From an optimization exercise on the open Yosys and OpenROAD flow, aimed at small area, a short achievable clock period and few clock cycles; shortcuts taken in it are not production practice. The RTL was checked by simulation tests, not by an equivalence proof against the original design. The series may have gaps, and a smaller design here may also do less where the tests do not look.

Run 1, I/O nets highlighted:
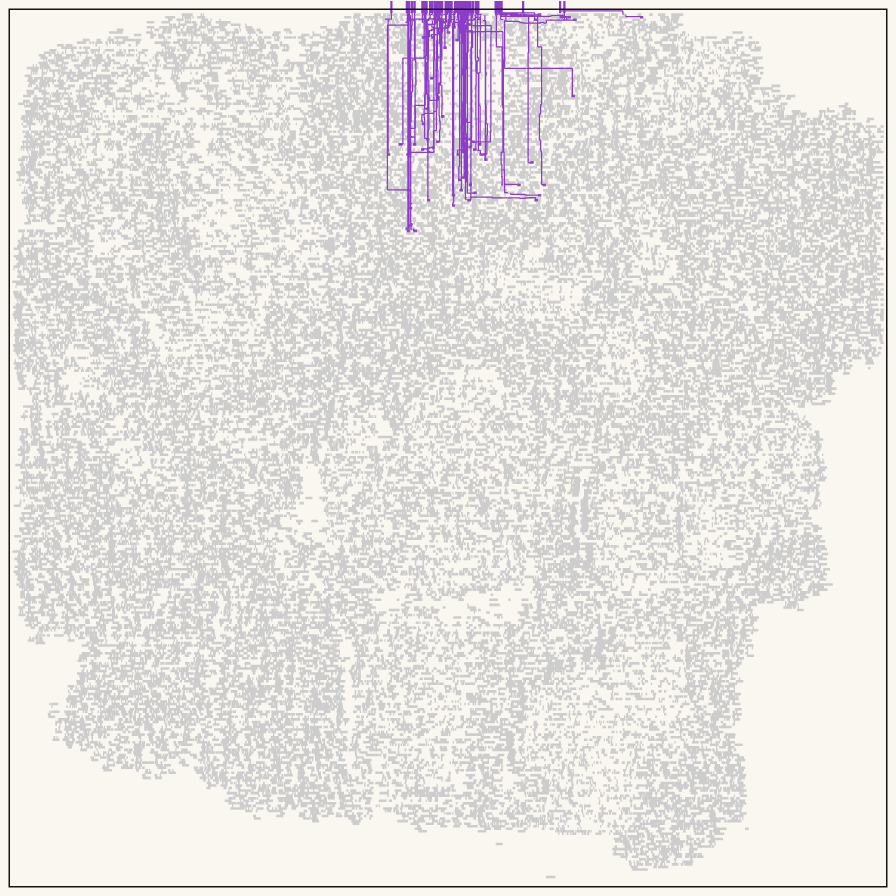
Run 1, routing congestion:
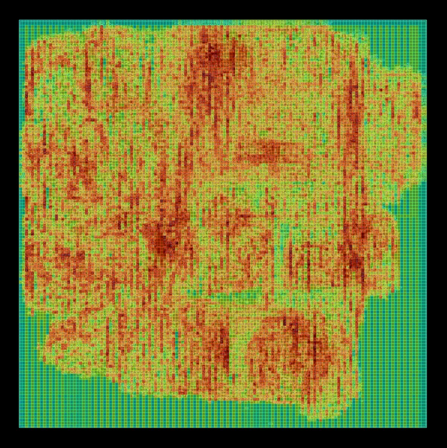
Run 1, clock network drawn from the DEF:
The bar under the picture is 200 um long.
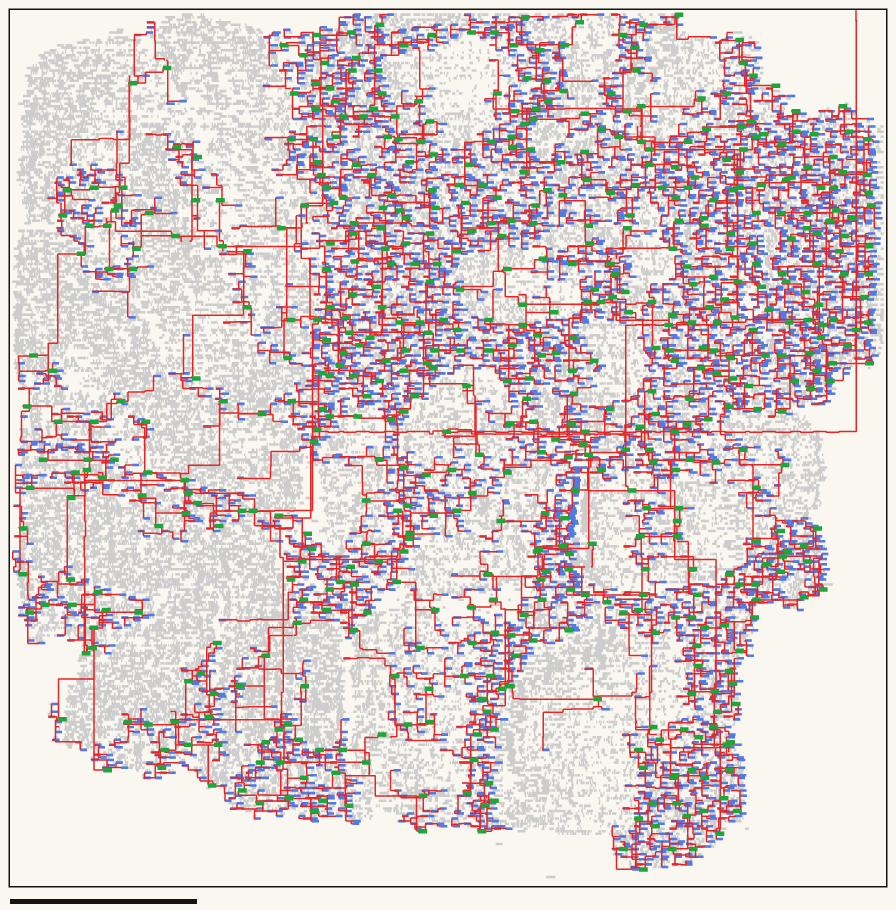
Run 1, metal 3:
The bar under the picture is 200 um long.
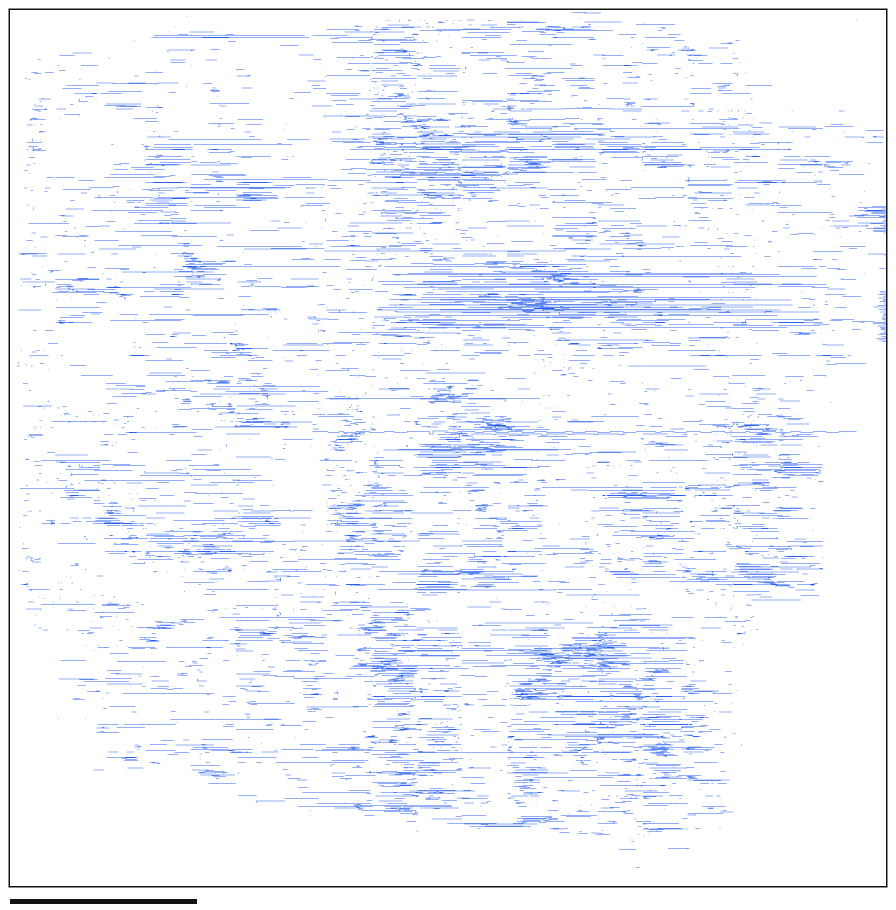
==> design.v <==
`timescale 1ns / 100ps
module fpu_double( clk, rst, enable, rmode, fpu_op, opa, opb, out, ready, underflow,
overflow, inexact, exception, invalid);
input		clk;
input		rst;
input		enable;
input	[1:0]	rmode;
input	[2:0]	fpu_op;
input	[63:0]	opa, opb;
output	[63:0]	out;
output		ready;
output		underflow;
output		overflow;
output		inexact;
output		exception;
output		invalid;
reg [63:0]	opa_reg;
reg [63:0]	opb_reg;
reg [2:0]	fpu_op_reg;
reg [1:0]	rmode_reg;
reg			enable_reg;
reg			enable_reg_1;  
reg			enable_reg_2;  
reg			enable_reg_3;  
reg			op_enable;	  
reg [63:0]	out;
reg [6:0] 	count_cycles;
reg [6:0]	count_ready;
wire		count_busy = (count_ready <= count_cycles);
reg			ready;
reg			ready_0;
reg			ready_1;
reg		underflow;
reg		overflow;
reg		inexact;
reg		exception;
reg		invalid;
wire		underflow_0;
wire		overflow_0;
wire		inexact_0;
wire		exception_0;
wire		invalid_0;
wire	add_enable_0 = (fpu_op_reg == 3'b000) & !(opa_reg[63] ^ opb_reg[63]);
wire	add_enable_1 = (fpu_op_reg == 3'b001) & (opa_reg[63] ^ opb_reg[63]);
reg		add_enable; 
wire	sub_enable_0 = (fpu_op_reg == 3'b000) & (opa_reg[63] ^ opb_reg[63]);
wire	sub_enable_1 = (fpu_op_reg == 3'b001) & !(opa_reg[63] ^ opb_reg[63]);
reg		sub_enable; 
reg		mul_enable; 
reg		div_enable; 
wire	[55:0]	sum_out;
wire	[55:0]	diff_out;
reg		[55:0]	addsub_out;
wire	[55:0]	mul_out;
wire	[55:0]	div_out;
reg		[55:0]	mantissa_round;
wire	[10:0] 	exp_add_out;
wire	[10:0] 	exp_sub_out;
wire	[11:0] 	exp_mul_out;
wire	[11:0] 	exp_div_out;
reg		[11:0] 	exponent_round;
reg		[11:0] 	exp_addsub;
wire	[11:0]	exponent_post_round;
wire	add_sign;
wire	sub_sign;
wire	mul_sign;
wire	div_sign;
reg		addsub_sign;
reg		sign_round;
wire	[63:0]	out_round;
wire	[63:0]	out_except;
wire		except_enable;
fpu_add u1(
	.clk(clk),.rst(rst),.enable(add_enable),.opa(opa_reg),.opb(opb_reg),
	.sign(add_sign),.sum_2(sum_out),.exponent_2(exp_add_out));
fpu_sub u2(
	.clk(clk),.rst(rst),.enable(sub_enable),.opa(opa_reg),.opb(opb_reg),
	.fpu_op(fpu_op_reg),.sign(sub_sign),.diff_2(diff_out),
	.exponent_2(exp_sub_out));
fpu_mul u3(
	.clk(clk),.rst(rst),.enable(mul_enable),.opa(opa_reg),.opb(opb_reg),
	.sign(mul_sign),.product_7(mul_out),.exponent_5(exp_mul_out));	
fpu_div u4(
	.clk(clk),.rst(rst),.enable(div_enable),.opa(opa_reg),.opb(opb_reg),
	.sign(div_sign),.mantissa_7(div_out),.exponent_out(exp_div_out));	
fpu_round u5(.clk(clk),.rst(rst),.enable(op_enable),	.round_mode(rmode_reg),
	.sign_term(sign_round),.mantissa_term(mantissa_round), .exponent_term(exponent_round),
	.round_out(out_round),.exponent_final(exponent_post_round));		
fpu_exceptions u6(.clk(clk),.rst(rst),.enable(op_enable),.rmode(rmode_reg),
	.opa(opa_reg),.opb(opb_reg),
	.in_except(out_round), .exponent_in(exponent_post_round),
	.mantissa_in(mantissa_round[1:0]),.fpu_op(fpu_op_reg),.out(out_except),
	.ex_enable(except_enable),.underflow(underflow_0),.overflow(overflow_0),
	.inexact(inexact_0),.exception(exception_0),.invalid(invalid_0));
always @(posedge clk)
begin
	case (fpu_op_reg)
	3'b000:		mantissa_round <= addsub_out;
	3'b001:		mantissa_round <= addsub_out;
	3'b010:		mantissa_round <= mul_out;
	3'b011:		mantissa_round <= div_out;
	default:	mantissa_round <= 0;
	endcase
end
always @(posedge clk)
begin
	case (fpu_op_reg)
	3'b000:		exponent_round <= exp_addsub;
	3'b001:		exponent_round <= exp_addsub;
	3'b010:		exponent_round <= exp_mul_out;
	3'b011:		exponent_round <= exp_div_out;
	default:	exponent_round <= 0;
	endcase
end
always @(posedge clk)
begin
	case (fpu_op_reg)
	3'b000:		sign_round <= addsub_sign;
	3'b001:		sign_round <= addsub_sign;
	3'b010:		sign_round <= mul_sign;
	3'b011:		sign_round <= div_sign;
	default:	sign_round <= 0;
	endcase
end
always @(posedge clk)
begin
	case (fpu_op_reg)
	3'b000:		count_cycles <= 24;
	3'b001:		count_cycles <= 24;
	3'b010:		count_cycles <= 32;
	3'b011:		count_cycles <= 80;
	default:	count_cycles <= 0;
	endcase
end
always @(posedge clk)
begin
	if (rst) begin
		add_enable <= 0;
		sub_enable <= 0;
		mul_enable <= 0;
		div_enable <= 0;
		addsub_out <= 0;
		addsub_sign <= 0;
		exp_addsub <= 0;
		end
	else begin
		add_enable <= (add_enable_0 | add_enable_1) & op_enable;
		sub_enable <= (sub_enable_0 | sub_enable_1) & op_enable;
		mul_enable <= (fpu_op_reg == 3'b010) & op_enable;
		div_enable <= (fpu_op_reg == 3'b011) & op_enable & enable_reg_3;
		addsub_out <= add_enable ? sum_out : diff_out;
		addsub_sign <= add_enable ? add_sign : sub_sign;
		exp_addsub <= add_enable ? { 1'b0, exp_add_out} : { 1'b0, exp_sub_out};
		end
end 
always @ (posedge clk)
begin
	if (rst)
		count_ready <= 0;
	else if (enable_reg_1) 
		count_ready <= 0;
	else if (count_busy)
		count_ready <= count_ready + 1; 
end
always @(posedge clk)
begin
	if (rst) begin
		enable_reg <= 0;
		enable_reg_1 <= 0;
		enable_reg_2 <= 0;	   
		enable_reg_3 <= 0;
		end
	else begin
		enable_reg <= enable;
		enable_reg_1 <= enable & !enable_reg;
		enable_reg_2 <= enable_reg_1;  
		enable_reg_3 <= enable_reg_1 | enable_reg_2;
		end
end 
always @(posedge clk) 
begin
	if (rst) begin
		opa_reg <= 0;
		opb_reg <= 0;
		fpu_op_reg <= 0; 
		rmode_reg <= 0;
		op_enable <= 0;
		end
	else if (enable_reg_1) begin
		opa_reg <= opa;
		opb_reg <= opb;
		fpu_op_reg <= fpu_op; 
		rmode_reg <= rmode;
		op_enable <= 1;
		end
end
always @(posedge clk)
begin
	if (rst) begin
		ready_0 <= 0;
		ready_1 <= 0;
		ready <= 0;	   
		end
	else if (enable_reg_1) begin
		ready_0 <= 0;
		ready_1 <= 0;
		ready <= 0;	 
		end
	else begin
		ready_0 <= !count_busy;
		ready_1 <= ready_0;
		ready <= ready_1;  
		end
end 
always @(posedge clk)
begin
	if (rst) begin
		underflow <= 0;
		overflow <= 0;
		inexact <= 0;
		exception <= 0;
		invalid <= 0;	   	 
		out <= 0;
		end
	else if (ready_1) begin
		underflow <= underflow_0;
		overflow <= overflow_0;
		inexact <= inexact_0;
		exception <= exception_0;
		invalid <= invalid_0; 	
		out <= except_enable ? out_except : out_round;
		end
end 
endmodule
`timescale 1ns / 100ps
module fpu_add( clk, rst, enable, opa, opb, sign, sum_2, exponent_2);
input		clk;
input		rst;
input		enable;
input	[63:0]	opa, opb;
output		sign;
output  [55:0]	sum_2;
output	[10:0]	exponent_2;
reg   sign;
reg   [10:0] exponent_a;
reg   [10:0] exponent_b;
reg   [51:0] mantissa_a;
reg   [51:0] mantissa_b;
reg   expa_gt_expb;
reg   [10:0] exponent_small;
reg   [10:0] exponent_large;
reg   [51:0] mantissa_small;
reg   [51:0] mantissa_large;
reg   small_is_denorm;
reg   large_is_denorm;
reg   large_norm_small_denorm;
reg   [10:0] exponent_diff;
reg   [55:0] large_add;
reg   [55:0] small_add;
reg   [55:0] small_shift;
wire   small_shift_nonzero = |small_shift[55:0];
wire	small_is_nonzero = (exponent_small > 0) | |mantissa_small[51:0]; 
wire   small_fraction_enable = small_is_nonzero & !small_shift_nonzero;
wire   [55:0] small_shift_2 = { 55'b0, 1'b1 };
reg   [55:0] small_shift_3;
reg   [55:0] sum;
wire   sum_overflow = sum[55];  
reg   [55:0] sum_2;
reg   [10:0] exponent;
wire   sum_leading_one = sum_2[54];  
reg   denorm_to_norm;
reg   [10:0] exponent_2;
always @(posedge clk) 
	begin
		if (rst) begin
			sign <= 0;
			exponent_a <= 0;
			exponent_b <= 0;
			mantissa_a <= 0;
			mantissa_b <= 0;
			expa_gt_expb <= 0;
			exponent_small  <= 0;
			exponent_large  <= 0;
			mantissa_small  <= 0;
			mantissa_large  <= 0;
			small_is_denorm <= 0;
			large_is_denorm <= 0;
			large_norm_small_denorm <= 0;
			exponent_diff <= 0;
			large_add <= 0;
			small_add <= 0;
			small_shift <= 0;
			small_shift_3 <= 0;
			sum <= 0;
			sum_2 <= 0;
			exponent <= 0;
			denorm_to_norm <= 0;
			exponent_2 <= 0;
		end
		else if (enable) begin
			sign <= opa[63];
			exponent_a <= opa[62:52];
			exponent_b <= opb[62:52];
			mantissa_a <= opa[51:0];
			mantissa_b <= opb[51:0];
			expa_gt_expb <= exponent_a > exponent_b;
			exponent_small  <= expa_gt_expb ? exponent_b : exponent_a;
			exponent_large  <= expa_gt_expb ? exponent_a : exponent_b;
			mantissa_small  <= expa_gt_expb ? mantissa_b : mantissa_a;
			mantissa_large  <= expa_gt_expb ? mantissa_a : mantissa_b;
			small_is_denorm <= !(exponent_small > 0);
			large_is_denorm <= !(exponent_large > 0);
			large_norm_small_denorm <= (small_is_denorm && !large_is_denorm);
			exponent_diff <= exponent_large - exponent_small - large_norm_small_denorm;
			large_add <= { 1'b0, !large_is_denorm, mantissa_large, 2'b0 };
			small_add <= { 1'b0, !small_is_denorm, mantissa_small, 2'b0 };
			small_shift <= small_add >> exponent_diff;
			small_shift_3 <= small_fraction_enable ? small_shift_2 : small_shift;
			sum <= large_add + small_shift_3;
			sum_2 <= sum_overflow ? sum >> 1 : sum;
			exponent <= sum_overflow ? exponent_large + 1: exponent_large;
			denorm_to_norm <= sum_leading_one & large_is_denorm;
			exponent_2 <= denorm_to_norm ? exponent + 1 : exponent;
		end
	end
endmodule
`timescale 1ns / 100ps
module fpu_sub( clk, rst, enable, opa, opb, fpu_op, sign, diff_2, exponent_2);
input		clk;
input		rst;
input		enable;
input	[63:0]	opa, opb;	  
input	[2:0]	fpu_op;
output		sign;
output	[55:0]	diff_2;
output	[10:0]	exponent_2;
reg [6:0] 	diff_shift;
reg [6:0] 	diff_shift_2;
reg   [10:0] exponent_a;
reg   [10:0] exponent_b;
reg   [51:0] mantissa_a;
reg   [51:0] mantissa_b;
reg   expa_gt_expb;
reg   expa_et_expb;
reg   mana_gtet_manb;
reg   a_gtet_b;
reg   sign;
reg   [10:0] exponent_small;
reg   [10:0] exponent_large;
reg   [51:0] mantissa_small;
reg   [51:0] mantissa_large;
reg   small_is_denorm;
reg   large_is_denorm;
reg   large_norm_small_denorm;
reg   small_is_nonzero;
reg   [10:0] exponent_diff;
reg   [54:0] minuend;
reg   [54:0] subtrahend;
reg   [54:0] subtra_shift;
wire   subtra_shift_nonzero = |subtra_shift[54:0];
wire   subtra_fraction_enable = small_is_nonzero & !subtra_shift_nonzero;
wire   [54:0] subtra_shift_2 = { 54'b0, 1'b1 };
reg   [54:0] subtra_shift_3;
reg   [54:0] diff;
reg   diffshift_gt_exponent;
reg   diffshift_et_55;  
reg   [54:0] diff_1;
reg   [10:0] exponent;
reg   [10:0] exponent_2;
wire   in_norm_out_denorm = (exponent_large > 0) & (exponent== 0);
reg   [55:0] diff_2;
always @(posedge clk) 
	begin
		if (rst) begin
		exponent_a <= 0;
		exponent_b <= 0;
		mantissa_a <= 0;
		mantissa_b <= 0;
		expa_gt_expb <= 0;
		expa_et_expb <= 0;
		mana_gtet_manb <= 0;
   		a_gtet_b <= 0;
   		sign <= 0;
   		exponent_small  <= 0;
   		exponent_large  <= 0;
  		mantissa_small  <= 0;
   		mantissa_large  <= 0;
   		small_is_denorm <= 0;
   		large_is_denorm <= 0;
   		large_norm_small_denorm <= 0;
   		small_is_nonzero <= 0;
		exponent_diff <= 0;
		minuend <= 0;
		subtrahend <= 0;
		subtra_shift <= 0;
		subtra_shift_3 <= 0;
		diff_shift_2 <= 0;
		diff <= 0;
		diffshift_gt_exponent <= 0;
		diffshift_et_55 <= 0;
		diff_1 <= 0;
		exponent <= 0;
		exponent_2 <= 0;
		diff_2 <= 0;
		end
		else if (enable) begin
		exponent_a <= opa[62:52];
		exponent_b <= opb[62:52];
		mantissa_a <= opa[51:0];
		mantissa_b <= opb[51:0];
		expa_gt_expb <= exponent_a > exponent_b;
		expa_et_expb <= exponent_a == exponent_b;
		mana_gtet_manb <= mantissa_a >= mantissa_b;
   		a_gtet_b <= expa_gt_expb | (expa_et_expb & mana_gtet_manb);
   		sign <= a_gtet_b ? opa[63] :!opb[63] ^ (fpu_op == 3'b000);
   		exponent_small  <= a_gtet_b ? exponent_b : exponent_a;
   		exponent_large  <= a_gtet_b ? exponent_a : exponent_b;
  		mantissa_small  <= a_gtet_b ? mantissa_b : mantissa_a;
   		mantissa_large  <= a_gtet_b ? mantissa_a : mantissa_b;
   		small_is_denorm <= !(exponent_small > 0);
   		large_is_denorm <= !(exponent_large > 0);
   		large_norm_small_denorm <= (small_is_denorm == 1 && large_is_denorm == 0);
   		small_is_nonzero <= (exponent_small > 0) | |mantissa_small[51:0];
		exponent_diff <= exponent_large - exponent_small - large_norm_small_denorm;
		minuend <= { !large_is_denorm, mantissa_large, 2'b00 };
		subtrahend <= { !small_is_denorm, mantissa_small, 2'b00 };
		subtra_shift <= subtrahend >> exponent_diff;
		subtra_shift_3 <= subtra_fraction_enable ? subtra_shift_2 : subtra_shift;
		diff_shift_2 <= diff_shift;
		diff <= minuend - subtra_shift_3;
		diffshift_gt_exponent <= diff_shift_2 > exponent_large;
		diffshift_et_55 <= diff_shift_2 == 55; 
		diff_1 <= diffshift_gt_exponent ? diff << exponent_large : diff << diff_shift_2;
		exponent <= diffshift_gt_exponent ? 0 : (exponent_large - diff_shift_2);
		exponent_2 <= diffshift_et_55 ? 0 : exponent;
		diff_2 <= in_norm_out_denorm ? { 1'b0, diff_1 >> 1} : {1'b0, diff_1};
		end
	end
always @(diff)
   casex(diff)	
    55'b1??????????????????????????????????????????????????????: diff_shift <=  0;
	55'b01?????????????????????????????????????????????????????: diff_shift <=  1;
	55'b001????????????????????????????????????????????????????: diff_shift <=  2;
	55'b0001???????????????????????????????????????????????????: diff_shift <=  3;
	55'b00001??????????????????????????????????????????????????: diff_shift <=  4;
	55'b000001?????????????????????????????????????????????????: diff_shift <=  5;
	55'b0000001????????????????????????????????????????????????: diff_shift <=  6;
	55'b00000001???????????????????????????????????????????????: diff_shift <=  7;
	55'b000000001??????????????????????????????????????????????: diff_shift <=  8;
	55'b0000000001?????????????????????????????????????????????: diff_shift <=  9;
	55'b00000000001????????????????????????????????????????????: diff_shift <=  10;
	55'b000000000001???????????????????????????????????????????: diff_shift <=  11;
	55'b0000000000001??????????????????????????????????????????: diff_shift <=  12;
	55'b00000000000001?????????????????????????????????????????: diff_shift <=  13;
	55'b000000000000001????????????????????????????????????????: diff_shift <=  14;
	55'b0000000000000001???????????????????????????????????????: diff_shift <=  15;
	55'b00000000000000001??????????????????????????????????????: diff_shift <=  16;
	55'b000000000000000001?????????????????????????????????????: diff_shift <=  17;
	55'b0000000000000000001????????????????????????????????????: diff_shift <=  18;
	55'b00000000000000000001???????????????????????????????????: diff_shift <=  19;
	55'b000000000000000000001??????????????????????????????????: diff_shift <=  20;
	55'b0000000000000000000001?????????????????????????????????: diff_shift <=  21;
	55'b00000000000000000000001????????????????????????????????: diff_shift <=  22;
	55'b000000000000000000000001???????????????????????????????: diff_shift <=  23;
	55'b0000000000000000000000001??????????????????????????????: diff_shift <=  24;
	55'b00000000000000000000000001?????????????????????????????: diff_shift <=  25;
	55'b000000000000000000000000001????????????????????????????: diff_shift <=  26;
	55'b0000000000000000000000000001???????????????????????????: diff_shift <=  27;
	55'b00000000000000000000000000001??????????????????????????: diff_shift <=  28;
	55'b000000000000000000000000000001?????????????????????????: diff_shift <=  29;
	55'b0000000000000000000000000000001????????????????????????: diff_shift <=  30;
	55'b00000000000000000000000000000001???????????????????????: diff_shift <=  31;
	55'b000000000000000000000000000000001??????????????????????: diff_shift <=  32;
	55'b0000000000000000000000000000000001?????????????????????: diff_shift <=  33;
	55'b00000000000000000000000000000000001????????????????????: diff_shift <=  34;
	55'b000000000000000000000000000000000001???????????????????: diff_shift <=  35;
	55'b0000000000000000000000000000000000001??????????????????: diff_shift <=  36;
	55'b00000000000000000000000000000000000001?????????????????: diff_shift <=  37;
	55'b000000000000000000000000000000000000001????????????????: diff_shift <=  38;
	55'b0000000000000000000000000000000000000001???????????????: diff_shift <=  39;
	55'b00000000000000000000000000000000000000001??????????????: diff_shift <=  40;
	55'b000000000000000000000000000000000000000001?????????????: diff_shift <=  41;
	55'b0000000000000000000000000000000000000000001????????????: diff_shift <=  42;
	55'b00000000000000000000000000000000000000000001???????????: diff_shift <=  43;
	55'b000000000000000000000000000000000000000000001??????????: diff_shift <=  44;
	55'b0000000000000000000000000000000000000000000001?????????: diff_shift <=  45;
	55'b00000000000000000000000000000000000000000000001????????: diff_shift <=  46;
	55'b000000000000000000000000000000000000000000000001???????: diff_shift <=  47;
	55'b0000000000000000000000000000000000000000000000001??????: diff_shift <=  48;
    55'b00000000000000000000000000000000000000000000000001?????: diff_shift <=  49;
	55'b000000000000000000000000000000000000000000000000001????: diff_shift <=  50;
	55'b0000000000000000000000000000000000000000000000000001???: diff_shift <=  51;
	55'b00000000000000000000000000000000000000000000000000001??: diff_shift <=  52;
	55'b000000000000000000000000000000000000000000000000000001?: diff_shift <=  53;
	55'b0000000000000000000000000000000000000000000000000000001: diff_shift <=  54;
	55'b0000000000000000000000000000000000000000000000000000000: diff_shift <=  55;
	endcase	
endmodule
`timescale 1ns / 100ps
module fpu_mul( clk, rst, enable, opa, opb, sign, product_7, exponent_5);
input		clk;
input		rst;
input		enable;
input	[63:0]	opa, opb;
output		sign;
output  [55:0] product_7;
output  [11:0] exponent_5;
reg [5:0] 	product_shift;
reg [5:0] 	product_shift_2;
reg   sign;
reg   [51:0] mantissa_a;
reg   [51:0] mantissa_b;
reg   [10:0] exponent_a;
reg   [10:0] exponent_b;
reg		a_is_norm;
reg		b_is_norm;
reg		a_is_zero; 
reg		b_is_zero; 
reg		in_zero;
reg   [11:0] exponent_terms;
reg    exponent_gt_expoffset;
reg   [11:0] exponent_under;
reg   [11:0] exponent_1;
wire   [11:0] exponent = 0;
reg   [11:0] exponent_2;
reg   exponent_gt_prodshift;
reg   [11:0] exponent_3;
reg   [11:0] exponent_4;
reg  exponent_et_zero;
reg   [52:0] mul_a;
reg   [52:0] mul_b;
reg		[40:0] product_a;
reg		[40:0] product_b;
reg		[40:0] product_c;
reg		[25:0] product_d;
reg		[33:0] product_e;
reg		[33:0] product_f;
reg		[35:0] product_g;
reg		[28:0] product_h;
reg		[28:0] product_i;
reg		[30:0] product_j;
reg		[41:0] sum_0;
reg		[35:0] sum_1;
reg		[41:0] sum_2;
reg		[35:0] sum_3;
reg		[36:0] sum_4;
reg		[27:0] sum_5;
reg		[29:0] sum_6;
reg		[36:0] sum_7;
reg		[30:0] sum_8;
reg   [105:0] product;
reg   [105:0] product_1;
reg   [105:0] product_2;
reg   [105:0] product_3;
reg   [105:0] product_4; 
reg   [105:0] product_5;
reg   [105:0] product_6;
reg		product_lsb;  
wire  [55:0] product_7 =  { 1'b0, product_6[105:52], product_lsb }; 
reg  [11:0] exponent_5;		
always @(posedge clk) 
begin
	if (rst) begin
		sign <= 0;
		mantissa_a <= 0;
		mantissa_b <= 0;
		exponent_a <= 0;
		exponent_b <= 0;
		a_is_norm <= 0;
		b_is_norm <= 0;
		a_is_zero <= 0; 
		b_is_zero <= 0; 
		in_zero <= 0;
		exponent_terms <= 0;
		exponent_gt_expoffset <= 0;
		exponent_under <= 0;
		exponent_1 <= 0; 
		exponent_2 <= 0;
		exponent_gt_prodshift <= 0;
		exponent_3 <= 0;
		exponent_4 <= 0;
		exponent_et_zero <= 0;
		mul_a <= 0; 
		mul_b <= 0;
		product_a <= 0;
		product_b <= 0;
		product_c <= 0;
		product_d <= 0;
		product_e <= 0;
		product_f <= 0;
		product_g <= 0;
		product_h <= 0;
		product_i <= 0;
		product_j <= 0;
		sum_0 <= 0;
		sum_1 <= 0;
		sum_2 <= 0;
		sum_3 <= 0;
		sum_4 <= 0;
		sum_5 <= 0;
		sum_6 <= 0;
		sum_7 <= 0;
		sum_8 <= 0;
		product <= 0;
		product_1 <= 0;
		product_2 <= 0; 
		product_3 <= 0;
		product_4 <= 0;
		product_5 <= 0; 
		product_6 <= 0;
		product_lsb <= 0;
		exponent_5 <= 0;
		product_shift_2 <= 0;
	end
	else if (enable) begin
		sign <= opa[63] ^ opb[63];
		mantissa_a <= opa[51:0];
		mantissa_b <= opb[51:0];
		exponent_a <= opa[62:52];
		exponent_b <= opb[62:52];
		a_is_norm <= |exponent_a;
		b_is_norm <= |exponent_b;
		a_is_zero <= !(|opa[62:0]); 
		b_is_zero <= !(|opb[62:0]); 
		in_zero <= a_is_zero | b_is_zero;
		exponent_terms <= exponent_a + exponent_b + !a_is_norm + !b_is_norm;
		exponent_gt_expoffset <= exponent_terms > 1021;
		exponent_under <= 1022 - exponent_terms;
		exponent_1 <= exponent_terms - 1022; 
		exponent_2 <= exponent_gt_expoffset ? exponent_1 : exponent;
		exponent_gt_prodshift <= exponent_2 > product_shift_2;
		exponent_3 <= exponent_2 - product_shift;
		exponent_4 <= exponent_gt_prodshift ? exponent_3 : exponent;
		exponent_et_zero <= exponent_4 == 0;
		mul_a <= { a_is_norm, mantissa_a };
		mul_b <= { b_is_norm, mantissa_b };
		product_a <= mul_a[23:0] * mul_b[16:0];
		product_b <= mul_a[23:0] * mul_b[33:17];
		product_c <= mul_a[23:0] * mul_b[50:34];
		product_d <= mul_a[23:0] * mul_b[52:51];
		product_e <= mul_a[40:24] * mul_b[16:0];
		product_f <= mul_a[40:24] * mul_b[33:17];
		product_g <= mul_a[40:24] * mul_b[52:34];
		product_h <= mul_a[52:41] * mul_b[16:0];
		product_i <= mul_a[52:41] * mul_b[33:17];
		product_j <= mul_a[52:41] * mul_b[52:34];
		sum_0 <= product_a[40:17] + product_b;
		sum_1 <= sum_0[41:7] + product_e;
		sum_2 <= sum_1[35:10] + product_c;
		sum_3 <= sum_2[41:7] + product_h;
		sum_4 <= sum_3 + product_f;
		sum_5 <= sum_4[36:10] + product_d;
		sum_6 <= sum_5[27:7] + product_i;
		sum_7 <= sum_6 + product_g;
		sum_8 <= sum_7[36:17] + product_j;
		product <= { sum_8, sum_7[16:0], sum_5[6:0], sum_4[9:0], sum_2[6:0],
					sum_1[9:0], sum_0[6:0], product_a[16:0] };
		product_1 <= product >> exponent_under;
		product_2 <= exponent_gt_expoffset ? product : product_1; 
		product_3 <= product_2 << product_shift_2;
		product_4 <= product_2 << exponent_2;
		product_5 <= exponent_gt_prodshift ? product_3  : product_4;
		product_6 <= exponent_et_zero ? product_5 >> 1 : product_5;
		product_lsb <= |product_6[51:0];
		exponent_5 <= in_zero ? 12'b0 : exponent_4;
		product_shift_2 <= product_shift;  
	end
end
always @(product)
   casex(product)	
    106'b1?????????????????????????????????????????????????????????????????????????????????????????????????????????: product_shift <=  0;
	106'b01????????????????????????????????????????????????????????????????????????????????????????????????????????: product_shift <=  1;
	106'b001???????????????????????????????????????????????????????????????????????????????????????????????????????: product_shift <=  2;
	106'b0001??????????????????????????????????????????????????????????????????????????????????????????????????????: product_shift <=  3;
	106'b00001?????????????????????????????????????????????????????????????????????????????????????????????????????: product_shift <=  4;
	106'b000001????????????????????????????????????????????????????????????????????????????????????????????????????: product_shift <=  5;
	106'b0000001???????????????????????????????????????????????????????????????????????????????????????????????????: product_shift <=  6;
	106'b00000001??????????????????????????????????????????????????????????????????????????????????????????????????: product_shift <=  7;
	106'b000000001?????????????????????????????????????????????????????????????????????????????????????????????????: product_shift <=  8;
	106'b0000000001????????????????????????????????????????????????????????????????????????????????????????????????: product_shift <=  9;
	106'b00000000001???????????????????????????????????????????????????????????????????????????????????????????????: product_shift <=  10;
	106'b000000000001??????????????????????????????????????????????????????????????????????????????????????????????: product_shift <=  11;
	106'b0000000000001?????????????????????????????????????????????????????????????????????????????????????????????: product_shift <=  12;
	106'b00000000000001????????????????????????????????????????????????????????????????????????????????????????????: product_shift <=  13;
	106'b000000000000001???????????????????????????????????????????????????????????????????????????????????????????: product_shift <=  14;
	106'b0000000000000001??????????????????????????????????????????????????????????????????????????????????????????: product_shift <=  15;
	106'b00000000000000001?????????????????????????????????????????????????????????????????????????????????????????: product_shift <=  16;
	106'b000000000000000001????????????????????????????????????????????????????????????????????????????????????????: product_shift <=  17;
	106'b0000000000000000001???????????????????????????????????????????????????????????????????????????????????????: product_shift <=  18;
	106'b00000000000000000001??????????????????????????????????????????????????????????????????????????????????????: product_shift <=  19;
	106'b000000000000000000001?????????????????????????????????????????????????????????????????????????????????????: product_shift <=  20;
	106'b0000000000000000000001????????????????????????????????????????????????????????????????????????????????????: product_shift <=  21;
	106'b00000000000000000000001???????????????????????????????????????????????????????????????????????????????????: product_shift <=  22;
	106'b000000000000000000000001??????????????????????????????????????????????????????????????????????????????????: product_shift <=  23;
	106'b0000000000000000000000001?????????????????????????????????????????????????????????????????????????????????: product_shift <=  24;
	106'b00000000000000000000000001????????????????????????????????????????????????????????????????????????????????: product_shift <=  25;
	106'b000000000000000000000000001???????????????????????????????????????????????????????????????????????????????: product_shift <=  26;
	106'b0000000000000000000000000001??????????????????????????????????????????????????????????????????????????????: product_shift <=  27;
	106'b00000000000000000000000000001?????????????????????????????????????????????????????????????????????????????: product_shift <=  28;
	106'b000000000000000000000000000001????????????????????????????????????????????????????????????????????????????: product_shift <=  29;
	106'b0000000000000000000000000000001???????????????????????????????????????????????????????????????????????????: product_shift <=  30;
	106'b00000000000000000000000000000001??????????????????????????????????????????????????????????????????????????: product_shift <=  31;
	106'b000000000000000000000000000000001?????????????????????????????????????????????????????????????????????????: product_shift <=  32;
	106'b0000000000000000000000000000000001????????????????????????????????????????????????????????????????????????: product_shift <=  33;
	106'b00000000000000000000000000000000001???????????????????????????????????????????????????????????????????????: product_shift <=  34;
	106'b000000000000000000000000000000000001??????????????????????????????????????????????????????????????????????: product_shift <=  35;
	106'b0000000000000000000000000000000000001?????????????????????????????????????????????????????????????????????: product_shift <=  36;
	106'b00000000000000000000000000000000000001????????????????????????????????????????????????????????????????????: product_shift <=  37;
	106'b000000000000000000000000000000000000001???????????????????????????????????????????????????????????????????: product_shift <=  38;
	106'b0000000000000000000000000000000000000001??????????????????????????????????????????????????????????????????: product_shift <=  39;
	106'b00000000000000000000000000000000000000001?????????????????????????????????????????????????????????????????: product_shift <=  40;
	106'b000000000000000000000000000000000000000001????????????????????????????????????????????????????????????????: product_shift <=  41;
	106'b0000000000000000000000000000000000000000001???????????????????????????????????????????????????????????????: product_shift <=  42;
	106'b00000000000000000000000000000000000000000001??????????????????????????????????????????????????????????????: product_shift <=  43;
	106'b000000000000000000000000000000000000000000001?????????????????????????????????????????????????????????????: product_shift <=  44;
	106'b0000000000000000000000000000000000000000000001????????????????????????????????????????????????????????????: product_shift <=  45;
	106'b00000000000000000000000000000000000000000000001???????????????????????????????????????????????????????????: product_shift <=  46;
	106'b000000000000000000000000000000000000000000000001??????????????????????????????????????????????????????????: product_shift <=  47;
	106'b0000000000000000000000000000000000000000000000001?????????????????????????????????????????????????????????: product_shift <=  48;
    106'b00000000000000000000000000000000000000000000000001????????????????????????????????????????????????????????: product_shift <=  49;
	106'b000000000000000000000000000000000000000000000000001???????????????????????????????????????????????????????: product_shift <=  50;
	106'b0000000000000000000000000000000000000000000000000001??????????????????????????????????????????????????????: product_shift <=  51;
	106'b00000000000000000000000000000000000000000000000000001?????????????????????????????????????????????????????: product_shift <=  52;
	106'b000000000000000000000000000000000000000000000000000000????????????????????????????????????????????????????: product_shift <=  53;
	default: product_shift <=  53;
	endcase	
endmodule
`timescale 1ns / 100ps
module fpu_div( clk, rst, enable, opa, opb, sign, mantissa_7,
exponent_out);
input		clk;
input		rst;
input		enable;
input	[63:0]	opa;
input	[63:0]	opb;
output		sign;
output	[55:0] mantissa_7;
output  [11:0] exponent_out;
parameter	preset  = 53;
reg [53:0] dividend_reg;
reg [53:0] divisor_reg;
reg enable_reg;
reg enable_reg_2;
reg enable_reg_a;
reg enable_reg_b;
reg enable_reg_c;
reg enable_reg_d;
reg enable_reg_e;
reg [5:0] 	dividend_shift;
reg [5:0] 	dividend_shift_2;
reg [5:0] 	divisor_shift;
reg [5:0] 	divisor_shift_2;
reg [5:0] 	count_out;
reg [11:0]  exponent_out;
wire   sign = opa[63] ^ opb[63];
reg [51:0] mantissa_a;
reg [51:0] mantissa_b;
wire [10:0] expon_a = opa[62:52];
wire [10:0] expon_b = opb[62:52];
wire	a_is_norm = |expon_a;
wire	b_is_norm = |expon_b;
wire	a_is_zero = !(|opa[62:0]); 
wire [11:0] exponent_a = { 1'b0, expon_a};
wire [11:0] exponent_b = { 1'b0, expon_b};
reg [51:0] dividend_a;
reg [51:0] dividend_a_shifted;
wire [52:0] dividend_denorm = { dividend_a_shifted, 1'b0};
wire [53:0]	dividend_1 = a_is_norm ? { 2'b01, dividend_a } : { 1'b0, dividend_denorm};
reg [51:0] divisor_b;
reg [51:0] divisor_b_shifted;
wire [52:0] divisor_denorm = { divisor_b_shifted, 1'b0};
wire [53:0]	divisor_1 = b_is_norm ? { 2'b01, divisor_b } : { 1'b0, divisor_denorm};
wire [5:0] count_index = count_out;
wire count_nonzero = !(count_index == 0);
reg [53:0] quotient;
reg	[53:0] quotient_out;
reg [53:0] remainder;
reg [53:0] remainder_out;
reg remainder_msb;
reg count_nonzero_reg;
reg count_nonzero_reg_2;
reg [11:0] expon_term;
reg expon_uf_1;
reg [11:0] expon_uf_term_1;
reg [11:0] expon_final_1;
reg [11:0] expon_final_2;
reg [11:0] expon_shift_a;
reg [11:0] expon_shift_b;
reg expon_uf_2;
reg [11:0] expon_uf_term_2;
reg [11:0] expon_uf_term_3;
reg expon_uf_gt_maxshift;
reg [11:0] expon_uf_term_4;
reg [11:0] expon_final_3;
reg [11:0] expon_final_4;
wire quotient_msb = quotient_out[53];
reg expon_final_4_et0;
reg expon_final_4_term;
reg [11:0] expon_final_5;
reg [51:0] mantissa_1;
wire [51:0] mantissa_2 = quotient_out[52:1];
wire [51:0] mantissa_3 = quotient_out[51:0];
wire [51:0] mantissa_4 = quotient_msb ? mantissa_2 : mantissa_3;
wire [51:0] mantissa_5 = (expon_final_4 == 1) ? mantissa_2 : mantissa_4;
wire [51:0] mantissa_6 = expon_final_4_et0 ? mantissa_1 : mantissa_5;
wire [107:0] remainder_a = { quotient_out[53:0] , remainder_msb, remainder_out[52:0]};
reg [6:0] remainder_shift_term;
reg [107:0] remainder_b;
wire [55:0] remainder_1 = remainder_b[107:52];
wire [55:0] remainder_2 = { quotient_out[0] , remainder_msb, remainder_out[52:0], 1'b0 };
wire [55:0] remainder_3 = { remainder_msb , remainder_out[52:0], 2'b0 };
wire [55:0] remainder_4 = quotient_msb ? remainder_2 : remainder_3;
wire [55:0] remainder_5 = (expon_final_4 == 1) ? remainder_2 : remainder_4;
wire [55:0] remainder_6 = expon_final_4_et0 ? remainder_1 : remainder_5;
wire	m_norm = |expon_final_5;
wire	rem_lsb = |remainder_6[54:0];	
wire [55:0] mantissa_7 = { 1'b0, m_norm, mantissa_6, remainder_6[55], rem_lsb };
always @ (posedge clk)
begin
	if (rst)
		exponent_out <= 0;
	else 
		exponent_out <= a_is_zero ? 12'b0 : expon_final_5; 
end
always @ (posedge clk)
begin
	if (rst)
		count_out <= 0;
	else if (enable_reg) 
		count_out <= preset;
	else if (count_nonzero)
		count_out <= count_out - 1; 
end
always @ (posedge clk)
begin
	if (rst) begin
		quotient_out <= 0;
		remainder_out <= 0;
		end
	else begin
		quotient_out <= quotient;
		remainder_out <= remainder;
		end
end
always @ (posedge clk)
begin
	if (rst) 
		quotient <= 0;
	else if (count_nonzero_reg)
		quotient[count_index] <= !(divisor_reg > dividend_reg);  
end
always @ (posedge clk)
begin
	if (rst) begin
		remainder <= 0;
		remainder_msb <= 0;
		end  
	else if (!count_nonzero_reg & count_nonzero_reg_2) begin	  
	    remainder <= dividend_reg;
		remainder_msb <= (divisor_reg > dividend_reg) ? 0 : 1;
		end
end
always @ (posedge clk)
begin
	if (rst) begin
		dividend_reg <= 0;
		divisor_reg <= 0;
		end
	else if (enable_reg_e) begin
		dividend_reg <= dividend_1;
		divisor_reg <= divisor_1;
		end
	else if (count_nonzero_reg)
		dividend_reg <= (divisor_reg > dividend_reg) ? dividend_reg << 1 : 
						(dividend_reg - divisor_reg) << 1; 
end
always @ (posedge clk)
begin
	if (rst) begin
		expon_term  <= 0;
 		expon_uf_1 <= 0;
        expon_uf_term_1 <= 0;
        expon_final_1 <= 0;
        expon_final_2 <= 0;
        expon_shift_a <= 0;
        expon_shift_b <= 0;
 		expon_uf_2 <= 0;
        expon_uf_term_2 <= 0;
        expon_uf_term_3 <= 0;
 		expon_uf_gt_maxshift <= 0;
        expon_uf_term_4 <= 0;
        expon_final_3 <= 0;
        expon_final_4 <= 0;
 		expon_final_4_et0 <= 0;
 		expon_final_4_term <= 0;
        expon_final_5 <= 0;
        mantissa_a <= 0;
		mantissa_b <= 0;
		dividend_a <= 0;
		divisor_b <= 0;
		dividend_shift_2 <= 0;
		divisor_shift_2 <= 0;
		remainder_shift_term <= 0;
		remainder_b <= 0;
		dividend_a_shifted <= 0;
		divisor_b_shifted <=  0;
		mantissa_1 <= 0;
		end
	else if (enable_reg_2) begin
		expon_term  <= exponent_a + 1023;
 		expon_uf_1 <= exponent_b > expon_term;
        expon_uf_term_1 <= expon_uf_1 ? (exponent_b - expon_term) : 0;
        expon_final_1 <= expon_term - exponent_b;
        expon_final_2 <= expon_uf_1 ? 0 : expon_final_1;
        expon_shift_a <= a_is_norm ? 0 : dividend_shift_2;
        expon_shift_b <= b_is_norm ? 0 : divisor_shift_2;
 		expon_uf_2 <= expon_shift_a > expon_final_2;
        expon_uf_term_2 <= expon_uf_2 ? (expon_shift_a - expon_final_2) : 0;
        expon_uf_term_3 <= expon_uf_term_2 + expon_uf_term_1;
 		expon_uf_gt_maxshift <= (expon_uf_term_3 > 51);
        expon_uf_term_4 <= expon_uf_gt_maxshift ? 52 : expon_uf_term_3;
        expon_final_3 <= expon_uf_2 ? 0 : (expon_final_2 - expon_shift_a);
        expon_final_4 <= expon_final_3 + expon_shift_b;
 		expon_final_4_et0 <= (expon_final_4 == 0);
 		expon_final_4_term <= expon_final_4_et0 ? 0 : 1;
        expon_final_5 <= quotient_msb ? expon_final_4 : expon_final_4 - expon_final_4_term;
		mantissa_a <= opa[51:0];
		mantissa_b <= opb[51:0];
		dividend_a <= mantissa_a;
		divisor_b <= mantissa_b;
		dividend_shift_2 <= dividend_shift;
		divisor_shift_2 <= divisor_shift;
		remainder_shift_term <= 52 - expon_uf_term_4;
		remainder_b <= remainder_a << remainder_shift_term;
		dividend_a_shifted <= dividend_a << dividend_shift_2;
		divisor_b_shifted <= divisor_b << divisor_shift_2;
		mantissa_1 <= quotient_out[53:2] >> expon_uf_term_4;
		end
end
always @ (posedge clk)
begin
	if (rst) begin
		count_nonzero_reg <= 0;	
		count_nonzero_reg_2 <= 0;
		enable_reg <= 0;
		enable_reg_a <= 0;
		enable_reg_b <= 0;
		enable_reg_c <= 0;
		enable_reg_d <= 0;
		enable_reg_e <= 0;
		end
	else begin
		count_nonzero_reg <= count_nonzero;	 
		count_nonzero_reg_2 <= count_nonzero_reg;
		enable_reg <= enable_reg_e;
		enable_reg_a <= enable;
		enable_reg_b <= enable_reg_a;
		enable_reg_c <= enable_reg_b;
		enable_reg_d <= enable_reg_c;
		enable_reg_e <= enable_reg_d;
		end
end
always @ (posedge clk)
begin
	if (rst) 
		enable_reg_2 <= 0;
	else if (enable)
		enable_reg_2 <= 1;
end
always @(dividend_a)
   casex(dividend_a)
    52'b1???????????????????????????????????????????????????: dividend_shift <= 0;
    52'b01??????????????????????????????????????????????????: dividend_shift <= 1;
    52'b001?????????????????????????????????????????????????: dividend_shift <= 2;
    52'b0001????????????????????????????????????????????????: dividend_shift <= 3;
    52'b00001???????????????????????????????????????????????: dividend_shift <= 4;
    52'b000001??????????????????????????????????????????????: dividend_shift <= 5;
    52'b0000001?????????????????????????????????????????????: dividend_shift <= 6;
    52'b00000001????????????????????????????????????????????: dividend_shift <= 7;
	52'b000000001???????????????????????????????????????????: dividend_shift <= 8;
    52'b0000000001??????????????????????????????????????????: dividend_shift <= 9;
    52'b00000000001?????????????????????????????????????????: dividend_shift <= 10;
    52'b000000000001????????????????????????????????????????: dividend_shift <= 11;
    52'b0000000000001???????????????????????????????????????: dividend_shift <= 12;
    52'b00000000000001??????????????????????????????????????: dividend_shift <= 13;
    52'b000000000000001?????????????????????????????????????: dividend_shift <= 14;
    52'b0000000000000001????????????????????????????????????: dividend_shift <= 15;
    52'b00000000000000001???????????????????????????????????: dividend_shift <= 16;
    52'b000000000000000001??????????????????????????????????: dividend_shift <= 17;
    52'b0000000000000000001?????????????????????????????????: dividend_shift <= 18;
    52'b00000000000000000001????????????????????????????????: dividend_shift <= 19;
    52'b000000000000000000001???????????????????????????????: dividend_shift <= 20;
    52'b0000000000000000000001??????????????????????????????: dividend_shift <= 21;
    52'b00000000000000000000001?????????????????????????????: dividend_shift <= 22;
    52'b000000000000000000000001????????????????????????????: dividend_shift <= 23;
    52'b0000000000000000000000001???????????????????????????: dividend_shift <= 24;
    52'b00000000000000000000000001??????????????????????????: dividend_shift <= 25;
    52'b000000000000000000000000001?????????????????????????: dividend_shift <= 26;
    52'b0000000000000000000000000001????????????????????????: dividend_shift <= 27;
    52'b00000000000000000000000000001???????????????????????: dividend_shift <= 28;
    52'b000000000000000000000000000001??????????????????????: dividend_shift <= 29;
    52'b0000000000000000000000000000001?????????????????????: dividend_shift <= 30;
    52'b00000000000000000000000000000001????????????????????: dividend_shift <= 31;
    52'b000000000000000000000000000000001???????????????????: dividend_shift <= 32;
    52'b0000000000000000000000000000000001??????????????????: dividend_shift <= 33;
    52'b00000000000000000000000000000000001?????????????????: dividend_shift <= 34;
    52'b000000000000000000000000000000000001????????????????: dividend_shift <= 35;
    52'b0000000000000000000000000000000000001???????????????: dividend_shift <= 36;
    52'b00000000000000000000000000000000000001??????????????: dividend_shift <= 37;
    52'b000000000000000000000000000000000000001?????????????: dividend_shift <= 38;
    52'b0000000000000000000000000000000000000001????????????: dividend_shift <= 39;
    52'b00000000000000000000000000000000000000001???????????: dividend_shift <= 40;
    52'b000000000000000000000000000000000000000001??????????: dividend_shift <= 41;
    52'b0000000000000000000000000000000000000000001?????????: dividend_shift <= 42;
    52'b00000000000000000000000000000000000000000001????????: dividend_shift <= 43;
    52'b000000000000000000000000000000000000000000001???????: dividend_shift <= 44;
    52'b0000000000000000000000000000000000000000000001??????: dividend_shift <= 45;
    52'b00000000000000000000000000000000000000000000001?????: dividend_shift <= 46;
    52'b000000000000000000000000000000000000000000000001????: dividend_shift <= 47;
    52'b0000000000000000000000000000000000000000000000001???: dividend_shift <= 48;
    52'b00000000000000000000000000000000000000000000000001??: dividend_shift <= 49;
    52'b000000000000000000000000000000000000000000000000001?: dividend_shift <= 50;
    52'b0000000000000000000000000000000000000000000000000001: dividend_shift <= 51;
    52'b0000000000000000000000000000000000000000000000000000: dividend_shift <= 52;
    endcase
always @(divisor_b)
   casex(divisor_b)
    52'b1???????????????????????????????????????????????????: divisor_shift <= 0;
    52'b01??????????????????????????????????????????????????: divisor_shift <= 1;
    52'b001?????????????????????????????????????????????????: divisor_shift <= 2;
    52'b0001????????????????????????????????????????????????: divisor_shift <= 3;
    52'b00001???????????????????????????????????????????????: divisor_shift <= 4;
    52'b000001??????????????????????????????????????????????: divisor_shift <= 5;
    52'b0000001?????????????????????????????????????????????: divisor_shift <= 6;
    52'b00000001????????????????????????????????????????????: divisor_shift <= 7;
	52'b000000001???????????????????????????????????????????: divisor_shift <= 8;
    52'b0000000001??????????????????????????????????????????: divisor_shift <= 9;
    52'b00000000001?????????????????????????????????????????: divisor_shift <= 10;
    52'b000000000001????????????????????????????????????????: divisor_shift <= 11;
    52'b0000000000001???????????????????????????????????????: divisor_shift <= 12;
    52'b00000000000001??????????????????????????????????????: divisor_shift <= 13;
    52'b000000000000001?????????????????????????????????????: divisor_shift <= 14;
    52'b0000000000000001????????????????????????????????????: divisor_shift <= 15;
    52'b00000000000000001???????????????????????????????????: divisor_shift <= 16;
    52'b000000000000000001??????????????????????????????????: divisor_shift <= 17;
    52'b0000000000000000001?????????????????????????????????: divisor_shift <= 18;
    52'b00000000000000000001????????????????????????????????: divisor_shift <= 19;
    52'b000000000000000000001???????????????????????????????: divisor_shift <= 20;
    52'b0000000000000000000001??????????????????????????????: divisor_shift <= 21;
    52'b00000000000000000000001?????????????????????????????: divisor_shift <= 22;
    52'b000000000000000000000001????????????????????????????: divisor_shift <= 23;
    52'b0000000000000000000000001???????????????????????????: divisor_shift <= 24;
    52'b00000000000000000000000001??????????????????????????: divisor_shift <= 25;
    52'b000000000000000000000000001?????????????????????????: divisor_shift <= 26;
    52'b0000000000000000000000000001????????????????????????: divisor_shift <= 27;
    52'b00000000000000000000000000001???????????????????????: divisor_shift <= 28;
    52'b000000000000000000000000000001??????????????????????: divisor_shift <= 29;
    52'b0000000000000000000000000000001?????????????????????: divisor_shift <= 30;
    52'b00000000000000000000000000000001????????????????????: divisor_shift <= 31;
    52'b000000000000000000000000000000001???????????????????: divisor_shift <= 32;
    52'b0000000000000000000000000000000001??????????????????: divisor_shift <= 33;
    52'b00000000000000000000000000000000001?????????????????: divisor_shift <= 34;
    52'b000000000000000000000000000000000001????????????????: divisor_shift <= 35;
    52'b0000000000000000000000000000000000001???????????????: divisor_shift <= 36;
    52'b00000000000000000000000000000000000001??????????????: divisor_shift <= 37;
    52'b000000000000000000000000000000000000001?????????????: divisor_shift <= 38;
    52'b0000000000000000000000000000000000000001????????????: divisor_shift <= 39;
    52'b00000000000000000000000000000000000000001???????????: divisor_shift <= 40;
    52'b000000000000000000000000000000000000000001??????????: divisor_shift <= 41;
    52'b0000000000000000000000000000000000000000001?????????: divisor_shift <= 42;
    52'b00000000000000000000000000000000000000000001????????: divisor_shift <= 43;
    52'b000000000000000000000000000000000000000000001???????: divisor_shift <= 44;
    52'b0000000000000000000000000000000000000000000001??????: divisor_shift <= 45;
    52'b00000000000000000000000000000000000000000000001?????: divisor_shift <= 46;
    52'b000000000000000000000000000000000000000000000001????: divisor_shift <= 47;
    52'b0000000000000000000000000000000000000000000000001???: divisor_shift <= 48;
    52'b00000000000000000000000000000000000000000000000001??: divisor_shift <= 49;
    52'b000000000000000000000000000000000000000000000000001?: divisor_shift <= 50;
    52'b0000000000000000000000000000000000000000000000000001: divisor_shift <= 51;
    52'b0000000000000000000000000000000000000000000000000000: divisor_shift <= 52;
    endcase
endmodule
`timescale 1ns / 100ps
module fpu_round( clk, rst, enable, round_mode, sign_term, 
mantissa_term, exponent_term, round_out, exponent_final);
input		clk;
input		rst;
input		enable;
input	[1:0]	round_mode;
input		sign_term;
input	[55:0]	mantissa_term;
input	[11:0]	exponent_term;
output	[63:0]	round_out;
output	[11:0]	exponent_final;
wire	[55:0] rounding_amount = { 53'b0, 1'b1, 2'b0};
wire	round_nearest = (round_mode == 2'b00);
wire	round_to_zero = (round_mode == 2'b01);
wire	round_to_pos_inf = (round_mode == 2'b10);
wire	round_to_neg_inf = (round_mode == 2'b11);
wire 	round_nearest_trigger = round_nearest &  mantissa_term[1]; 
wire	round_to_pos_inf_trigger = !sign_term & |mantissa_term[1:0]; 
wire	round_to_neg_inf_trigger = sign_term & |mantissa_term[1:0];
wire 	round_trigger = ( round_nearest & round_nearest_trigger)
						| (round_to_pos_inf & round_to_pos_inf_trigger) 
						| (round_to_neg_inf & round_to_neg_inf_trigger);
reg	  [55:0] sum_round;
wire	sum_round_overflow = sum_round[55]; 
reg	  [55:0] sum_round_2;
reg   [11:0] exponent_round;
reg	  [55:0] sum_final; 
reg   [11:0] exponent_final;
reg   [63:0] round_out;
always @(posedge clk) 
	begin
		if (rst) begin
			sum_round <= 0;
			sum_round_2 <= 0;
			exponent_round <= 0;
			sum_final <= 0; 
			exponent_final <= 0;
			round_out <= 0;
		end
		else begin
			sum_round <= rounding_amount + mantissa_term;
			sum_round_2 <= sum_round_overflow ? sum_round >> 1 : sum_round;
			exponent_round <= sum_round_overflow ? (exponent_term + 1) : exponent_term;
			sum_final <= round_trigger ? sum_round_2 : mantissa_term; 
			exponent_final <= round_trigger ? exponent_round : exponent_term;
			round_out <= { sign_term, exponent_final[10:0], sum_final[53:2] };
			end
	end
endmodule	
`timescale 1ns / 100ps
module fpu_exceptions( clk, rst, enable, rmode, opa, opb, in_except,
exponent_in, mantissa_in, fpu_op, out, ex_enable, underflow, overflow, 
inexact, exception, invalid);
input		clk;
input		rst;
input		enable;
input	[1:0]	rmode;
input	[63:0]	opa;
input	[63:0]	opb;
input	[63:0]	in_except;
input	[11:0]	exponent_in;
input	[1:0]	mantissa_in;
input	[2:0]	fpu_op;
output	[63:0]	out;
output		ex_enable;
output		underflow;
output		overflow;
output		inexact;
output		exception;
output		invalid;
reg		[63:0]	out;
reg		ex_enable;
reg		underflow;
reg		overflow;
reg		inexact;
reg		exception;
reg		invalid;
reg		in_et_zero;
reg		opa_et_zero;
reg		opb_et_zero;
reg		input_et_zero;
reg		add;
reg		subtract;
reg		multiply;
reg		divide;
reg		opa_QNaN;
reg		opb_QNaN;
reg		opa_SNaN;
reg		opb_SNaN;
reg		opa_pos_inf;
reg		opb_pos_inf;
reg		opa_neg_inf;
reg		opb_neg_inf;
reg		opa_inf;
reg		opb_inf;
reg		NaN_input;
reg		SNaN_input;
reg		a_NaN;
reg		div_by_0;
reg		div_0_by_0;
reg		div_inf_by_inf;
reg		div_by_inf;
reg		mul_0_by_inf;
reg		mul_inf;
reg		div_inf;
reg		add_inf;
reg		sub_inf;
reg		addsub_inf_invalid;
reg		addsub_inf;
reg		out_inf_trigger;
reg		out_pos_inf;
reg		out_neg_inf;
reg		round_nearest;
reg		round_to_zero;
reg		round_to_pos_inf;
reg		round_to_neg_inf;
reg		inf_round_down_trigger;
reg		mul_uf;
reg		div_uf;								
reg		underflow_trigger;			
reg		invalid_trigger;
reg		overflow_trigger;
reg		inexact_trigger;
reg	 	except_trigger;
reg		enable_trigger;
reg		NaN_out_trigger;
reg		SNaN_trigger;
wire	[10:0]  exp_2047 = 11'b11111111111;
wire	[10:0]  exp_2046 = 11'b11111111110;
reg		[62:0] NaN_output_0; 
reg		[62:0] NaN_output; 
wire	[51:0]  mantissa_max = 52'b1111111111111111111111111111111111111111111111111111;
reg		[62:0]	inf_round_down;
reg		[62:0]	out_inf;
reg		[63:0]	out_0;
reg		[63:0]	out_1;
reg		[63:0]	out_2;
always @(posedge clk)
begin
	if (rst) begin
		in_et_zero <=    0;
		opa_et_zero <=   0;
		opb_et_zero <=   0;
		input_et_zero <= 0;
		add 	<= 	0;
		subtract <= 0;
		multiply <= 0;
		divide 	<= 	0;
		opa_QNaN <= 0;
		opb_QNaN <= 0;
		opa_SNaN <= 0;
		opb_SNaN <= 0;
		opa_pos_inf <= 0;
		opb_pos_inf <= 0;
		opa_neg_inf <= 0;
		opb_neg_inf <= 0; 
		opa_inf <= 0;
		opb_inf <= 0;
		NaN_input <= 0; 
		SNaN_input <= 0;
		a_NaN <= 0;
		div_by_0 <= 0;
		div_0_by_0 <= 0;
		div_inf_by_inf <= 0;
		div_by_inf <= 0;
		mul_0_by_inf <= 0;
		mul_inf <= 0;
		div_inf <= 0;
		add_inf <= 0;
		sub_inf <= 0;
		addsub_inf_invalid <= 0;
		addsub_inf <= 0;
		out_inf_trigger <= 0;
		out_pos_inf <= 0;
		out_neg_inf <= 0;
		round_nearest <= 0;
		round_to_zero <= 0;
		round_to_pos_inf <= 0;
		round_to_neg_inf <= 0;
		inf_round_down_trigger <= 0;
		mul_uf <= 0;
		div_uf <= 0;															
		underflow_trigger <= 0;		
		invalid_trigger <= 0;
		overflow_trigger <= 0;
		inexact_trigger <= 0;
		except_trigger <= 0;
		enable_trigger <= 0;
		NaN_out_trigger <= 0;
		SNaN_trigger <= 0;
		NaN_output_0 <= 0;
		NaN_output <= 0;
		inf_round_down <= 0;
		out_inf <= 0;
		out_0 <= 0;
		out_1 <= 0;
		out_2 <= 0;
		end
	else if (enable) begin
		in_et_zero <= !(|in_except[62:0]);
		opa_et_zero <= !(|opa[62:0]);
		opb_et_zero <= !(|opb[62:0]);
		input_et_zero <= !(|in_except[62:0]);	
		add 	<= 	fpu_op == 3'b000;
		subtract <= 	fpu_op == 3'b001;
		multiply <= 	fpu_op == 3'b010;
		divide 	<= 	fpu_op == 3'b011;
		opa_QNaN <= (opa[62:52] == 2047) & |opa[51:0] & opa[51];
		opb_QNaN <= (opb[62:52] == 2047) & |opb[51:0] & opb[51];
		opa_SNaN <= (opa[62:52] == 2047) & |opa[51:0] & !opa[51];
		opb_SNaN <= (opb[62:52] == 2047) & |opb[51:0] & !opb[51];
		opa_pos_inf <= !opa[63] & (opa[62:52] == 2047) & !(|opa[51:0]);
		opb_pos_inf <= !opb[63] & (opb[62:52] == 2047) & !(|opb[51:0]);
		opa_neg_inf <= opa[63] & (opa[62:52] == 2047) & !(|opa[51:0]);
		opb_neg_inf <= opb[63] & (opb[62:52] == 2047) & !(|opb[51:0]);
		opa_inf <= (opa[62:52] == 2047) & !(|opa[51:0]);
		opb_inf <= (opb[62:52] == 2047) & !(|opb[51:0]);
		NaN_input <= opa_QNaN | opb_QNaN | opa_SNaN | opb_SNaN;
		SNaN_input <= opa_SNaN | opb_SNaN;
		a_NaN <= opa_QNaN | opa_SNaN;
		div_by_0 <= divide & opb_et_zero & !opa_et_zero;
		div_0_by_0 <= divide & opb_et_zero & opa_et_zero;
		div_inf_by_inf <= divide & opa_inf & opb_inf;
		div_by_inf <= divide & !opa_inf & opb_inf;
		mul_0_by_inf <= multiply & ((opa_inf & opb_et_zero) | (opa_et_zero & opb_inf));
		mul_inf <= multiply & (opa_inf | opb_inf) & !mul_0_by_inf;
		div_inf <= divide & opa_inf & !opb_inf;
		add_inf <= (add & (opa_inf | opb_inf));
		sub_inf <= (subtract & (opa_inf | opb_inf));
		addsub_inf_invalid <= (add & opa_pos_inf & opb_neg_inf) | (add & opa_neg_inf & opb_pos_inf) | 
					(subtract & opa_pos_inf & opb_pos_inf) | (subtract & opa_neg_inf & opb_neg_inf);
		addsub_inf <= (add_inf | sub_inf) & !addsub_inf_invalid;
		out_inf_trigger <= addsub_inf | mul_inf | div_inf | div_by_0 | (exponent_in > 2046);
		out_pos_inf <= out_inf_trigger & !in_except[63];
		out_neg_inf <= out_inf_trigger & in_except[63];
		round_nearest <= (rmode == 2'b00);
		round_to_zero <= (rmode == 2'b01);
		round_to_pos_inf <= (rmode == 2'b10);
		round_to_neg_inf <= (rmode == 2'b11);
		inf_round_down_trigger <= (out_pos_inf & round_to_neg_inf) | 
								(out_neg_inf & round_to_pos_inf) |
								(out_inf_trigger & round_to_zero);
		mul_uf <= multiply & !opa_et_zero & !opb_et_zero & in_et_zero;
		div_uf <= divide & !opa_et_zero & in_et_zero;																
		underflow_trigger <= div_by_inf | mul_uf | div_uf;								
		invalid_trigger <= SNaN_input | addsub_inf_invalid | mul_0_by_inf |
						div_0_by_0 | div_inf_by_inf;
		overflow_trigger <= out_inf_trigger & !NaN_input;
		inexact_trigger <= (|mantissa_in[1:0] | out_inf_trigger | underflow_trigger) &
						!NaN_input;
		except_trigger <= invalid_trigger | overflow_trigger | underflow_trigger |
						inexact_trigger;
		enable_trigger <= except_trigger | out_inf_trigger | NaN_input;	
		NaN_out_trigger <= NaN_input | invalid_trigger;
		SNaN_trigger <= invalid_trigger & !SNaN_input;
		NaN_output_0 <= a_NaN ? { exp_2047, 1'b1, opa[50:0]} : { exp_2047, 1'b1, opb[50:0]};
		NaN_output <= SNaN_trigger ? { exp_2047, 2'b01, opa[49:0]} : NaN_output_0;
		inf_round_down <= { exp_2046, mantissa_max };
		out_inf <= inf_round_down_trigger ? inf_round_down : { exp_2047, 52'b0 };
		out_0 <= underflow_trigger ? { in_except[63], 63'b0 } : in_except;
		out_1 <= out_inf_trigger ? { in_except[63], out_inf } : out_0;
		out_2 <= NaN_out_trigger ? { in_except[63], NaN_output} : out_1;
		end
end 
always @(posedge clk)
begin
	if (rst) begin
		ex_enable <= 0;
		underflow <= 0;
		overflow <= 0;	   
		inexact <= 0;
		exception <= 0;
		invalid <= 0;
		out <= 0;
		end
	else if (enable) begin
		ex_enable <= enable_trigger;
		underflow <= underflow_trigger;
		overflow <= overflow_trigger;	   
		inexact <= inexact_trigger;
		exception <= except_trigger;
		invalid <= invalid_trigger;
		out <= out_2;
		end
end 
endmodule
==> run.sh <==
#!/bin/bash
# synth_recipe.tcl (not shown) runs the flow's synth.tcl, then flattens the netlist and writes it again
# the make line also repeats each setting of config.mk as NAME=value (left out here)
make -C /OpenROAD-flow-scripts/flow DESIGN_CONFIG=/design/flow/config.mk WORK_HOME=/design/flow/orfs CLKGATE_MAP_FILE= SYNTH_SCRIPT=/design/flow/synth_recipe.tcl finish
==> config.mk <==
export PLATFORM = sky130hd
export DESIGN_NAME = fpu_double
export DESIGN_NICKNAME = fpu_double
export VERILOG_FILES = /design/flow/design.v
export SDC_FILE = /design/flow/constraint.sdc
export NUM_CORES = 8
export LEC_CHECK = 0
export CAP_MARGIN = 20
export CORE_MARGIN = 2
export CORE_UTILIZATION = 40
export SLEW_MARGIN = 20
==> constraint.sdc <==
create_clock -name core_clock -period 7.5 [get_ports {clk}]
set_input_delay 1.5000 -clock core_clock [delete_from_list [all_inputs] [get_ports {clk}]]
set_output_delay 1.5000 -clock core_clock [all_outputs]
set_load 0.01 [all_outputs]
==> run_results.csv, run 1 <==
group,metric,value,unit
cells_and_area,multi_input_area,0.2246,mm^2
critical_path,worstSetupPathType,"flip-flop to flip-flop",
synth,synth_mux_area_share,14.34,%
cells_and_area,multi_input_gates,29260,
cells_and_area,flops_and_latches,4984,
routing,met3_length,92320,um
synth,synthAdderAreaFrac,18.24,%
cells_and_area,buffer_area_share,2.462,%
timing,fin_crit,7232,ps
status,status,"finished clean",
synth,synthCells,40600,
critical_path,cpPeakStageDelay,570,ps
synth,netlist.area_leader.share,28.68,%
critical_path,reg2reg_from,"u3.mul_b[8]$_SDFFE_PP0P_",
synth,synth_xor_area_share,2.077,%
cells_and_area,final_nets,43030,
cells_and_area,multi_input_area_share,58.98,%
synth,yosys_most_used_dff,"dfxtp_1",
critical_path,crit_chain,"buf_6, nand2_1, fa_1, inv_1, fa_1, fa_1, fa_1, fa_1, inv_1, fa_1, inv_1, ha_1, a21o_1, a311oi_1, a21oi_1, a41o_1, a21o_1, a221o_1, and4_1, a2111oi_0, buf_4, mux2i_1, a21oi_1",
synth,synthSimpleGateAreaFrac,16.48,%
critical_path,critPathTopFamily,"adder cells",
synth,synth_compound_area_share,13.32,%
cells_and_area,post-route-util,43.93,%
global_routing,grt_pass1_wl,1930000,um
routing,highest_layer,"met5",
timing,fmax,0.1383,GHz
critical_path,required,8420,ps
clock_network,cts.path.max_buffers,4,
timing,tightest_slew,1304,ps
synth,synth_area,0.3479,mm^2
cells_and_area,clkCellAreaFrac,5.206,%
synth,ys_async_sr_fraction,0,%
timing,setup_slack,267.7,ps
cells_and_area,layout_commonest_cell,"nor2_1",
flow_run,maxCapViolCount,0,
clock_network,clk_pin_slew,60,ps
critical_path,rrSetupSlack,270,ps
cells_and_area,area_growth_syn_to_layout,9.492,%
clock_network,cts.sinks,4984,
clock_network,cts_setup_buffers,0,
routing,wl_met2,581100,um
clock_network,cts_resized,0,
cells_and_area,buffers,1010,
critical_path,cp_common_cell,"fa_1",
cells_and_area,regArea,0.1001,mm^2
global_routing,grt_max_degree,221,
routing,ant_nets,0,
cells_and_area,seq_share,26.28,%
floorplan,num_rows,342,
synth,ys_seq_area_share,28.68,%
Testbench counts for the RTL of run 1, summed over its fixed seeds: cycles 89,896.
About 'I/O nets highlighted':
legend:
  `opa`:
    colour: purple
    bits: 64
    direction: input
    edge: top
    end_cells: 64
    buffers: 64
    wire: 9140 um
I/O pins: 206
Port Buf Inserts: 205

About 'routing congestion':
met1 Track Usage GR: 39.40%
GR Util met2: 44.95%

About 'clock network drawn from the DEF':
legend:
  flip-flops:
    colour: blue
    count: 4984
  cells driving clock nets:
    colour: green
    count: 577
  clock wires:
    colour: red
    length: 70.7 mm
flops lie: spread over the die
Clock Latency Late Sink: 1180 ps
Final Skew: 137.1 ps

About 'metal 3':
wire length on this layer: 92.3 mm
main direction: horizontal
via count: 292700
met3 GRT Util: 4.222%
DRT Wirelength: 1329000 um

## Run 2: files that changed since run 1, shown whole
==> design.v <==
`timescale 1ns / 100ps
module fpu_double( clk, rst, enable, rmode, fpu_op, opa, opb, out, ready, underflow,
overflow, inexact, exception, invalid);
input		clk;
input		rst;
input		enable;
input	[1:0]	rmode;
input	[2:0]	fpu_op;
input	[63:0]	opa, opb;
output	[63:0]	out;
output		ready;
output		underflow;
output		overflow;
output		inexact;
output		exception;
output		invalid;
reg [63:0] out;
reg ready, underflow, overflow, inexact, exception, invalid;
localparam [4:0]
  S_IDLE = 5'd0,
  S_A1   = 5'd1,  S_A1B = 5'd2,  S_A2  = 5'd3,  S_SN  = 5'd4,
  S_M    = 5'd5,  S_MC  = 5'd6,  S_MS0 = 5'd7,  S_MSR = 5'd8,  S_MSL = 5'd9,  S_MFIN = 5'd10,
  S_D    = 5'd11, S_D29 = 5'd12, S_D30 = 5'd13,
  S_DN   = 5'd14, S_DE1 = 5'd15, S_DE2 = 5'd16, S_DR1 = 5'd17, S_DR2 = 5'd18,
  S_DP   = 5'd19, S_DPS = 5'd20, S_DFIN = 5'd21,
  S_RND  = 5'd22, S_DE3 = 5'd23;
localparam [2:0] C_ADD = 3'd0, C_SUB = 3'd1, C_MUL = 3'd2, C_DIV = 3'd3, C_FIN = 3'd4, C_FINR = 3'd5;
reg [4:0] st;
reg en_d;
wire idle = (st == S_IDLE);
wire start = enable & ~en_d;
reg [63:0] A, B;
reg [1:0]  OPR, RMR;
reg a_zero, b_zero, a_inf, b_inf, a_qnan, b_qnan, a_snan, b_snan;
reg an, bn;            
reg agt, aeq;          
reg [10:0] diff;       
wire [10:0] ea_p = opa[62:52], eb_p = opb[62:52];
wire an_p = |ea_p, bn_p = |eb_p;
wire [10:0] ea1_p = an_p ? ea_p : 11'd1;
wire [10:0] eb1_p = bn_p ? eb_p : 11'd1;
wire [10:0] dab_p = ea1_p - eb1_p;
wire [10:0] dba_p = eb1_p - ea1_p;
wire agt_p = ea_p > eb_p;
wire [10:0] ea = A[62:52], eb = B[62:52];
wire sa = A[63], sb = B[63];
reg [63:0] X, Y;       
reg [59:0] R;          
reg [55:0] Q, QM;      
reg        qprev;      
reg        r0c, r1c;   
reg        neg3;       
reg        Dh;         
reg [11:0] E, E2;      
reg        e_is0, e_ge2, e_is1;
reg [2:0]  cls;
reg        sgn;
reg        stk;        
reg [6:0]  cnt;
reg [11:0] cnt2;
reg        esub;
reg        egt, mfast;
reg [11:0] e2m, eum;
reg [5:0]  sha, shb;
reg [11:0] ef4, uft4r, ef2r, uft1r;
reg        et0, dright;
reg        cpa_inv, cpa_cin;
wire [63:0] cpa_y0 = cpa_inv ? ~Y : Y;
wire [63:0] cpa_y = {cpa_y0[63:1], cpa_y0[0] | (st == S_MC & r1c)};
wire [63:0] cpa = X + cpa_y + {63'b0, cpa_cin};
wire a_den = ~an, b_den = ~bn;
wire mge = A[51:0] >= B[51:0];
wire a_ge_b = agt | (aeq & mge);
wire [55:0] fa = {1'b0, an, A[51:0], 2'b00};
wire [55:0] fb = {1'b0, bn, B[51:0], 2'b00};
wire [55:0] LA = a_ge_b ? fa : fb;
wire [55:0] sh_in = agt ? fb : fa;
wire [55:0] shifted = (|diff[10:6]) ? 56'd0 : (sh_in >> diff[5:0]);
wire small_den = agt ? b_den : a_den;
wire fix_fast = ~small_den & (diff >= 11'd55);
wire [55:0] SS = ((aeq & mge) ? fb : shifted) | {55'd0, fix_fast};
wire [10:0] el = agt ? ea : eb;
wire esub_w = OPR[0] ^ sa ^ sb;
wire sub_sign = a_ge_b ? sa : (~sb ^ (OPR == 2'b00));
wire small_nz = agt ? (|B[51:0]) : (|A[51:0]);
wire mfirst = (cnt == 7'd0);
wire [52:0] Mm = {an, A[51:0]};
wire [2:0] bd0 = {Q[1], Q[0], qprev};
wire [2:0] bd1 = {Q[3], Q[2], Q[1]};
wire [2:0] bd2 = {Q[5], Q[4], Q[3]};
wire [2:0] bd3 = {Q[7], Q[6], Q[5]};
wire [55:0] row0, row1, row2, row3;
wire n0, n1, n2, n3;
fpu_booth_row br0(.bits(bd0), .m(Mm), .row(row0), .neg(n0));
fpu_booth_row br1(.bits(bd1), .m(Mm), .row(row1), .neg(n1));
fpu_booth_row br2(.bits(bd2), .m(Mm), .row(row2), .neg(n2));
fpu_booth_row br3(.bits(bd3), .m(Mm), .row(row3), .neg(n3));
wire [55:0] us = mfirst ? 56'h80000000000000 : X[63:8];
wire [55:0] uc = mfirst ? 56'd0 : Y[63:8];
wire [63:0] ma_in0 = {8'b0, us};
wire [63:0] ma_in1 = {8'b0, uc};
wire [63:0] ma_in2 = {1'b0, 1'b1, 1'b0, 1'b1, 1'b0, 1'b1, 1'b0, 1'b1, row0};
wire [63:0] ma_in3 = {6'b0, row1, 1'b0, n0};
wire [63:0] ma_in4 = {4'b0, row2, 1'b0, n1, 2'b0};
wire [63:0] ma_in5 = {2'b0, row3, 1'b0, n2, 4'b0};
wire [63:0] l1s_a = ma_in0 ^ ma_in1 ^ ma_in2;
wire [63:0] l1c_a = {((ma_in0 & ma_in1) | (ma_in0 & ma_in2) | (ma_in1 & ma_in2)), 1'b0};
wire [63:0] l1s_b = ma_in3 ^ ma_in4 ^ ma_in5;
wire [63:0] l1c_b = {((ma_in3 & ma_in4) | (ma_in3 & ma_in5) | (ma_in4 & ma_in5)), 1'b0};
wire [63:0] l2s = l1s_a ^ l1c_a ^ l1s_b;
wire [63:0] l2c = {((l1s_a & l1c_a) | (l1s_a & l1s_b) | (l1c_a & l1s_b)), 1'b0};
wire [63:0] l3s = l2s ^ l2c ^ l1c_b;
wire [63:0] l3c = {((l2s & l2c) | (l2s & l1c_b) | (l2c & l1c_b)), 1'b0};
wire [7:0] lo_s = mfirst ? 8'd0 : X[7:0];
wire [9:0] retire = {2'b0, lo_s} + {2'b0, Y[7:1], r1c} + {3'b0, neg3, 6'b0} + {9'b0, r0c};
wire dfirst = (cnt == 7'd0);
wire dfast;
wire [52:0] Dv = {Dh, B[51:0]};
wire [55:0] ws = X[55:0];
wire [55:0] wc = dfirst ? 56'd0 : Y[55:0];
wire [6:0] yhat = ws[55:49] + wc[55:49];
wire [2:0] qd;    
fpu_srt_sel qs(.y(yhat), .d(Dv[51:49]), .q(qd));
wire q_neg = qd[2], q_two = qd[1], q_one = qd[0];
wire q_pos = (q_two | q_one) & ~q_neg;
wire [57:0] qD4 = q_two ? {2'b0, Dv, 3'b0} : q_one ? {3'b0, Dv, 2'b0} : 58'd0;
wire [57:0] dT = q_pos ? ~qD4 : qD4;
wire [57:0] w4s = {ws, 2'b00};
wire [57:0] w4c = {wc, 2'b00};
wire [57:0] ns = w4s ^ w4c ^ dT;
wire [57:0] nc = {((w4s & w4c) | (w4s & dT) | (w4c & dT)), q_pos};
wire [1:0] qmag = q_two ? 2'd2 : q_one ? 2'd1 : 2'd0;
wire [55:0] Q_nx  = q_neg ? {QM[53:0], 2'd0 - qmag} : {Q[53:0], qmag};
wire [55:0] QM_nx = (q_pos) ? {Q[53:0], qmag - 2'd1} : {QM[53:0], 2'd3 - qmag};
wire wneg = R[55];
wire rmsb_f = wneg ? QM[0] : Q[0];
wire [1:0] cmul = {1'b0, wneg} + {1'b0, rmsb_f};
wire [52:0] zx = R[54:2];
wire [52:0] zy = cmul == 2'd1 ? Dv : cmul == 2'd2 ? {Dv[51:0], 1'b0} : 53'd0;
wire zdiv = ~|((zx ^ zy) ^ {(zx[51:0] | zy[51:0]), 1'b0});
wire [11:0] d_et  = {1'b0, ea} + 12'd1023;
wire        d_uf1 = {1'b0, eb} > d_et;
wire [11:0] d_uft1 = d_uf1 ? ({1'b0, eb} - d_et) : 12'd0;
wire [11:0] d_ef1 = d_et - {1'b0, eb};
wire [11:0] d_ef2 = d_uf1 ? 12'd0 : d_ef1;
wire        d_uf2 = {6'd0, sha} > ef2r;
wire [11:0] d_uft2 = d_uf2 ? ({6'd0, sha} - ef2r) : 12'd0;
wire [11:0] d_uft3 = d_uft2 + uft1r;
wire [11:0] d_uft4 = (d_uft3 > 12'd51) ? 12'd52 : d_uft3;
wire [11:0] d_ef3 = d_uf2 ? 12'd0 : (ef2r - {6'd0, sha});
wire [11:0] d_ef4 = d_ef3 + {6'd0, shb};
wire [11:0] f_ef4 = d_uf1 ? 12'd0 : d_ef1;
assign dfast = an & bn & (|f_ef4);
wire [11:0] m_et = {1'b0, ea} + {1'b0, eb} + {11'd0, ~an} + {11'd0, ~bn};
wire        m_egt = m_et > 12'd1021;
wire [11:0] m_e1 = m_et - 12'd1022;
wire [11:0] m_e2 = m_egt ? m_e1 : 12'd0;
wire [11:0] m_eu = 12'd1022 - m_et;
wire [56:0] V = R[59:3];
reg  [1:0]  rsh;    
reg         ralt;   
always @* begin
  rsh = 2'd0; ralt = 1'b0;
  case (cls)
    C_ADD: begin rsh = V[55] ? 2'd1 : 2'd0; ralt = V[55] | (e_is0 & V[54]); end
    C_SUB: begin rsh = (~V[54] & V[53] & e_ge2) ? 2'd2 : 2'd0; ralt = ~V[54]; end
    C_MUL: begin rsh = V[54] ? 2'd0 : 2'd2; ralt = ~V[54]; end
    C_DIV: begin rsh = (V[54] | e_is1) ? 2'd0 : 2'd2; ralt = ~V[54]; end
    C_FINR: rsh = 2'd1;
    default: ;
  endcase
end
wire [55:0] rm_m0 = (rsh == 2'd1) ? V[56:1] : (rsh == 2'd2) ? {V[54:0], 1'b0} : V[55:0];
wire [55:0] rm_m = {rm_m0[55:1], rm_m0[0] | stk | (|R[2:0])};
wire [11:0] rm_e = ralt ? E2 : E;
wire [63:0] rnd_out;
wire [4:0]  rnd_flags;
fpu_round_exc rx(.m(rm_m), .e(rm_e), .s(sgn), .rm(RMR), .op(OPR),
  .a_zero(a_zero), .b_zero(b_zero), .a_inf(a_inf), .b_inf(b_inf),
  .a_qnan(a_qnan), .b_qnan(b_qnan), .a_snan(a_snan), .b_snan(b_snan),
  .sa(sa), .sb(sb), .pa(A[50:0]), .pb(B[50:0]),
  .out(rnd_out), .flags(rnd_flags));
wire sub_slow = (cls == C_SUB) & ~V[54] & ~V[53];
always @(posedge clk) begin
  if (rst) begin
    st <= S_IDLE;
    en_d <= 1'b0;
    ready <= 1'b0;
  end else begin
    en_d <= enable;
    case (st)
      S_IDLE: if (start) begin
        ready <= 1'b0;
        case (fpu_op[1:0])
          2'b00, 2'b01: st <= S_A1;
          2'b10: st <= S_M;
          default: st <= S_D;
        endcase
      end
      S_A1: st <= (small_den & ~aeq) ? S_A1B : S_A2;
      S_A1B: st <= S_A2;
      S_A2: st <= S_RND;
      S_SN: if (V[54] | ~e_ge2 | ~|V) st <= S_RND;
      S_M: if (cnt == 7'd6) st <= S_MC;
      S_MC: st <= mfast ? S_RND : S_MS0;
      S_MS0: st <= (a_zero | b_zero) ? S_RND : egt ? S_MSL : S_MSR;
      S_MSR: if (cnt2 == 12'd0) st <= S_MFIN;
      S_MSL: if (~((cnt2 < e2m) & (cnt2 < 12'd53) & ~R[57])) st <= S_MFIN;
      S_MFIN: st <= S_RND;
      S_D: if (dfirst & ~dfast) st <= S_DN;
           else if (cnt == 7'd27) st <= S_D29;
      S_D29: st <= S_D30;
      S_D30: st <= S_RND;
      S_DN: if (cnt[6] & cnt2[6]) st <= S_DE1;
      S_DE1: st <= S_DE2;
      S_DE2: st <= S_DE3;
      S_DE3: st <= S_DR1;
      S_DR1: st <= S_DR2;
      S_DR2: st <= (cnt == 7'd1) ? S_DP : S_DR1;
      S_DP: st <= S_DPS;
      S_DPS: if (cnt2 == 12'd0) st <= S_DFIN;
      S_DFIN: st <= S_RND;
      S_RND: if (sub_slow) st <= S_SN;
             else begin st <= S_IDLE; ready <= 1'b1; end
      default: st <= S_IDLE;
    endcase
  end
end
always @(posedge clk) begin
  if (st == S_RND && !sub_slow) begin
    out <= rnd_out;
    {underflow, overflow, inexact, exception, invalid} <= rnd_flags;
  end
end
always @(posedge clk) begin
  case (st)
  S_IDLE: begin
    A <= opa; B <= opb; OPR <= fpu_op[1:0]; RMR <= rmode;
    a_zero <= ~|opa[62:0];
    b_zero <= ~|opb[62:0];
    a_inf  <= (&ea_p) & ~|opa[51:0];
    b_inf  <= (&eb_p) & ~|opb[51:0];
    a_qnan <= (&ea_p) & (|opa[51:0]) & opa[51];
    b_qnan <= (&eb_p) & (|opb[51:0]) & opb[51];
    a_snan <= (&ea_p) & (|opa[51:0]) & ~opa[51];
    b_snan <= (&eb_p) & (|opb[51:0]) & ~opb[51];
    an <= an_p; bn <= bn_p;
    agt <= agt_p; aeq <= (ea_p == eb_p);
    diff <= agt_p ? dab_p : dba_p;
    X <= {11'd0, an_p, opa[51:0]};
    Y <= 64'd0;
    Q <= {3'd0, bn_p, opb[51:0]};
    Dh <= bn_p;
    qprev <= 1'b0; r0c <= 1'b0; r1c <= 1'b0; neg3 <= 1'b0;
    cnt <= 7'd0; cnt2 <= 12'd0;
    stk <= 1'b0;
  end
  S_A1: begin
    X <= {5'd0, LA, 3'd0};
    Y <= {5'd0, SS, 3'd0};
    E <= {1'b0, el};
    esub <= esub_w;
    sgn <= esub_w ? sub_sign : sa;
  end
  S_A1B: begin
    Y[3] <= Y[3] | (small_nz & ~|Y);
  end
  S_A2: begin
    R <= cpa[59:0];
    E2 <= esub ? ((E >= 12'd2) ? E - 12'd1 : 12'd0) : {1'b0, E[10:0] + 11'd1};
    cls <= esub ? C_SUB : C_ADD;
    e_is0 <= (E == 12'd0);
    e_ge2 <= (E >= 12'd2);
  end
  S_SN: begin
    if (V[54] | ~e_ge2 | ~|V) begin
      if (~V[54]) E <= 12'd0;
      cls <= C_FIN;
    end else begin
      R <= {R[58:0], 1'b0};
      E <= E - 12'd1;
      e_ge2 <= (E >= 12'd3);
    end
  end
  S_M: begin
    X <= {l3s[63:8], l3s[7:0]};
    Y <= {l3c[63:8], l3c[7:0]};
    Q <= {retire[7:0], Q[55:8]};
    qprev <= Q[7];
    r0c <= |retire[9:8]; r1c <= retire[9];
    neg3 <= n3;
    cnt <= cnt + 7'd1;
    if (mfirst) begin
      egt <= m_egt; e2m <= m_e2; eum <= m_eu;
      mfast <= an & bn & m_egt & (m_e2 >= 12'd2);
      sgn <= sa ^ sb;
    end
  end
  S_MC: begin
    R <= cpa[59:0];
    stk <= |Q[55:8];
    E <= e2m; E2 <= e2m - 12'd1;
    cls <= C_MUL;
    cnt2 <= 12'd0;
  end
  S_MS0: begin
    cls <= C_FIN;
    if (a_zero | b_zero) begin
      R <= 60'd0; stk <= 1'b0; E <= 12'd0;
    end else if (~egt) begin
      E <= 12'd0;
      if (eum >= 12'd106) begin
        R <= 60'd0; Q <= 56'd0; cnt2 <= 12'd0;
      end else cnt2 <= eum + 12'd1;
    end
  end
  S_MSR: begin
    if (cnt2 == 12'd0) begin
    end else begin
      R[57:0] <= {1'b0, R[57:1]};
      Q[55:8] <= {R[0], Q[55:9]};
      cnt2 <= cnt2 - 12'd1;
    end
  end
  S_MSL: begin
    if ((cnt2 < e2m) & (cnt2 < 12'd53) & ~R[57]) begin
      R[57:0] <= {R[56:0], Q[55]};
      Q[55:8] <= {Q[54:8], 1'b0};
      cnt2 <= cnt2 + 12'd1;
    end else begin
      if (e2m > cnt2) E <= e2m - cnt2;
      else begin
        E <= 12'd0;
        R[57:0] <= {1'b0, R[57:1]};
        Q[55:8] <= {R[0], Q[55:9]};
      end
    end
  end
  S_MFIN: begin
    stk <= |Q[55:8];
  end
  S_D: begin
    if (dfirst & ~dfast) begin
      cnt <= an ? 7'd64 : 7'd0;
      cnt2 <= bn ? 12'd64 : 12'd0;
      ef2r <= d_ef2; uft1r <= d_uft1;
      sgn <= sa ^ sb;
    end else begin
      X[55:0] <= ns[55:0];
      Y[55:0] <= nc[55:0];
      Q <= Q_nx; QM <= QM_nx;
      cnt <= cnt + 7'd1;
      if (dfirst) begin sgn <= sa ^ sb; ef4 <= f_ef4; end
    end
  end
  S_D29: begin
    R <= cpa[59:0];
  end
  S_D30: begin
    R <= {2'b00, (wneg ? QM[54:0] : Q[54:0]), 3'b000};
    stk <= ~zdiv;
    E <= ef4; E2 <= ef4 - 12'd1;
    e_is1 <= (ef4 == 12'd1);
    cls <= C_DIV;
  end
  S_DN: begin
    if (~cnt[6]) begin
      if (X[52] | (cnt[5:0] == 6'd53)) cnt[6] <= 1'b1;
      else begin X[52:0] <= {X[51:0], 1'b0}; cnt[5:0] <= cnt[5:0] + 6'd1; end
    end
    if (~cnt2[6]) begin
      if (Dh | (cnt2[5:0] == 6'd53)) cnt2[6] <= 1'b1;
      else begin {Dh, B[51:0]} <= {B[51:0], 1'b0}; cnt2[5:0] <= cnt2[5:0] + 6'd1; end
    end
  end
  S_DE1: begin
    sha <= an ? 6'd0 : cnt[5:0] - 6'd1;
    shb <= bn ? 6'd0 : cnt2[5:0] - 6'd1;
  end
  S_DE2: begin
    uft4r <= d_uft4;
    ef4 <= d_ef4;
  end
  S_DE3: begin
    et0 <= (ef4 == 12'd0);
    Y <= {11'd0, Dv};
    X[63:54] <= 10'd0;
    Q <= 56'd0;
    cnt <= 7'd55;
  end
  S_DR1: begin
    R <= cpa[59:0];
  end
  S_DR2: begin
    Q <= {Q[54:0], ~R[59]};
    if (cnt != 7'd1) X[53:0] <= R[59] ? {X[52:0], 1'b0} : {R[52:0], 1'b0};
    cnt <= cnt - 7'd1;
  end
  S_DP: begin
    R <= {2'b00, Q[54:0], 3'b000};
    Q <= {X[52:0], 3'b000};
    E <= a_zero ? 12'd0 : ((Q[54] | et0) ? ef4 : ef4 - 12'd1);
    E2 <= {11'd0, |((Q[54] | et0) ? ef4 : ef4 - 12'd1)};    
    cnt2 <= et0 ? uft4r : ((Q[54] | (ef4 == 12'd1)) ? 12'd1 : 12'd2);
    dright <= et0;    
    cls <= C_FINR;
  end
  S_DPS: begin
    if (cnt2 != 12'd0) begin
      cnt2 <= cnt2 - 12'd1;
      if (dright) begin
        R[57:3] <= {1'b0, R[57:4]};
        Q[55:3] <= {R[3], Q[55:4]};
      end else begin
        R[57:3] <= {R[56:3], Q[55]};
        Q[55:3] <= {Q[54:3], 1'b0};
      end
    end
  end
  S_DFIN: begin
    R[59] <= 1'b0;
    R[58] <= E2[0];
    stk <= R[3] | (|Q[55:3]);
  end
  default: ;
  endcase
end
always @* begin
  cpa_inv = 1'b0; cpa_cin = 1'b0;
  case (st)
    S_A2: begin cpa_inv = esub; cpa_cin = esub; end
    S_MC: begin cpa_cin = r0c; end
    S_DR1: begin cpa_inv = 1'b1; cpa_cin = 1'b1; end
    default: ;
  endcase
end
endmodule
`timescale 1ns / 100ps
module fpu_booth_row(bits, m, row, neg);
input	[2:0]	bits;
input	[52:0]	m;
output	[55:0]	row;
output		neg;
wire one = bits[1] ^ bits[0];
wire two = (bits == 3'b011) | (bits == 3'b100);
assign neg = bits[2] & ~(bits[1] & bits[0]);
wire [54:0] pp = ({55{one}} & {2'b00, m}) | ({55{two}} & {1'b0, m, 1'b0});
assign row = {~neg, pp ^ {55{neg}}};
endmodule
`timescale 1ns / 100ps
module fpu_srt_sel(y, d, q);
input	[6:0]	y;
input	[2:0]	d;
output	[2:0]	q;
reg signed [7:0] m2, m1, m0, mn1;
always @* begin
  case (d)
    3'd0: begin m2 = 12; m1 = 4; m0 = -4; mn1 = -13; end
    3'd1: begin m2 = 14; m1 = 4; m0 = -6; mn1 = -15; end
    3'd2: begin m2 = 15; m1 = 4; m0 = -6; mn1 = -16; end
    3'd3: begin m2 = 16; m1 = 4; m0 = -6; mn1 = -18; end
    3'd4: begin m2 = 18; m1 = 6; m0 = -8; mn1 = -20; end
    3'd5: begin m2 = 20; m1 = 6; m0 = -8; mn1 = -20; end
    3'd6: begin m2 = 20; m1 = 8; m0 = -8; mn1 = -22; end
    default: begin m2 = 24; m1 = 8; m0 = -8; mn1 = -24; end
  endcase
end
wire signed [7:0] ys = {y[6], y};
wire ge2 = ys >= m2;
wire ge1 = ys >= m1;
wire ge0 = ys >= m0;
wire gen1 = ys >= mn1;
assign q[2] = ~ge0;                           
assign q[1] = ge2 | ~gen1;                    
assign q[0] = (ge1 & ~ge2) | (~ge0 & gen1);   
endmodule
`timescale 1ns / 100ps
module fpu_round_exc(m, e, s, rm, op, a_zero, b_zero, a_inf, b_inf, a_qnan, b_qnan,
  a_snan, b_snan, sa, sb, pa, pb, out, flags);
input	[55:0]	m;
input	[11:0]	e;
input		s;
input	[1:0]	rm;
input	[1:0]	op;
input		a_zero, b_zero, a_inf, b_inf, a_qnan, b_qnan, a_snan, b_snan, sa, sb;
input	[50:0]	pa, pb;
output	[63:0]	out;
output	[4:0]	flags;    
wire rn = (rm == 2'b00), rz = (rm == 2'b01), rp = (rm == 2'b10), rmi = (rm == 2'b11);
wire gs = m[1] | m[0];
wire trig = (rn & m[1]) | (rp & ~s & gs) | (rmi & s & gs);
wire ones = &m[53:2];
wire zeros = ~|m[53:2];
wire ov = m[54] & ones;
wire [51:0] frac = trig ? (m[53:2] + 52'd1) : m[53:2];
wire [11:0] ef = e + {11'd0, trig & ov};
wire in_z = (ef[10:0] == 11'd0) & (trig ? ones : zeros);
wire add = (op == 2'b00), sub = (op == 2'b01), mul = (op == 2'b10), dv = (op == 2'b11);
wire apinf = a_inf & ~sa, aninf = a_inf & sa, bpinf = b_inf & ~sb, bninf = b_inf & sb;
wire nan_in = a_qnan | b_qnan | a_snan | b_snan;
wire snan_in = a_snan | b_snan;
wire a_nan = a_qnan | a_snan;
wire div_by_0 = dv & b_zero & ~a_zero;
wire div_0_0 = dv & b_zero & a_zero;
wire div_ii = dv & a_inf & b_inf;
wire div_by_inf = dv & ~a_inf & b_inf;
wire mul_0i = mul & ((a_inf & b_zero) | (a_zero & b_inf));
wire mul_inf = mul & (a_inf | b_inf) & ~mul_0i;
wire div_inf = dv & a_inf & ~b_inf;
wire asii = (add & apinf & bninf) | (add & aninf & bpinf) | (sub & apinf & bpinf) | (sub & aninf & bninf);
wire asi = (add | sub) & (a_inf | b_inf) & ~asii;
wire oit = asi | mul_inf | div_inf | div_by_0 | (ef > 12'd2046);
wire irdt = (oit & ~s & rmi) | (oit & s & rp) | (oit & rz);
wire mul_uf = mul & ~a_zero & ~b_zero & in_z;
wire div_uf = dv & ~a_zero & in_z;
wire uft = div_by_inf | mul_uf | div_uf;
wire inv = snan_in | asii | mul_0i | div_0_0 | div_ii;
wire ovf = oit & ~nan_in;
wire inx = (gs | oit | uft) & ~nan_in;
wire exc = inv | ovf | uft | inx;
wire nan_out = nan_in | inv;
wire snan_t = inv & ~snan_in;
wire [62:0] nan0 = a_nan ? {11'h7ff, 1'b1, pa} : {11'h7ff, 1'b1, pb};
wire [62:0] nano = snan_t ? {11'h7ff, 2'b01, pa[49:0]} : nan0;
wire [62:0] oinf = irdt ? {11'h7fe, {52{1'b1}}} : {11'h7ff, 52'd0};
wire [62:0] body = nan_out ? nano : oit ? oinf : uft ? 63'd0 : {ef[10:0], frac};
assign out = {s, body};
assign flags = {uft, ovf, inx, exc, inv};
endmodule
Run 2, sequential cells coloured by netlist name:
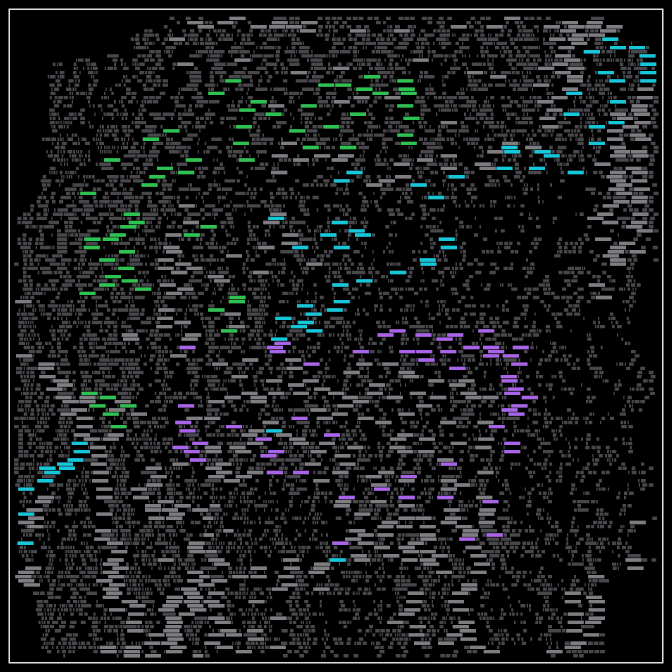
legend:
  `R`:
    colour: purple
    sequential_cells: 60
  `Y`:
    colour: green
    sequential_cells: 62
  `B`:
    colour: cyan
    sequential_cells: 64
    where: spread over the die
Finished Core Util: 45.22%
Seq area share: 25.16%
Sequential Area: 0.02008 mm^2

Run 2, logic cells by family:
The bar under the picture is 100 um long.
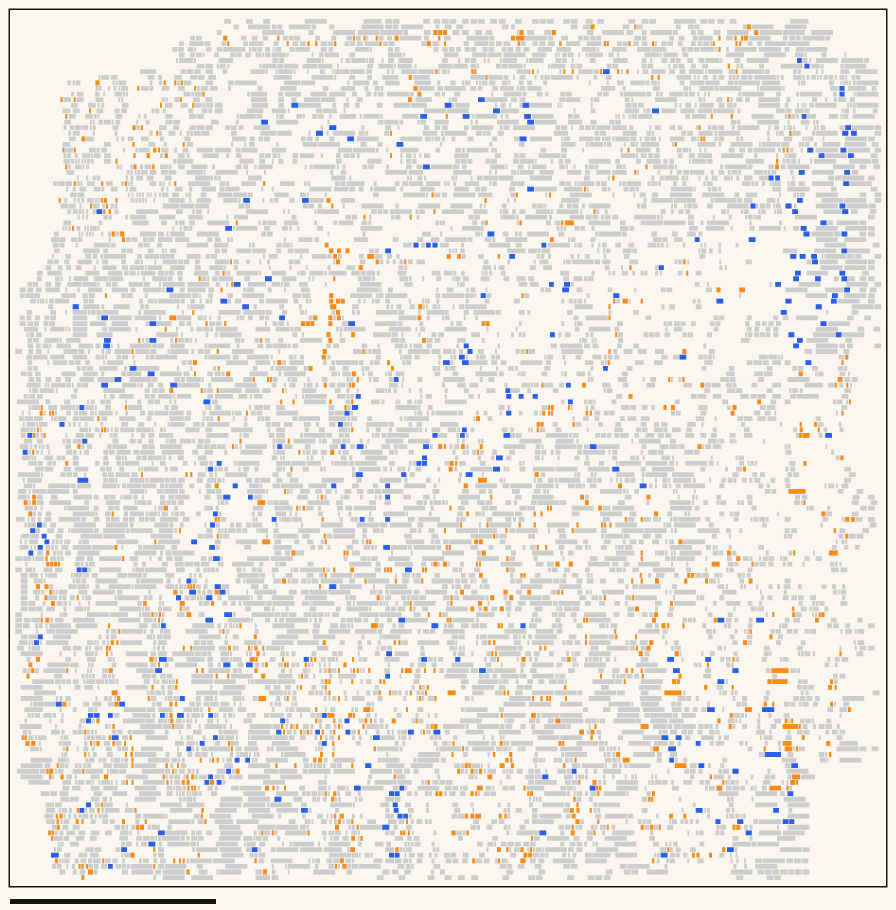
legend:
  AND-OR and OR-AND gates:
    colour: blue
    cells: 289
    where: spread over the die
  NOR gates:
    colour: orange
    cells: 904
    where: spread over the die

==> run_results.csv, run 2 <==
group,metric,value,unit
synth,synthCells,7947,
synth,synth_compound_area_share,22.22,%
cells_and_area,buffer_area_share,6.329,%
critical_path,required,8030,ps
synth,yosys_most_used_dff,"edfxtp_1",
cells_and_area,flops_and_latches,671,
routing,ant_nets,0,
routing,met3_length,62410,um
synth,ys_async_sr_fraction,0,%
synth,synthAdderAreaFrac,14.32,%
clock_network,clk_pin_slew,60,ps
timing,tightest_slew,1243,ps
synth,netlist.area_leader.share,28.03,%
critical_path,reg2reg_from,"R[58]$_DFFE_PP_",
global_routing,grt_max_degree,90,
critical_path,cpPeakStageDelay,570,ps
cells_and_area,multi_input_area_share,58.32,%
critical_path,rrSetupSlack,240,ps
synth,synth_area,0.07115,mm^2
routing,highest_layer,"met5",
floorplan,num_rows,154,
flow_run,maxCapViolCount,0,
cells_and_area,layout_commonest_cell,"nand2_1",
synth,synthSimpleGateAreaFrac,14.08,%
status,status,"finished clean",
routing,wl_met2,164500,um
synth,ys_seq_area_share,28.22,%
global_routing,use_met1,57.90,%
place,port_buffers,204,
critical_path,critPathTopFamily,"simple AND/OR/NAND/NOR gates",
cells_and_area,multi_input_area,0.04654,mm^2
clock_network,clk_latency,820,ps
cells_and_area,buffers,581,
timing,finClkSkew,86.62,ps
Testbench counts for the RTL of run 2, summed over its fixed seeds: cycles 25,837.
Run 2, routing congestion:
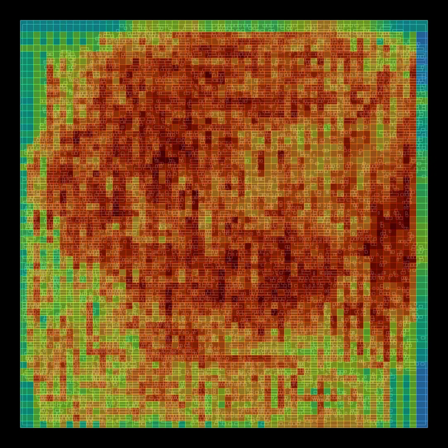
GR Util met2: 60.78%
GRT Total Usage: 45.00%

--- run 3 (changed files replaced; the others as in run 2) ---
==> design.v <==
`timescale 1ns / 100ps
module fpu_double( clk, rst, enable, rmode, fpu_op, opa, opb, out, ready, underflow,
overflow, inexact, exception, invalid);
input		clk;
input		rst;
input		enable;
input	[1:0]	rmode;
input	[2:0]	fpu_op;
input	[63:0]	opa, opb;
output	[63:0]	out;
output		ready;
output		underflow;
output		overflow;
output		inexact;
output		exception;
output		invalid;
reg [63:0] out;
reg ready, underflow, overflow, inexact, exception, invalid;
localparam [4:0]
  S_IDLE = 5'd0,
  S_A1   = 5'd1,  S_A1B = 5'd2,  S_A2  = 5'd3,  S_SN  = 5'd4,
  S_M    = 5'd5,  S_MC  = 5'd6,  S_MS0 = 5'd7,  S_MSR = 5'd8,  S_MSL = 5'd9,  S_MFIN = 5'd10,
  S_D    = 5'd11, S_D29 = 5'd12, S_D30 = 5'd13,
  S_DN   = 5'd14, S_DE1 = 5'd15, S_DE2 = 5'd16, S_DR1 = 5'd17, S_DR2 = 5'd18,
  S_DP   = 5'd19, S_DPS = 5'd20, S_DFIN = 5'd21,
  S_RND  = 5'd22, S_DE3 = 5'd23, S_DE4 = 5'd24;
localparam [2:0] C_ADD = 3'd0, C_SUB = 3'd1, C_MUL = 3'd2, C_DIV = 3'd3, C_FIN = 3'd4, C_FINR = 3'd5;
reg [4:0] st;
reg [4:0] st_nx;
reg [31:0] oh;    
reg en_d;
wire idle = oh[S_IDLE];
wire start = enable & ~en_d;
reg [63:0] A, B;
reg [1:0]  OPR, RMR;
reg a_zero, b_zero, a_inf, b_inf, a_qnan, b_qnan, a_snan, b_snan;
reg an, bn;            
reg agt, aeq;          
reg [10:0] dab, dba;   
reg  [3:0] mgt, meq;   
wire mge = mgt[3] | (meq[3] & (mgt[2] | (meq[2] & (mgt[1] | (meq[1] & (mgt[0] | meq[0]))))));
wire [10:0] diff = agt ? dab : dba;
wire [10:0] ea_p = opa[62:52], eb_p = opb[62:52];
wire an_p = |ea_p, bn_p = |eb_p;
wire [10:0] dab_p = ea_p - eb_p;
wire [11:0] dba_p = {1'b0, eb_p} - {1'b0, ea_p};
wire agt_p = dba_p[11];
wire [10:0] ea = A[62:52], eb = B[62:52];
wire sa = A[63], sb = B[63];
reg [63:0] X, Y;       
reg [59:0] R;          
reg [55:0] Q, QM;      
reg        qprev;      
reg        r0c, r1c;   
reg        neg3;       
reg        Dh;         
reg [11:0] E, E2;      
reg        e_is0, e_ge2, e_is1;
reg        c_add, c_sub, c_mul, c_div, c_finr;
reg        first;       
reg        sgn;
reg        stk;        
reg [6:0]  cnt;
reg [11:0] cnt2;
reg        esub;
reg        mfast;
reg        et0, dright;
reg        cpa_sub1;    
wire       cpa_cin = cpa_sub1 | (oh[S_MC] & r0c);
wire [63:0] cpa_y = {Y[63:1], Y[0] | (oh[S_MC] & r1c)};
wire [63:0] cpa = X + cpa_y + {63'b0, cpa_cin};
wire a_den = ~an, b_den = ~bn;
wire a_ge_b = agt | (aeq & mge);
wire [55:0] fa = {1'b0, an, A[51:0], 2'b00};
wire [55:0] fb = {1'b0, bn, B[51:0], 2'b00};
wire [55:0] LA = a_ge_b ? fa : fb;
wire lnsd = agt ? (b_den & an) : (a_den & bn);    
wire [55:0] sh_in = agt ? (lnsd ? {fb[54:0], 1'b0} : fb) : (lnsd ? {fa[54:0], 1'b0} : fa);
wire [55:0] shifted = (|diff[10:6]) ? 56'd0 : (sh_in >> diff[5:0]);
wire small_den = agt ? b_den : a_den;
wire fix_fast = ~small_den & (diff >= 11'd55);
wire [55:0] SS = ((aeq & mge) ? fb : shifted) | {55'd0, fix_fast};
wire [10:0] el = agt ? ea : eb;
wire esub_w = OPR[0] ^ sa ^ sb;
wire sub_sign = a_ge_b ? sa : (~sb ^ (OPR == 2'b00));
wire small_nz = agt ? (|B[51:0]) : (|A[51:0]);
wire mfirst = first;
wire [52:0] Mm = {an, A[51:0]};
reg [11:0] bdig;
function [2:0] benc;
  input [2:0] b;
  benc = {b[2] & ~(b[1] & b[0]), (b == 3'b011) | (b == 3'b100), b[1] ^ b[0]};
endfunction
wire [8:0] bsrc_cap = {opb[7:0], 1'b0};
wire [8:0] bsrc_m = {Q[15:8], Q[7]};
wire [11:0] bdig_cap = {benc(bsrc_cap[8:6]), benc(bsrc_cap[6:4]), benc(bsrc_cap[4:2]), benc(bsrc_cap[2:0])};
wire [11:0] bdig_m = {benc(bsrc_m[8:6]), benc(bsrc_m[6:4]), benc(bsrc_m[4:2]), benc(bsrc_m[2:0])};
wire [55:0] row0, row1, row2, row3;
wire n0 = bdig[2], n1 = bdig[5], n2 = bdig[8], n3 = bdig[11];
fpu_booth_row br0(.one(bdig[0]), .two(bdig[1]), .neg(bdig[2]), .m(Mm), .row(row0));
fpu_booth_row br1(.one(bdig[3]), .two(bdig[4]), .neg(bdig[5]), .m(Mm), .row(row1));
fpu_booth_row br2(.one(bdig[6]), .two(bdig[7]), .neg(bdig[8]), .m(Mm), .row(row2));
fpu_booth_row br3(.one(bdig[9]), .two(bdig[10]), .neg(bdig[11]), .m(Mm), .row(row3));
wire [55:0] us = X[63:8];
wire [55:0] uc = Y[63:8];
wire [63:0] ma_in0 = {8'b0, us};
wire [63:0] ma_in1 = {8'b0, uc};
wire [63:0] ma_in2 = {1'b0, 1'b1, 1'b0, 1'b1, 1'b0, 1'b1, 1'b0, 1'b1, row0};
wire [63:0] ma_in3 = {6'b0, row1, 1'b0, n0};
wire [63:0] ma_in4 = {4'b0, row2, 1'b0, n1, 2'b0};
wire [63:0] ma_in5 = {2'b0, row3, 1'b0, n2, 4'b0};
wire [63:0] l1s_a = ma_in0 ^ ma_in1 ^ ma_in2;
wire [63:0] l1c_a = {((ma_in0 & ma_in1) | (ma_in0 & ma_in2) | (ma_in1 & ma_in2)), 1'b0};
wire [63:0] l1s_b = ma_in3 ^ ma_in4 ^ ma_in5;
wire [63:0] l1c_b = {((ma_in3 & ma_in4) | (ma_in3 & ma_in5) | (ma_in4 & ma_in5)), 1'b0};
wire [63:0] l2s = l1s_a ^ l1c_a ^ l1s_b;
wire [63:0] l2c = {((l1s_a & l1c_a) | (l1s_a & l1s_b) | (l1c_a & l1s_b)), 1'b0};
wire [63:0] l3s = l2s ^ l2c ^ l1c_b;
wire [63:0] l3c = {((l2s & l2c) | (l2s & l1c_b) | (l2c & l1c_b)), 1'b0};
wire [7:0] lo_s = X[7:0];
wire [9:0] retire = {2'b0, lo_s} + {2'b0, Y[7:1], r1c} + {3'b0, neg3, 6'b0} + {9'b0, r0c};
wire dfirst = first;
wire dfast;
wire [52:0] Dv = {Dh, B[51:0]};
wire [55:0] ws = X[55:0];
wire [55:0] wc = Y[55:0];
reg  [2:0] qr;    
wire q_neg = qr[2], q_two = qr[1], q_one = qr[0];
wire q_pos = (q_two | q_one) & ~q_neg;
wire [57:0] qD4 = q_two ? {2'b0, Dv, 3'b0} : q_one ? {3'b0, Dv, 2'b0} : 58'd0;
wire [57:0] dT = q_pos ? ~qD4 : qD4;
wire [57:0] w4s = {ws, 2'b00};
wire [57:0] w4c = {wc, 2'b00};
wire [57:0] ns = w4s ^ w4c ^ dT;
wire [57:0] nc = {((w4s & w4c) | (w4s & dT) | (w4c & dT)), q_pos};
reg  [3:0] qh;    
wire [57:0] D2x = {2'b0, Dv, 3'b0}, D1x = {3'b0, Dv, 2'b0};
wire [55:48] dTn = ({8{qh[3]}} & ~D2x[55:48]) | ({8{qh[2]}} & ~D1x[55:48])
                 | ({8{qh[1]}} & D1x[55:48]) | ({8{qh[0]}} & D2x[55:48]);
wire [55:48] w4sn = ws[53:46], w4cn = wc[53:46];
wire [55:49] nsn = w4sn[55:49] ^ w4cn[55:49] ^ dTn[55:49];
wire [55:49] ncn = (w4sn[54:48] & w4cn[54:48]) | (w4sn[54:48] & dTn[54:48]) | (w4cn[54:48] & dTn[54:48]);
wire [6:0] yhat = nsn + ncn;
wire [2:0] qd;
fpu_srt_sel qs(.y(yhat), .d(Dv[51:49]), .q(qd));
wire q1two = ((opb[51:49] == 3'd0) & opa[51]) | ((opb[51:49] == 3'd1) & opa[51] & opa[50])
           | ((opb[51:49] == 3'd2) & (&opa[51:49]));
wire [2:0] qd1 = {1'b0, q1two, ~q1two};
wire [1:0] qmag = q_two ? 2'd2 : q_one ? 2'd1 : 2'd0;
wire [55:0] Q_nx  = q_neg ? {QM[53:0], 2'd0 - qmag} : {Q[53:0], qmag};
wire [55:0] QM_nx = (q_pos) ? {Q[53:0], qmag - 2'd1} : {QM[53:0], 2'd3 - qmag};
wire wneg = R[55];
wire rmsb_f = wneg ? QM[0] : Q[0];
wire [1:0] cmul = {1'b0, wneg} + {1'b0, rmsb_f};
wire [52:0] zx = R[54:2];
wire [52:0] zy = cmul == 2'd1 ? Dv : cmul == 2'd2 ? {Dv[51:0], 1'b0} : 53'd0;
wire zdiv = ~|((zx ^ zy) ^ {(zx[51:0] | zy[51:0]), 1'b0});
wire [11:0] d_et  = {1'b0, ea} + 12'd1023;
wire        d_uf1 = {1'b0, eb} > d_et;
wire [11:0] d_uft1 = d_uf1 ? ({1'b0, eb} - d_et) : 12'd0;
wire [11:0] d_ef1 = d_et - {1'b0, eb};
wire [11:0] d_ef2 = d_uf1 ? 12'd0 : d_ef1;
wire [11:0] f_ef4 = d_uf1 ? 12'd0 : d_ef1;
reg dfast_r;
assign dfast = dfast_r;
wire dfast_p = an_p & bn_p & (dba_p[11] | (dba_p[10:0] < 11'd1023));
wire [11:0] m_et0 = {1'b0, ea} + {1'b0, eb};
reg  [11:0] m_et;
wire        m_egt = m_et > 12'd1021;
wire [11:0] m_e1 = m_et - 12'd1022;
wire [11:0] m_e2 = m_egt ? m_e1 : 12'd0;
wire [11:0] m_eu = 12'd1022 - m_et;
wire [56:0] V = R[59:3];
wire shr = (c_add & V[55]) | c_finr;
wire shl = (c_sub & ~V[54] & V[53] & e_ge2) | (c_mul & ~V[54]) | (c_div & ~V[54] & ~e_is1);
wire shn = ~shr & ~shl;
wire ralt = (c_add & (V[55] | (e_is0 & V[54]))) | ((c_sub | c_mul | c_div) & ~V[54]);
wire [63:0] rnd_out;
wire [4:0]  rnd_flags;
fpu_round_exc rx(.v(V), .shn(shn), .shr(shr), .shl(shl), .st(stk | (|R[2:0])),
  .e1(E), .e2(E2), .ealt(ralt), .s(sgn), .rm(RMR), .op(OPR),
  .a_zero(a_zero), .b_zero(b_zero), .a_inf(a_inf), .b_inf(b_inf),
  .a_qnan(a_qnan), .b_qnan(b_qnan), .a_snan(a_snan), .b_snan(b_snan),
  .sa(sa), .sb(sb), .pa(A[50:0]), .pb(B[50:0]),
  .out(rnd_out), .flags(rnd_flags));
wire sub_slow = c_sub & ~V[54] & ~V[53];
wire sn_done = V[54] | ~e_ge2 | ~|V;
wire msl_go = (E != 12'd0) & (cnt2 < 12'd53) & ~R[57];
wire dabort = ~dfast;
always @* begin
  st_nx = st;
  case (st)
    S_IDLE: if (start) st_nx = (fpu_op[1:0] == 2'b10) ? S_M : (fpu_op[1:0] == 2'b11) ? S_D : S_A1;
    S_A1: st_nx = (small_den & ~aeq) ? S_A1B : S_A2;
    S_A1B: st_nx = S_A2;
    S_A2: st_nx = S_RND;
    S_SN: if (sn_done) st_nx = S_RND;
    S_M: if (cnt == 7'd6) st_nx = S_MC;
    S_MC: st_nx = mfast ? S_RND : S_MS0;
    S_MS0: st_nx = (a_zero | b_zero) ? S_RND : m_egt ? S_MSL : S_MSR;
    S_MSR: if (cnt2 == 12'd0) st_nx = S_MFIN;
    S_MSL: if (~msl_go) st_nx = S_MFIN;
    S_MFIN: st_nx = S_RND;
    S_D: if (first & dabort) st_nx = S_DN;
         else if (cnt == 7'd27) st_nx = S_D29;
    S_D29: st_nx = S_D30;
    S_D30: st_nx = S_RND;
    S_DN: if (X[52] | (cnt == 7'd53)) st_nx = S_DE1;
    S_DE1: if (Dh | (cnt == 7'd53)) st_nx = S_DE4;
    S_DE4: st_nx = S_DR1;
    S_DR1: st_nx = S_DR2;
    S_DR2: st_nx = (cnt == 7'd1) ? S_DP : S_DR1;
    S_DP: st_nx = S_DPS;
    S_DPS: if (cnt2 == 12'd0) st_nx = S_DFIN;
    S_DFIN: st_nx = S_RND;
    S_RND: st_nx = sub_slow ? S_SN : S_IDLE;
    default: st_nx = S_IDLE;
  endcase
end
always @(posedge clk) begin
  if (rst) begin
    st <= S_IDLE;
    oh <= 32'd1 << S_IDLE;
    en_d <= 1'b0;
    ready <= 1'b0;
  end else begin
    st <= st_nx;
    oh <= 32'd1 << st_nx;
    en_d <= enable;
    if (oh[S_IDLE] & start) ready <= 1'b0;
    if (oh[S_RND] & ~sub_slow) ready <= 1'b1;
  end
end
always @(posedge clk) begin
  cpa_sub1 <= (st_nx == S_A2) ? esub_w : (st_nx == S_DR1);
  first <= (st_nx != st);
end
always @(posedge clk) begin
  if (oh[S_RND] & ~sub_slow) begin
    out <= rnd_out;
    {underflow, overflow, inexact, exception, invalid} <= rnd_flags;
  end
end
wire dstep = oh[S_D] & ~(first & dabort);
wire dn_sha = oh[S_DN] & ~X[52] & (cnt != 7'd53);
wire dr2_upd = oh[S_DR2] & (cnt != 7'd1);
wire [63:0] Xcap = (fpu_op[1:0] == 2'b10) ? {1'b1, 63'd0} : {11'd0, an_p, opa[51:0]};
wire x_hold = ~(oh[S_IDLE] | oh[S_A1] | oh[S_M] | dstep | dn_sha | oh[S_DE4] | dr2_upd);
wire xf = oh[S_M] | dstep;
wire [63:0] X_fast = oh[S_M] ? l3s : {8'd0, ns[55:0]};
wire [63:0] X_slow =
    ({64{oh[S_IDLE]}} & Xcap)
  | ({64{oh[S_A1]}} & {5'd0, LA, 3'd0})
  | ({64{dn_sha}} & {X[63:53], X[51:0], 1'b0})
  | ({64{oh[S_DE4]}} & {10'd0, X[53:0]})
  | ({64{dr2_upd}} & {X[63:54], (R[59] ? {X[52:0], 1'b0} : {R[52:0], 1'b0})})
  | ({64{x_hold}} & X);
wire [63:0] X_nx = xf ? X_fast : X_slow;
wire a1b_fix = small_nz & (esub ? &Y : ~|Y);
wire y_hold = ~(oh[S_IDLE] | oh[S_A1] | oh[S_M] | dstep | oh[S_DE4] | oh[S_A1B]);
wire [63:0] Y_fast = oh[S_M] ? l3c : {8'd0, nc[55:0]};
wire [63:0] Y_slow =
    ({64{oh[S_A1]}} & ({5'd0, SS, 3'd0} ^ {64{esub_w}}))
  | ({64{oh[S_A1B]}} & {Y[63:4], Y[3] ^ a1b_fix, Y[2:0]})
  | ({64{oh[S_DE4]}} & ~{11'd0, Dv})
  | ({64{y_hold}} & Y);
wire [63:0] Y_nx = xf ? Y_fast : Y_slow;
wire r_cpa = oh[S_A2] | oh[S_MC] | oh[S_D29] | oh[S_DR1];
wire sn_sh = oh[S_SN] & ~sn_done;
wire ms_zero = oh[S_MS0] & ((a_zero | b_zero) | (~m_egt & (m_eu >= 12'd106)));
wire p_shr = (oh[S_MSR] & (cnt2 != 12'd0)) | (oh[S_MSL] & ~msl_go & (E == 12'd0));
wire p_shl = oh[S_MSL] & msl_go;
wire dps_go = oh[S_DPS] & (cnt2 != 12'd0);
wire q_shr = dps_go & dright;
wire q_shl = dps_go & ~dright;
wire r_hold = ~(r_cpa | sn_sh | ms_zero | p_shr | p_shl | oh[S_D30] | oh[S_DP] | q_shr | q_shl | oh[S_DFIN]);
wire [59:0] R_nx =
    ({60{r_cpa}} & cpa[59:0])
  | ({60{sn_sh}} & {R[58:0], 1'b0})
  | ({60{p_shr}} & {R[59:58], 1'b0, R[57:1]})
  | ({60{p_shl}} & {R[59:58], R[56:0], Q[55]})
  | ({60{oh[S_D30]}} & {2'b00, (wneg ? QM[54:0] : Q[54:0]), 3'b000})
  | ({60{oh[S_DP]}} & {2'b00, Q[54:0], 3'b000})
  | ({60{q_shr}} & {R[59:58], 1'b0, R[57:4], R[2:0]})
  | ({60{q_shl}} & {R[59:58], R[56:3], Q[55], R[2:0]})
  | ({60{oh[S_DFIN]}} & {1'b0, E2[0], R[57:0]})
  | ({60{r_hold}} & R);
wire q_hold = ~(oh[S_IDLE] | oh[S_M] | dstep | ms_zero | p_shr | p_shl | oh[S_DE4] | oh[S_DR2] | oh[S_DP] | q_shr | q_shl);
wire [55:0] Q_nx2 =
    ({56{oh[S_IDLE]}} & {3'd0, bn_p, opb[51:0]})
  | ({56{oh[S_M]}} & {retire[7:0], Q[55:8]})
  | ({56{dstep}} & Q_nx)
  | ({56{ms_zero}} & ((a_zero | b_zero) ? Q : 56'd0))
  | ({56{p_shr}} & {R[0], Q[55:9], Q[7:0]})
  | ({56{p_shl}} & {Q[54:8], 1'b0, Q[7:0]})
  | ({56{oh[S_DR2]}} & {Q[54:0], ~R[59]})
  | ({56{oh[S_DP]}} & {X[52:0], 3'b000})
  | ({56{q_shr}} & {R[3], Q[55:4], Q[2:0]})
  | ({56{q_shl}} & {Q[54:3], 1'b0, Q[2:0]})
  | ({56{q_hold}} & Q);
always @(posedge clk) begin
  qr <= oh[S_IDLE] ? qd1 : qd;
  qh <= oh[S_IDLE] ? {qd1[1], qd1[0], 2'b00} : {~qd[2] & qd[1], ~qd[2] & qd[0], qd[2] & qd[0], qd[2] & qd[1]};
  bdig <= oh[S_IDLE] ? bdig_cap : bdig_m;
  X <= X_nx;
  Y <= Y_nx;
  R <= R_nx;
  Q <= Q_nx2;
  if (dstep) QM <= QM_nx;
end
always @(posedge clk) begin
  case (st)
  S_IDLE: begin
    A <= opa; B <= opb; OPR <= fpu_op[1:0]; RMR <= rmode;
    a_zero <= ~|opa[62:0];
    b_zero <= ~|opb[62:0];
    a_inf  <= (&ea_p) & ~|opa[51:0];
    b_inf  <= (&eb_p) & ~|opb[51:0];
    a_qnan <= (&ea_p) & (|opa[51:0]) & opa[51];
    b_qnan <= (&eb_p) & (|opb[51:0]) & opb[51];
    a_snan <= (&ea_p) & (|opa[51:0]) & ~opa[51];
    b_snan <= (&eb_p) & (|opb[51:0]) & ~opb[51];
    an <= an_p; bn <= bn_p;
    agt <= agt_p; aeq <= (ea_p == eb_p);
    dab <= dab_p; dba <= dba_p[10:0];
    mgt <= {opa[51:39] > opb[51:39], opa[38:26] > opb[38:26], opa[25:13] > opb[25:13], opa[12:0] > opb[12:0]};
    meq <= {opa[51:39] == opb[51:39], opa[38:26] == opb[38:26], opa[25:13] == opb[25:13], opa[12:0] == opb[12:0]};
    Dh <= bn_p;
    dfast_r <= dfast_p;
    qprev <= 1'b0; r0c <= 1'b0; r1c <= 1'b0; neg3 <= 1'b0;
    cnt <= 7'd0; cnt2 <= 12'd0;
    stk <= 1'b0;
    c_add <= 1'b0; c_sub <= 1'b0; c_mul <= 1'b0; c_div <= 1'b0; c_finr <= 1'b0;
  end
  S_A1: begin
    E <= {1'b0, el};
    esub <= esub_w;
    sgn <= esub_w ? sub_sign : sa;
  end
  S_A2: begin
    E2 <= esub ? ((E >= 12'd2) ? E - 12'd1 : 12'd0) : {1'b0, E[10:0] + 11'd1};
    c_add <= ~esub; c_sub <= esub;
    e_is0 <= (E == 12'd0);
    e_ge2 <= (E >= 12'd2);
  end
  S_SN: begin
    if (sn_done) begin
      if (~V[54]) E <= 12'd0;
      c_sub <= 1'b0;
    end else begin
      E <= E - 12'd1;
      e_ge2 <= (E >= 12'd3);
    end
  end
  S_M: begin
    qprev <= Q[7];
    r0c <= |retire[9:8]; r1c <= retire[9];
    neg3 <= n3;
    cnt <= cnt + 7'd1;
    if (cnt == 7'd1) m_et <= m_et + {11'd0, ~an} + {11'd0, ~bn};
    if (mfirst) begin
      m_et <= m_et0;
      sgn <= sa ^ sb;
    end
    if (cnt == 7'd2) mfast <= an & bn & m_egt & (m_e2 >= 12'd2);
  end
  S_MC: begin
    stk <= |Q[55:8];
    E <= m_e2; E2 <= m_e2 - 12'd1;
    c_mul <= mfast;
    cnt2 <= 12'd0;
  end
  S_MS0: begin
    if (a_zero | b_zero) begin
      stk <= 1'b0; E <= 12'd0;
    end else if (~m_egt) begin
      E <= 12'd0;
      cnt2 <= (m_eu >= 12'd106) ? 12'd0 : m_eu + 12'd1;
    end
  end
  S_MSR: if (cnt2 != 12'd0) cnt2 <= cnt2 - 12'd1;
  S_MSL: begin
    if (msl_go) begin cnt2 <= cnt2 + 12'd1; E <= E - 12'd1; end
  end
  S_MFIN: stk <= |Q[55:8];
  S_D: begin
    if (first & dabort) begin
      cnt <= 7'd0;
      cnt2 <= d_uft1;
      E <= d_ef2;
      sgn <= sa ^ sb;
    end else begin
      cnt <= cnt + 7'd1;
      if (first) begin sgn <= sa ^ sb; E <= f_ef4; end
    end
  end
  S_D30: begin
    stk <= ~zdiv;
    E2 <= E - 12'd1;
    e_is1 <= (E == 12'd1);
    c_div <= 1'b1;
  end
  S_DN: begin    
    if (dn_sha) begin
      cnt <= cnt + 7'd1;
      if (cnt != 7'd0) begin
        if (E != 12'd0) E <= E - 12'd1; else cnt2 <= cnt2 + 12'd1;
      end
    end else cnt <= 7'd0;
  end
  S_DE1: begin   
    if (~Dh & (cnt != 7'd53)) begin
      {Dh, B[51:0]} <= {B[51:0], 1'b0};
      cnt <= cnt + 7'd1;
      if (cnt != 7'd0) E <= E + 12'd1;
    end
  end
  S_DE4: begin
    et0 <= (E == 12'd0);
    cnt <= 7'd55;
  end
  S_DR2: cnt <= cnt - 7'd1;
  S_DP: begin
    E <= a_zero ? 12'd0 : ((Q[54] | et0) ? E : E - 12'd1);
    E2 <= {11'd0, |((Q[54] | et0) ? E : E - 12'd1)};    
    cnt2 <= et0 ? ((cnt2 > 12'd51) ? 12'd52 : cnt2) : ((Q[54] | (E == 12'd1)) ? 12'd1 : 12'd2);
    dright <= et0;
    c_finr <= 1'b1;
  end
  S_DPS: if (cnt2 != 12'd0) cnt2 <= cnt2 - 12'd1;
  S_DFIN: stk <= R[3] | (|Q[55:3]);
  default: ;
  endcase
end
endmodule
`timescale 1ns / 100ps
module fpu_booth_row(one, two, neg, m, row);
input		one, two, neg;
input	[52:0]	m;
output	[55:0]	row;
wire [54:0] pp = ({55{one}} & {2'b00, m}) | ({55{two}} & {1'b0, m, 1'b0});
assign row = {~neg, pp ^ {55{neg}}};
endmodule
`timescale 1ns / 100ps
module fpu_srt_sel(y, d, q);
input	[6:0]	y;
input	[2:0]	d;
output	[2:0]	q;
reg signed [7:0] m2, m1, m0, mn1;
always @* begin
  case (d)
    3'd0: begin m2 = 12; m1 = 4; m0 = -4; mn1 = -13; end
    3'd1: begin m2 = 14; m1 = 4; m0 = -6; mn1 = -15; end
    3'd2: begin m2 = 15; m1 = 4; m0 = -6; mn1 = -16; end
    3'd3: begin m2 = 16; m1 = 4; m0 = -6; mn1 = -18; end
    3'd4: begin m2 = 18; m1 = 6; m0 = -8; mn1 = -20; end
    3'd5: begin m2 = 20; m1 = 6; m0 = -8; mn1 = -20; end
    3'd6: begin m2 = 20; m1 = 8; m0 = -8; mn1 = -22; end
    default: begin m2 = 24; m1 = 8; m0 = -8; mn1 = -24; end
  endcase
end
wire signed [7:0] ys = {y[6], y};
wire ge2 = ys >= m2;
wire ge1 = ys >= m1;
wire ge0 = ys >= m0;
wire gen1 = ys >= mn1;
assign q[2] = ~ge0;                           
assign q[1] = ge2 | ~gen1;                    
assign q[0] = (ge1 & ~ge2) | (~ge0 & gen1);   
endmodule
`timescale 1ns / 100ps
module fpu_round_exc(v, shn, shr, shl, st, e1, e2, ealt, s, rm, op, a_zero, b_zero, a_inf, b_inf,
  a_qnan, b_qnan, a_snan, b_snan, sa, sb, pa, pb, out, flags);
input	[56:0]	v;
input		shn, shr, shl;    
input		st;               
input	[11:0]	e1, e2;
input		ealt;             
input		s;
input	[1:0]	rm;
input	[1:0]	op;
input		a_zero, b_zero, a_inf, b_inf, a_qnan, b_qnan, a_snan, b_snan, sa, sb;
input	[50:0]	pa, pb;
output	[63:0]	out;
output	[4:0]	flags;    
wire [53:2] mf = ({52{shn}} & v[53:2]) | ({52{shr}} & v[54:3]) | ({52{shl}} & v[52:1]);
wire m54 = (shn & v[54]) | (shr & v[55]) | (shl & v[53]);
wire m1  = (shn & v[1]) | (shr & v[2]) | (shl & v[0]);
wire m0  = (shn & v[0]) | (shr & v[1]) | st;
wire ones_c = &v[52:3];
wire zeros_c = ~|v[52:3];
wire ones = ones_c & ((shn & v[53] & v[2]) | (shr & v[54] & v[53]) | (shl & v[2] & v[1]));
wire zeros = zeros_c & ((shn & ~v[53] & ~v[2]) | (shr & ~v[54] & ~v[53]) | (shl & ~v[2] & ~v[1]));
wire [53:0] w = {v[54:1]} | {52'd0, shr, shn | shr};
wire [53:0] wi = w + 54'd1;
wire [53:2] finc = ({52{shn}} & wi[52:1]) | ({52{shr}} & wi[53:2]) | ({52{shl}} & wi[51:0]);
wire rn = (rm == 2'b00), rz = (rm == 2'b01), rp = (rm == 2'b10), rmi = (rm == 2'b11);
wire gs = m1 | m0;
wire trig = (rn & m1) | (rp & ~s & gs) | (rmi & s & gs);
wire ov = m54 & ones;
wire [51:0] frac = trig ? finc : mf;
wire [11:0] e = ealt ? e2 : e1;
wire einc = trig & ov;
wire [11:0] ef = e + {11'd0, einc};
wire e1_big = e1 > 12'd2046, e1_big1 = e1 > 12'd2045;
wire e2_big = e2 > 12'd2046, e2_big1 = e2 > 12'd2045;
wire e1_z = (e1[10:0] == 11'd0), e1_z1 = (e1[10:0] == 11'h7ff);
wire e2_z = (e2[10:0] == 11'd0), e2_z1 = (e2[10:0] == 11'h7ff);
wire ebig = ealt ? (einc ? e2_big1 : e2_big) : (einc ? e1_big1 : e1_big);
wire ezero = ealt ? (einc ? e2_z1 : e2_z) : (einc ? e1_z1 : e1_z);
wire in_z = ezero & (trig ? ones : zeros);
wire add = (op == 2'b00), sub = (op == 2'b01), mul = (op == 2'b10), dv = (op == 2'b11);
wire apinf = a_inf & ~sa, aninf = a_inf & sa, bpinf = b_inf & ~sb, bninf = b_inf & sb;
wire nan_in = a_qnan | b_qnan | a_snan | b_snan;
wire snan_in = a_snan | b_snan;
wire a_nan = a_qnan | a_snan;
wire div_by_0 = dv & b_zero & ~a_zero;
wire div_0_0 = dv & b_zero & a_zero;
wire div_ii = dv & a_inf & b_inf;
wire div_by_inf = dv & ~a_inf & b_inf;
wire mul_0i = mul & ((a_inf & b_zero) | (a_zero & b_inf));
wire mul_inf = mul & (a_inf | b_inf) & ~mul_0i;
wire div_inf = dv & a_inf & ~b_inf;
wire asii = (add & apinf & bninf) | (add & aninf & bpinf) | (sub & apinf & bpinf) | (sub & aninf & bninf);
wire asi = (add | sub) & (a_inf | b_inf) & ~asii;
wire oit0 = asi | mul_inf | div_inf | div_by_0;
wire oit = oit0 | ebig;
wire irdt = (oit & ~s & rmi) | (oit & s & rp) | (oit & rz);
wire mul_uf0 = mul & ~a_zero & ~b_zero;
wire div_uf0 = dv & ~a_zero;
wire uft = div_by_inf | ((mul_uf0 | div_uf0) & in_z);
wire inv = snan_in | asii | mul_0i | div_0_0 | div_ii;
wire ovf = oit & ~nan_in;
wire inx = (gs | oit | uft) & ~nan_in;
wire exc = inv | ovf | uft | inx;
wire nan_out = nan_in | inv;
wire snan_t = inv & ~snan_in;
wire [62:0] nan0 = a_nan ? {11'h7ff, 1'b1, pa} : {11'h7ff, 1'b1, pb};
wire [62:0] nano = snan_t ? {11'h7ff, 2'b01, pa[49:0]} : nan0;
wire [62:0] oinf = irdt ? {11'h7fe, {52{1'b1}}} : {11'h7ff, 52'd0};
wire [62:0] body = nan_out ? nano : oit ? oinf : uft ? 63'd0 : {ef[10:0], frac};
assign out = {s, body};
assign flags = {uft, ovf, inx, exc, inv};
endmodule
==> config.mk <==
export PLATFORM = sky130hd
export DESIGN_NAME = fpu_double
export DESIGN_NICKNAME = fpu_double
export VERILOG_FILES = /design/flow/design.v
export SDC_FILE = /design/flow/constraint.sdc
export NUM_CORES = 8
export LEC_CHECK = 0
export ABC_CLOCK_PERIOD_IN_PS = 3000
export CAP_MARGIN = 20
export CORE_MARGIN = 2
export CORE_UTILIZATION = 40
export PLACE_DENSITY = 0.45
export SETUP_SLACK_MARGIN = 4.2
export SLEW_MARGIN = 20
Run 3, logic cells by family:
The bar under the picture is 100 um long.
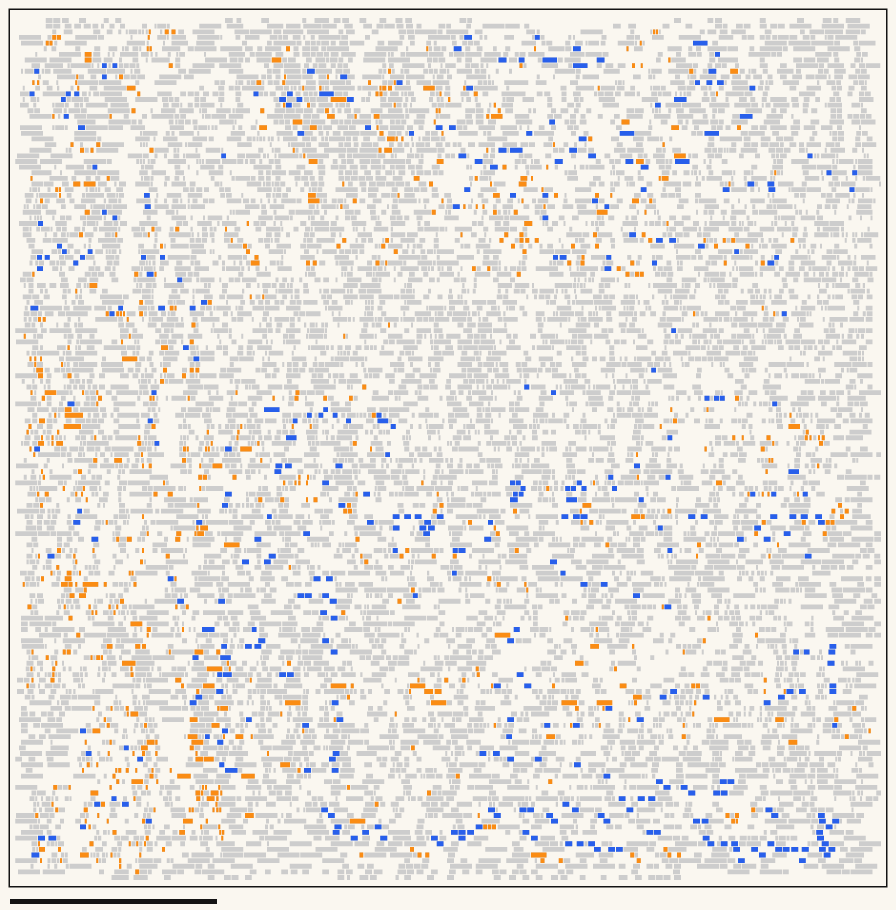
legend:
  NOR gates:
    colour: orange
    cells: 711
    where: spread over the die
  AND-OR and OR-AND gates:
    colour: blue
    cells: 384
    where: spread over the die
multi-input combinational area share: 58.33%
most common cell after layout, fill and taps aside: inv_1

Run 3, I/O nets highlighted:
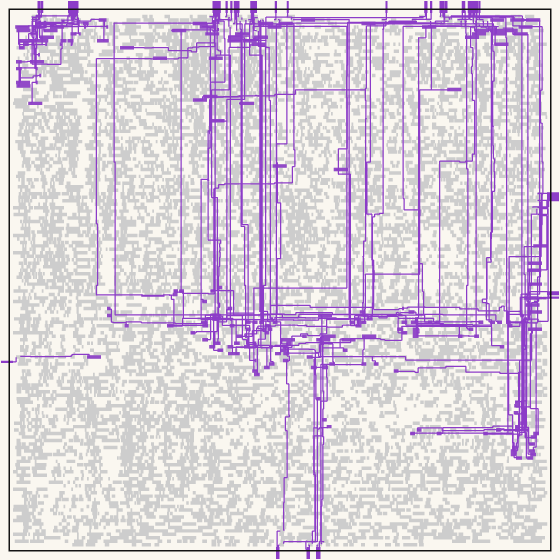
legend:
  `opa`:
    colour: purple
    bits: 64
    direction: input
    edge: 49 top, 8 right, 6 bottom, 1 left
    end_cells: 213
    buffers: 81
    wire: 19600 um
Port Buf Inserts: 204

==> run_results.csv, run 3 <==
group,metric,value,unit
synth,synthCells,8291,
synth,netlist.area_leader.share,15.89,%
global_routing,grt_max_degree,123,
critical_path,reg2reg_from,"R[43]$_DFF_P_",
cells_and_area,buffer_area_share,13.08,%
cells_and_area,clkCellAreaFrac,3.334,%
flow_run,maxCapViolCount,0,
critical_path,cpPeakStageDelay,730,ps
clock_network,clk_pin_slew,60,ps
routing,ant_nets,0,
clock_network,clk_latency,800,ps
routing,wl_met2,183500,um
clock_network,cts.path.max_buffers,3,
cells_and_area,regArea,0.01730,mm^2
synth,yosys_most_used_dff,"edfxtp_1",
cells_and_area,buffers,1139,
floorplan,io_pins,206,
timing,finClkSkew,30.06,ps
status,status,"finished clean",
synth,synth_xor_area_share,7.085,%
synth,synth_mux_area_share,6.682,%
critical_path,required,8110,ps
cells_and_area,final_nets,9439,
cells_and_area,seq_share,18.99,%
cells_and_area,multi_input_area,0.05314,mm^2
cells_and_area,flops_and_latches,664,
global_routing,grt_util_all_layers,47.92,%
timing,tightest_slew,1330,ps
synth,ys_async_sr_fraction,0,%
timing,setup_slack,3488,ps
critical_path,worstSetupPathType,"flip-flop to flip-flop",
critical_path,critPathTopFamily,"simple AND/OR/NAND/NOR gates",
clock_network,cts_setup_buffers,467,
clock_network,cts_resized,1033,
cells_and_area,area_growth_syn_to_layout,30.00,%
timing,fin_crit,4012,ps
timing,fmax,0.2492,GHz
critical_path,crit_chain,"and4_1, and4_1, nand4bb_1, or4b_4, nor3_4, mux2i_2, a32oi_4, buf_12, nor2_4, nand2b_4, buf_12, buf_12, buf_16, o221ai_2",
routing,met3_length,55030,um
cells_and_area,post-route-util,52.36,%
synth,ys_seq_area_share,24.26,%
Testbench counts for the RTL of run 3, summed over its fixed seeds: cycles 25,837.
Run 3, metal 3:
The bar under the picture is 100 um long.
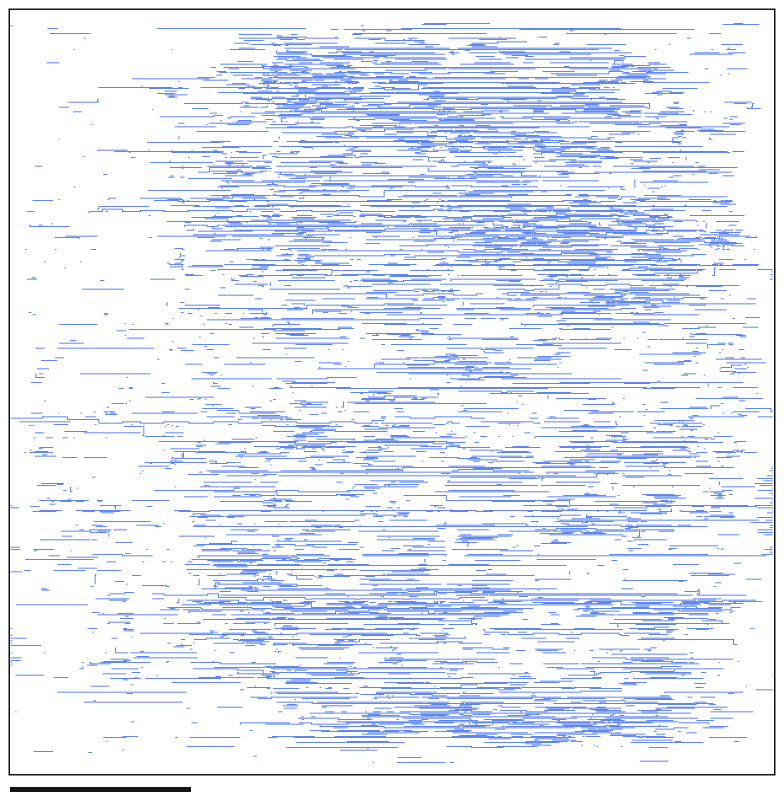
share of all routed wire: 12%
nets with wire on the layer: 1679
longest straight run: 218 um
main direction: horizontal
DRT Wirelength: 449200 um
via count: 78210
met3 GRT Util: 14.67%

Run 3, sequential cells coloured by netlist name:
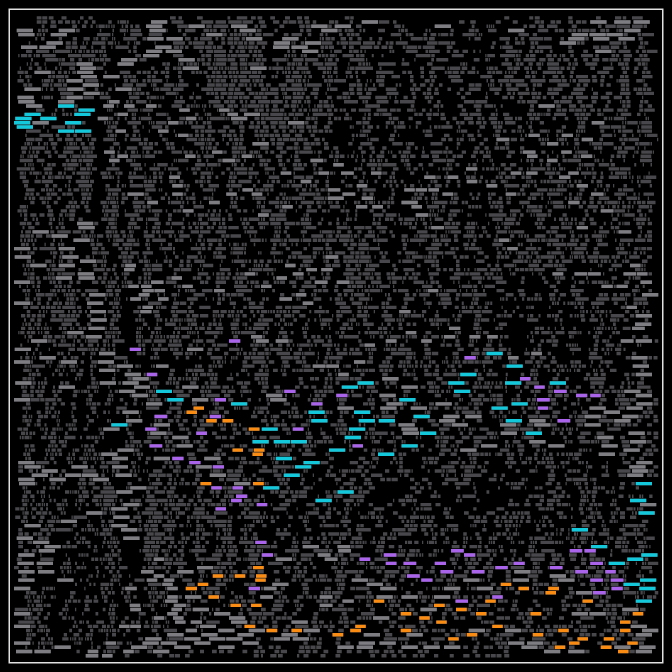

==> run 4, diff against run 3 <==
--- a/design.v
+++ b/design.v
@@ -74,7 +74,7 @@
 wire [55:0] fa = {1'b0, an, A[51:0], 2'b00};
 wire [55:0] fb = {1'b0, bn, B[51:0], 2'b00};
 wire [55:0] LA = a_ge_b ? fa : fb;
-wire lnsd = agt ? (b_den & an) : (a_den & bn);    
+reg  lnsd;            
 wire [55:0] sh_in = agt ? (lnsd ? {fb[54:0], 1'b0} : fb) : (lnsd ? {fa[54:0], 1'b0} : fa);
 wire [55:0] shifted = (|diff[10:6]) ? 56'd0 : (sh_in >> diff[5:0]);
 wire small_den = agt ? b_den : a_den;
@@ -323,6 +323,7 @@
     an <= an_p; bn <= bn_p;
     agt <= agt_p; aeq <= (ea_p == eb_p);
     dab <= dab_p; dba <= dba_p[10:0];
+    lnsd <= agt_p ? (~bn_p & an_p) : (~an_p & bn_p);
     mgt <= {opa[51:39] > opb[51:39], opa[38:26] > opb[38:26], opa[25:13] > opb[25:13], opa[12:0] > opb[12:0]};
     meq <= {opa[51:39] == opb[51:39], opa[38:26] == opb[38:26], opa[25:13] == opb[25:13], opa[12:0] == opb[12:0]};
     Dh <= bn_p;
@@ -501,11 +502,13 @@
 wire [51:0] frac = trig ? finc : mf;
 wire [11:0] e = ealt ? e2 : e1;
 wire einc = trig & ov;
-wire [11:0] ef = e + {11'd0, einc};
+wire [11:0] e1p = e1 + 12'd1, e2p = e2 + 12'd1;
+wire [11:0] ef = ealt ? (einc ? e2p : e2) : (einc ? e1p : e1);
 wire e1_big = e1 > 12'd2046, e1_big1 = e1 > 12'd2045;
 wire e2_big = e2 > 12'd2046, e2_big1 = e2 > 12'd2045;
 wire e1_z = (e1[10:0] == 11'd0), e1_z1 = (e1[10:0] == 11'h7ff);
 wire e2_z = (e2[10:0] == 11'd0), e2_z1 = (e2[10:0] == 11'h7ff);
+wire ebig0 = ealt ? e2_big : e1_big;       
 wire ebig = ealt ? (einc ? e2_big1 : e2_big) : (einc ? e1_big1 : e1_big);
 wire ezero = ealt ? (einc ? e2_z1 : e2_z) : (einc ? e1_z1 : e1_z);
 wire in_z = ezero & (trig ? ones : zeros);
@@ -538,7 +541,10 @@
 wire [62:0] nan0 = a_nan ? {11'h7ff, 1'b1, pa} : {11'h7ff, 1'b1, pb};
 wire [62:0] nano = snan_t ? {11'h7ff, 2'b01, pa[49:0]} : nan0;
 wire [62:0] oinf = irdt ? {11'h7fe, {52{1'b1}}} : {11'h7ff, 52'd0};
-wire [62:0] body = nan_out ? nano : oit ? oinf : uft ? 63'd0 : {ef[10:0], frac};
+wire early_inf = oit0 | ebig0;
+wire irdt0 = (early_inf & ~s & rmi) | (early_inf & s & rp) | (early_inf & rz);
+wire [62:0] oinf0 = irdt0 ? {11'h7fe, {52{1'b1}}} : {11'h7ff, 52'd0};
+wire [62:0] body = nan_out ? nano : early_inf ? oinf0 : div_by_inf ? 63'd0 : {ef[10:0], frac};
 assign out = {s, body};
 assign flags = {uft, ovf, inx, exc, inv};
 endmodule
Run 4, sequential cells coloured by netlist name:
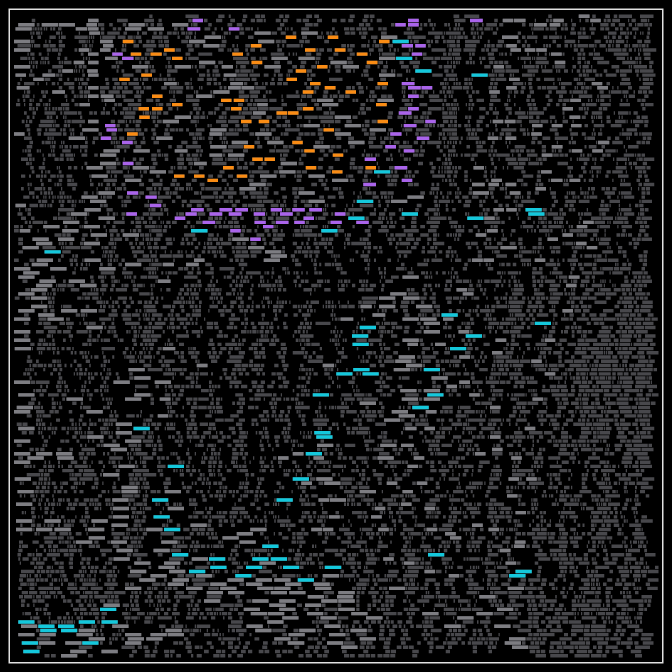
legend:
  `B`:
    colour: cyan
    sequential_cells: 64
    where: spread over the die
  `Q`:
    colour: orange
    sequential_cells: 56
  `R`:
    colour: purple
    sequential_cells: 60

Run 4, logic cells by family:
The bar under the picture is 100 um long.
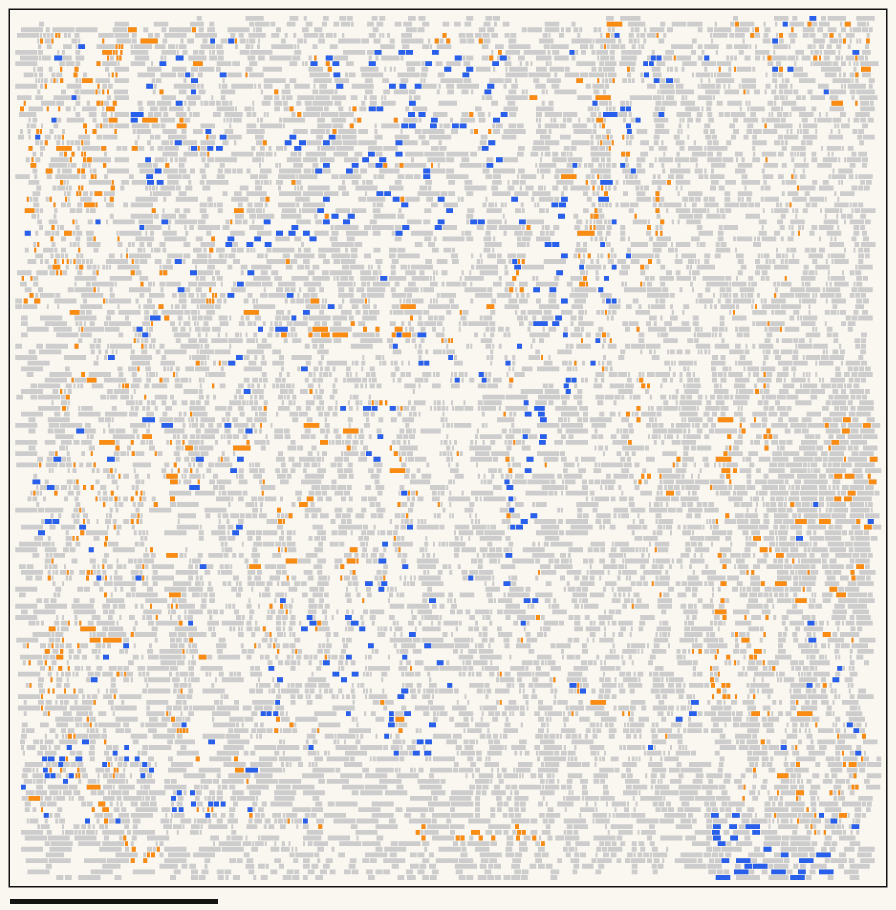
legend:
  NOR gates:
    colour: orange
    cells: 710
    where: spread over the die
  AND-OR and OR-AND gates:
    colour: blue
    cells: 404
    where: spread over the die

==> run_results.csv, run 4 <==
group,metric,value,unit
routing,highest_layer,"met5",
synth,synthAdderAreaFrac,13.81,%
routing,wl_met2,189900,um
place,port_buffers,204,
timing,finClkSkew,49.44,ps
critical_path,cpPeakStageDelay,610,ps
critical_path,required,8210,ps
routing,ant_nets,0,
synth,yosys_most_used_dff,"edfxtp_1",
clock_network,cts_resized,1065,
timing,fin_crit,4147,ps
synth,ys_async_sr_fraction,0,%
status,status,"finished clean",
cells_and_area,seq_share,18.73,%
floorplan,num_rows,153,
cells_and_area,layout_commonest_cell,"nand2_1",
cells_and_area,final_nets,9477,
routing,totalWireLength,468200,um
clock_network,cts.path.max_buffers,3,
critical_path,worstSetupPathType,"flip-flop to flip-flop",
routing,via_count,79300,
clock_network,clk_latency,780,ps
cells_and_area,area_growth_syn_to_layout,31.89,%
global_routing,grt_max_degree,124,
synth,netlist.area_leader.share,16.02,%
critical_path,cp_common_cell,"fa_2",
cells_and_area,multi_input_area_share,58.27,%
cells_and_area,buffer_area_share,13.57,%
timing,setup_slack,3353,ps
synth,synthCells,8237,
global_routing,grt_util_all_layers,49.60,%
floorplan,io_pins,206,
synth,synth_compound_area_share,25.78,%
routing,met3_length,63820,um
cells_and_area,buffers,1200,
global_routing,met3_usage,17.87,%
synth,synth_xor_area_share,7.647,%
critical_path,reg2reg_from,"Y[0]$_DFF_P_",
Testbench counts for the RTL of run 4, summed over its fixed seeds: cycles 25,837.
Run 4, routing congestion:
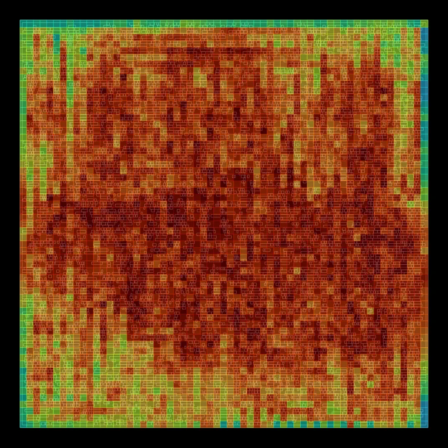
met1 Track Usage GR: 56.93%
Finished Core Util: 52.98%

==> run 5, diff against run 4 <==
--- a/config.mk
+++ b/config.mk
@@ -5,10 +5,10 @@
 export SDC_FILE = /design/flow/constraint.sdc
 export NUM_CORES = 8
 export LEC_CHECK = 0
-export ABC_CLOCK_PERIOD_IN_PS = 3000
+export ABC_CLOCK_PERIOD_IN_PS = 2500
 export CAP_MARGIN = 20
 export CORE_MARGIN = 2
 export CORE_UTILIZATION = 40
 export PLACE_DENSITY = 0.45
-export SETUP_SLACK_MARGIN = 4.2
+export SETUP_SLACK_MARGIN = 4.6
 export SLEW_MARGIN = 20
Run 5, sequential cells coloured by netlist name:
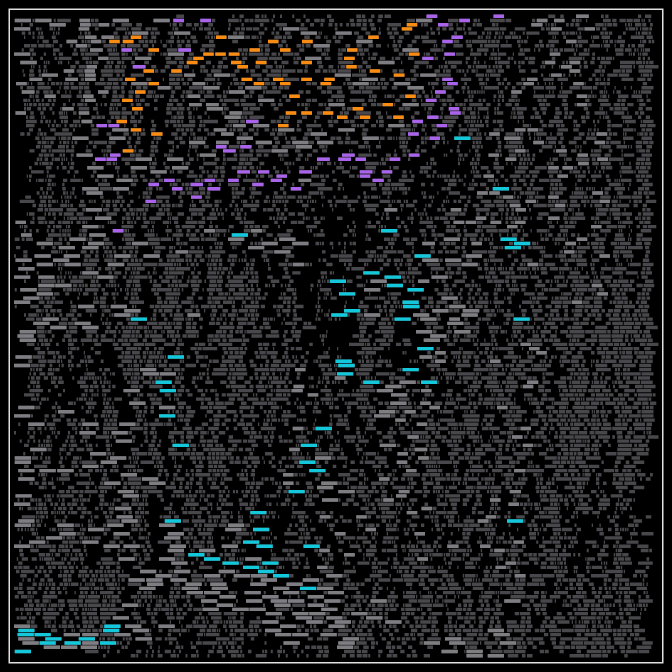
legend:
  `Q`:
    colour: orange
    sequential_cells: 56
  `R`:
    colour: purple
    sequential_cells: 60
  `B`:
    colour: cyan
    sequential_cells: 64
not coloured: 485
Seq area share: 17.28%
Sequential Area: 0.01720 mm^2

Run 5, logic cells by family:
The bar under the picture is 100 um long.
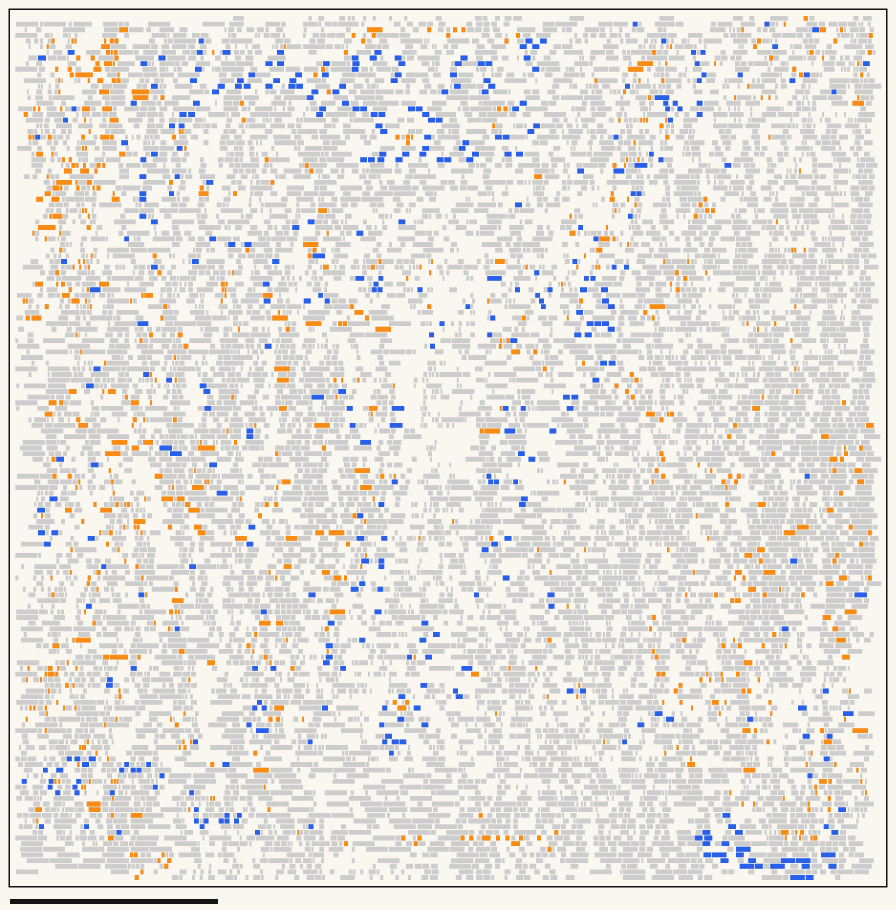
legend:
  AND-OR and OR-AND gates:
    colour: blue
    cells: 403
    where: spread over the die
  NOR gates:
    colour: orange
    cells: 710
    where: spread over the die
multi-input combinational area share: 57.24%
Finished Layout Cells: 11500

Run 5, routing congestion:
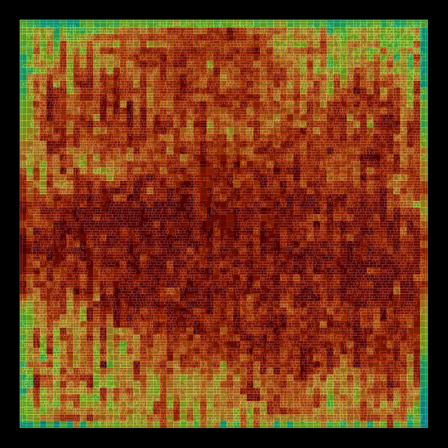
met1 Track Usage GR: 59.59%
GRT Total Usage: 53.01%

==> run_results.csv, run 5 <==
group,metric,value,unit
status,status,"complete, but fails checks",
status,violations,"max-capacitance violations",
floorplan,io_pins,206,
floorplan,num_rows,153,
critical_path,reg2reg_from,"Y[0]$_DFF_P_",
timing,finClkSkew,54.33,ps
synth,ys_async_sr_fraction,0,%
critical_path,cpPeakStageDelay,370,ps
synth,synth_compound_area_share,25.78,%
timing,setup_slack,3432,ps
routing,highest_layer,"met5",
flow_run,maxCapViolCount,1,
critical_path,critPathTopFamily,"compound AO/OA/AOI/OAI gates",
critical_path,cp_common_cell,"fa_2",
cells_and_area,final_nets,9798,
cells_and_area,post-route-util,57.32,%
synth,synth_area,0.06975,mm^2
global_routing,grt_pass1_wl,655900,um
routing,via_count,82820,
clock_network,cts.sinks,665,
timing,tightest_slew,1527,ps
synth,synthAdderAreaFrac,13.81,%
critical_path,rrSetupSlack,3430,ps
==> run 6, diff against run 5 <==
--- a/design.v
+++ b/design.v
@@ -68,7 +68,8 @@
 reg        cpa_sub1;    
 wire       cpa_cin = cpa_sub1 | (oh[S_MC] & r0c);
 wire [63:0] cpa_y = {Y[63:1], Y[0] | (oh[S_MC] & r1c)};
-wire [63:0] cpa = X + cpa_y + {63'b0, cpa_cin};
+wire [64:0] cpa_w = {X, cpa_cin} + {cpa_y, cpa_cin};
+wire [63:0] cpa = cpa_w[64:1];
 wire a_den = ~an, b_den = ~bn;
 wire a_ge_b = agt | (aeq & mge);
 wire [55:0] fa = {1'b0, an, A[51:0], 2'b00};
@@ -76,10 +77,24 @@
 wire [55:0] LA = a_ge_b ? fa : fb;
 reg  lnsd;            
 wire [55:0] sh_in = agt ? (lnsd ? {fb[54:0], 1'b0} : fb) : (lnsd ? {fa[54:0], 1'b0} : fa);
-wire [55:0] shifted = (|diff[10:6]) ? 56'd0 : (sh_in >> diff[5:0]);
+wire [3:0] sa10 = 4'b0001 << diff[1:0];
+wire [3:0] sa32 = 4'b0001 << diff[3:2];
+wire [3:0] sa54 = (|diff[10:6]) ? 4'b0000 : (4'b0001 << diff[5:4]);
+wire [55:0] sh_inx = sh_in ^ {56{esub_w}};
+wire [58:0] shx0 = {{3{esub_w}}, sh_inx};
+wire [55:0] shl1 = ({56{sa10[0]}} & shx0[55:0]) | ({56{sa10[1]}} & shx0[56:1])
+                 | ({56{sa10[2]}} & shx0[57:2]) | ({56{sa10[3]}} & shx0[58:3]);
+wire [103:0] shx1 = {{48{esub_w}}, shl1};
+wire [55:0] shl2 = ({56{sa32[0]}} & shx1[55:0]) | ({56{sa32[1]}} & shx1[59:4])
+                 | ({56{sa32[2]}} & shx1[63:8]) | ({56{sa32[3]}} & shx1[67:12]);
+wire [103:0] shx2 = {{48{esub_w}}, shl2};
+wire [55:0] shifted = ({56{sa54[0]}} & shx2[55:0]) | ({56{sa54[1]}} & shx2[71:16])
+                    | ({56{sa54[2]}} & shx2[87:32]) | ({56{sa54[3]}} & shx2[103:48])
+                    | {56{~|sa54 & esub_w}};
 wire small_den = agt ? b_den : a_den;
 wire fix_fast = ~small_den & (diff >= 11'd55);
-wire [55:0] SS = ((aeq & mge) ? fb : shifted) | {55'd0, fix_fast};
+wire [55:0] SS0 = (aeq & mge) ? (fb ^ {56{esub_w}}) : shifted;
+wire [55:0] SS = {SS0[55:1], SS0[0] ^ fix_fast};    
 wire [10:0] el = agt ? ea : eb;
 wire esub_w = OPR[0] ^ sa ^ sb;
 wire sub_sign = a_ge_b ? sa : (~sb ^ (OPR == 2'b00));
@@ -260,7 +275,7 @@
 wire y_hold = ~(oh[S_IDLE] | oh[S_A1] | oh[S_M] | dstep | oh[S_DE4] | oh[S_A1B]);
 wire [63:0] Y_fast = oh[S_M] ? l3c : {8'd0, nc[55:0]};
 wire [63:0] Y_slow =
-    ({64{oh[S_A1]}} & ({5'd0, SS, 3'd0} ^ {64{esub_w}}))
+    ({64{oh[S_A1]}} & {{5{esub_w}}, SS, {3{esub_w}}})
   | ({64{oh[S_A1B]}} & {Y[63:4], Y[3] ^ a1b_fix, Y[2:0]})
   | ({64{oh[S_DE4]}} & ~{11'd0, Dv})
   | ({64{y_hold}} & Y);
==> config.mk (replaced) <==
export PLATFORM = sky130hd
export DESIGN_NAME = fpu_double
export DESIGN_NICKNAME = fpu_double
export VERILOG_FILES = /design/flow/design.v
export SDC_FILE = /design/flow/constraint.sdc
export NUM_CORES = 8
export LEC_CHECK = 0
export CAP_MARGIN = 40
export CORE_MARGIN = 2
export CORE_UTILIZATION = 40
export PLACE_DENSITY = 0.45
export SETUP_SLACK_MARGIN = 4.2
export SLEW_MARGIN = 40
==> run_results.csv, run 6 <==
group,metric,value,unit
synth,ys_async_sr_fraction,0,%
cells_and_area,regArea,0.01724,mm^2
cells_and_area,clkCellAreaFrac,3.422,%
cells_and_area,multi_input_area_share,59.31,%
cells_and_area,multi_input_gates,6265,
synth,synthAdderAreaFrac,13.56,%
flow_run,maxCapViolCount,0,
clock_network,cts_resized,692,
critical_path,rrSetupSlack,3690,ps
synth,synthSimpleGateAreaFrac,13.25,%
floorplan,num_rows,154,
cells_and_area,seq_share,19.43,%
cells_and_area,multi_input_area,0.05265,mm^2
cells_and_area,buffers,998,
critical_path,critPathTopFamily,"compound AO/OA/AOI/OAI gates",
cells_and_area,final_nets,9463,
cells_and_area,buffer_area_share,11.38,%
clock_network,clk_pin_slew,60,ps
clock_network,cts.path.max_buffers,3,
place,port_buffers,204,
status,status,"finished clean",
timing,setup_slack,3691,ps
global_routing,grt_max_degree,118,
synth,yosys_most_used_dff,"edfxtp_1",
timing,finClkSkew,38.86,ps
cells_and_area,layout_commonest_cell,"nand2_1",
synth,ys_seq_area_share,24.00,%
synth,synth_xor_area_share,8.027,%
cells_and_area,flops_and_latches,665,
routing,met3_length,53320,um
clock_network,clk_latency,800,ps
critical_path,cpPeakStageDelay,720,ps
cells_and_area,final_cell_count_no_fill,11160,
cells_and_area,post-route-util,50.35,%
routing,highest_layer,"met5",
routing,totalWireLength,446000,um
synth,synth_compound_area_share,26.02,%
clock_network,cts_setup_buffers,297,
floorplan,io_pins,206,
Testbench counts for the RTL of run 6, summed over its fixed seeds: cycles 25,837.
Run 6, routing congestion:
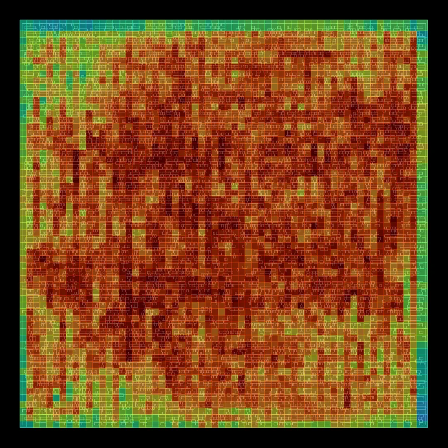
GRT Total Usage: 47.06%
GR Util met2: 68.04%
gr busiest metal: met2
met1 Track Usage GR: 56.59%

Run 6, I/O nets highlighted:
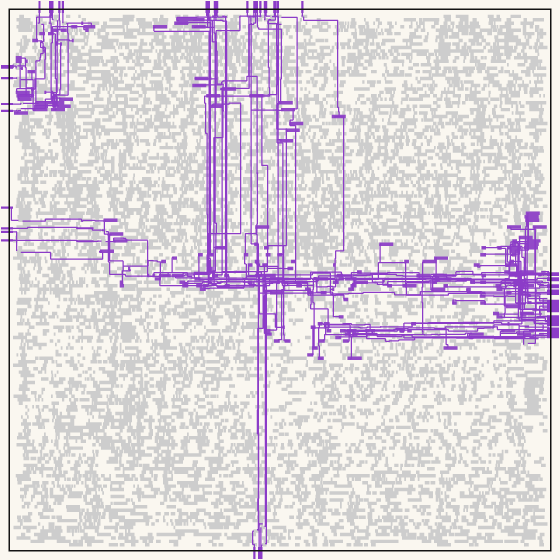
legend:
  `opa`:
    colour: purple
    bits: 64
    direction: input
    edge: 28 right, 23 top, 9 left, 4 bottom
    end_cells: 213
    buffers: 66
    wire: 13500 um

Run 6, sequential cells coloured by netlist name:
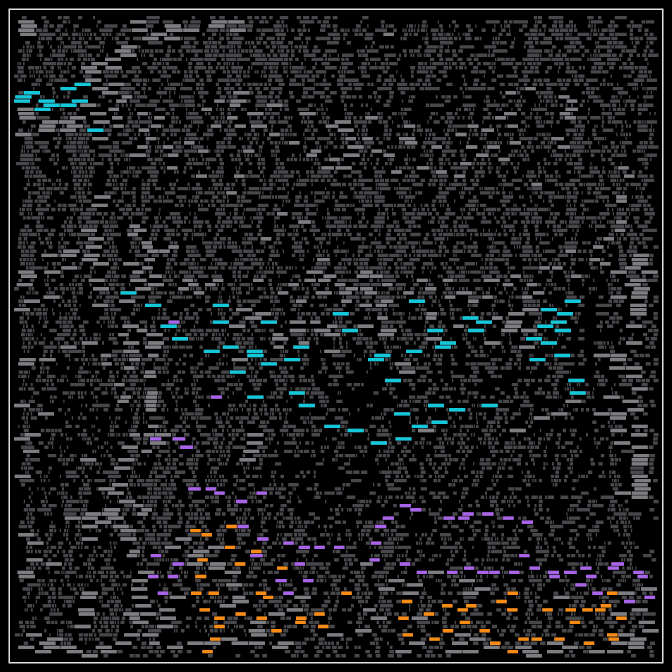
legend:
  `R`:
    colour: purple
    sequential_cells: 60
    where: a horizontal strip, bottom
  `B`:
    colour: cyan
    sequential_cells: 64
  `Q`:
    colour: orange
    sequential_cells: 56

==> run 7, diff against run 6 <==
--- a/config.mk
+++ b/config.mk
@@ -7,7 +7,7 @@
 export LEC_CHECK = 0
 export CAP_MARGIN = 40
 export CORE_MARGIN = 2
-export CORE_UTILIZATION = 40
-export PLACE_DENSITY = 0.45
+export CORE_UTILIZATION = 45
+export PLACE_DENSITY = 0.48
 export SETUP_SLACK_MARGIN = 4.2
 export SLEW_MARGIN = 40
Run 7, I/O nets highlighted:
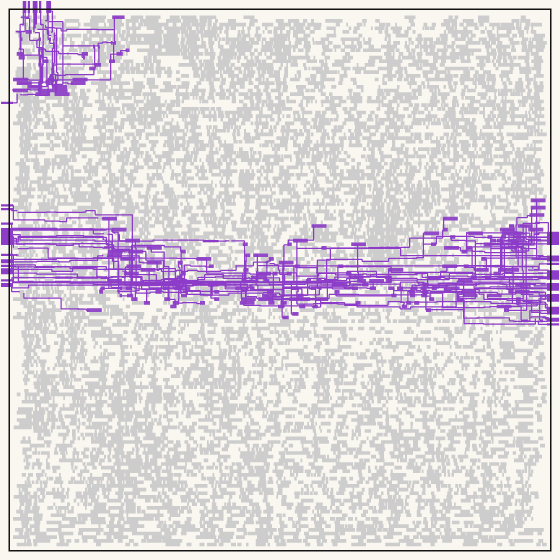
legend:
  `opa`:
    colour: purple
    bits: 64
    direction: input
    edge: 31 right, 23 left, 10 top
    end_cells: 213
    buffers: 64
    wire: 12200 um

Run 7, metal 3:
The bar under the picture is 100 um long.
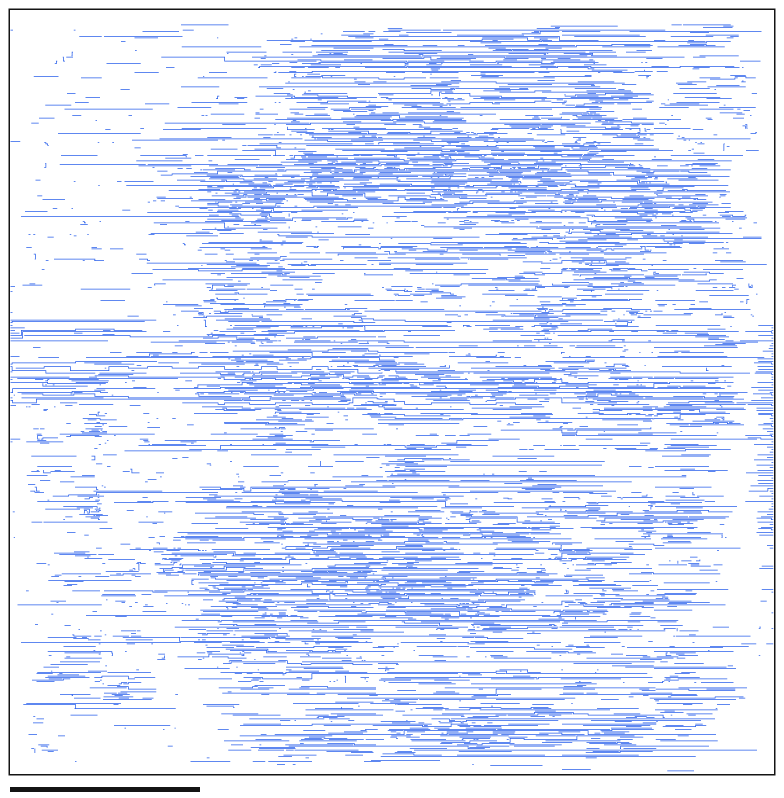
longest straight run: 196 um
wire length on this layer: 63.1 mm
nets with wire on the layer: 1797
via count: 79280
DRT Wirelength: 430700 um
met3 GRT Util: 17.95%

Run 7, sequential cells coloured by netlist name:
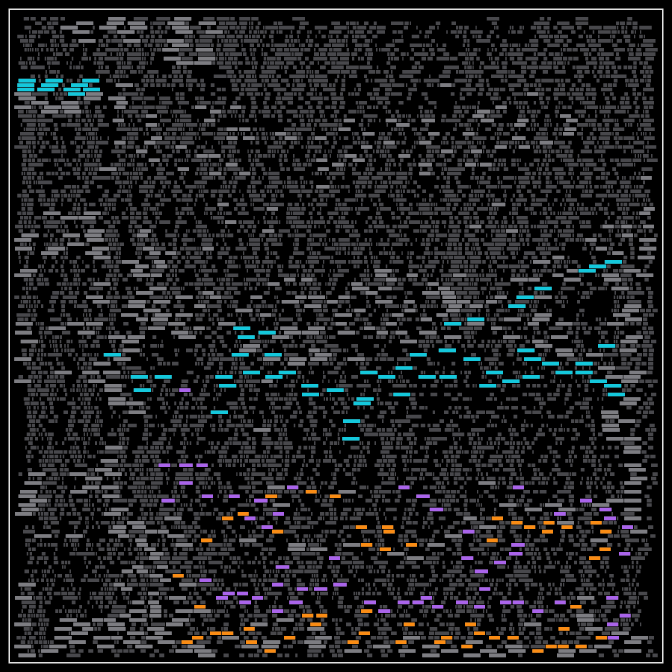
legend:
  `Q`:
    colour: orange
    sequential_cells: 56
  `B`:
    colour: cyan
    sequential_cells: 64
  `R`:
    colour: purple
    sequential_cells: 60
    where: a horizontal strip, bottom
not coloured: 485

==> run_results.csv, run 7 <==
group,metric,value,unit
global_routing,grt_util_all_layers,50.10,%
critical_path,crit_chain,"ha_2, a21oi_1, o21ai_0, a2111oi_2, o31ai_2, nor2_4, o31a_1, o21ai_0, a211o_1",
synth,synth_area,0.07098,mm^2
synth,synth_mux_area_share,6.806,%
global_routing,use_met1,59.90,%
floorplan,die_w,401.2,um
cells_and_area,multi_input_gates,6269,
critical_path,cpPeakStageDelay,680,ps
timing,fin_crit,3808,ps
global_routing,grt_max_degree,118,
floorplan,coreArea,0.1564,mm^2
place,port_buffers,204,
routing,met3_length,63140,um
critical_path,cp_common_cell,"o21ai_0",
cells_and_area,n_fill_cell,14430,
routing,highest_layer,"met5",
status,status,"finished clean",
routing,wl_met2,168900,um
synth,yosys_most_used_dff,"edfxtp_1",
cells_and_area,buffer_area_share,11.28,%
cells_and_area,flops_and_latches,665,
synth,ys_async_sr_fraction,0,%
cells_and_area,final_nets,9457,
clock_network,clk_latency,770,ps
critical_path,reg2regPathDepth,9,
synth,synthCells,8443,
clock_network,cts_setup_buffers,255,
global_routing,grt.busiest_layer,"met2",
global_routing,grt_pass1_wl,574500,um
floorplan,io_pins,206,
synth,synth_compound_area_share,26.02,%
cells_and_area,layout_commonest_cell,"nand2_1",
critical_path,worstSetupPathType,"flip-flop to flip-flop",
global_routing,met2_usage,70.67,%
flow_run,maxCapViolCount,0,
global_routing,grt_pass1_vias,71670,
timing,fmax,0.2626,GHz
critical_path,required,8130,ps
synth,ys_seq_area_share,24.00,%
cells_and_area,multi_input_area_share,59.68,%
synth,netlist.area_leader.share,15.74,%
cells_and_area,buffers,991,
clock_network,cts.sinks,665,
cells_and_area,area_growth_syn_to_layout,24.73,%
cells_and_area,seq_share,19.48,%
cells_and_area,multi_input_area,0.05284,mm^2
clock_network,cts.path.max_buffers,3,
cells_and_area,regArea,0.01725,mm^2
timing,setup_slack,3692,ps
clock_network,cts_root_buf,"clkbuf_16",
clock_network,clk_pin_slew,60,ps
synth,synthSimpleGateAreaFrac,13.25,%
clock_network,cts_resized,630,
critical_path,reg2reg_from,"Y[24]$_DFF_P_",
==> run 8, diff against run 7 <==
--- a/config.mk
+++ b/config.mk
@@ -7,7 +7,7 @@
 export LEC_CHECK = 0
 export CAP_MARGIN = 40
 export CORE_MARGIN = 2
-export CORE_UTILIZATION = 45
-export PLACE_DENSITY = 0.48
-export SETUP_SLACK_MARGIN = 4.2
+export CORE_UTILIZATION = 42
+export PLACE_DENSITY = 0.5
+export SETUP_SLACK_MARGIN = 4.3
 export SLEW_MARGIN = 40
Run 8, metal 3:
The bar under the picture is 100 um long.
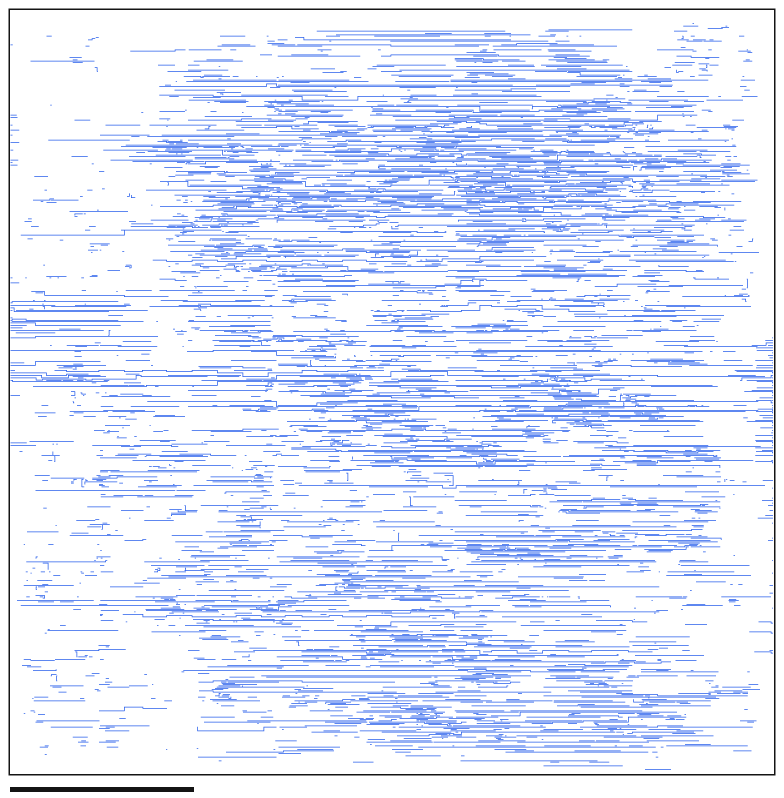
wire length on this layer: 56.7 mm
nets with wire on the layer: 1652
longest straight run: 234 um
main direction: horizontal
share of all routed wire: 13%
met3 GRT Util: 14.78%
DRT Wirelength: 440500 um
via count: 78870

Run 8, routing congestion:
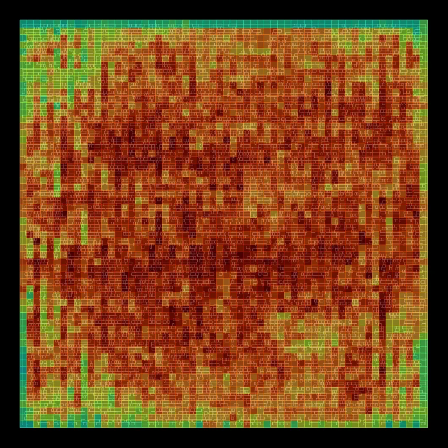
wire per inst: 39.49 um
Finished Core Util: 54.35%

Run 8, logic cells by family:
The bar under the picture is 100 um long.
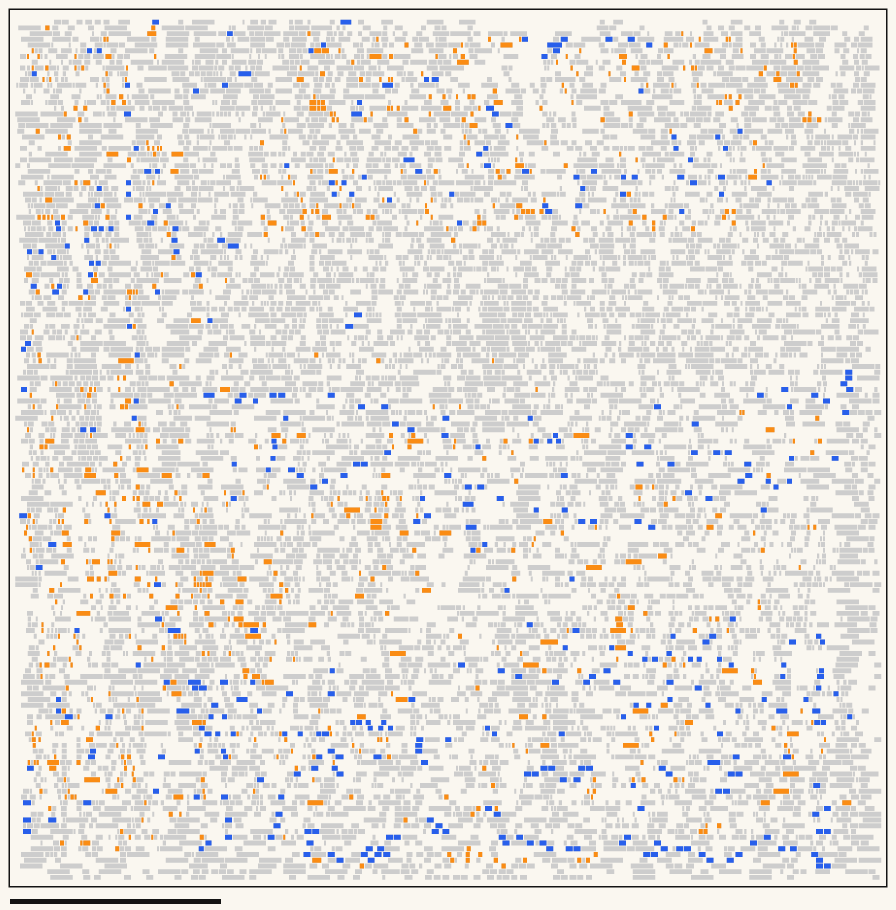
legend:
  NOR gates:
    colour: orange
    cells: 730
    where: spread over the die
  AND-OR and OR-AND gates:
    colour: blue
    cells: 407
    where: spread over the die
most common cell after layout, fill and taps aside: nand2_1
Finished Layout Cells: 11150
multi-input combinational area share: 59.33%

==> run_results.csv, run 8 <==
group,metric,value,unit
status,status,"finished clean",
clock_network,clk_latency,790,ps
routing,ant_nets,0,
cells_and_area,seq_share,18.95,%
cells_and_area,clkCellAreaFrac,3.371,%
cells_and_area,buffers,1118,
cells_and_area,area_growth_syn_to_layout,28.32,%
cells_and_area,final_nets,9583,
global_routing,met2_usage,69.24,%
cells_and_area,multi_input_area,0.05404,mm^2
synth,ys_async_sr_fraction,0,%
synth,synthCells,8443,
critical_path,critPathTopFamily,"compound AO/OA/AOI/OAI gates",
synth,synthSimpleGateAreaFrac,13.25,%
global_routing,grt.busiest_layer,"met2",
place,port_buffers,204,
critical_path,rrSetupSlack,3690,ps
floorplan,num_rows,150,
global_routing,grt_util_all_layers,48.65,%
cells_and_area,regArea,0.01726,mm^2
floorplan,die_w,415.1,um
critical_path,reg2regPathDepth,12,
clock_network,cts.sinks,665,
synth,synth_xor_area_share,8.027,%
synth,synth_compound_area_share,26.02,%
synth,netlist.area_leader.share,15.74,%
timing,fin_crit,3807,ps
global_routing,grt_max_degree,160,
clock_network,cts_root_buf,"clkbuf_16",
critical_path,cp_common_cell,"buf_12",
global_routing,grt_pass1_wl,594300,um
critical_path,cpPeakStageDelay,880,ps
synth,synth_mux_area_share,6.806,%
timing,finClkSkew,36.05,ps
global_routing,use_met1,59.24,%
cells_and_area,n_fill_cell,15680,
synth,ys_seq_area_share,24.00,%
synth,synth_area,0.07098,mm^2
synth,yosys_most_used_dff,"edfxtp_1",
critical_path,worstSetupPathType,"flip-flop to flip-flop",
timing,setup_slack,3693,ps
global_routing,grt_pass1_vias,72440,
critical_path,crit_chain,"buf_6, buf_12, or2_4, buf_12, o22ai_4, nor2_4, mux4_2, xnor2_2, mux2i_1, a222oi_1, a21o_1, a21oi_1",
clock_network,clk_pin_slew,60,ps
==> run 9, diff against run 8 <==
--- a/design.v
+++ b/design.v
@@ -150,12 +150,13 @@
 wire [57:0] nc = {((w4s & w4c) | (w4s & dT) | (w4c & dT)), q_pos};
 reg  [3:0] qh;    
 wire [57:0] D2x = {2'b0, Dv, 3'b0}, D1x = {3'b0, Dv, 2'b0};
-wire [55:48] dTn = ({8{qh[3]}} & ~D2x[55:48]) | ({8{qh[2]}} & ~D1x[55:48])
-                 | ({8{qh[1]}} & D1x[55:48]) | ({8{qh[0]}} & D2x[55:48]);
-wire [55:48] w4sn = ws[53:46], w4cn = wc[53:46];
-wire [55:49] nsn = w4sn[55:49] ^ w4cn[55:49] ^ dTn[55:49];
-wire [55:49] ncn = (w4sn[54:48] & w4cn[54:48]) | (w4sn[54:48] & dTn[54:48]) | (w4cn[54:48] & dTn[54:48]);
-wire [6:0] yhat = nsn + ncn;
+reg  [53:46] shs, shc;
+wire [55:44] dTn = ({12{qh[3]}} & ~D2x[55:44]) | ({12{qh[2]}} & ~D1x[55:44])
+                 | ({12{qh[1]}} & D1x[55:44]) | ({12{qh[0]}} & D2x[55:44]);
+wire [55:44] w4sn = {shs[53:46], ws[45:42]}, w4cn = {shc[53:46], wc[45:42]};
+wire [55:45] nsn = w4sn[55:45] ^ w4cn[55:45] ^ dTn[55:45];
+wire [55:45] ncn = (w4sn[54:44] & w4cn[54:44]) | (w4sn[54:44] & dTn[54:44]) | (w4cn[54:44] & dTn[54:44]);
+wire [6:0] yhat = nsn[55:49] + ncn[55:49];
 wire [2:0] qd;
 fpu_srt_sel qs(.y(yhat), .d(Dv[51:49]), .q(qd));
 wire q1two = ((opb[51:49] == 3'd0) & opa[51]) | ((opb[51:49] == 3'd1) & opa[51] & opa[50])
@@ -315,6 +316,8 @@
   | ({56{q_hold}} & Q);
 always @(posedge clk) begin
   qr <= oh[S_IDLE] ? qd1 : qd;
+  shs <= oh[S_IDLE] ? Xcap[53:46] : nsn[53:46];
+  shc <= oh[S_IDLE] ? 8'd0 : ncn[53:46];
   qh <= oh[S_IDLE] ? {qd1[1], qd1[0], 2'b00} : {~qd[2] & qd[1], ~qd[2] & qd[0], qd[2] & qd[0], qd[2] & qd[1]};
   bdig <= oh[S_IDLE] ? bdig_cap : bdig_m;
   X <= X_nx;
--- a/config.mk
+++ b/config.mk
@@ -7,7 +7,7 @@
 export LEC_CHECK = 0
 export CAP_MARGIN = 40
 export CORE_MARGIN = 2
-export CORE_UTILIZATION = 42
-export PLACE_DENSITY = 0.5
-export SETUP_SLACK_MARGIN = 4.3
+export CORE_UTILIZATION = 40
+export PLACE_DENSITY = 0.45
+export SETUP_SLACK_MARGIN = 4.2
 export SLEW_MARGIN = 40
Run 9, logic cells by family:
The bar under the picture is 100 um long.
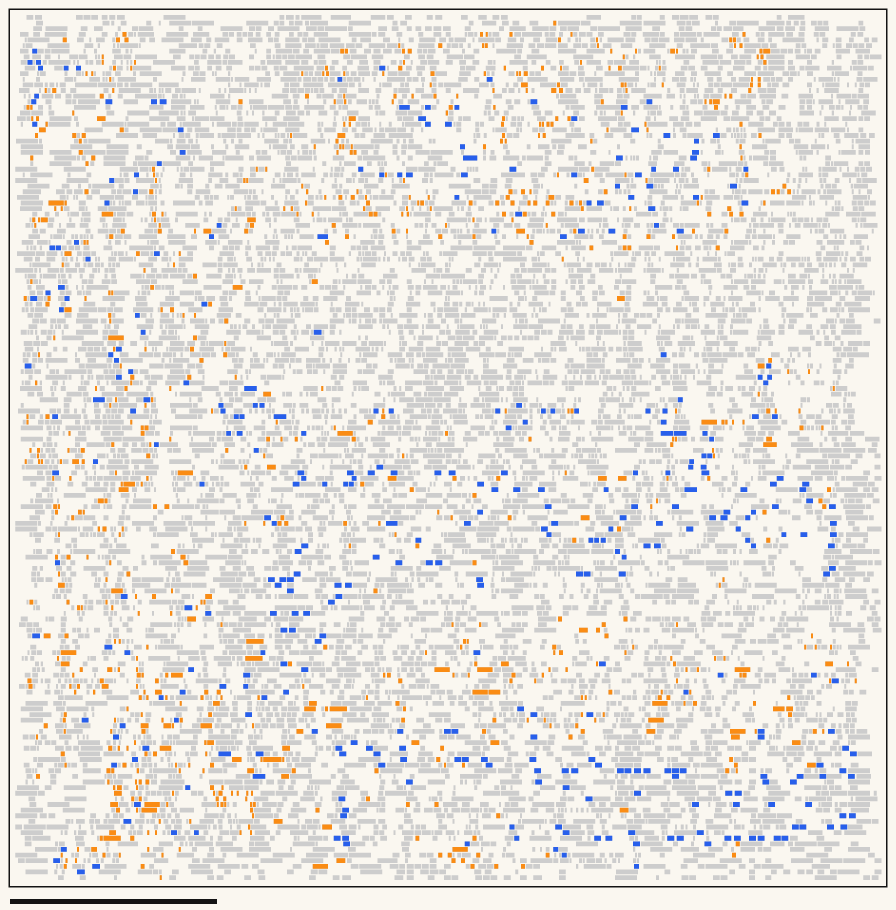
legend:
  NOR gates:
    colour: orange
    cells: 775
    where: spread over the die
  AND-OR and OR-AND gates:
    colour: blue
    cells: 375
    where: spread over the die

Run 9, routing congestion:
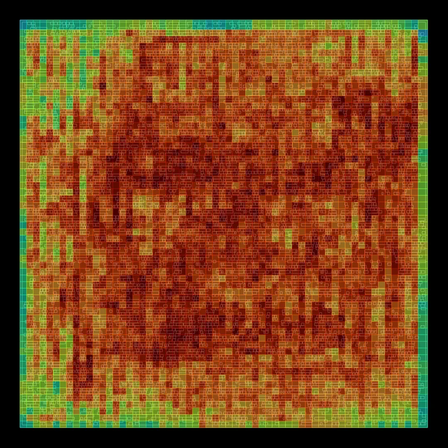
GR Util met2: 69.90%
met1 Track Usage GR: 58.21%

Run 9, sequential cells coloured by netlist name:
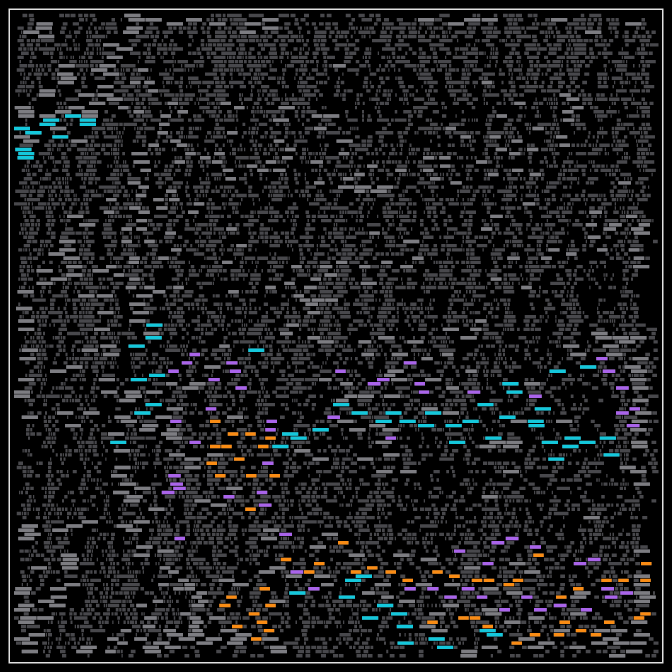
legend:
  `B`:
    colour: cyan
    sequential_cells: 64
    where: spread over the die
  `R`:
    colour: purple
    sequential_cells: 60
  `Q`:
    colour: orange
    sequential_cells: 56
Seq area share: 19.44%

==> run_results.csv, run 9 <==
group,metric,value,unit
status,status,"finished clean",
floorplan,num_rows,154,
global_routing,grt_max_degree,79,
timing,finClkSkew,46.95,ps
global_routing,met3_usage,13.31,%
critical_path,cpPeakStageDelay,510,ps
clock_network,clk_latency,790,ps
clock_network,cts_setup_buffers,386,
global_routing,grt_pass1_vias,71830,
flow_run,maxCapViolCount,0,
timing,setup_slack,3633,ps
synth,ys_seq_area_share,24.62,%
global_routing,grt.busiest_layer,"met2",
critical_path,critPathTopFamily,"adder cells",
timing,tightest_slew,1156,ps
cells_and_area,multi_input_gates,6193,
routing,highest_layer,"met5",
timing,fin_crit,3867,ps
synth,synth_area,0.07051,mm^2
cells_and_area,clkCellAreaFrac,3.321,%
routing,met3_length,55870,um
cells_and_area,regArea,0.01770,mm^2
clock_network,cts_resized,827,
cells_and_area,area_growth_syn_to_layout,29.12,%
synth,synth_xor_area_share,8.220,%
clock_network,cts.sinks,681,
routing,wl_per_cell,40.39,um
synth,synth_compound_area_share,24.79,%
synth,synthSimpleGateAreaFrac,13.59,%
cells_and_area,post-route-util,51.80,%
floorplan,die_w,423.8,um
synth,netlist.area_leader.share,15.84,%
routing,ant_nets,0,
cells_and_area,multi_input_area_share,57.99,%
synth,synthAdderAreaFrac,13.74,%
timing,fmax,0.2586,GHz
cells_and_area,layout_commonest_cell,"nand2_1",
synth,yosys_most_used_dff,"edfxtp_1",
Testbench counts for the RTL of run 9, summed over its fixed seeds: cycles 25,837.
==> run 10, diff against run 9 <==
--- a/design.v
+++ b/design.v
@@ -151,14 +151,16 @@
 reg  [3:0] qh;    
 wire [57:0] D2x = {2'b0, Dv, 3'b0}, D1x = {3'b0, Dv, 2'b0};
 reg  [53:46] shs, shc;
-wire [55:44] dTn = ({12{qh[3]}} & ~D2x[55:44]) | ({12{qh[2]}} & ~D1x[55:44])
-                 | ({12{qh[1]}} & D1x[55:44]) | ({12{qh[0]}} & D2x[55:44]);
+reg  [51:40] dsh;
+wire [55:44] D2n = {1'b1, dsh[51:41]}, D1n = {2'b01, dsh[51:42]};
+wire [55:44] dTn = ({12{qh[3]}} & ~D2n) | ({12{qh[2]}} & ~D1n)
+                 | ({12{qh[1]}} & D1n) | ({12{qh[0]}} & D2n);
 wire [55:44] w4sn = {shs[53:46], ws[45:42]}, w4cn = {shc[53:46], wc[45:42]};
 wire [55:45] nsn = w4sn[55:45] ^ w4cn[55:45] ^ dTn[55:45];
 wire [55:45] ncn = (w4sn[54:44] & w4cn[54:44]) | (w4sn[54:44] & dTn[54:44]) | (w4cn[54:44] & dTn[54:44]);
 wire [6:0] yhat = nsn[55:49] + ncn[55:49];
 wire [2:0] qd;
-fpu_srt_sel qs(.y(yhat), .d(Dv[51:49]), .q(qd));
+fpu_srt_sel qs(.y(yhat), .d(dsh[51:49]), .q(qd));
 wire q1two = ((opb[51:49] == 3'd0) & opa[51]) | ((opb[51:49] == 3'd1) & opa[51] & opa[50])
            | ((opb[51:49] == 3'd2) & (&opa[51:49]));
 wire [2:0] qd1 = {1'b0, q1two, ~q1two};
@@ -317,6 +319,7 @@
 always @(posedge clk) begin
   qr <= oh[S_IDLE] ? qd1 : qd;
   shs <= oh[S_IDLE] ? Xcap[53:46] : nsn[53:46];
+  if (oh[S_IDLE]) dsh <= opb[51:40];
   shc <= oh[S_IDLE] ? 8'd0 : ncn[53:46];
   qh <= oh[S_IDLE] ? {qd1[1], qd1[0], 2'b00} : {~qd[2] & qd[1], ~qd[2] & qd[0], qd[2] & qd[0], qd[2] & qd[1]};
   bdig <= oh[S_IDLE] ? bdig_cap : bdig_m;
Run 10, logic cells by family:
The bar under the picture is 100 um long.
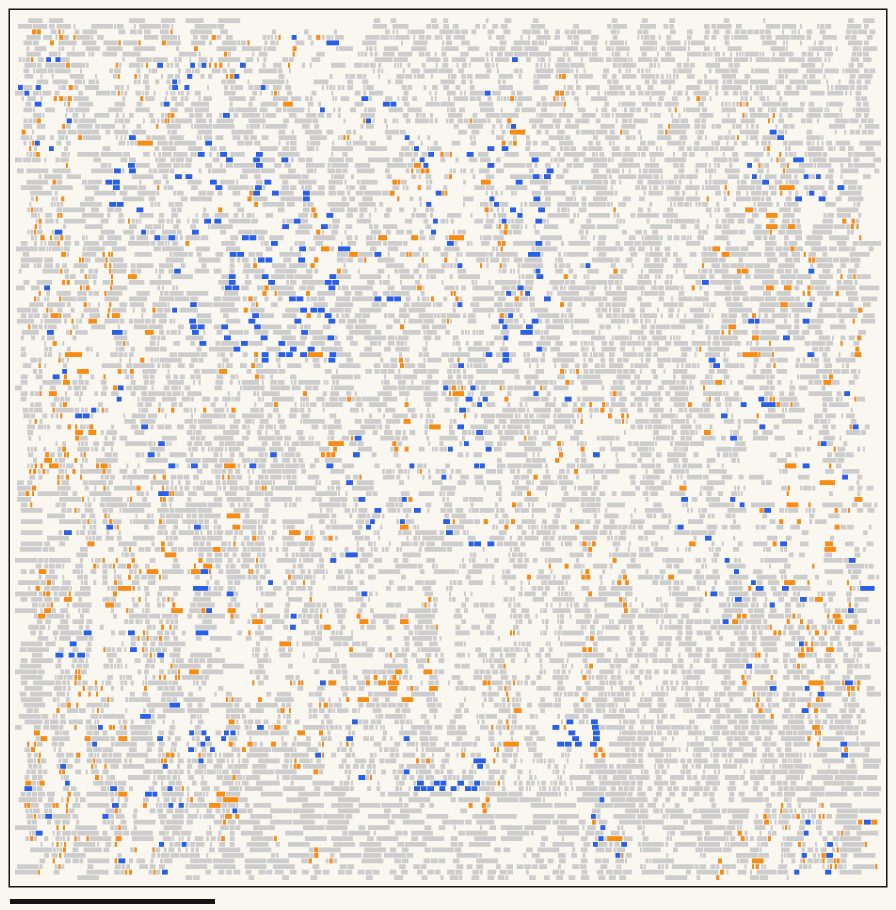
legend:
  NOR gates:
    colour: orange
    cells: 801
    where: spread over the die
  AND-OR and OR-AND gates:
    colour: blue
    cells: 399
    where: spread over the die
multi-input combinational area share: 58.14%
Finished Layout Cells: 11480
most common cell after layout, fill and taps aside: inv_1

Run 10, metal 3:
The bar under the picture is 100 um long.
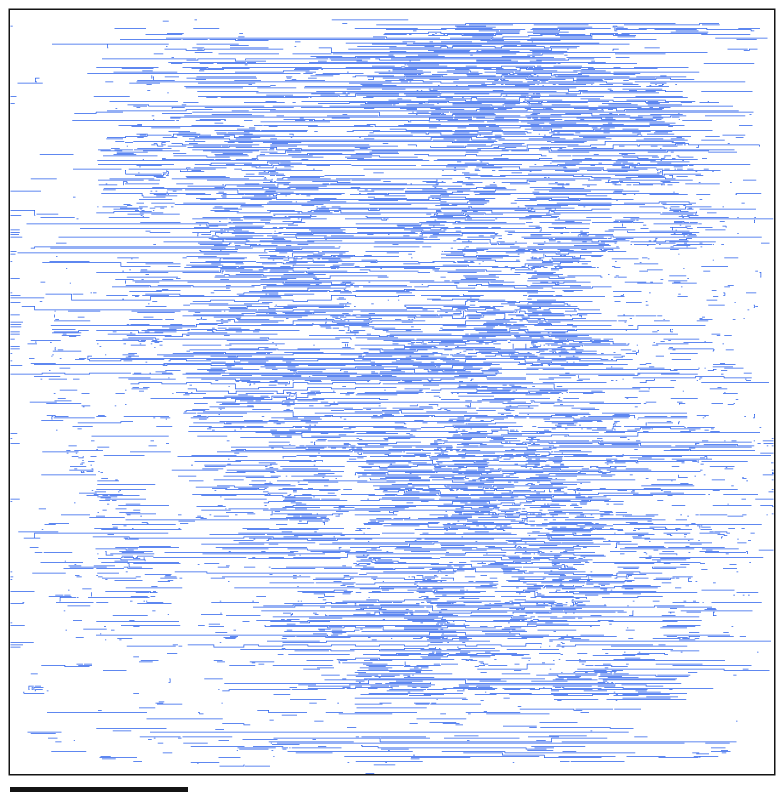
main direction: horizontal
wire length on this layer: 76.8 mm
met3 GRT Util: 23.20%
DRT Wirelength: 501400 um

Run 10, sequential cells coloured by netlist name:
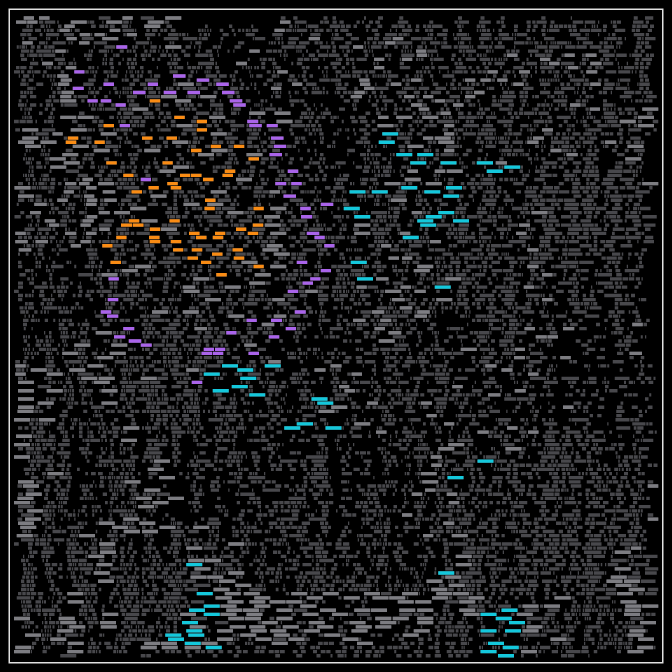
legend:
  `B`:
    colour: cyan
    sequential_cells: 64
  `Q`:
    colour: orange
    sequential_cells: 56
  `R`:
    colour: purple
    sequential_cells: 60
not coloured: 511

==> run_results.csv, run 10 <==
group,metric,value,unit
synth,synth_compound_area_share,25.22,%
flow_run,maxCapViolCount,0,
synth,netlist.area_leader.share,15.94,%
global_routing,grt_util_all_layers,51.19,%
cells_and_area,n_fill_cell,16740,
routing,wl_per_cell,43.66,um
global_routing,use_met1,61.18,%
synth,synth_area,0.07198,mm^2
synth,synthAdderAreaFrac,13.45,%
synth,ys_seq_area_share,24.53,%
cells_and_area,multi_input_area,0.05478,mm^2
clock_network,cts_resized,928,
synth,ys_async_sr_fraction,0,%
clock_network,cts_root_buf,"clkbuf_16",
synth,synth_mux_area_share,6.781,%
critical_path,crit_chain,"buf_12, nor4_4, nand4_1, nor4_4, buf_6, a21oi_4, or3_4, o21bai_4, or2_4, buf_6, buf_12, a22oi_2, nand3_1",
routing,highest_layer,"met5",
global_routing,met2_usage,68.59,%
cells_and_area,seq_share,18.99,%
synth,yosys_most_used_dff,"edfxtp_1",
clock_network,clk_latency,850,ps
synth,synthCells,8533,
timing,fin_crit,3646,ps
floorplan,num_rows,155,
routing,via_count,84110,
timing,finClkSkew,58.75,ps
critical_path,critPathTopFamily,"simple AND/OR/NAND/NOR gates",
routing,wl_met2,191000,um
status,status,"finished clean",
clock_network,cts_setup_buffers,326,
Testbench counts for the RTL of run 10, summed over its fixed seeds: cycles 25,837.
==> run 11, diff against run 10 <==
--- a/design.v
+++ b/design.v
@@ -37,6 +37,7 @@
 reg an, bn;            
 reg agt, aeq;          
 reg [10:0] dab, dba;   
+reg        esub_w;     
 reg  [3:0] mgt, meq;   
 wire mge = mgt[3] | (meq[3] & (mgt[2] | (meq[2] & (mgt[1] | (meq[1] & (mgt[0] | meq[0]))))));
 wire [10:0] diff = agt ? dab : dba;
@@ -49,7 +50,8 @@
 wire sa = A[63], sb = B[63];
 reg [63:0] X, Y;       
 reg [59:0] R;          
-reg [55:0] Q, QM;      
+reg [55:0] Q;          
+reg [55:0] QN;         
 reg        qprev;      
 reg        r0c, r1c;   
 reg        neg3;       
@@ -66,7 +68,7 @@
 reg        mfast;
 reg        et0, dright;
 reg        cpa_sub1;    
-wire       cpa_cin = cpa_sub1 | (oh[S_MC] & r0c);
+wire       cpa_cin = cpa_sub1 | (oh[S_MC] & r0c) | (oh[S_D30] & ~R[55]);
 wire [63:0] cpa_y = {Y[63:1], Y[0] | (oh[S_MC] & r1c)};
 wire [64:0] cpa_w = {X, cpa_cin} + {cpa_y, cpa_cin};
 wire [63:0] cpa = cpa_w[64:1];
@@ -96,7 +98,6 @@
 wire [55:0] SS0 = (aeq & mge) ? (fb ^ {56{esub_w}}) : shifted;
 wire [55:0] SS = {SS0[55:1], SS0[0] ^ fix_fast};    
 wire [10:0] el = agt ? ea : eb;
-wire esub_w = OPR[0] ^ sa ^ sb;
 wire sub_sign = a_ge_b ? sa : (~sb ^ (OPR == 2'b00));
 wire small_nz = agt ? (|B[51:0]) : (|A[51:0]);
 wire mfirst = first;
@@ -165,10 +166,10 @@
            | ((opb[51:49] == 3'd2) & (&opa[51:49]));
 wire [2:0] qd1 = {1'b0, q1two, ~q1two};
 wire [1:0] qmag = q_two ? 2'd2 : q_one ? 2'd1 : 2'd0;
-wire [55:0] Q_nx  = q_neg ? {QM[53:0], 2'd0 - qmag} : {Q[53:0], qmag};
-wire [55:0] QM_nx = (q_pos) ? {Q[53:0], qmag - 2'd1} : {QM[53:0], 2'd3 - qmag};
+wire [55:0] Q_nx  = {Q[53:0], q_neg ? 2'd0 : qmag};
+wire [55:0] QN_nx = {QN[53:0], q_neg ? qmag : 2'd0};
 wire wneg = R[55];
-wire rmsb_f = wneg ? QM[0] : Q[0];
+wire rmsb_f = X[3] ^ ~Y[3] ^ wneg;    
 wire [1:0] cmul = {1'b0, wneg} + {1'b0, rmsb_f};
 wire [52:0] zx = R[54:2];
 wire [52:0] zy = cmul == 2'd1 ? Dv : cmul == 2'd2 ? {Dv[51:0], 1'b0} : 53'd0;
@@ -263,27 +264,29 @@
 wire dn_sha = oh[S_DN] & ~X[52] & (cnt != 7'd53);
 wire dr2_upd = oh[S_DR2] & (cnt != 7'd1);
 wire [63:0] Xcap = (fpu_op[1:0] == 2'b10) ? {1'b1, 63'd0} : {11'd0, an_p, opa[51:0]};
-wire x_hold = ~(oh[S_IDLE] | oh[S_A1] | oh[S_M] | dstep | dn_sha | oh[S_DE4] | dr2_upd);
+wire x_hold = ~(oh[S_IDLE] | oh[S_A1] | oh[S_M] | dstep | dn_sha | oh[S_DE4] | dr2_upd | oh[S_D29]);
 wire xf = oh[S_M] | dstep;
 wire [63:0] X_fast = oh[S_M] ? l3s : {8'd0, ns[55:0]};
 wire [63:0] X_slow =
     ({64{oh[S_IDLE]}} & Xcap)
   | ({64{oh[S_A1]}} & {5'd0, LA, 3'd0})
+  | ({64{oh[S_D29]}} & {5'd0, Q, 3'd0})
   | ({64{dn_sha}} & {X[63:53], X[51:0], 1'b0})
   | ({64{oh[S_DE4]}} & {10'd0, X[53:0]})
   | ({64{dr2_upd}} & {X[63:54], (R[59] ? {X[52:0], 1'b0} : {R[52:0], 1'b0})})
   | ({64{x_hold}} & X);
 wire [63:0] X_nx = xf ? X_fast : X_slow;
 wire a1b_fix = small_nz & (esub ? &Y : ~|Y);
-wire y_hold = ~(oh[S_IDLE] | oh[S_A1] | oh[S_M] | dstep | oh[S_DE4] | oh[S_A1B]);
+wire y_hold = ~(oh[S_IDLE] | oh[S_A1] | oh[S_M] | dstep | oh[S_DE4] | oh[S_A1B] | oh[S_D29]);
 wire [63:0] Y_fast = oh[S_M] ? l3c : {8'd0, nc[55:0]};
 wire [63:0] Y_slow =
     ({64{oh[S_A1]}} & {{5{esub_w}}, SS, {3{esub_w}}})
   | ({64{oh[S_A1B]}} & {Y[63:4], Y[3] ^ a1b_fix, Y[2:0]})
   | ({64{oh[S_DE4]}} & ~{11'd0, Dv})
+  | ({64{oh[S_D29]}} & ~{5'd0, QN, 3'd0})
   | ({64{y_hold}} & Y);
 wire [63:0] Y_nx = xf ? Y_fast : Y_slow;
-wire r_cpa = oh[S_A2] | oh[S_MC] | oh[S_D29] | oh[S_DR1];
+wire r_cpa = oh[S_A2] | oh[S_MC] | oh[S_D29] | oh[S_D30] | oh[S_DR1];
 wire sn_sh = oh[S_SN] & ~sn_done;
 wire ms_zero = oh[S_MS0] & ((a_zero | b_zero) | (~m_egt & (m_eu >= 12'd106)));
 wire p_shr = (oh[S_MSR] & (cnt2 != 12'd0)) | (oh[S_MSL] & ~msl_go & (E == 12'd0));
@@ -291,13 +294,12 @@
 wire dps_go = oh[S_DPS] & (cnt2 != 12'd0);
 wire q_shr = dps_go & dright;
 wire q_shl = dps_go & ~dright;
-wire r_hold = ~(r_cpa | sn_sh | ms_zero | p_shr | p_shl | oh[S_D30] | oh[S_DP] | q_shr | q_shl | oh[S_DFIN]);
+wire r_hold = ~(r_cpa | sn_sh | ms_zero | p_shr | p_shl | oh[S_DP] | q_shr | q_shl | oh[S_DFIN]);
 wire [59:0] R_nx =
     ({60{r_cpa}} & cpa[59:0])
   | ({60{sn_sh}} & {R[58:0], 1'b0})
   | ({60{p_shr}} & {R[59:58], 1'b0, R[57:1]})
   | ({60{p_shl}} & {R[59:58], R[56:0], Q[55]})
-  | ({60{oh[S_D30]}} & {2'b00, (wneg ? QM[54:0] : Q[54:0]), 3'b000})
   | ({60{oh[S_DP]}} & {2'b00, Q[54:0], 3'b000})
   | ({60{q_shr}} & {R[59:58], 1'b0, R[57:4], R[2:0]})
   | ({60{q_shl}} & {R[59:58], R[56:3], Q[55], R[2:0]})
@@ -327,7 +329,7 @@
   Y <= Y_nx;
   R <= R_nx;
   Q <= Q_nx2;
-  if (dstep) QM <= QM_nx;
+  QN <= QN_nx;
 end
 always @(posedge clk) begin
   case (st)
@@ -344,6 +346,7 @@
     an <= an_p; bn <= bn_p;
     agt <= agt_p; aeq <= (ea_p == eb_p);
     dab <= dab_p; dba <= dba_p[10:0];
+    esub_w <= fpu_op[0] ^ opa[63] ^ opb[63];
     lnsd <= agt_p ? (~bn_p & an_p) : (~an_p & bn_p);
     mgt <= {opa[51:39] > opb[51:39], opa[38:26] > opb[38:26], opa[25:13] > opb[25:13], opa[12:0] > opb[12:0]};
     meq <= {opa[51:39] == opb[51:39], opa[38:26] == opb[38:26], opa[25:13] == opb[25:13], opa[12:0] == opb[12:0]};
--- a/config.mk
+++ b/config.mk
@@ -9,5 +9,5 @@
 export CORE_MARGIN = 2
 export CORE_UTILIZATION = 40
 export PLACE_DENSITY = 0.45
-export SETUP_SLACK_MARGIN = 4.2
+export SETUP_SLACK_MARGIN = 4.0
 export SLEW_MARGIN = 40
Run 11, I/O nets highlighted:
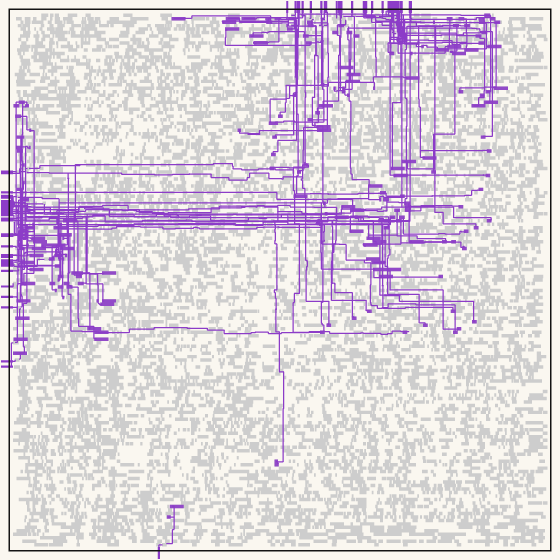
legend:
  `opa`:
    colour: purple
    bits: 64
    direction: input
    edge: 32 top, 31 left, 1 bottom
    end_cells: 214
    buffers: 69
    wire: 15700 um

Run 11, sequential cells coloured by netlist name:
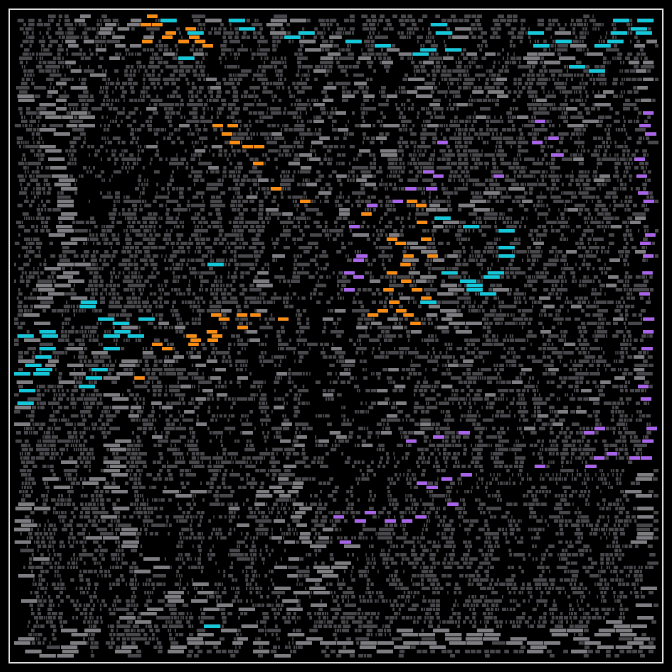
legend:
  `B`:
    colour: cyan
    sequential_cells: 64
  `QN`:
    colour: orange
    sequential_cells: 56
  `R`:
    colour: purple
    sequential_cells: 60

Run 11, logic cells by family:
The bar under the picture is 100 um long.
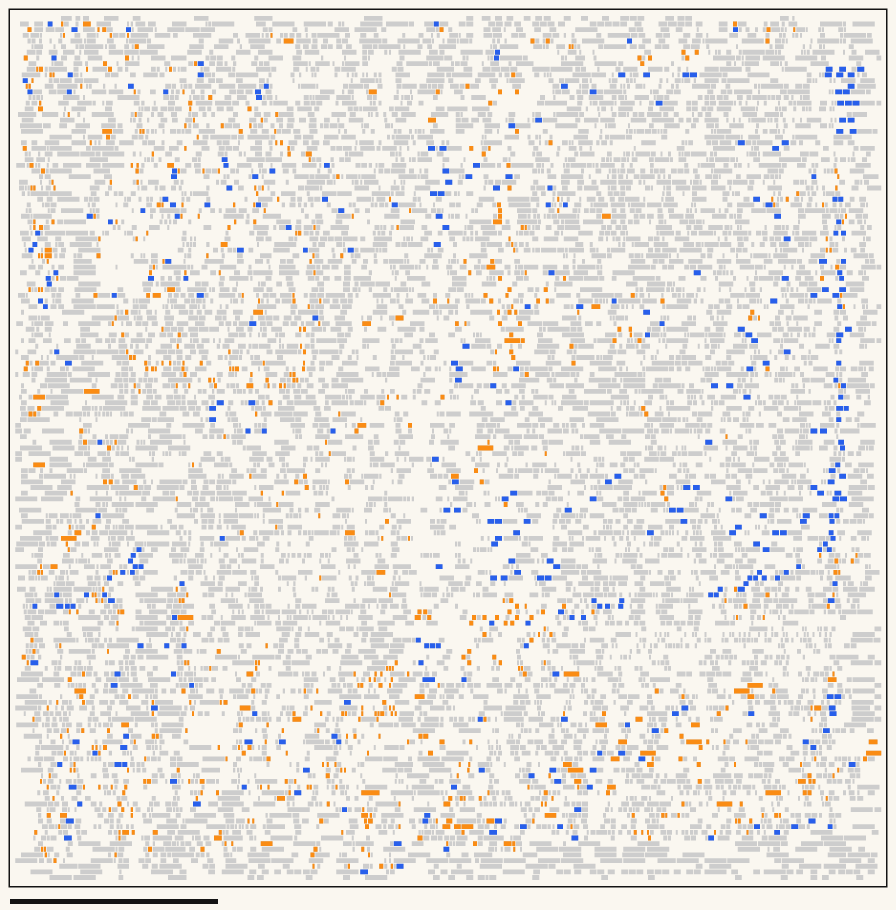
legend:
  AND-OR and OR-AND gates:
    colour: blue
    cells: 358
    where: spread over the die
  NOR gates:
    colour: orange
    cells: 735
    where: spread over the die
most common cell after layout, fill and taps aside: nand2_1
multi-input combinational area share: 59.49%
Finished Layout Cells: 11120

==> run_results.csv, run 11 <==
group,metric,value,unit
global_routing,grt_max_degree,111,
synth,synth_mux_area_share,4.724,%
cells_and_area,post-route-util,48.65,%
routing,highest_layer,"met5",
cells_and_area,area_growth_syn_to_layout,21.12,%
routing,met3_length,66430,um
clock_network,clk_pin_slew,60,ps
clock_network,cts.path.max_buffers,3,
cells_and_area,multi_input_area,0.05025,mm^2
status,status,"finished clean",
critical_path,required,8020,ps
global_routing,grt_util_all_layers,48.04,%
clock_network,cts_setup_buffers,164,
critical_path,worstSetupPathType,"flip-flop to flip-flop",
synth,synth_area,0.06974,mm^2
critical_path,crit_chain,"buf_12, nand4_1, or4_4, nor4_4, buf_4, or4b_4, nor3_4, buf_12, buf_8, buf_4, buf_6, mux2i_2, nor2_1, a21oi_2, o21ai_1",
place,port_buffers,204,
floorplan,io_pins,206,
floorplan,die_w,421.6,um
synth,synth_compound_area_share,26.17,%
routing,via_count,78710,
routing,totalWireLength,448900,um
timing,tightest_slew,1175,ps
cells_and_area,clkCellAreaFrac,3.751,%
synth,netlist.area_leader.share,14.12,%
clock_network,cts_resized,480,
routing,wl_per_cell,40.36,um
synth,synth_xor_area_share,8.025,%
synth,synthCells,8539,
global_routing,grt.busiest_layer,"met2",
synth,ys_seq_area_share,24.60,%
critical_path,cpPeakStageDelay,690,ps
cells_and_area,multi_input_gates,6370,
cells_and_area,final_nets,9407,
timing,fmax,0.2408,GHz
global_routing,met3_usage,20.53,%
cells_and_area,seq_share,20.51,%
global_routing,grt_pass1_vias,71220,
flow_run,maxCapViolCount,0,
timing,setup_slack,3347,ps
floorplan,num_rows,153,
critical_path,reg2regPathDepth,15,
global_routing,use_met1,59.42,%
critical_path,critPathTopFamily,"simple AND/OR/NAND/NOR gates",
floorplan,coreArea,0.1736,mm^2
synth,yosys_most_used_dff,"dfxtp_1",
global_routing,grt_pass1_wl,601200,um
cells_and_area,regArea,0.01732,mm^2
clock_network,cts.sinks,693,
critical_path,rrSetupSlack,3350,ps
clock_network,cts_root_buf,"clkbuf_16",
cells_and_area,buffer_area_share,9.642,%
Testbench counts for the RTL of run 11, summed over its fixed seeds: cycles 25,837.
==> run 12, diff against run 11 <==
--- a/config.mk
+++ b/config.mk
@@ -9,5 +9,5 @@
 export CORE_MARGIN = 2
 export CORE_UTILIZATION = 40
 export PLACE_DENSITY = 0.45
-export SETUP_SLACK_MARGIN = 4.0
+export SETUP_SLACK_MARGIN = 4.3
 export SLEW_MARGIN = 40
==> run_results.csv, run 12 <==
group,metric,value,unit
status,status,"finished clean",
cells_and_area,flops_and_latches,693,
global_routing,met2_usage,65.46,%
clock_network,cts.path.max_buffers,3,
flow_run,maxCapViolCount,0,
routing,highest_layer,"met5",
synth,synth_xor_area_share,8.025,%
floorplan,die_w,421.6,um
synth,ys_async_sr_fraction,0,%
cells_and_area,final_cell_count_no_fill,11380,
synth,netlist.area_leader.share,14.12,%
clock_network,cts_root_buf,"clkbuf_16",
timing,fin_crit,4129,ps
critical_path,rrSetupSlack,3370,ps
timing,fmax,0.2422,GHz
synth,synthAdderAreaFrac,13.90,%
floorplan,io_pins,206,
clock_network,cts.sinks,693,
place,port_buffers,204,
routing,totalWireLength,463400,um
cells_and_area,buffers,1107,
cells_and_area,clkCellAreaFrac,3.269,%
timing,tightest_slew,1016,ps
synth,synth_area,0.06974,mm^2
critical_path,required,8010,ps
global_routing,grt_max_degree,107,
cells_and_area,n_fill_cell,16460,
cells_and_area,area_growth_syn_to_layout,30.69,%
floorplan,num_rows,153,
cells_and_area,multi_input_gates,6375,
global_routing,grt.busiest_layer,"met2",
critical_path,reg2regPathDepth,13,
cells_and_area,layout_commonest_cell,"nand2_1",
critical_path,reg2reg_from,"R[21]$_DFF_P_",
critical_path,crit_chain,"buf_12, nand4_1, or4_4, nor4_4, buf_6, or4b_4, nor3_4, buf_12, buf_6, clkbuf_16, nand4_1, xor2_1, o221ai_1",
critical_path,cpPeakStageDelay,770,ps
routing,ant_nets,0,
Run 12, I/O nets highlighted:
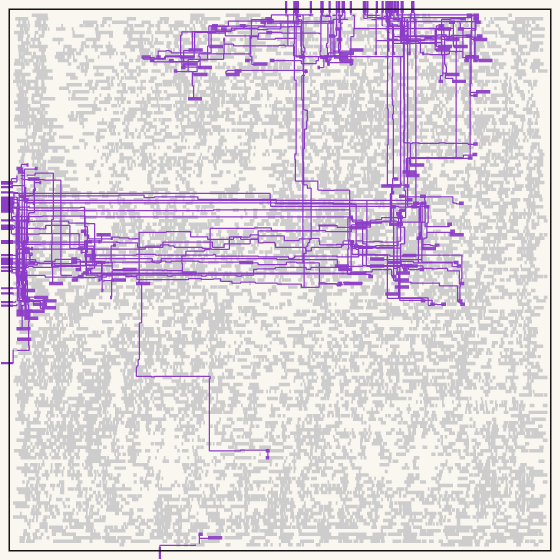
legend:
  `opa`:
    colour: purple
    bits: 64
    direction: input
    edge: 32 top, 31 left, 1 bottom
    end_cells: 214
    buffers: 66
    wire: 14700 um

Run 12, sequential cells coloured by netlist name:
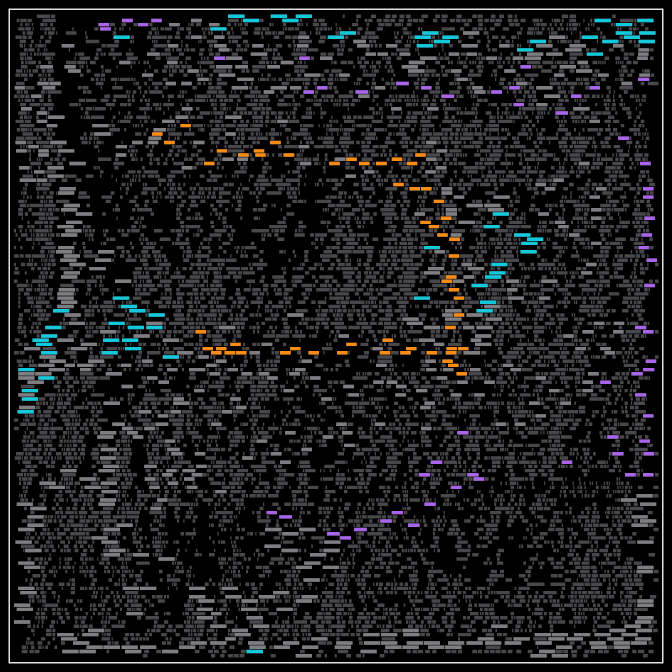
legend:
  `R`:
    colour: purple
    sequential_cells: 60
  `QN`:
    colour: orange
    sequential_cells: 56
  `B`:
    colour: cyan
    sequential_cells: 64
Finished Core Util: 52.49%
Sequential Area: 0.01733 mm^2
Seq area share: 19.02%

Run 12, metal 3:
The bar under the picture is 100 um long.
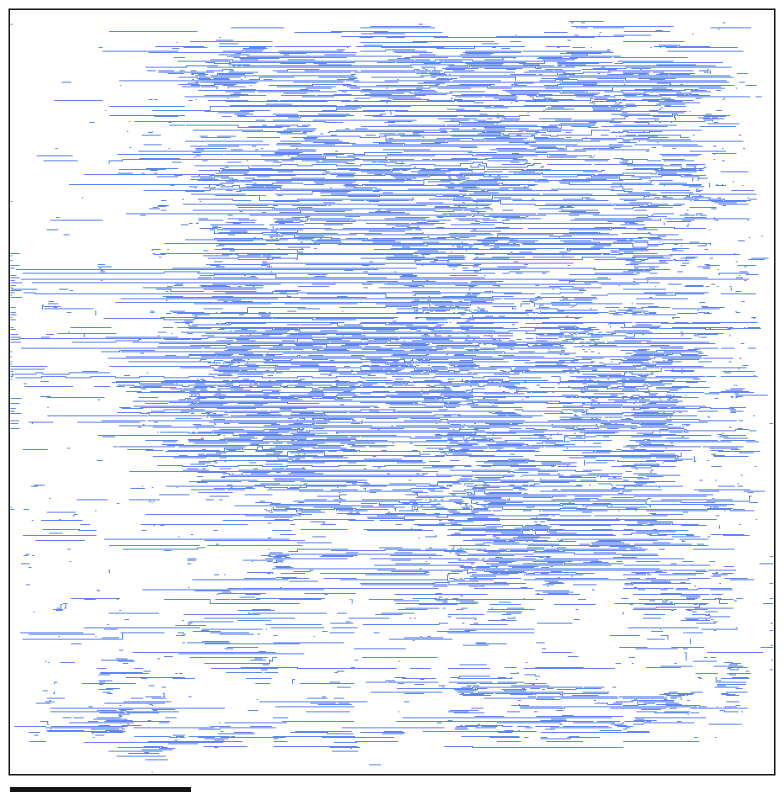
main direction: horizontal
wire length on this layer: 72.8 mm
share of all routed wire: 16%
nets with wire on the layer: 1651
longest straight run: 305 um

Run 12, routing congestion:
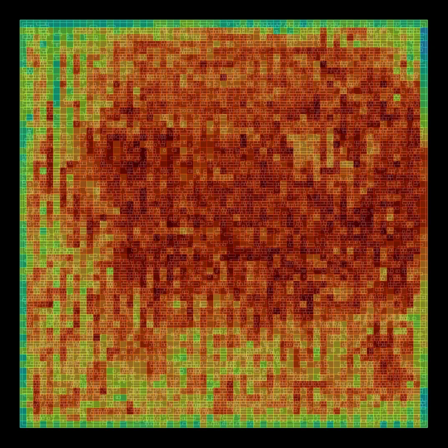

==> run 13, diff against run 12 <==
--- a/config.mk
+++ b/config.mk
@@ -9,5 +9,5 @@
 export CORE_MARGIN = 2
 export CORE_UTILIZATION = 40
 export PLACE_DENSITY = 0.45
-export SETUP_SLACK_MARGIN = 4.3
+export SETUP_SLACK_MARGIN = 4.2
 export SLEW_MARGIN = 40
Run 13, routing congestion:
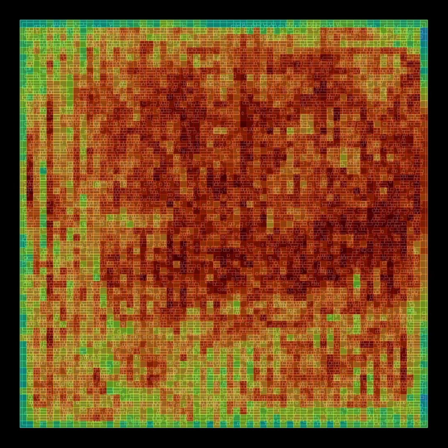
GR Util met2: 66.19%
Finished Core Util: 50.63%

Run 13, sequential cells coloured by netlist name:
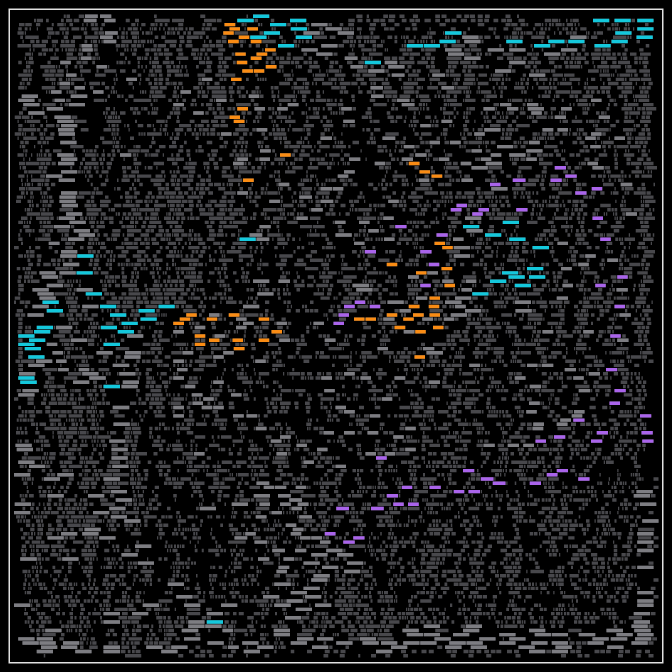
legend:
  `B`:
    colour: cyan
    sequential_cells: 64
  `QN`:
    colour: orange
    sequential_cells: 56
  `R`:
    colour: purple
    sequential_cells: 60

Run 13, metal 3:
The bar under the picture is 100 um long.
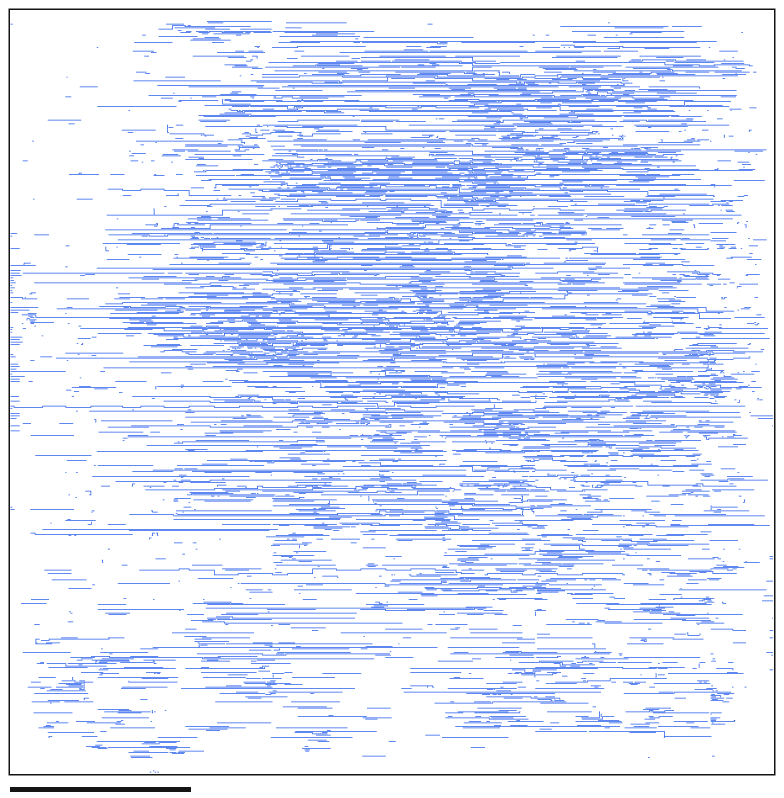
longest straight run: 248 um
share of all routed wire: 14%

==> run_results.csv, run 13 <==
group,metric,value,unit
status,status,"finished clean",
cells_and_area,flops_and_latches,693,
clock_network,cts.sinks,693,
synth,synthCells,8539,
routing,highest_layer,"met5",
global_routing,use_met1,58.22,%
routing,via_count,78900,
cells_and_area,final_cell_count_no_fill,11200,
cells_and_area,final_nets,9499,
timing,tightest_slew,999.3,ps
timing,fin_crit,3937,ps
floorplan,die_w,421.6,um
synth,synth_compound_area_share,26.17,%
floorplan,io_pins,206,
cells_and_area,clkCellAreaFrac,3.559,%
critical_path,cp_common_cell,"buf_6",
clock_network,cts_resized,791,
place,port_buffers,204,
cells_and_area,multi_input_area_share,59.58,%
critical_path,rrSetupSlack,3560,ps
synth,synthSimpleGateAreaFrac,14.40,%
routing,totalWireLength,449700,um
cells_and_area,multi_input_area,0.05238,mm^2
synth,yosys_most_used_dff,"dfxtp_1",
cells_and_area,area_growth_syn_to_layout,26.06,%
critical_path,reg2reg_from,"R[21]$_DFF_P_",
==> run 14, diff against run 13 <==
--- a/config.mk
+++ b/config.mk
@@ -5,6 +5,7 @@
 export SDC_FILE = /design/flow/constraint.sdc
 export NUM_CORES = 8
 export LEC_CHECK = 0
+export ABC_AREA = 1
 export CAP_MARGIN = 40
 export CORE_MARGIN = 2
 export CORE_UTILIZATION = 40
Run 14, metal 3:
The bar under the picture is 100 um long.
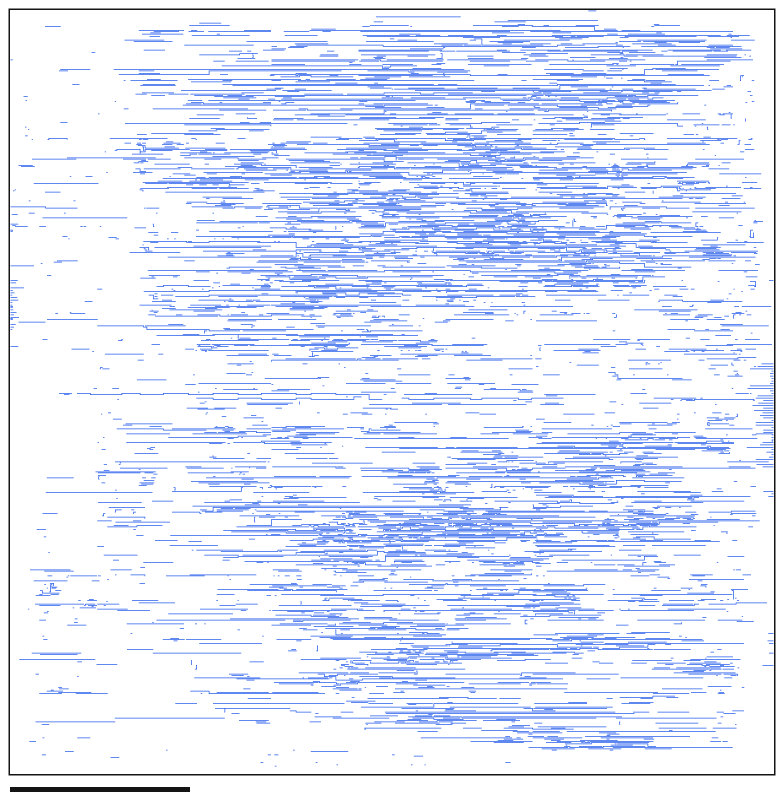
nets with wire on the layer: 1722
share of all routed wire: 12%
longest straight run: 215 um
main direction: horizontal
wire length on this layer: 55.7 mm
DRT Wirelength: 445900 um
met3 GRT Util: 11.77%

Run 14, routing congestion:
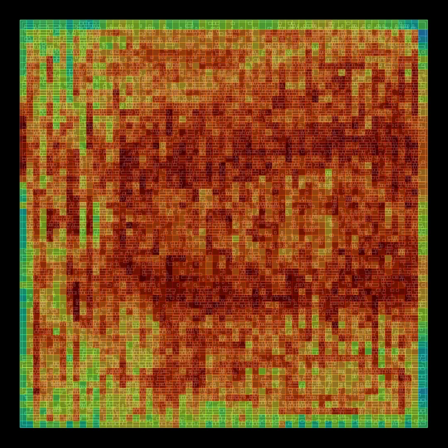
GRT Total Usage: 46.56%
met1 Track Usage GR: 57.24%

==> run_results.csv, run 14 <==
group,metric,value,unit
cells_and_area,seq_share,19.83,%
critical_path,crit_chain,"ha_4, ha_4, or2_4, nand2_4, buf_12, inv_6, nand2_8, clkinv_8, buf_12, a22oi_1, ha_1, nand2_1, nor3b_2, nand4_1, nor4_4, nand4_1, nand2_1, nand3_1",
synth,synth_compound_area_share,22.41,%
timing,fin_crit,3839,ps
global_routing,grt_pass1_vias,75550,
synth,synthSimpleGateAreaFrac,22.44,%
cells_and_area,multi_input_area,0.04926,mm^2
timing,tightest_slew,1035,ps
synth,synth_area,0.07047,mm^2
routing,via_count,82930,
synth,synth_mux_area_share,0.01598,%
critical_path,critPathTopFamily,"simple AND/OR/NAND/NOR gates",
critical_path,required,7990,ps
cells_and_area,area_growth_syn_to_layout,23.82,%
global_routing,met2_usage,67.47,%
place,port_buffers,204,
global_routing,grt_max_degree,105,
timing,finClkSkew,66.24,ps
cells_and_area,final_nets,10980,
clock_network,cts_resized,638,
cells_and_area,clkCellAreaFrac,3.433,%
cells_and_area,n_fill_cell,17620,
synth,yosys_most_used_dff,"dfxtp_1",
status,status,"finished clean",
critical_path,reg2regPathDepth,18,
clock_network,clk_latency,790,ps
synth,ys_async_sr_fraction,0,%
routing,wl_per_cell,35.18,um
clock_network,cts.path.max_buffers,3,
cells_and_area,multi_input_gates,7263,
cells_and_area,buffer_area_share,10.54,%
cells_and_area,post-route-util,49.71,%
routing,highest_layer,"met5",
critical_path,rrSetupSlack,3660,ps
clock_network,cts_setup_buffers,233,
Run 14, logic cells by family:
The bar under the picture is 100 um long.
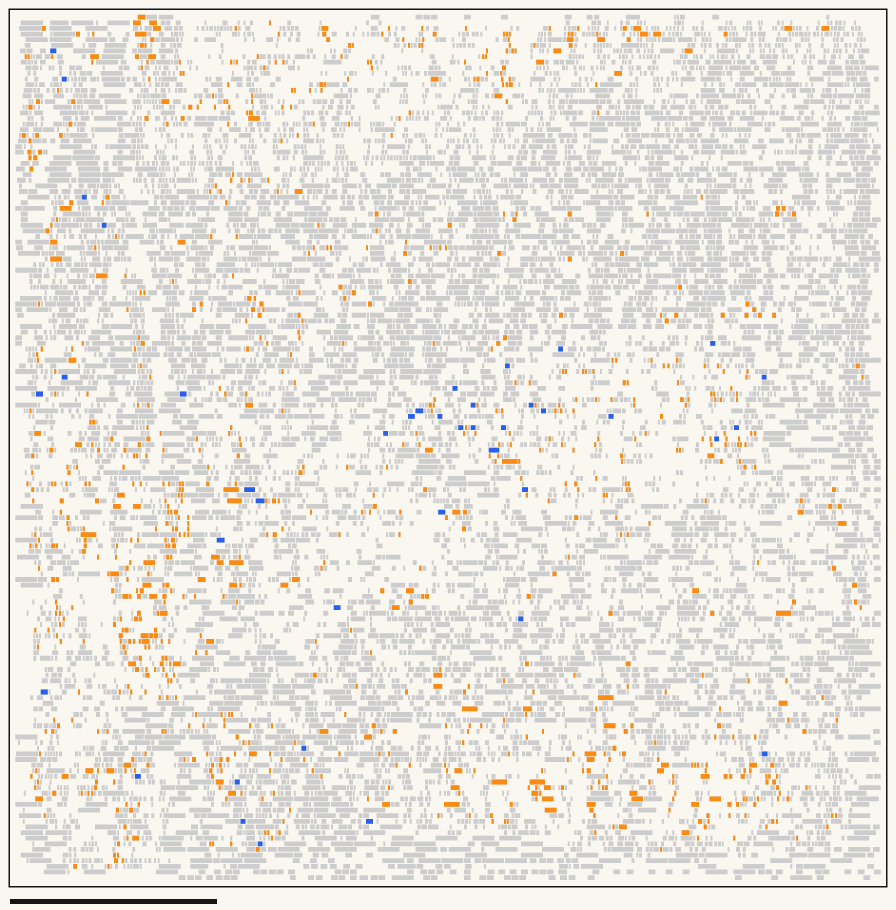
legend:
  NOR gates:
    colour: orange
    cells: 906
    where: spread over the die
  AND-OR and OR-AND gates:
    colour: blue
    cells: 41
multi-input combinational area share: 56.46%
Finished Layout Cells: 12680

==> run 15, diff against run 14 <==
--- a/design.v
+++ b/design.v
@@ -150,24 +150,53 @@
 wire [57:0] ns = w4s ^ w4c ^ dT;
 wire [57:0] nc = {((w4s & w4c) | (w4s & dT) | (w4c & dT)), q_pos};
 reg  [3:0] qh;    
-wire [57:0] D2x = {2'b0, Dv, 3'b0}, D1x = {3'b0, Dv, 2'b0};
 reg  [53:46] shs, shc;
 reg  [51:40] dsh;
-wire [55:44] D2n = {1'b1, dsh[51:41]}, D1n = {2'b01, dsh[51:42]};
-wire [55:44] dTn = ({12{qh[3]}} & ~D2n) | ({12{qh[2]}} & ~D1n)
-                 | ({12{qh[1]}} & D1n) | ({12{qh[0]}} & D2n);
-wire [55:44] w4sn = {shs[53:46], ws[45:42]}, w4cn = {shc[53:46], wc[45:42]};
-wire [55:45] nsn = w4sn[55:45] ^ w4cn[55:45] ^ dTn[55:45];
-wire [55:45] ncn = (w4sn[54:44] & w4cn[54:44]) | (w4sn[54:44] & dTn[54:44]) | (w4cn[54:44] & dTn[54:44]);
+wire [55:43] D2n = {1'b1, dsh[51:40]}, D1n = {2'b01, dsh[51:41]};
+wire [55:43] dTn = ({13{qh[3]}} & ~D2n) | ({13{qh[2]}} & ~D1n)
+                 | ({13{qh[1]}} & D1n) | ({13{qh[0]}} & D2n);
+wire [55:43] w4sn = {shs[53:46], ws[45:41]}, w4cn = {shc[53:46], wc[45:41]};
+wire [55:44] nsn = w4sn[55:44] ^ w4cn[55:44] ^ dTn[55:44];
+wire [55:44] ncn = (w4sn[54:43] & w4cn[54:43]) | (w4sn[54:43] & dTn[54:43]) | (w4cn[54:43] & dTn[54:43]);
 wire [6:0] yhat = nsn[55:49] + ncn[55:49];
 wire [2:0] qd;
 fpu_srt_sel qs(.y(yhat), .d(dsh[51:49]), .q(qd));
+wire [5:0] y2 = nsn[55:50] + ncn[55:50];
+wire qb_pos = ~y2[5] & (y2[4:0] >= (dsh[51] ? 5'd6 : 5'd4));
+wire qb_neg = y2[5] & (y2[4:0] < (dsh[51] ? 5'd25 : 5'd27));    
+wire [55:45] a2sn = nsn[54:44], a2cn = ncn[54:44];
+wire [55:45] Dkn = {2'b01, dsh[51:43]};
+wire [55:46] psn = a2sn[55:46] ^ a2cn[55:46] ^ ~Dkn[55:46];
+wire [55:46] pcn = (a2sn[54:45] & a2cn[54:45]) | (a2sn[54:45] & ~Dkn[54:45]) | (a2cn[54:45] & ~Dkn[54:45]);
+wire [55:46] msn = a2sn[55:46] ^ a2cn[55:46] ^ Dkn[55:46];
+wire [55:46] mcn = (a2sn[54:45] & a2cn[54:45]) | (a2sn[54:45] & Dkn[54:45]) | (a2cn[54:45] & Dkn[54:45]);
+wire [6:0] y4p = psn[55:49] + pcn[55:49];
+wire [6:0] y4m = msn[55:49] + mcn[55:49];
+wire [6:0] y40 = a2sn[55:49] + a2cn[55:49];
+wire [2:0] qdp, qdm, qd0;
+fpu_srt_sel qsp(.y(y4p), .d(dsh[51:49]), .q(qdp));
+fpu_srt_sel qsm(.y(y4m), .d(dsh[51:49]), .q(qdm));
+fpu_srt_sel qs0(.y(y40), .d(dsh[51:49]), .q(qd0));
+wire [2:0] qd_mix = qb_pos ? qdp : qb_neg ? qdm : qd0;
+wire [2:0] qd_nx = first ? qd : qd_mix;
+wire [53:46] shs_nx = first ? nsn[53:46] : (qb_pos ? psn[53:46] : qb_neg ? msn[53:46] : a2sn[53:46]);
+wire [53:46] shc_nx = first ? ncn[53:46] : (qb_pos ? pcn[53:46] : qb_neg ? mcn[53:46] : a2cn[53:46]);
+wire [55:0] wa_s = ns[55:0], wa_c = nc[55:0];
+wire [55:0] a2s = {wa_s[54:0], 1'b0}, a2c = {wa_c[54:0], 1'b0};
+wire [55:0] D4 = {1'b0, Dv, 2'b00};
+wire [55:0] sp = a2s ^ a2c ^ ~D4;
+wire [55:0] cp = {((a2s[54:0] & a2c[54:0]) | (a2s[54:0] & ~D4[54:0]) | (a2c[54:0] & ~D4[54:0])), 1'b1};
+wire [55:0] sm = a2s ^ a2c ^ D4;
+wire [55:0] cm = {((a2s[54:0] & a2c[54:0]) | (a2s[54:0] & D4[54:0]) | (a2c[54:0] & D4[54:0])), 1'b0};
+wire [55:0] dws = first ? wa_s : (qb_pos ? sp : qb_neg ? sm : a2s);
+wire [55:0] dwc = first ? wa_c : (qb_pos ? cp : qb_neg ? cm : a2c);
 wire q1two = ((opb[51:49] == 3'd0) & opa[51]) | ((opb[51:49] == 3'd1) & opa[51] & opa[50])
            | ((opb[51:49] == 3'd2) & (&opa[51:49]));
 wire [2:0] qd1 = {1'b0, q1two, ~q1two};
 wire [1:0] qmag = q_two ? 2'd2 : q_one ? 2'd1 : 2'd0;
-wire [55:0] Q_nx  = {Q[53:0], q_neg ? 2'd0 : qmag};
-wire [55:0] QN_nx = {QN[53:0], q_neg ? qmag : 2'd0};
+wire [1:0] qap = q_neg ? 2'd0 : qmag, qan = q_neg ? qmag : 2'd0;
+wire [55:0] Q_nx  = first ? {Q[53:0], qap} : {Q[52:0], qap, qb_pos};
+wire [55:0] QN_nx = first ? {QN[53:0], qan} : {QN[52:0], qan, qb_neg};
 wire wneg = R[55];
 wire rmsb_f = X[3] ^ ~Y[3] ^ wneg;    
 wire [1:0] cmul = {1'b0, wneg} + {1'b0, rmsb_f};
@@ -221,7 +250,7 @@
     S_MSL: if (~msl_go) st_nx = S_MFIN;
     S_MFIN: st_nx = S_RND;
     S_D: if (first & dabort) st_nx = S_DN;
-         else if (cnt == 7'd27) st_nx = S_D29;
+         else if (cnt == 7'd18) st_nx = S_D29;
     S_D29: st_nx = S_D30;
     S_D30: st_nx = S_RND;
     S_DN: if (X[52] | (cnt == 7'd53)) st_nx = S_DE1;
@@ -266,7 +295,7 @@
 wire [63:0] Xcap = (fpu_op[1:0] == 2'b10) ? {1'b1, 63'd0} : {11'd0, an_p, opa[51:0]};
 wire x_hold = ~(oh[S_IDLE] | oh[S_A1] | oh[S_M] | dstep | dn_sha | oh[S_DE4] | dr2_upd | oh[S_D29]);
 wire xf = oh[S_M] | dstep;
-wire [63:0] X_fast = oh[S_M] ? l3s : {8'd0, ns[55:0]};
+wire [63:0] X_fast = oh[S_M] ? l3s : {8'd0, dws};
 wire [63:0] X_slow =
     ({64{oh[S_IDLE]}} & Xcap)
   | ({64{oh[S_A1]}} & {5'd0, LA, 3'd0})
@@ -278,7 +307,7 @@
 wire [63:0] X_nx = xf ? X_fast : X_slow;
 wire a1b_fix = small_nz & (esub ? &Y : ~|Y);
 wire y_hold = ~(oh[S_IDLE] | oh[S_A1] | oh[S_M] | dstep | oh[S_DE4] | oh[S_A1B] | oh[S_D29]);
-wire [63:0] Y_fast = oh[S_M] ? l3c : {8'd0, nc[55:0]};
+wire [63:0] Y_fast = oh[S_M] ? l3c : {8'd0, dwc};
 wire [63:0] Y_slow =
     ({64{oh[S_A1]}} & {{5{esub_w}}, SS, {3{esub_w}}})
   | ({64{oh[S_A1B]}} & {Y[63:4], Y[3] ^ a1b_fix, Y[2:0]})
@@ -319,11 +348,11 @@
   | ({56{q_shl}} & {Q[54:3], 1'b0, Q[2:0]})
   | ({56{q_hold}} & Q);
 always @(posedge clk) begin
-  qr <= oh[S_IDLE] ? qd1 : qd;
-  shs <= oh[S_IDLE] ? Xcap[53:46] : nsn[53:46];
+  qr <= oh[S_IDLE] ? qd1 : qd_nx;
+  shs <= oh[S_IDLE] ? Xcap[53:46] : shs_nx;
   if (oh[S_IDLE]) dsh <= opb[51:40];
-  shc <= oh[S_IDLE] ? 8'd0 : ncn[53:46];
-  qh <= oh[S_IDLE] ? {qd1[1], qd1[0], 2'b00} : {~qd[2] & qd[1], ~qd[2] & qd[0], qd[2] & qd[0], qd[2] & qd[1]};
+  shc <= oh[S_IDLE] ? 8'd0 : shc_nx;
+  qh <= oh[S_IDLE] ? {qd1[1], qd1[0], 2'b00} : {~qd_nx[2] & qd_nx[1], ~qd_nx[2] & qd_nx[0], qd_nx[2] & qd_nx[0], qd_nx[2] & qd_nx[1]};
   bdig <= oh[S_IDLE] ? bdig_cap : bdig_m;
   X <= X_nx;
   Y <= Y_nx;
--- a/config.mk
+++ b/config.mk
@@ -5,7 +5,6 @@
 export SDC_FILE = /design/flow/constraint.sdc
 export NUM_CORES = 8
 export LEC_CHECK = 0
-export ABC_AREA = 1
 export CAP_MARGIN = 40
 export CORE_MARGIN = 2
 export CORE_UTILIZATION = 40
==> run_results.csv, run 15 <==
group,metric,value,unit
status,status,"finished clean",
global_routing,grt_max_degree,127,
cells_and_area,flops_and_latches,695,
synth,netlist.area_leader.share,12.30,%
timing,tightest_slew,1115,ps
floorplan,num_rows,164,
global_routing,grt_pass1_vias,82930,
synth,synth_compound_area_share,26.96,%
critical_path,required,8190,ps
critical_path,critPathTopFamily,"adder cells",
synth,ys_async_sr_fraction,0,%
cells_and_area,area_growth_syn_to_layout,25.56,%
cells_and_area,multi_input_area_share,61.23,%
critical_path,reg2reg_from,"dsh[47]$_DFFE_PP_",
cells_and_area,seq_share,17.26,%
critical_path,reg2regPathDepth,20,
routing,highest_layer,"met5",
synth,yosys_most_used_dff,"dfxtp_1",
global_routing,grt_pass1_wl,701000,um
cells_and_area,buffer_area_share,11.55,%
routing,wl_met2,206300,um
synth,synthAdderAreaFrac,17.46,%
timing,fin_crit,4916,ps
cells_and_area,final_cell_count_no_fill,12690,
critical_path,crit_chain,"buf_6, nor2b_2, a211oi_4, fa_2, inv_4, fa_1, inv_2, fa_2, a21o_1, a21oi_4, xnor2_4, ha_1, o21ai_1, a21oi_2, nor4_4, a311oi_4, a2111oi_4, a21oi_2, o21a_1, nor2b_1",
cells_and_area,multi_input_gates,7160,
cells_and_area,n_fill_cell,19070,
cells_and_area,clkCellAreaFrac,3.163,%
critical_path,cpPeakStageDelay,600,ps
clock_network,cts_root_buf,"clkbuf_16",
synth,synth_most_common_cell,"inv_1",
synth,synthSimpleGateAreaFrac,12.63,%
place,port_buffers,204,
synth,synth_mux_area_share,5.809,%
cells_and_area,final_nets,10890,
routing,ant_nets,0,
flow_run,maxCapViolCount,0,
timing,setup_slack,2584,ps
synth,ys_seq_area_share,21.37,%
timing,fmax,0.2034,GHz
clock_network,cts_resized,921,
clock_network,clk_pin_slew,70,ps
cells_and_area,multi_input_area,0.06196,mm^2
clock_network,clk_latency,810,ps
global_routing,grt.busiest_layer,"met2",
global_routing,grt_overflow,0,
critical_path,worstSetupPathType,"flip-flop to flip-flop",
floorplan,coreArea,0.2001,mm^2
synth,synth.yosys.warnings,2,
synth,synth_xor_area_share,6.945,%
routing,met3_length,73240,um
critical_path,worst-path-stages,20,
cells_and_area,buffers,1051,
clock_network,cts.path.max_buffers,3,
floorplan,die_w,452.8,um
Testbench counts for the RTL of run 15, summed over its fixed seeds: cycles 21,607.
Run 15, metal 3:
The bar under the picture is 100 um long.
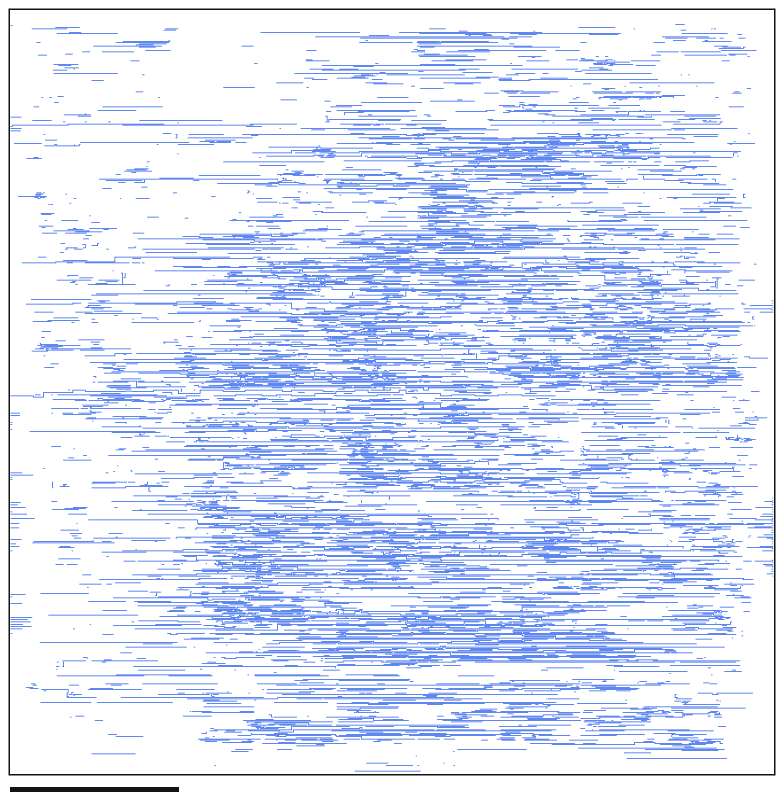
main direction: horizontal
wire length on this layer: 73.2 mm
longest straight run: 201 um
share of all routed wire: 14%
nets with wire on the layer: 1854
via count: 90550
met3 GRT Util: 17.72%

Run 15, I/O nets highlighted:
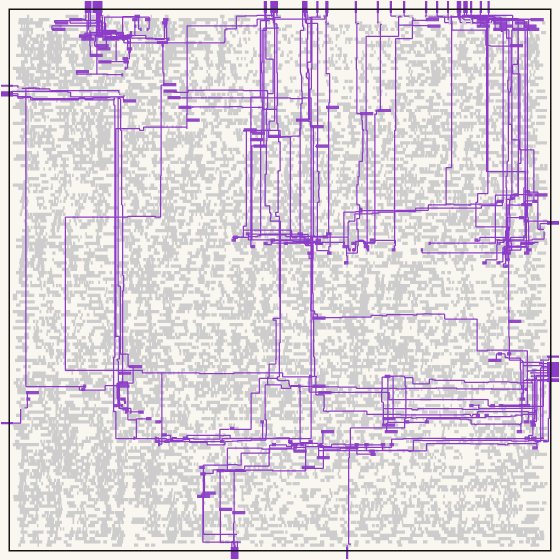
legend:
  `opa`:
    colour: purple
    bits: 64
    direction: input
    edge: 40 top, 14 right, 5 bottom, 5 left
    end_cells: 214
    buffers: 74
    wire: 17800 um

Run 15, routing congestion:
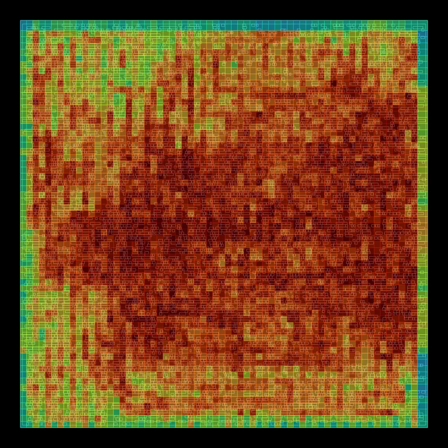
GRT Total Usage: 48.82%
GR Util met2: 67.16%
Finished Core Util: 50.57%
met1 Track Usage GR: 58.90%
wire per inst: 41.65 um


==> screenshots <==
Sequential cells coloured by netlist name.
shot_01.png
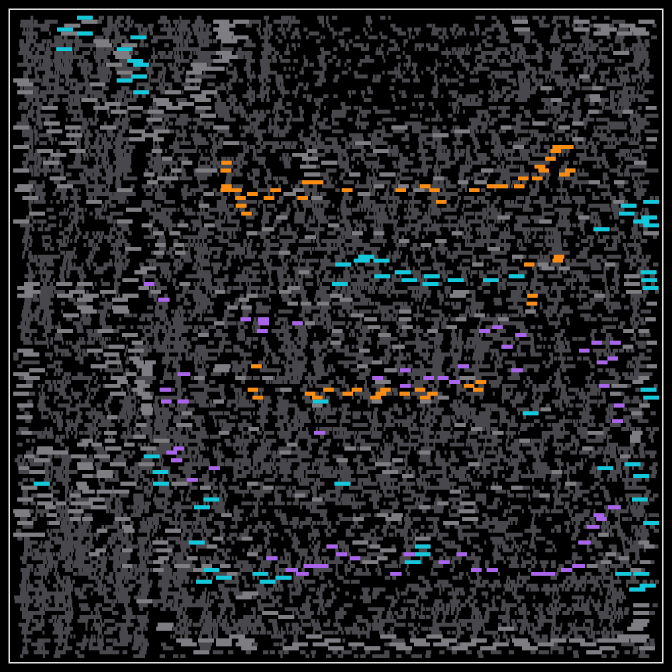
shot_02.png
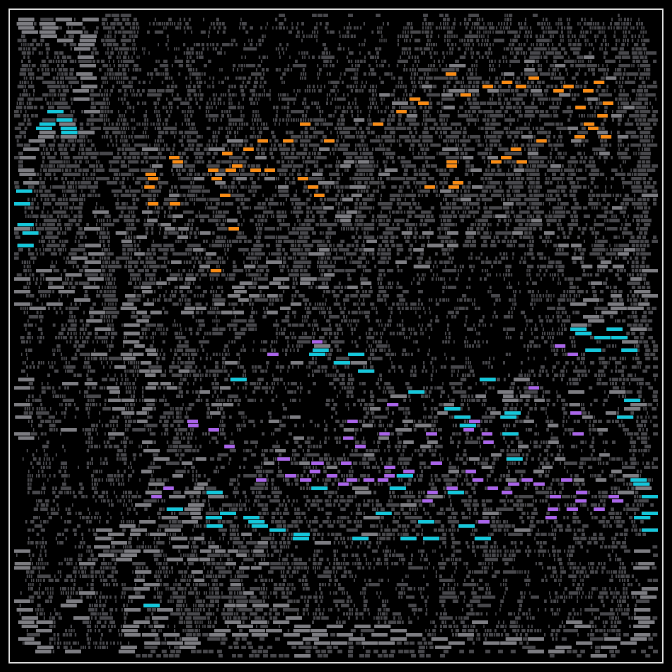
shot_03.png
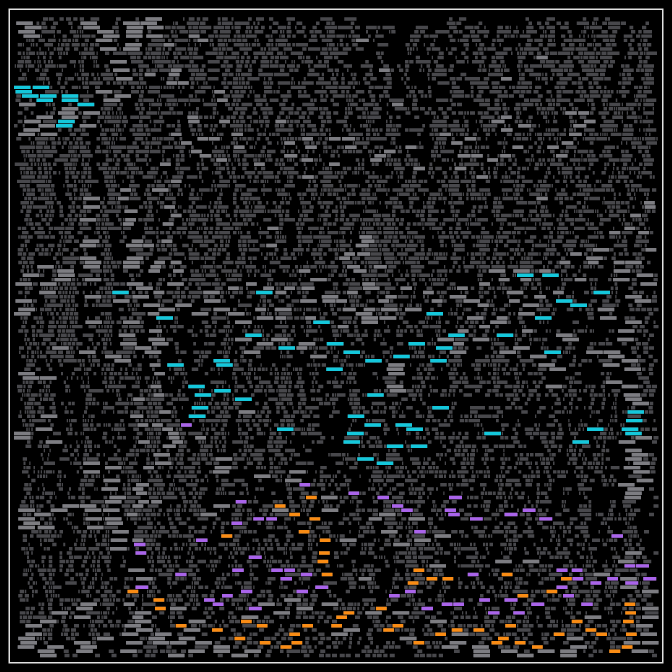
run 15 -> shot_01.png
run 8 -> shot_03.png
run 14 -> shot_02.png

Key to shot_02.png:
legend:
  `B`:
    colour: cyan
    sequential_cells: 64
  `QN`:
    colour: orange
    sequential_cells: 56
    where: a horizontal strip, top
  `R`:
    colour: purple
    sequential_cells: 60
not coloured: 513


==> gallery <==
Logic cells by family.
The bar under the picture is 100 um long.
picture 1
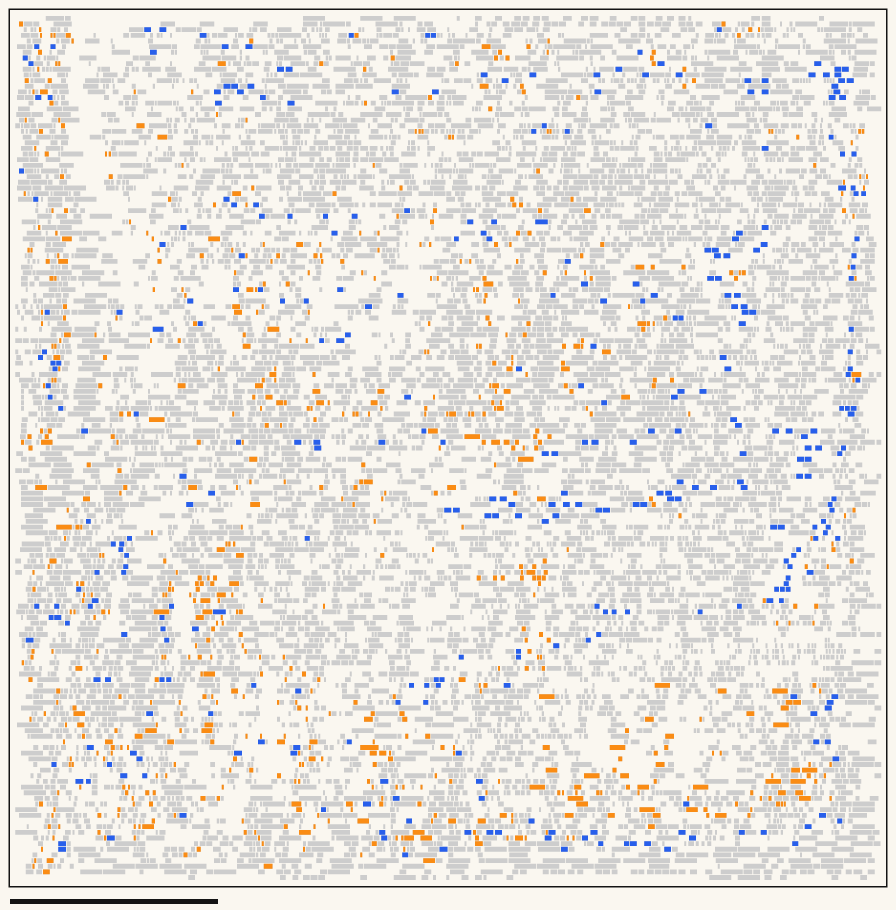
picture 2
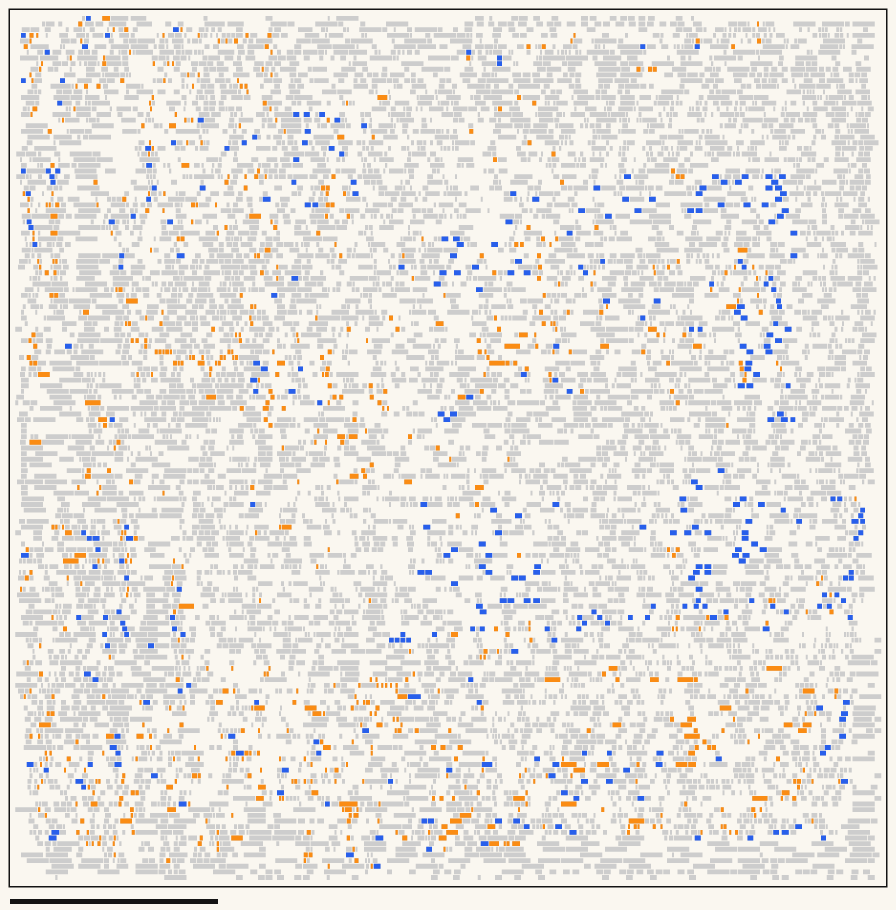
picture 3
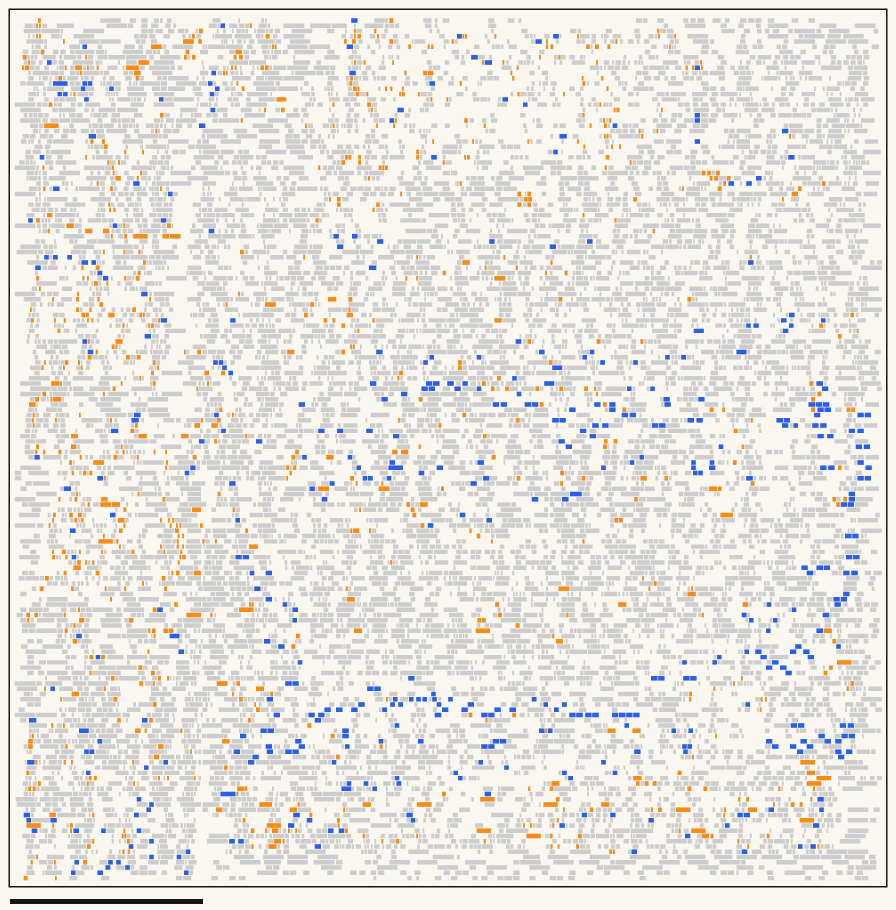
picture 4
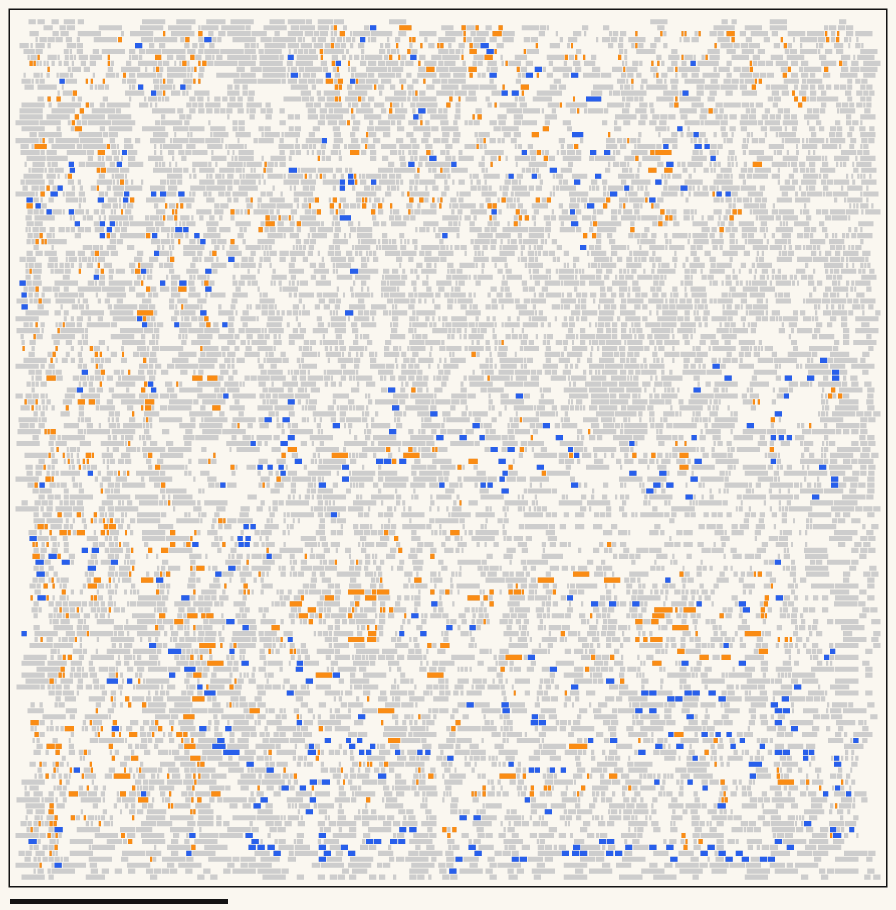
- largest die: picture 3
run 15: picture 3
run 12: picture 1
run 13: picture 2
run 7: picture 4

[what the ideal ports hide]
The results above use ideal ports. As a check the final layouts listed here were re-extracted and re-timed, cells and wires unchanged.
Step 1: set_driving_cell puts a clkbuf_16 on clk and a buf_2 on each other input, an assumption about the parent block.
Step 2 also shifts input and output timing later by t, the mid clock arrival at the registers, as if the neighbouring blocks saw the same clock.
Three values: ideal, step 1, step 2; two values: the first two.
| run | shift t [ns] | setup WS [ns] | hold WS [ns] | worst register clock-pin slew, ns | worst slew at a driven data input, ns |
|---|---|---|---|---|---|
| run 1 | 1.281 | 0.268 / 0.268 / 0.268 | 0.375 / 0.375 / 0.375 | 0.08 / 0.08 | 0.26 |
| run 2 | 0.870 | 0.238 / 0.238 / 0.238 | 0.542 / 0.542 / 0.542 | 0.07 / 0.07 | 0.12 |
| run 3 | 0.870 | 3.488 / 3.488 / 3.317 | 0.444 / 0.444 / 0.444 | 0.07 / 0.07 | 0.05 |
| run 4 | 0.843 | 3.353 / 3.353 / 3.285 | 0.455 / 0.455 / 0.455 | 0.07 / 0.07 | 0.12 |
| run 5 | 0.857 | 3.432 / 3.432 / 3.432 | 0.447 / 0.447 / 0.447 | 0.07 / 0.07 | 0.08 |
| run 6 | 0.871 | 3.691 / 3.691 / 3.335 | 0.448 / 0.448 / 0.448 | 0.08 / 0.08 | 0.08 |
| run 7 | 0.828 | 3.692 / 3.692 / 3.217 | 0.445 / 0.445 / 0.445 | 0.07 / 0.07 | 0.23 |
| run 8 | 0.863 | 3.693 / 3.693 / 3.418 | 0.450 / 0.450 / 0.450 | 0.08 / 0.08 | 0.16 |
| run 9 | 0.852 | 3.633 / 3.633 / 3.373 | 0.456 / 0.456 / 0.456 | 0.07 / 0.07 | 0.09 |
| run 10 | 0.907 | 3.854 / 3.854 / 3.179 | 0.455 / 0.455 / 0.455 | 0.08 / 0.08 | 0.05 |
| run 11 | 0.912 | 3.347 / 3.347 / 2.934 | 0.347 / 0.347 / 0.347 | 0.07 / 0.07 | 0.16 |
| run 12 | 0.885 | 3.371 / 3.371 / 3.371 | 0.340 / 0.340 / 0.340 | 0.08 / 0.08 | 0.16 |
| run 13 | 0.857 | 3.563 / 3.563 / 3.257 | 0.352 / 0.352 / 0.352 | 0.07 / 0.07 | 0.16 |
| run 14 | 0.852 | 3.661 / 3.661 / 3.317 | 0.347 / 0.347 / 0.347 | 0.07 / 0.07 | 0.10 |
| run 15 | 0.886 | 2.584 / 2.584 / 2.584 | 0.453 / 0.453 / 0.453 | 0.07 / 0.07 | 0.11 |
For run 10, which loses most, drivers alone change the setup slack by 0.000 ns; drivers and shift together by -0.675 ns.
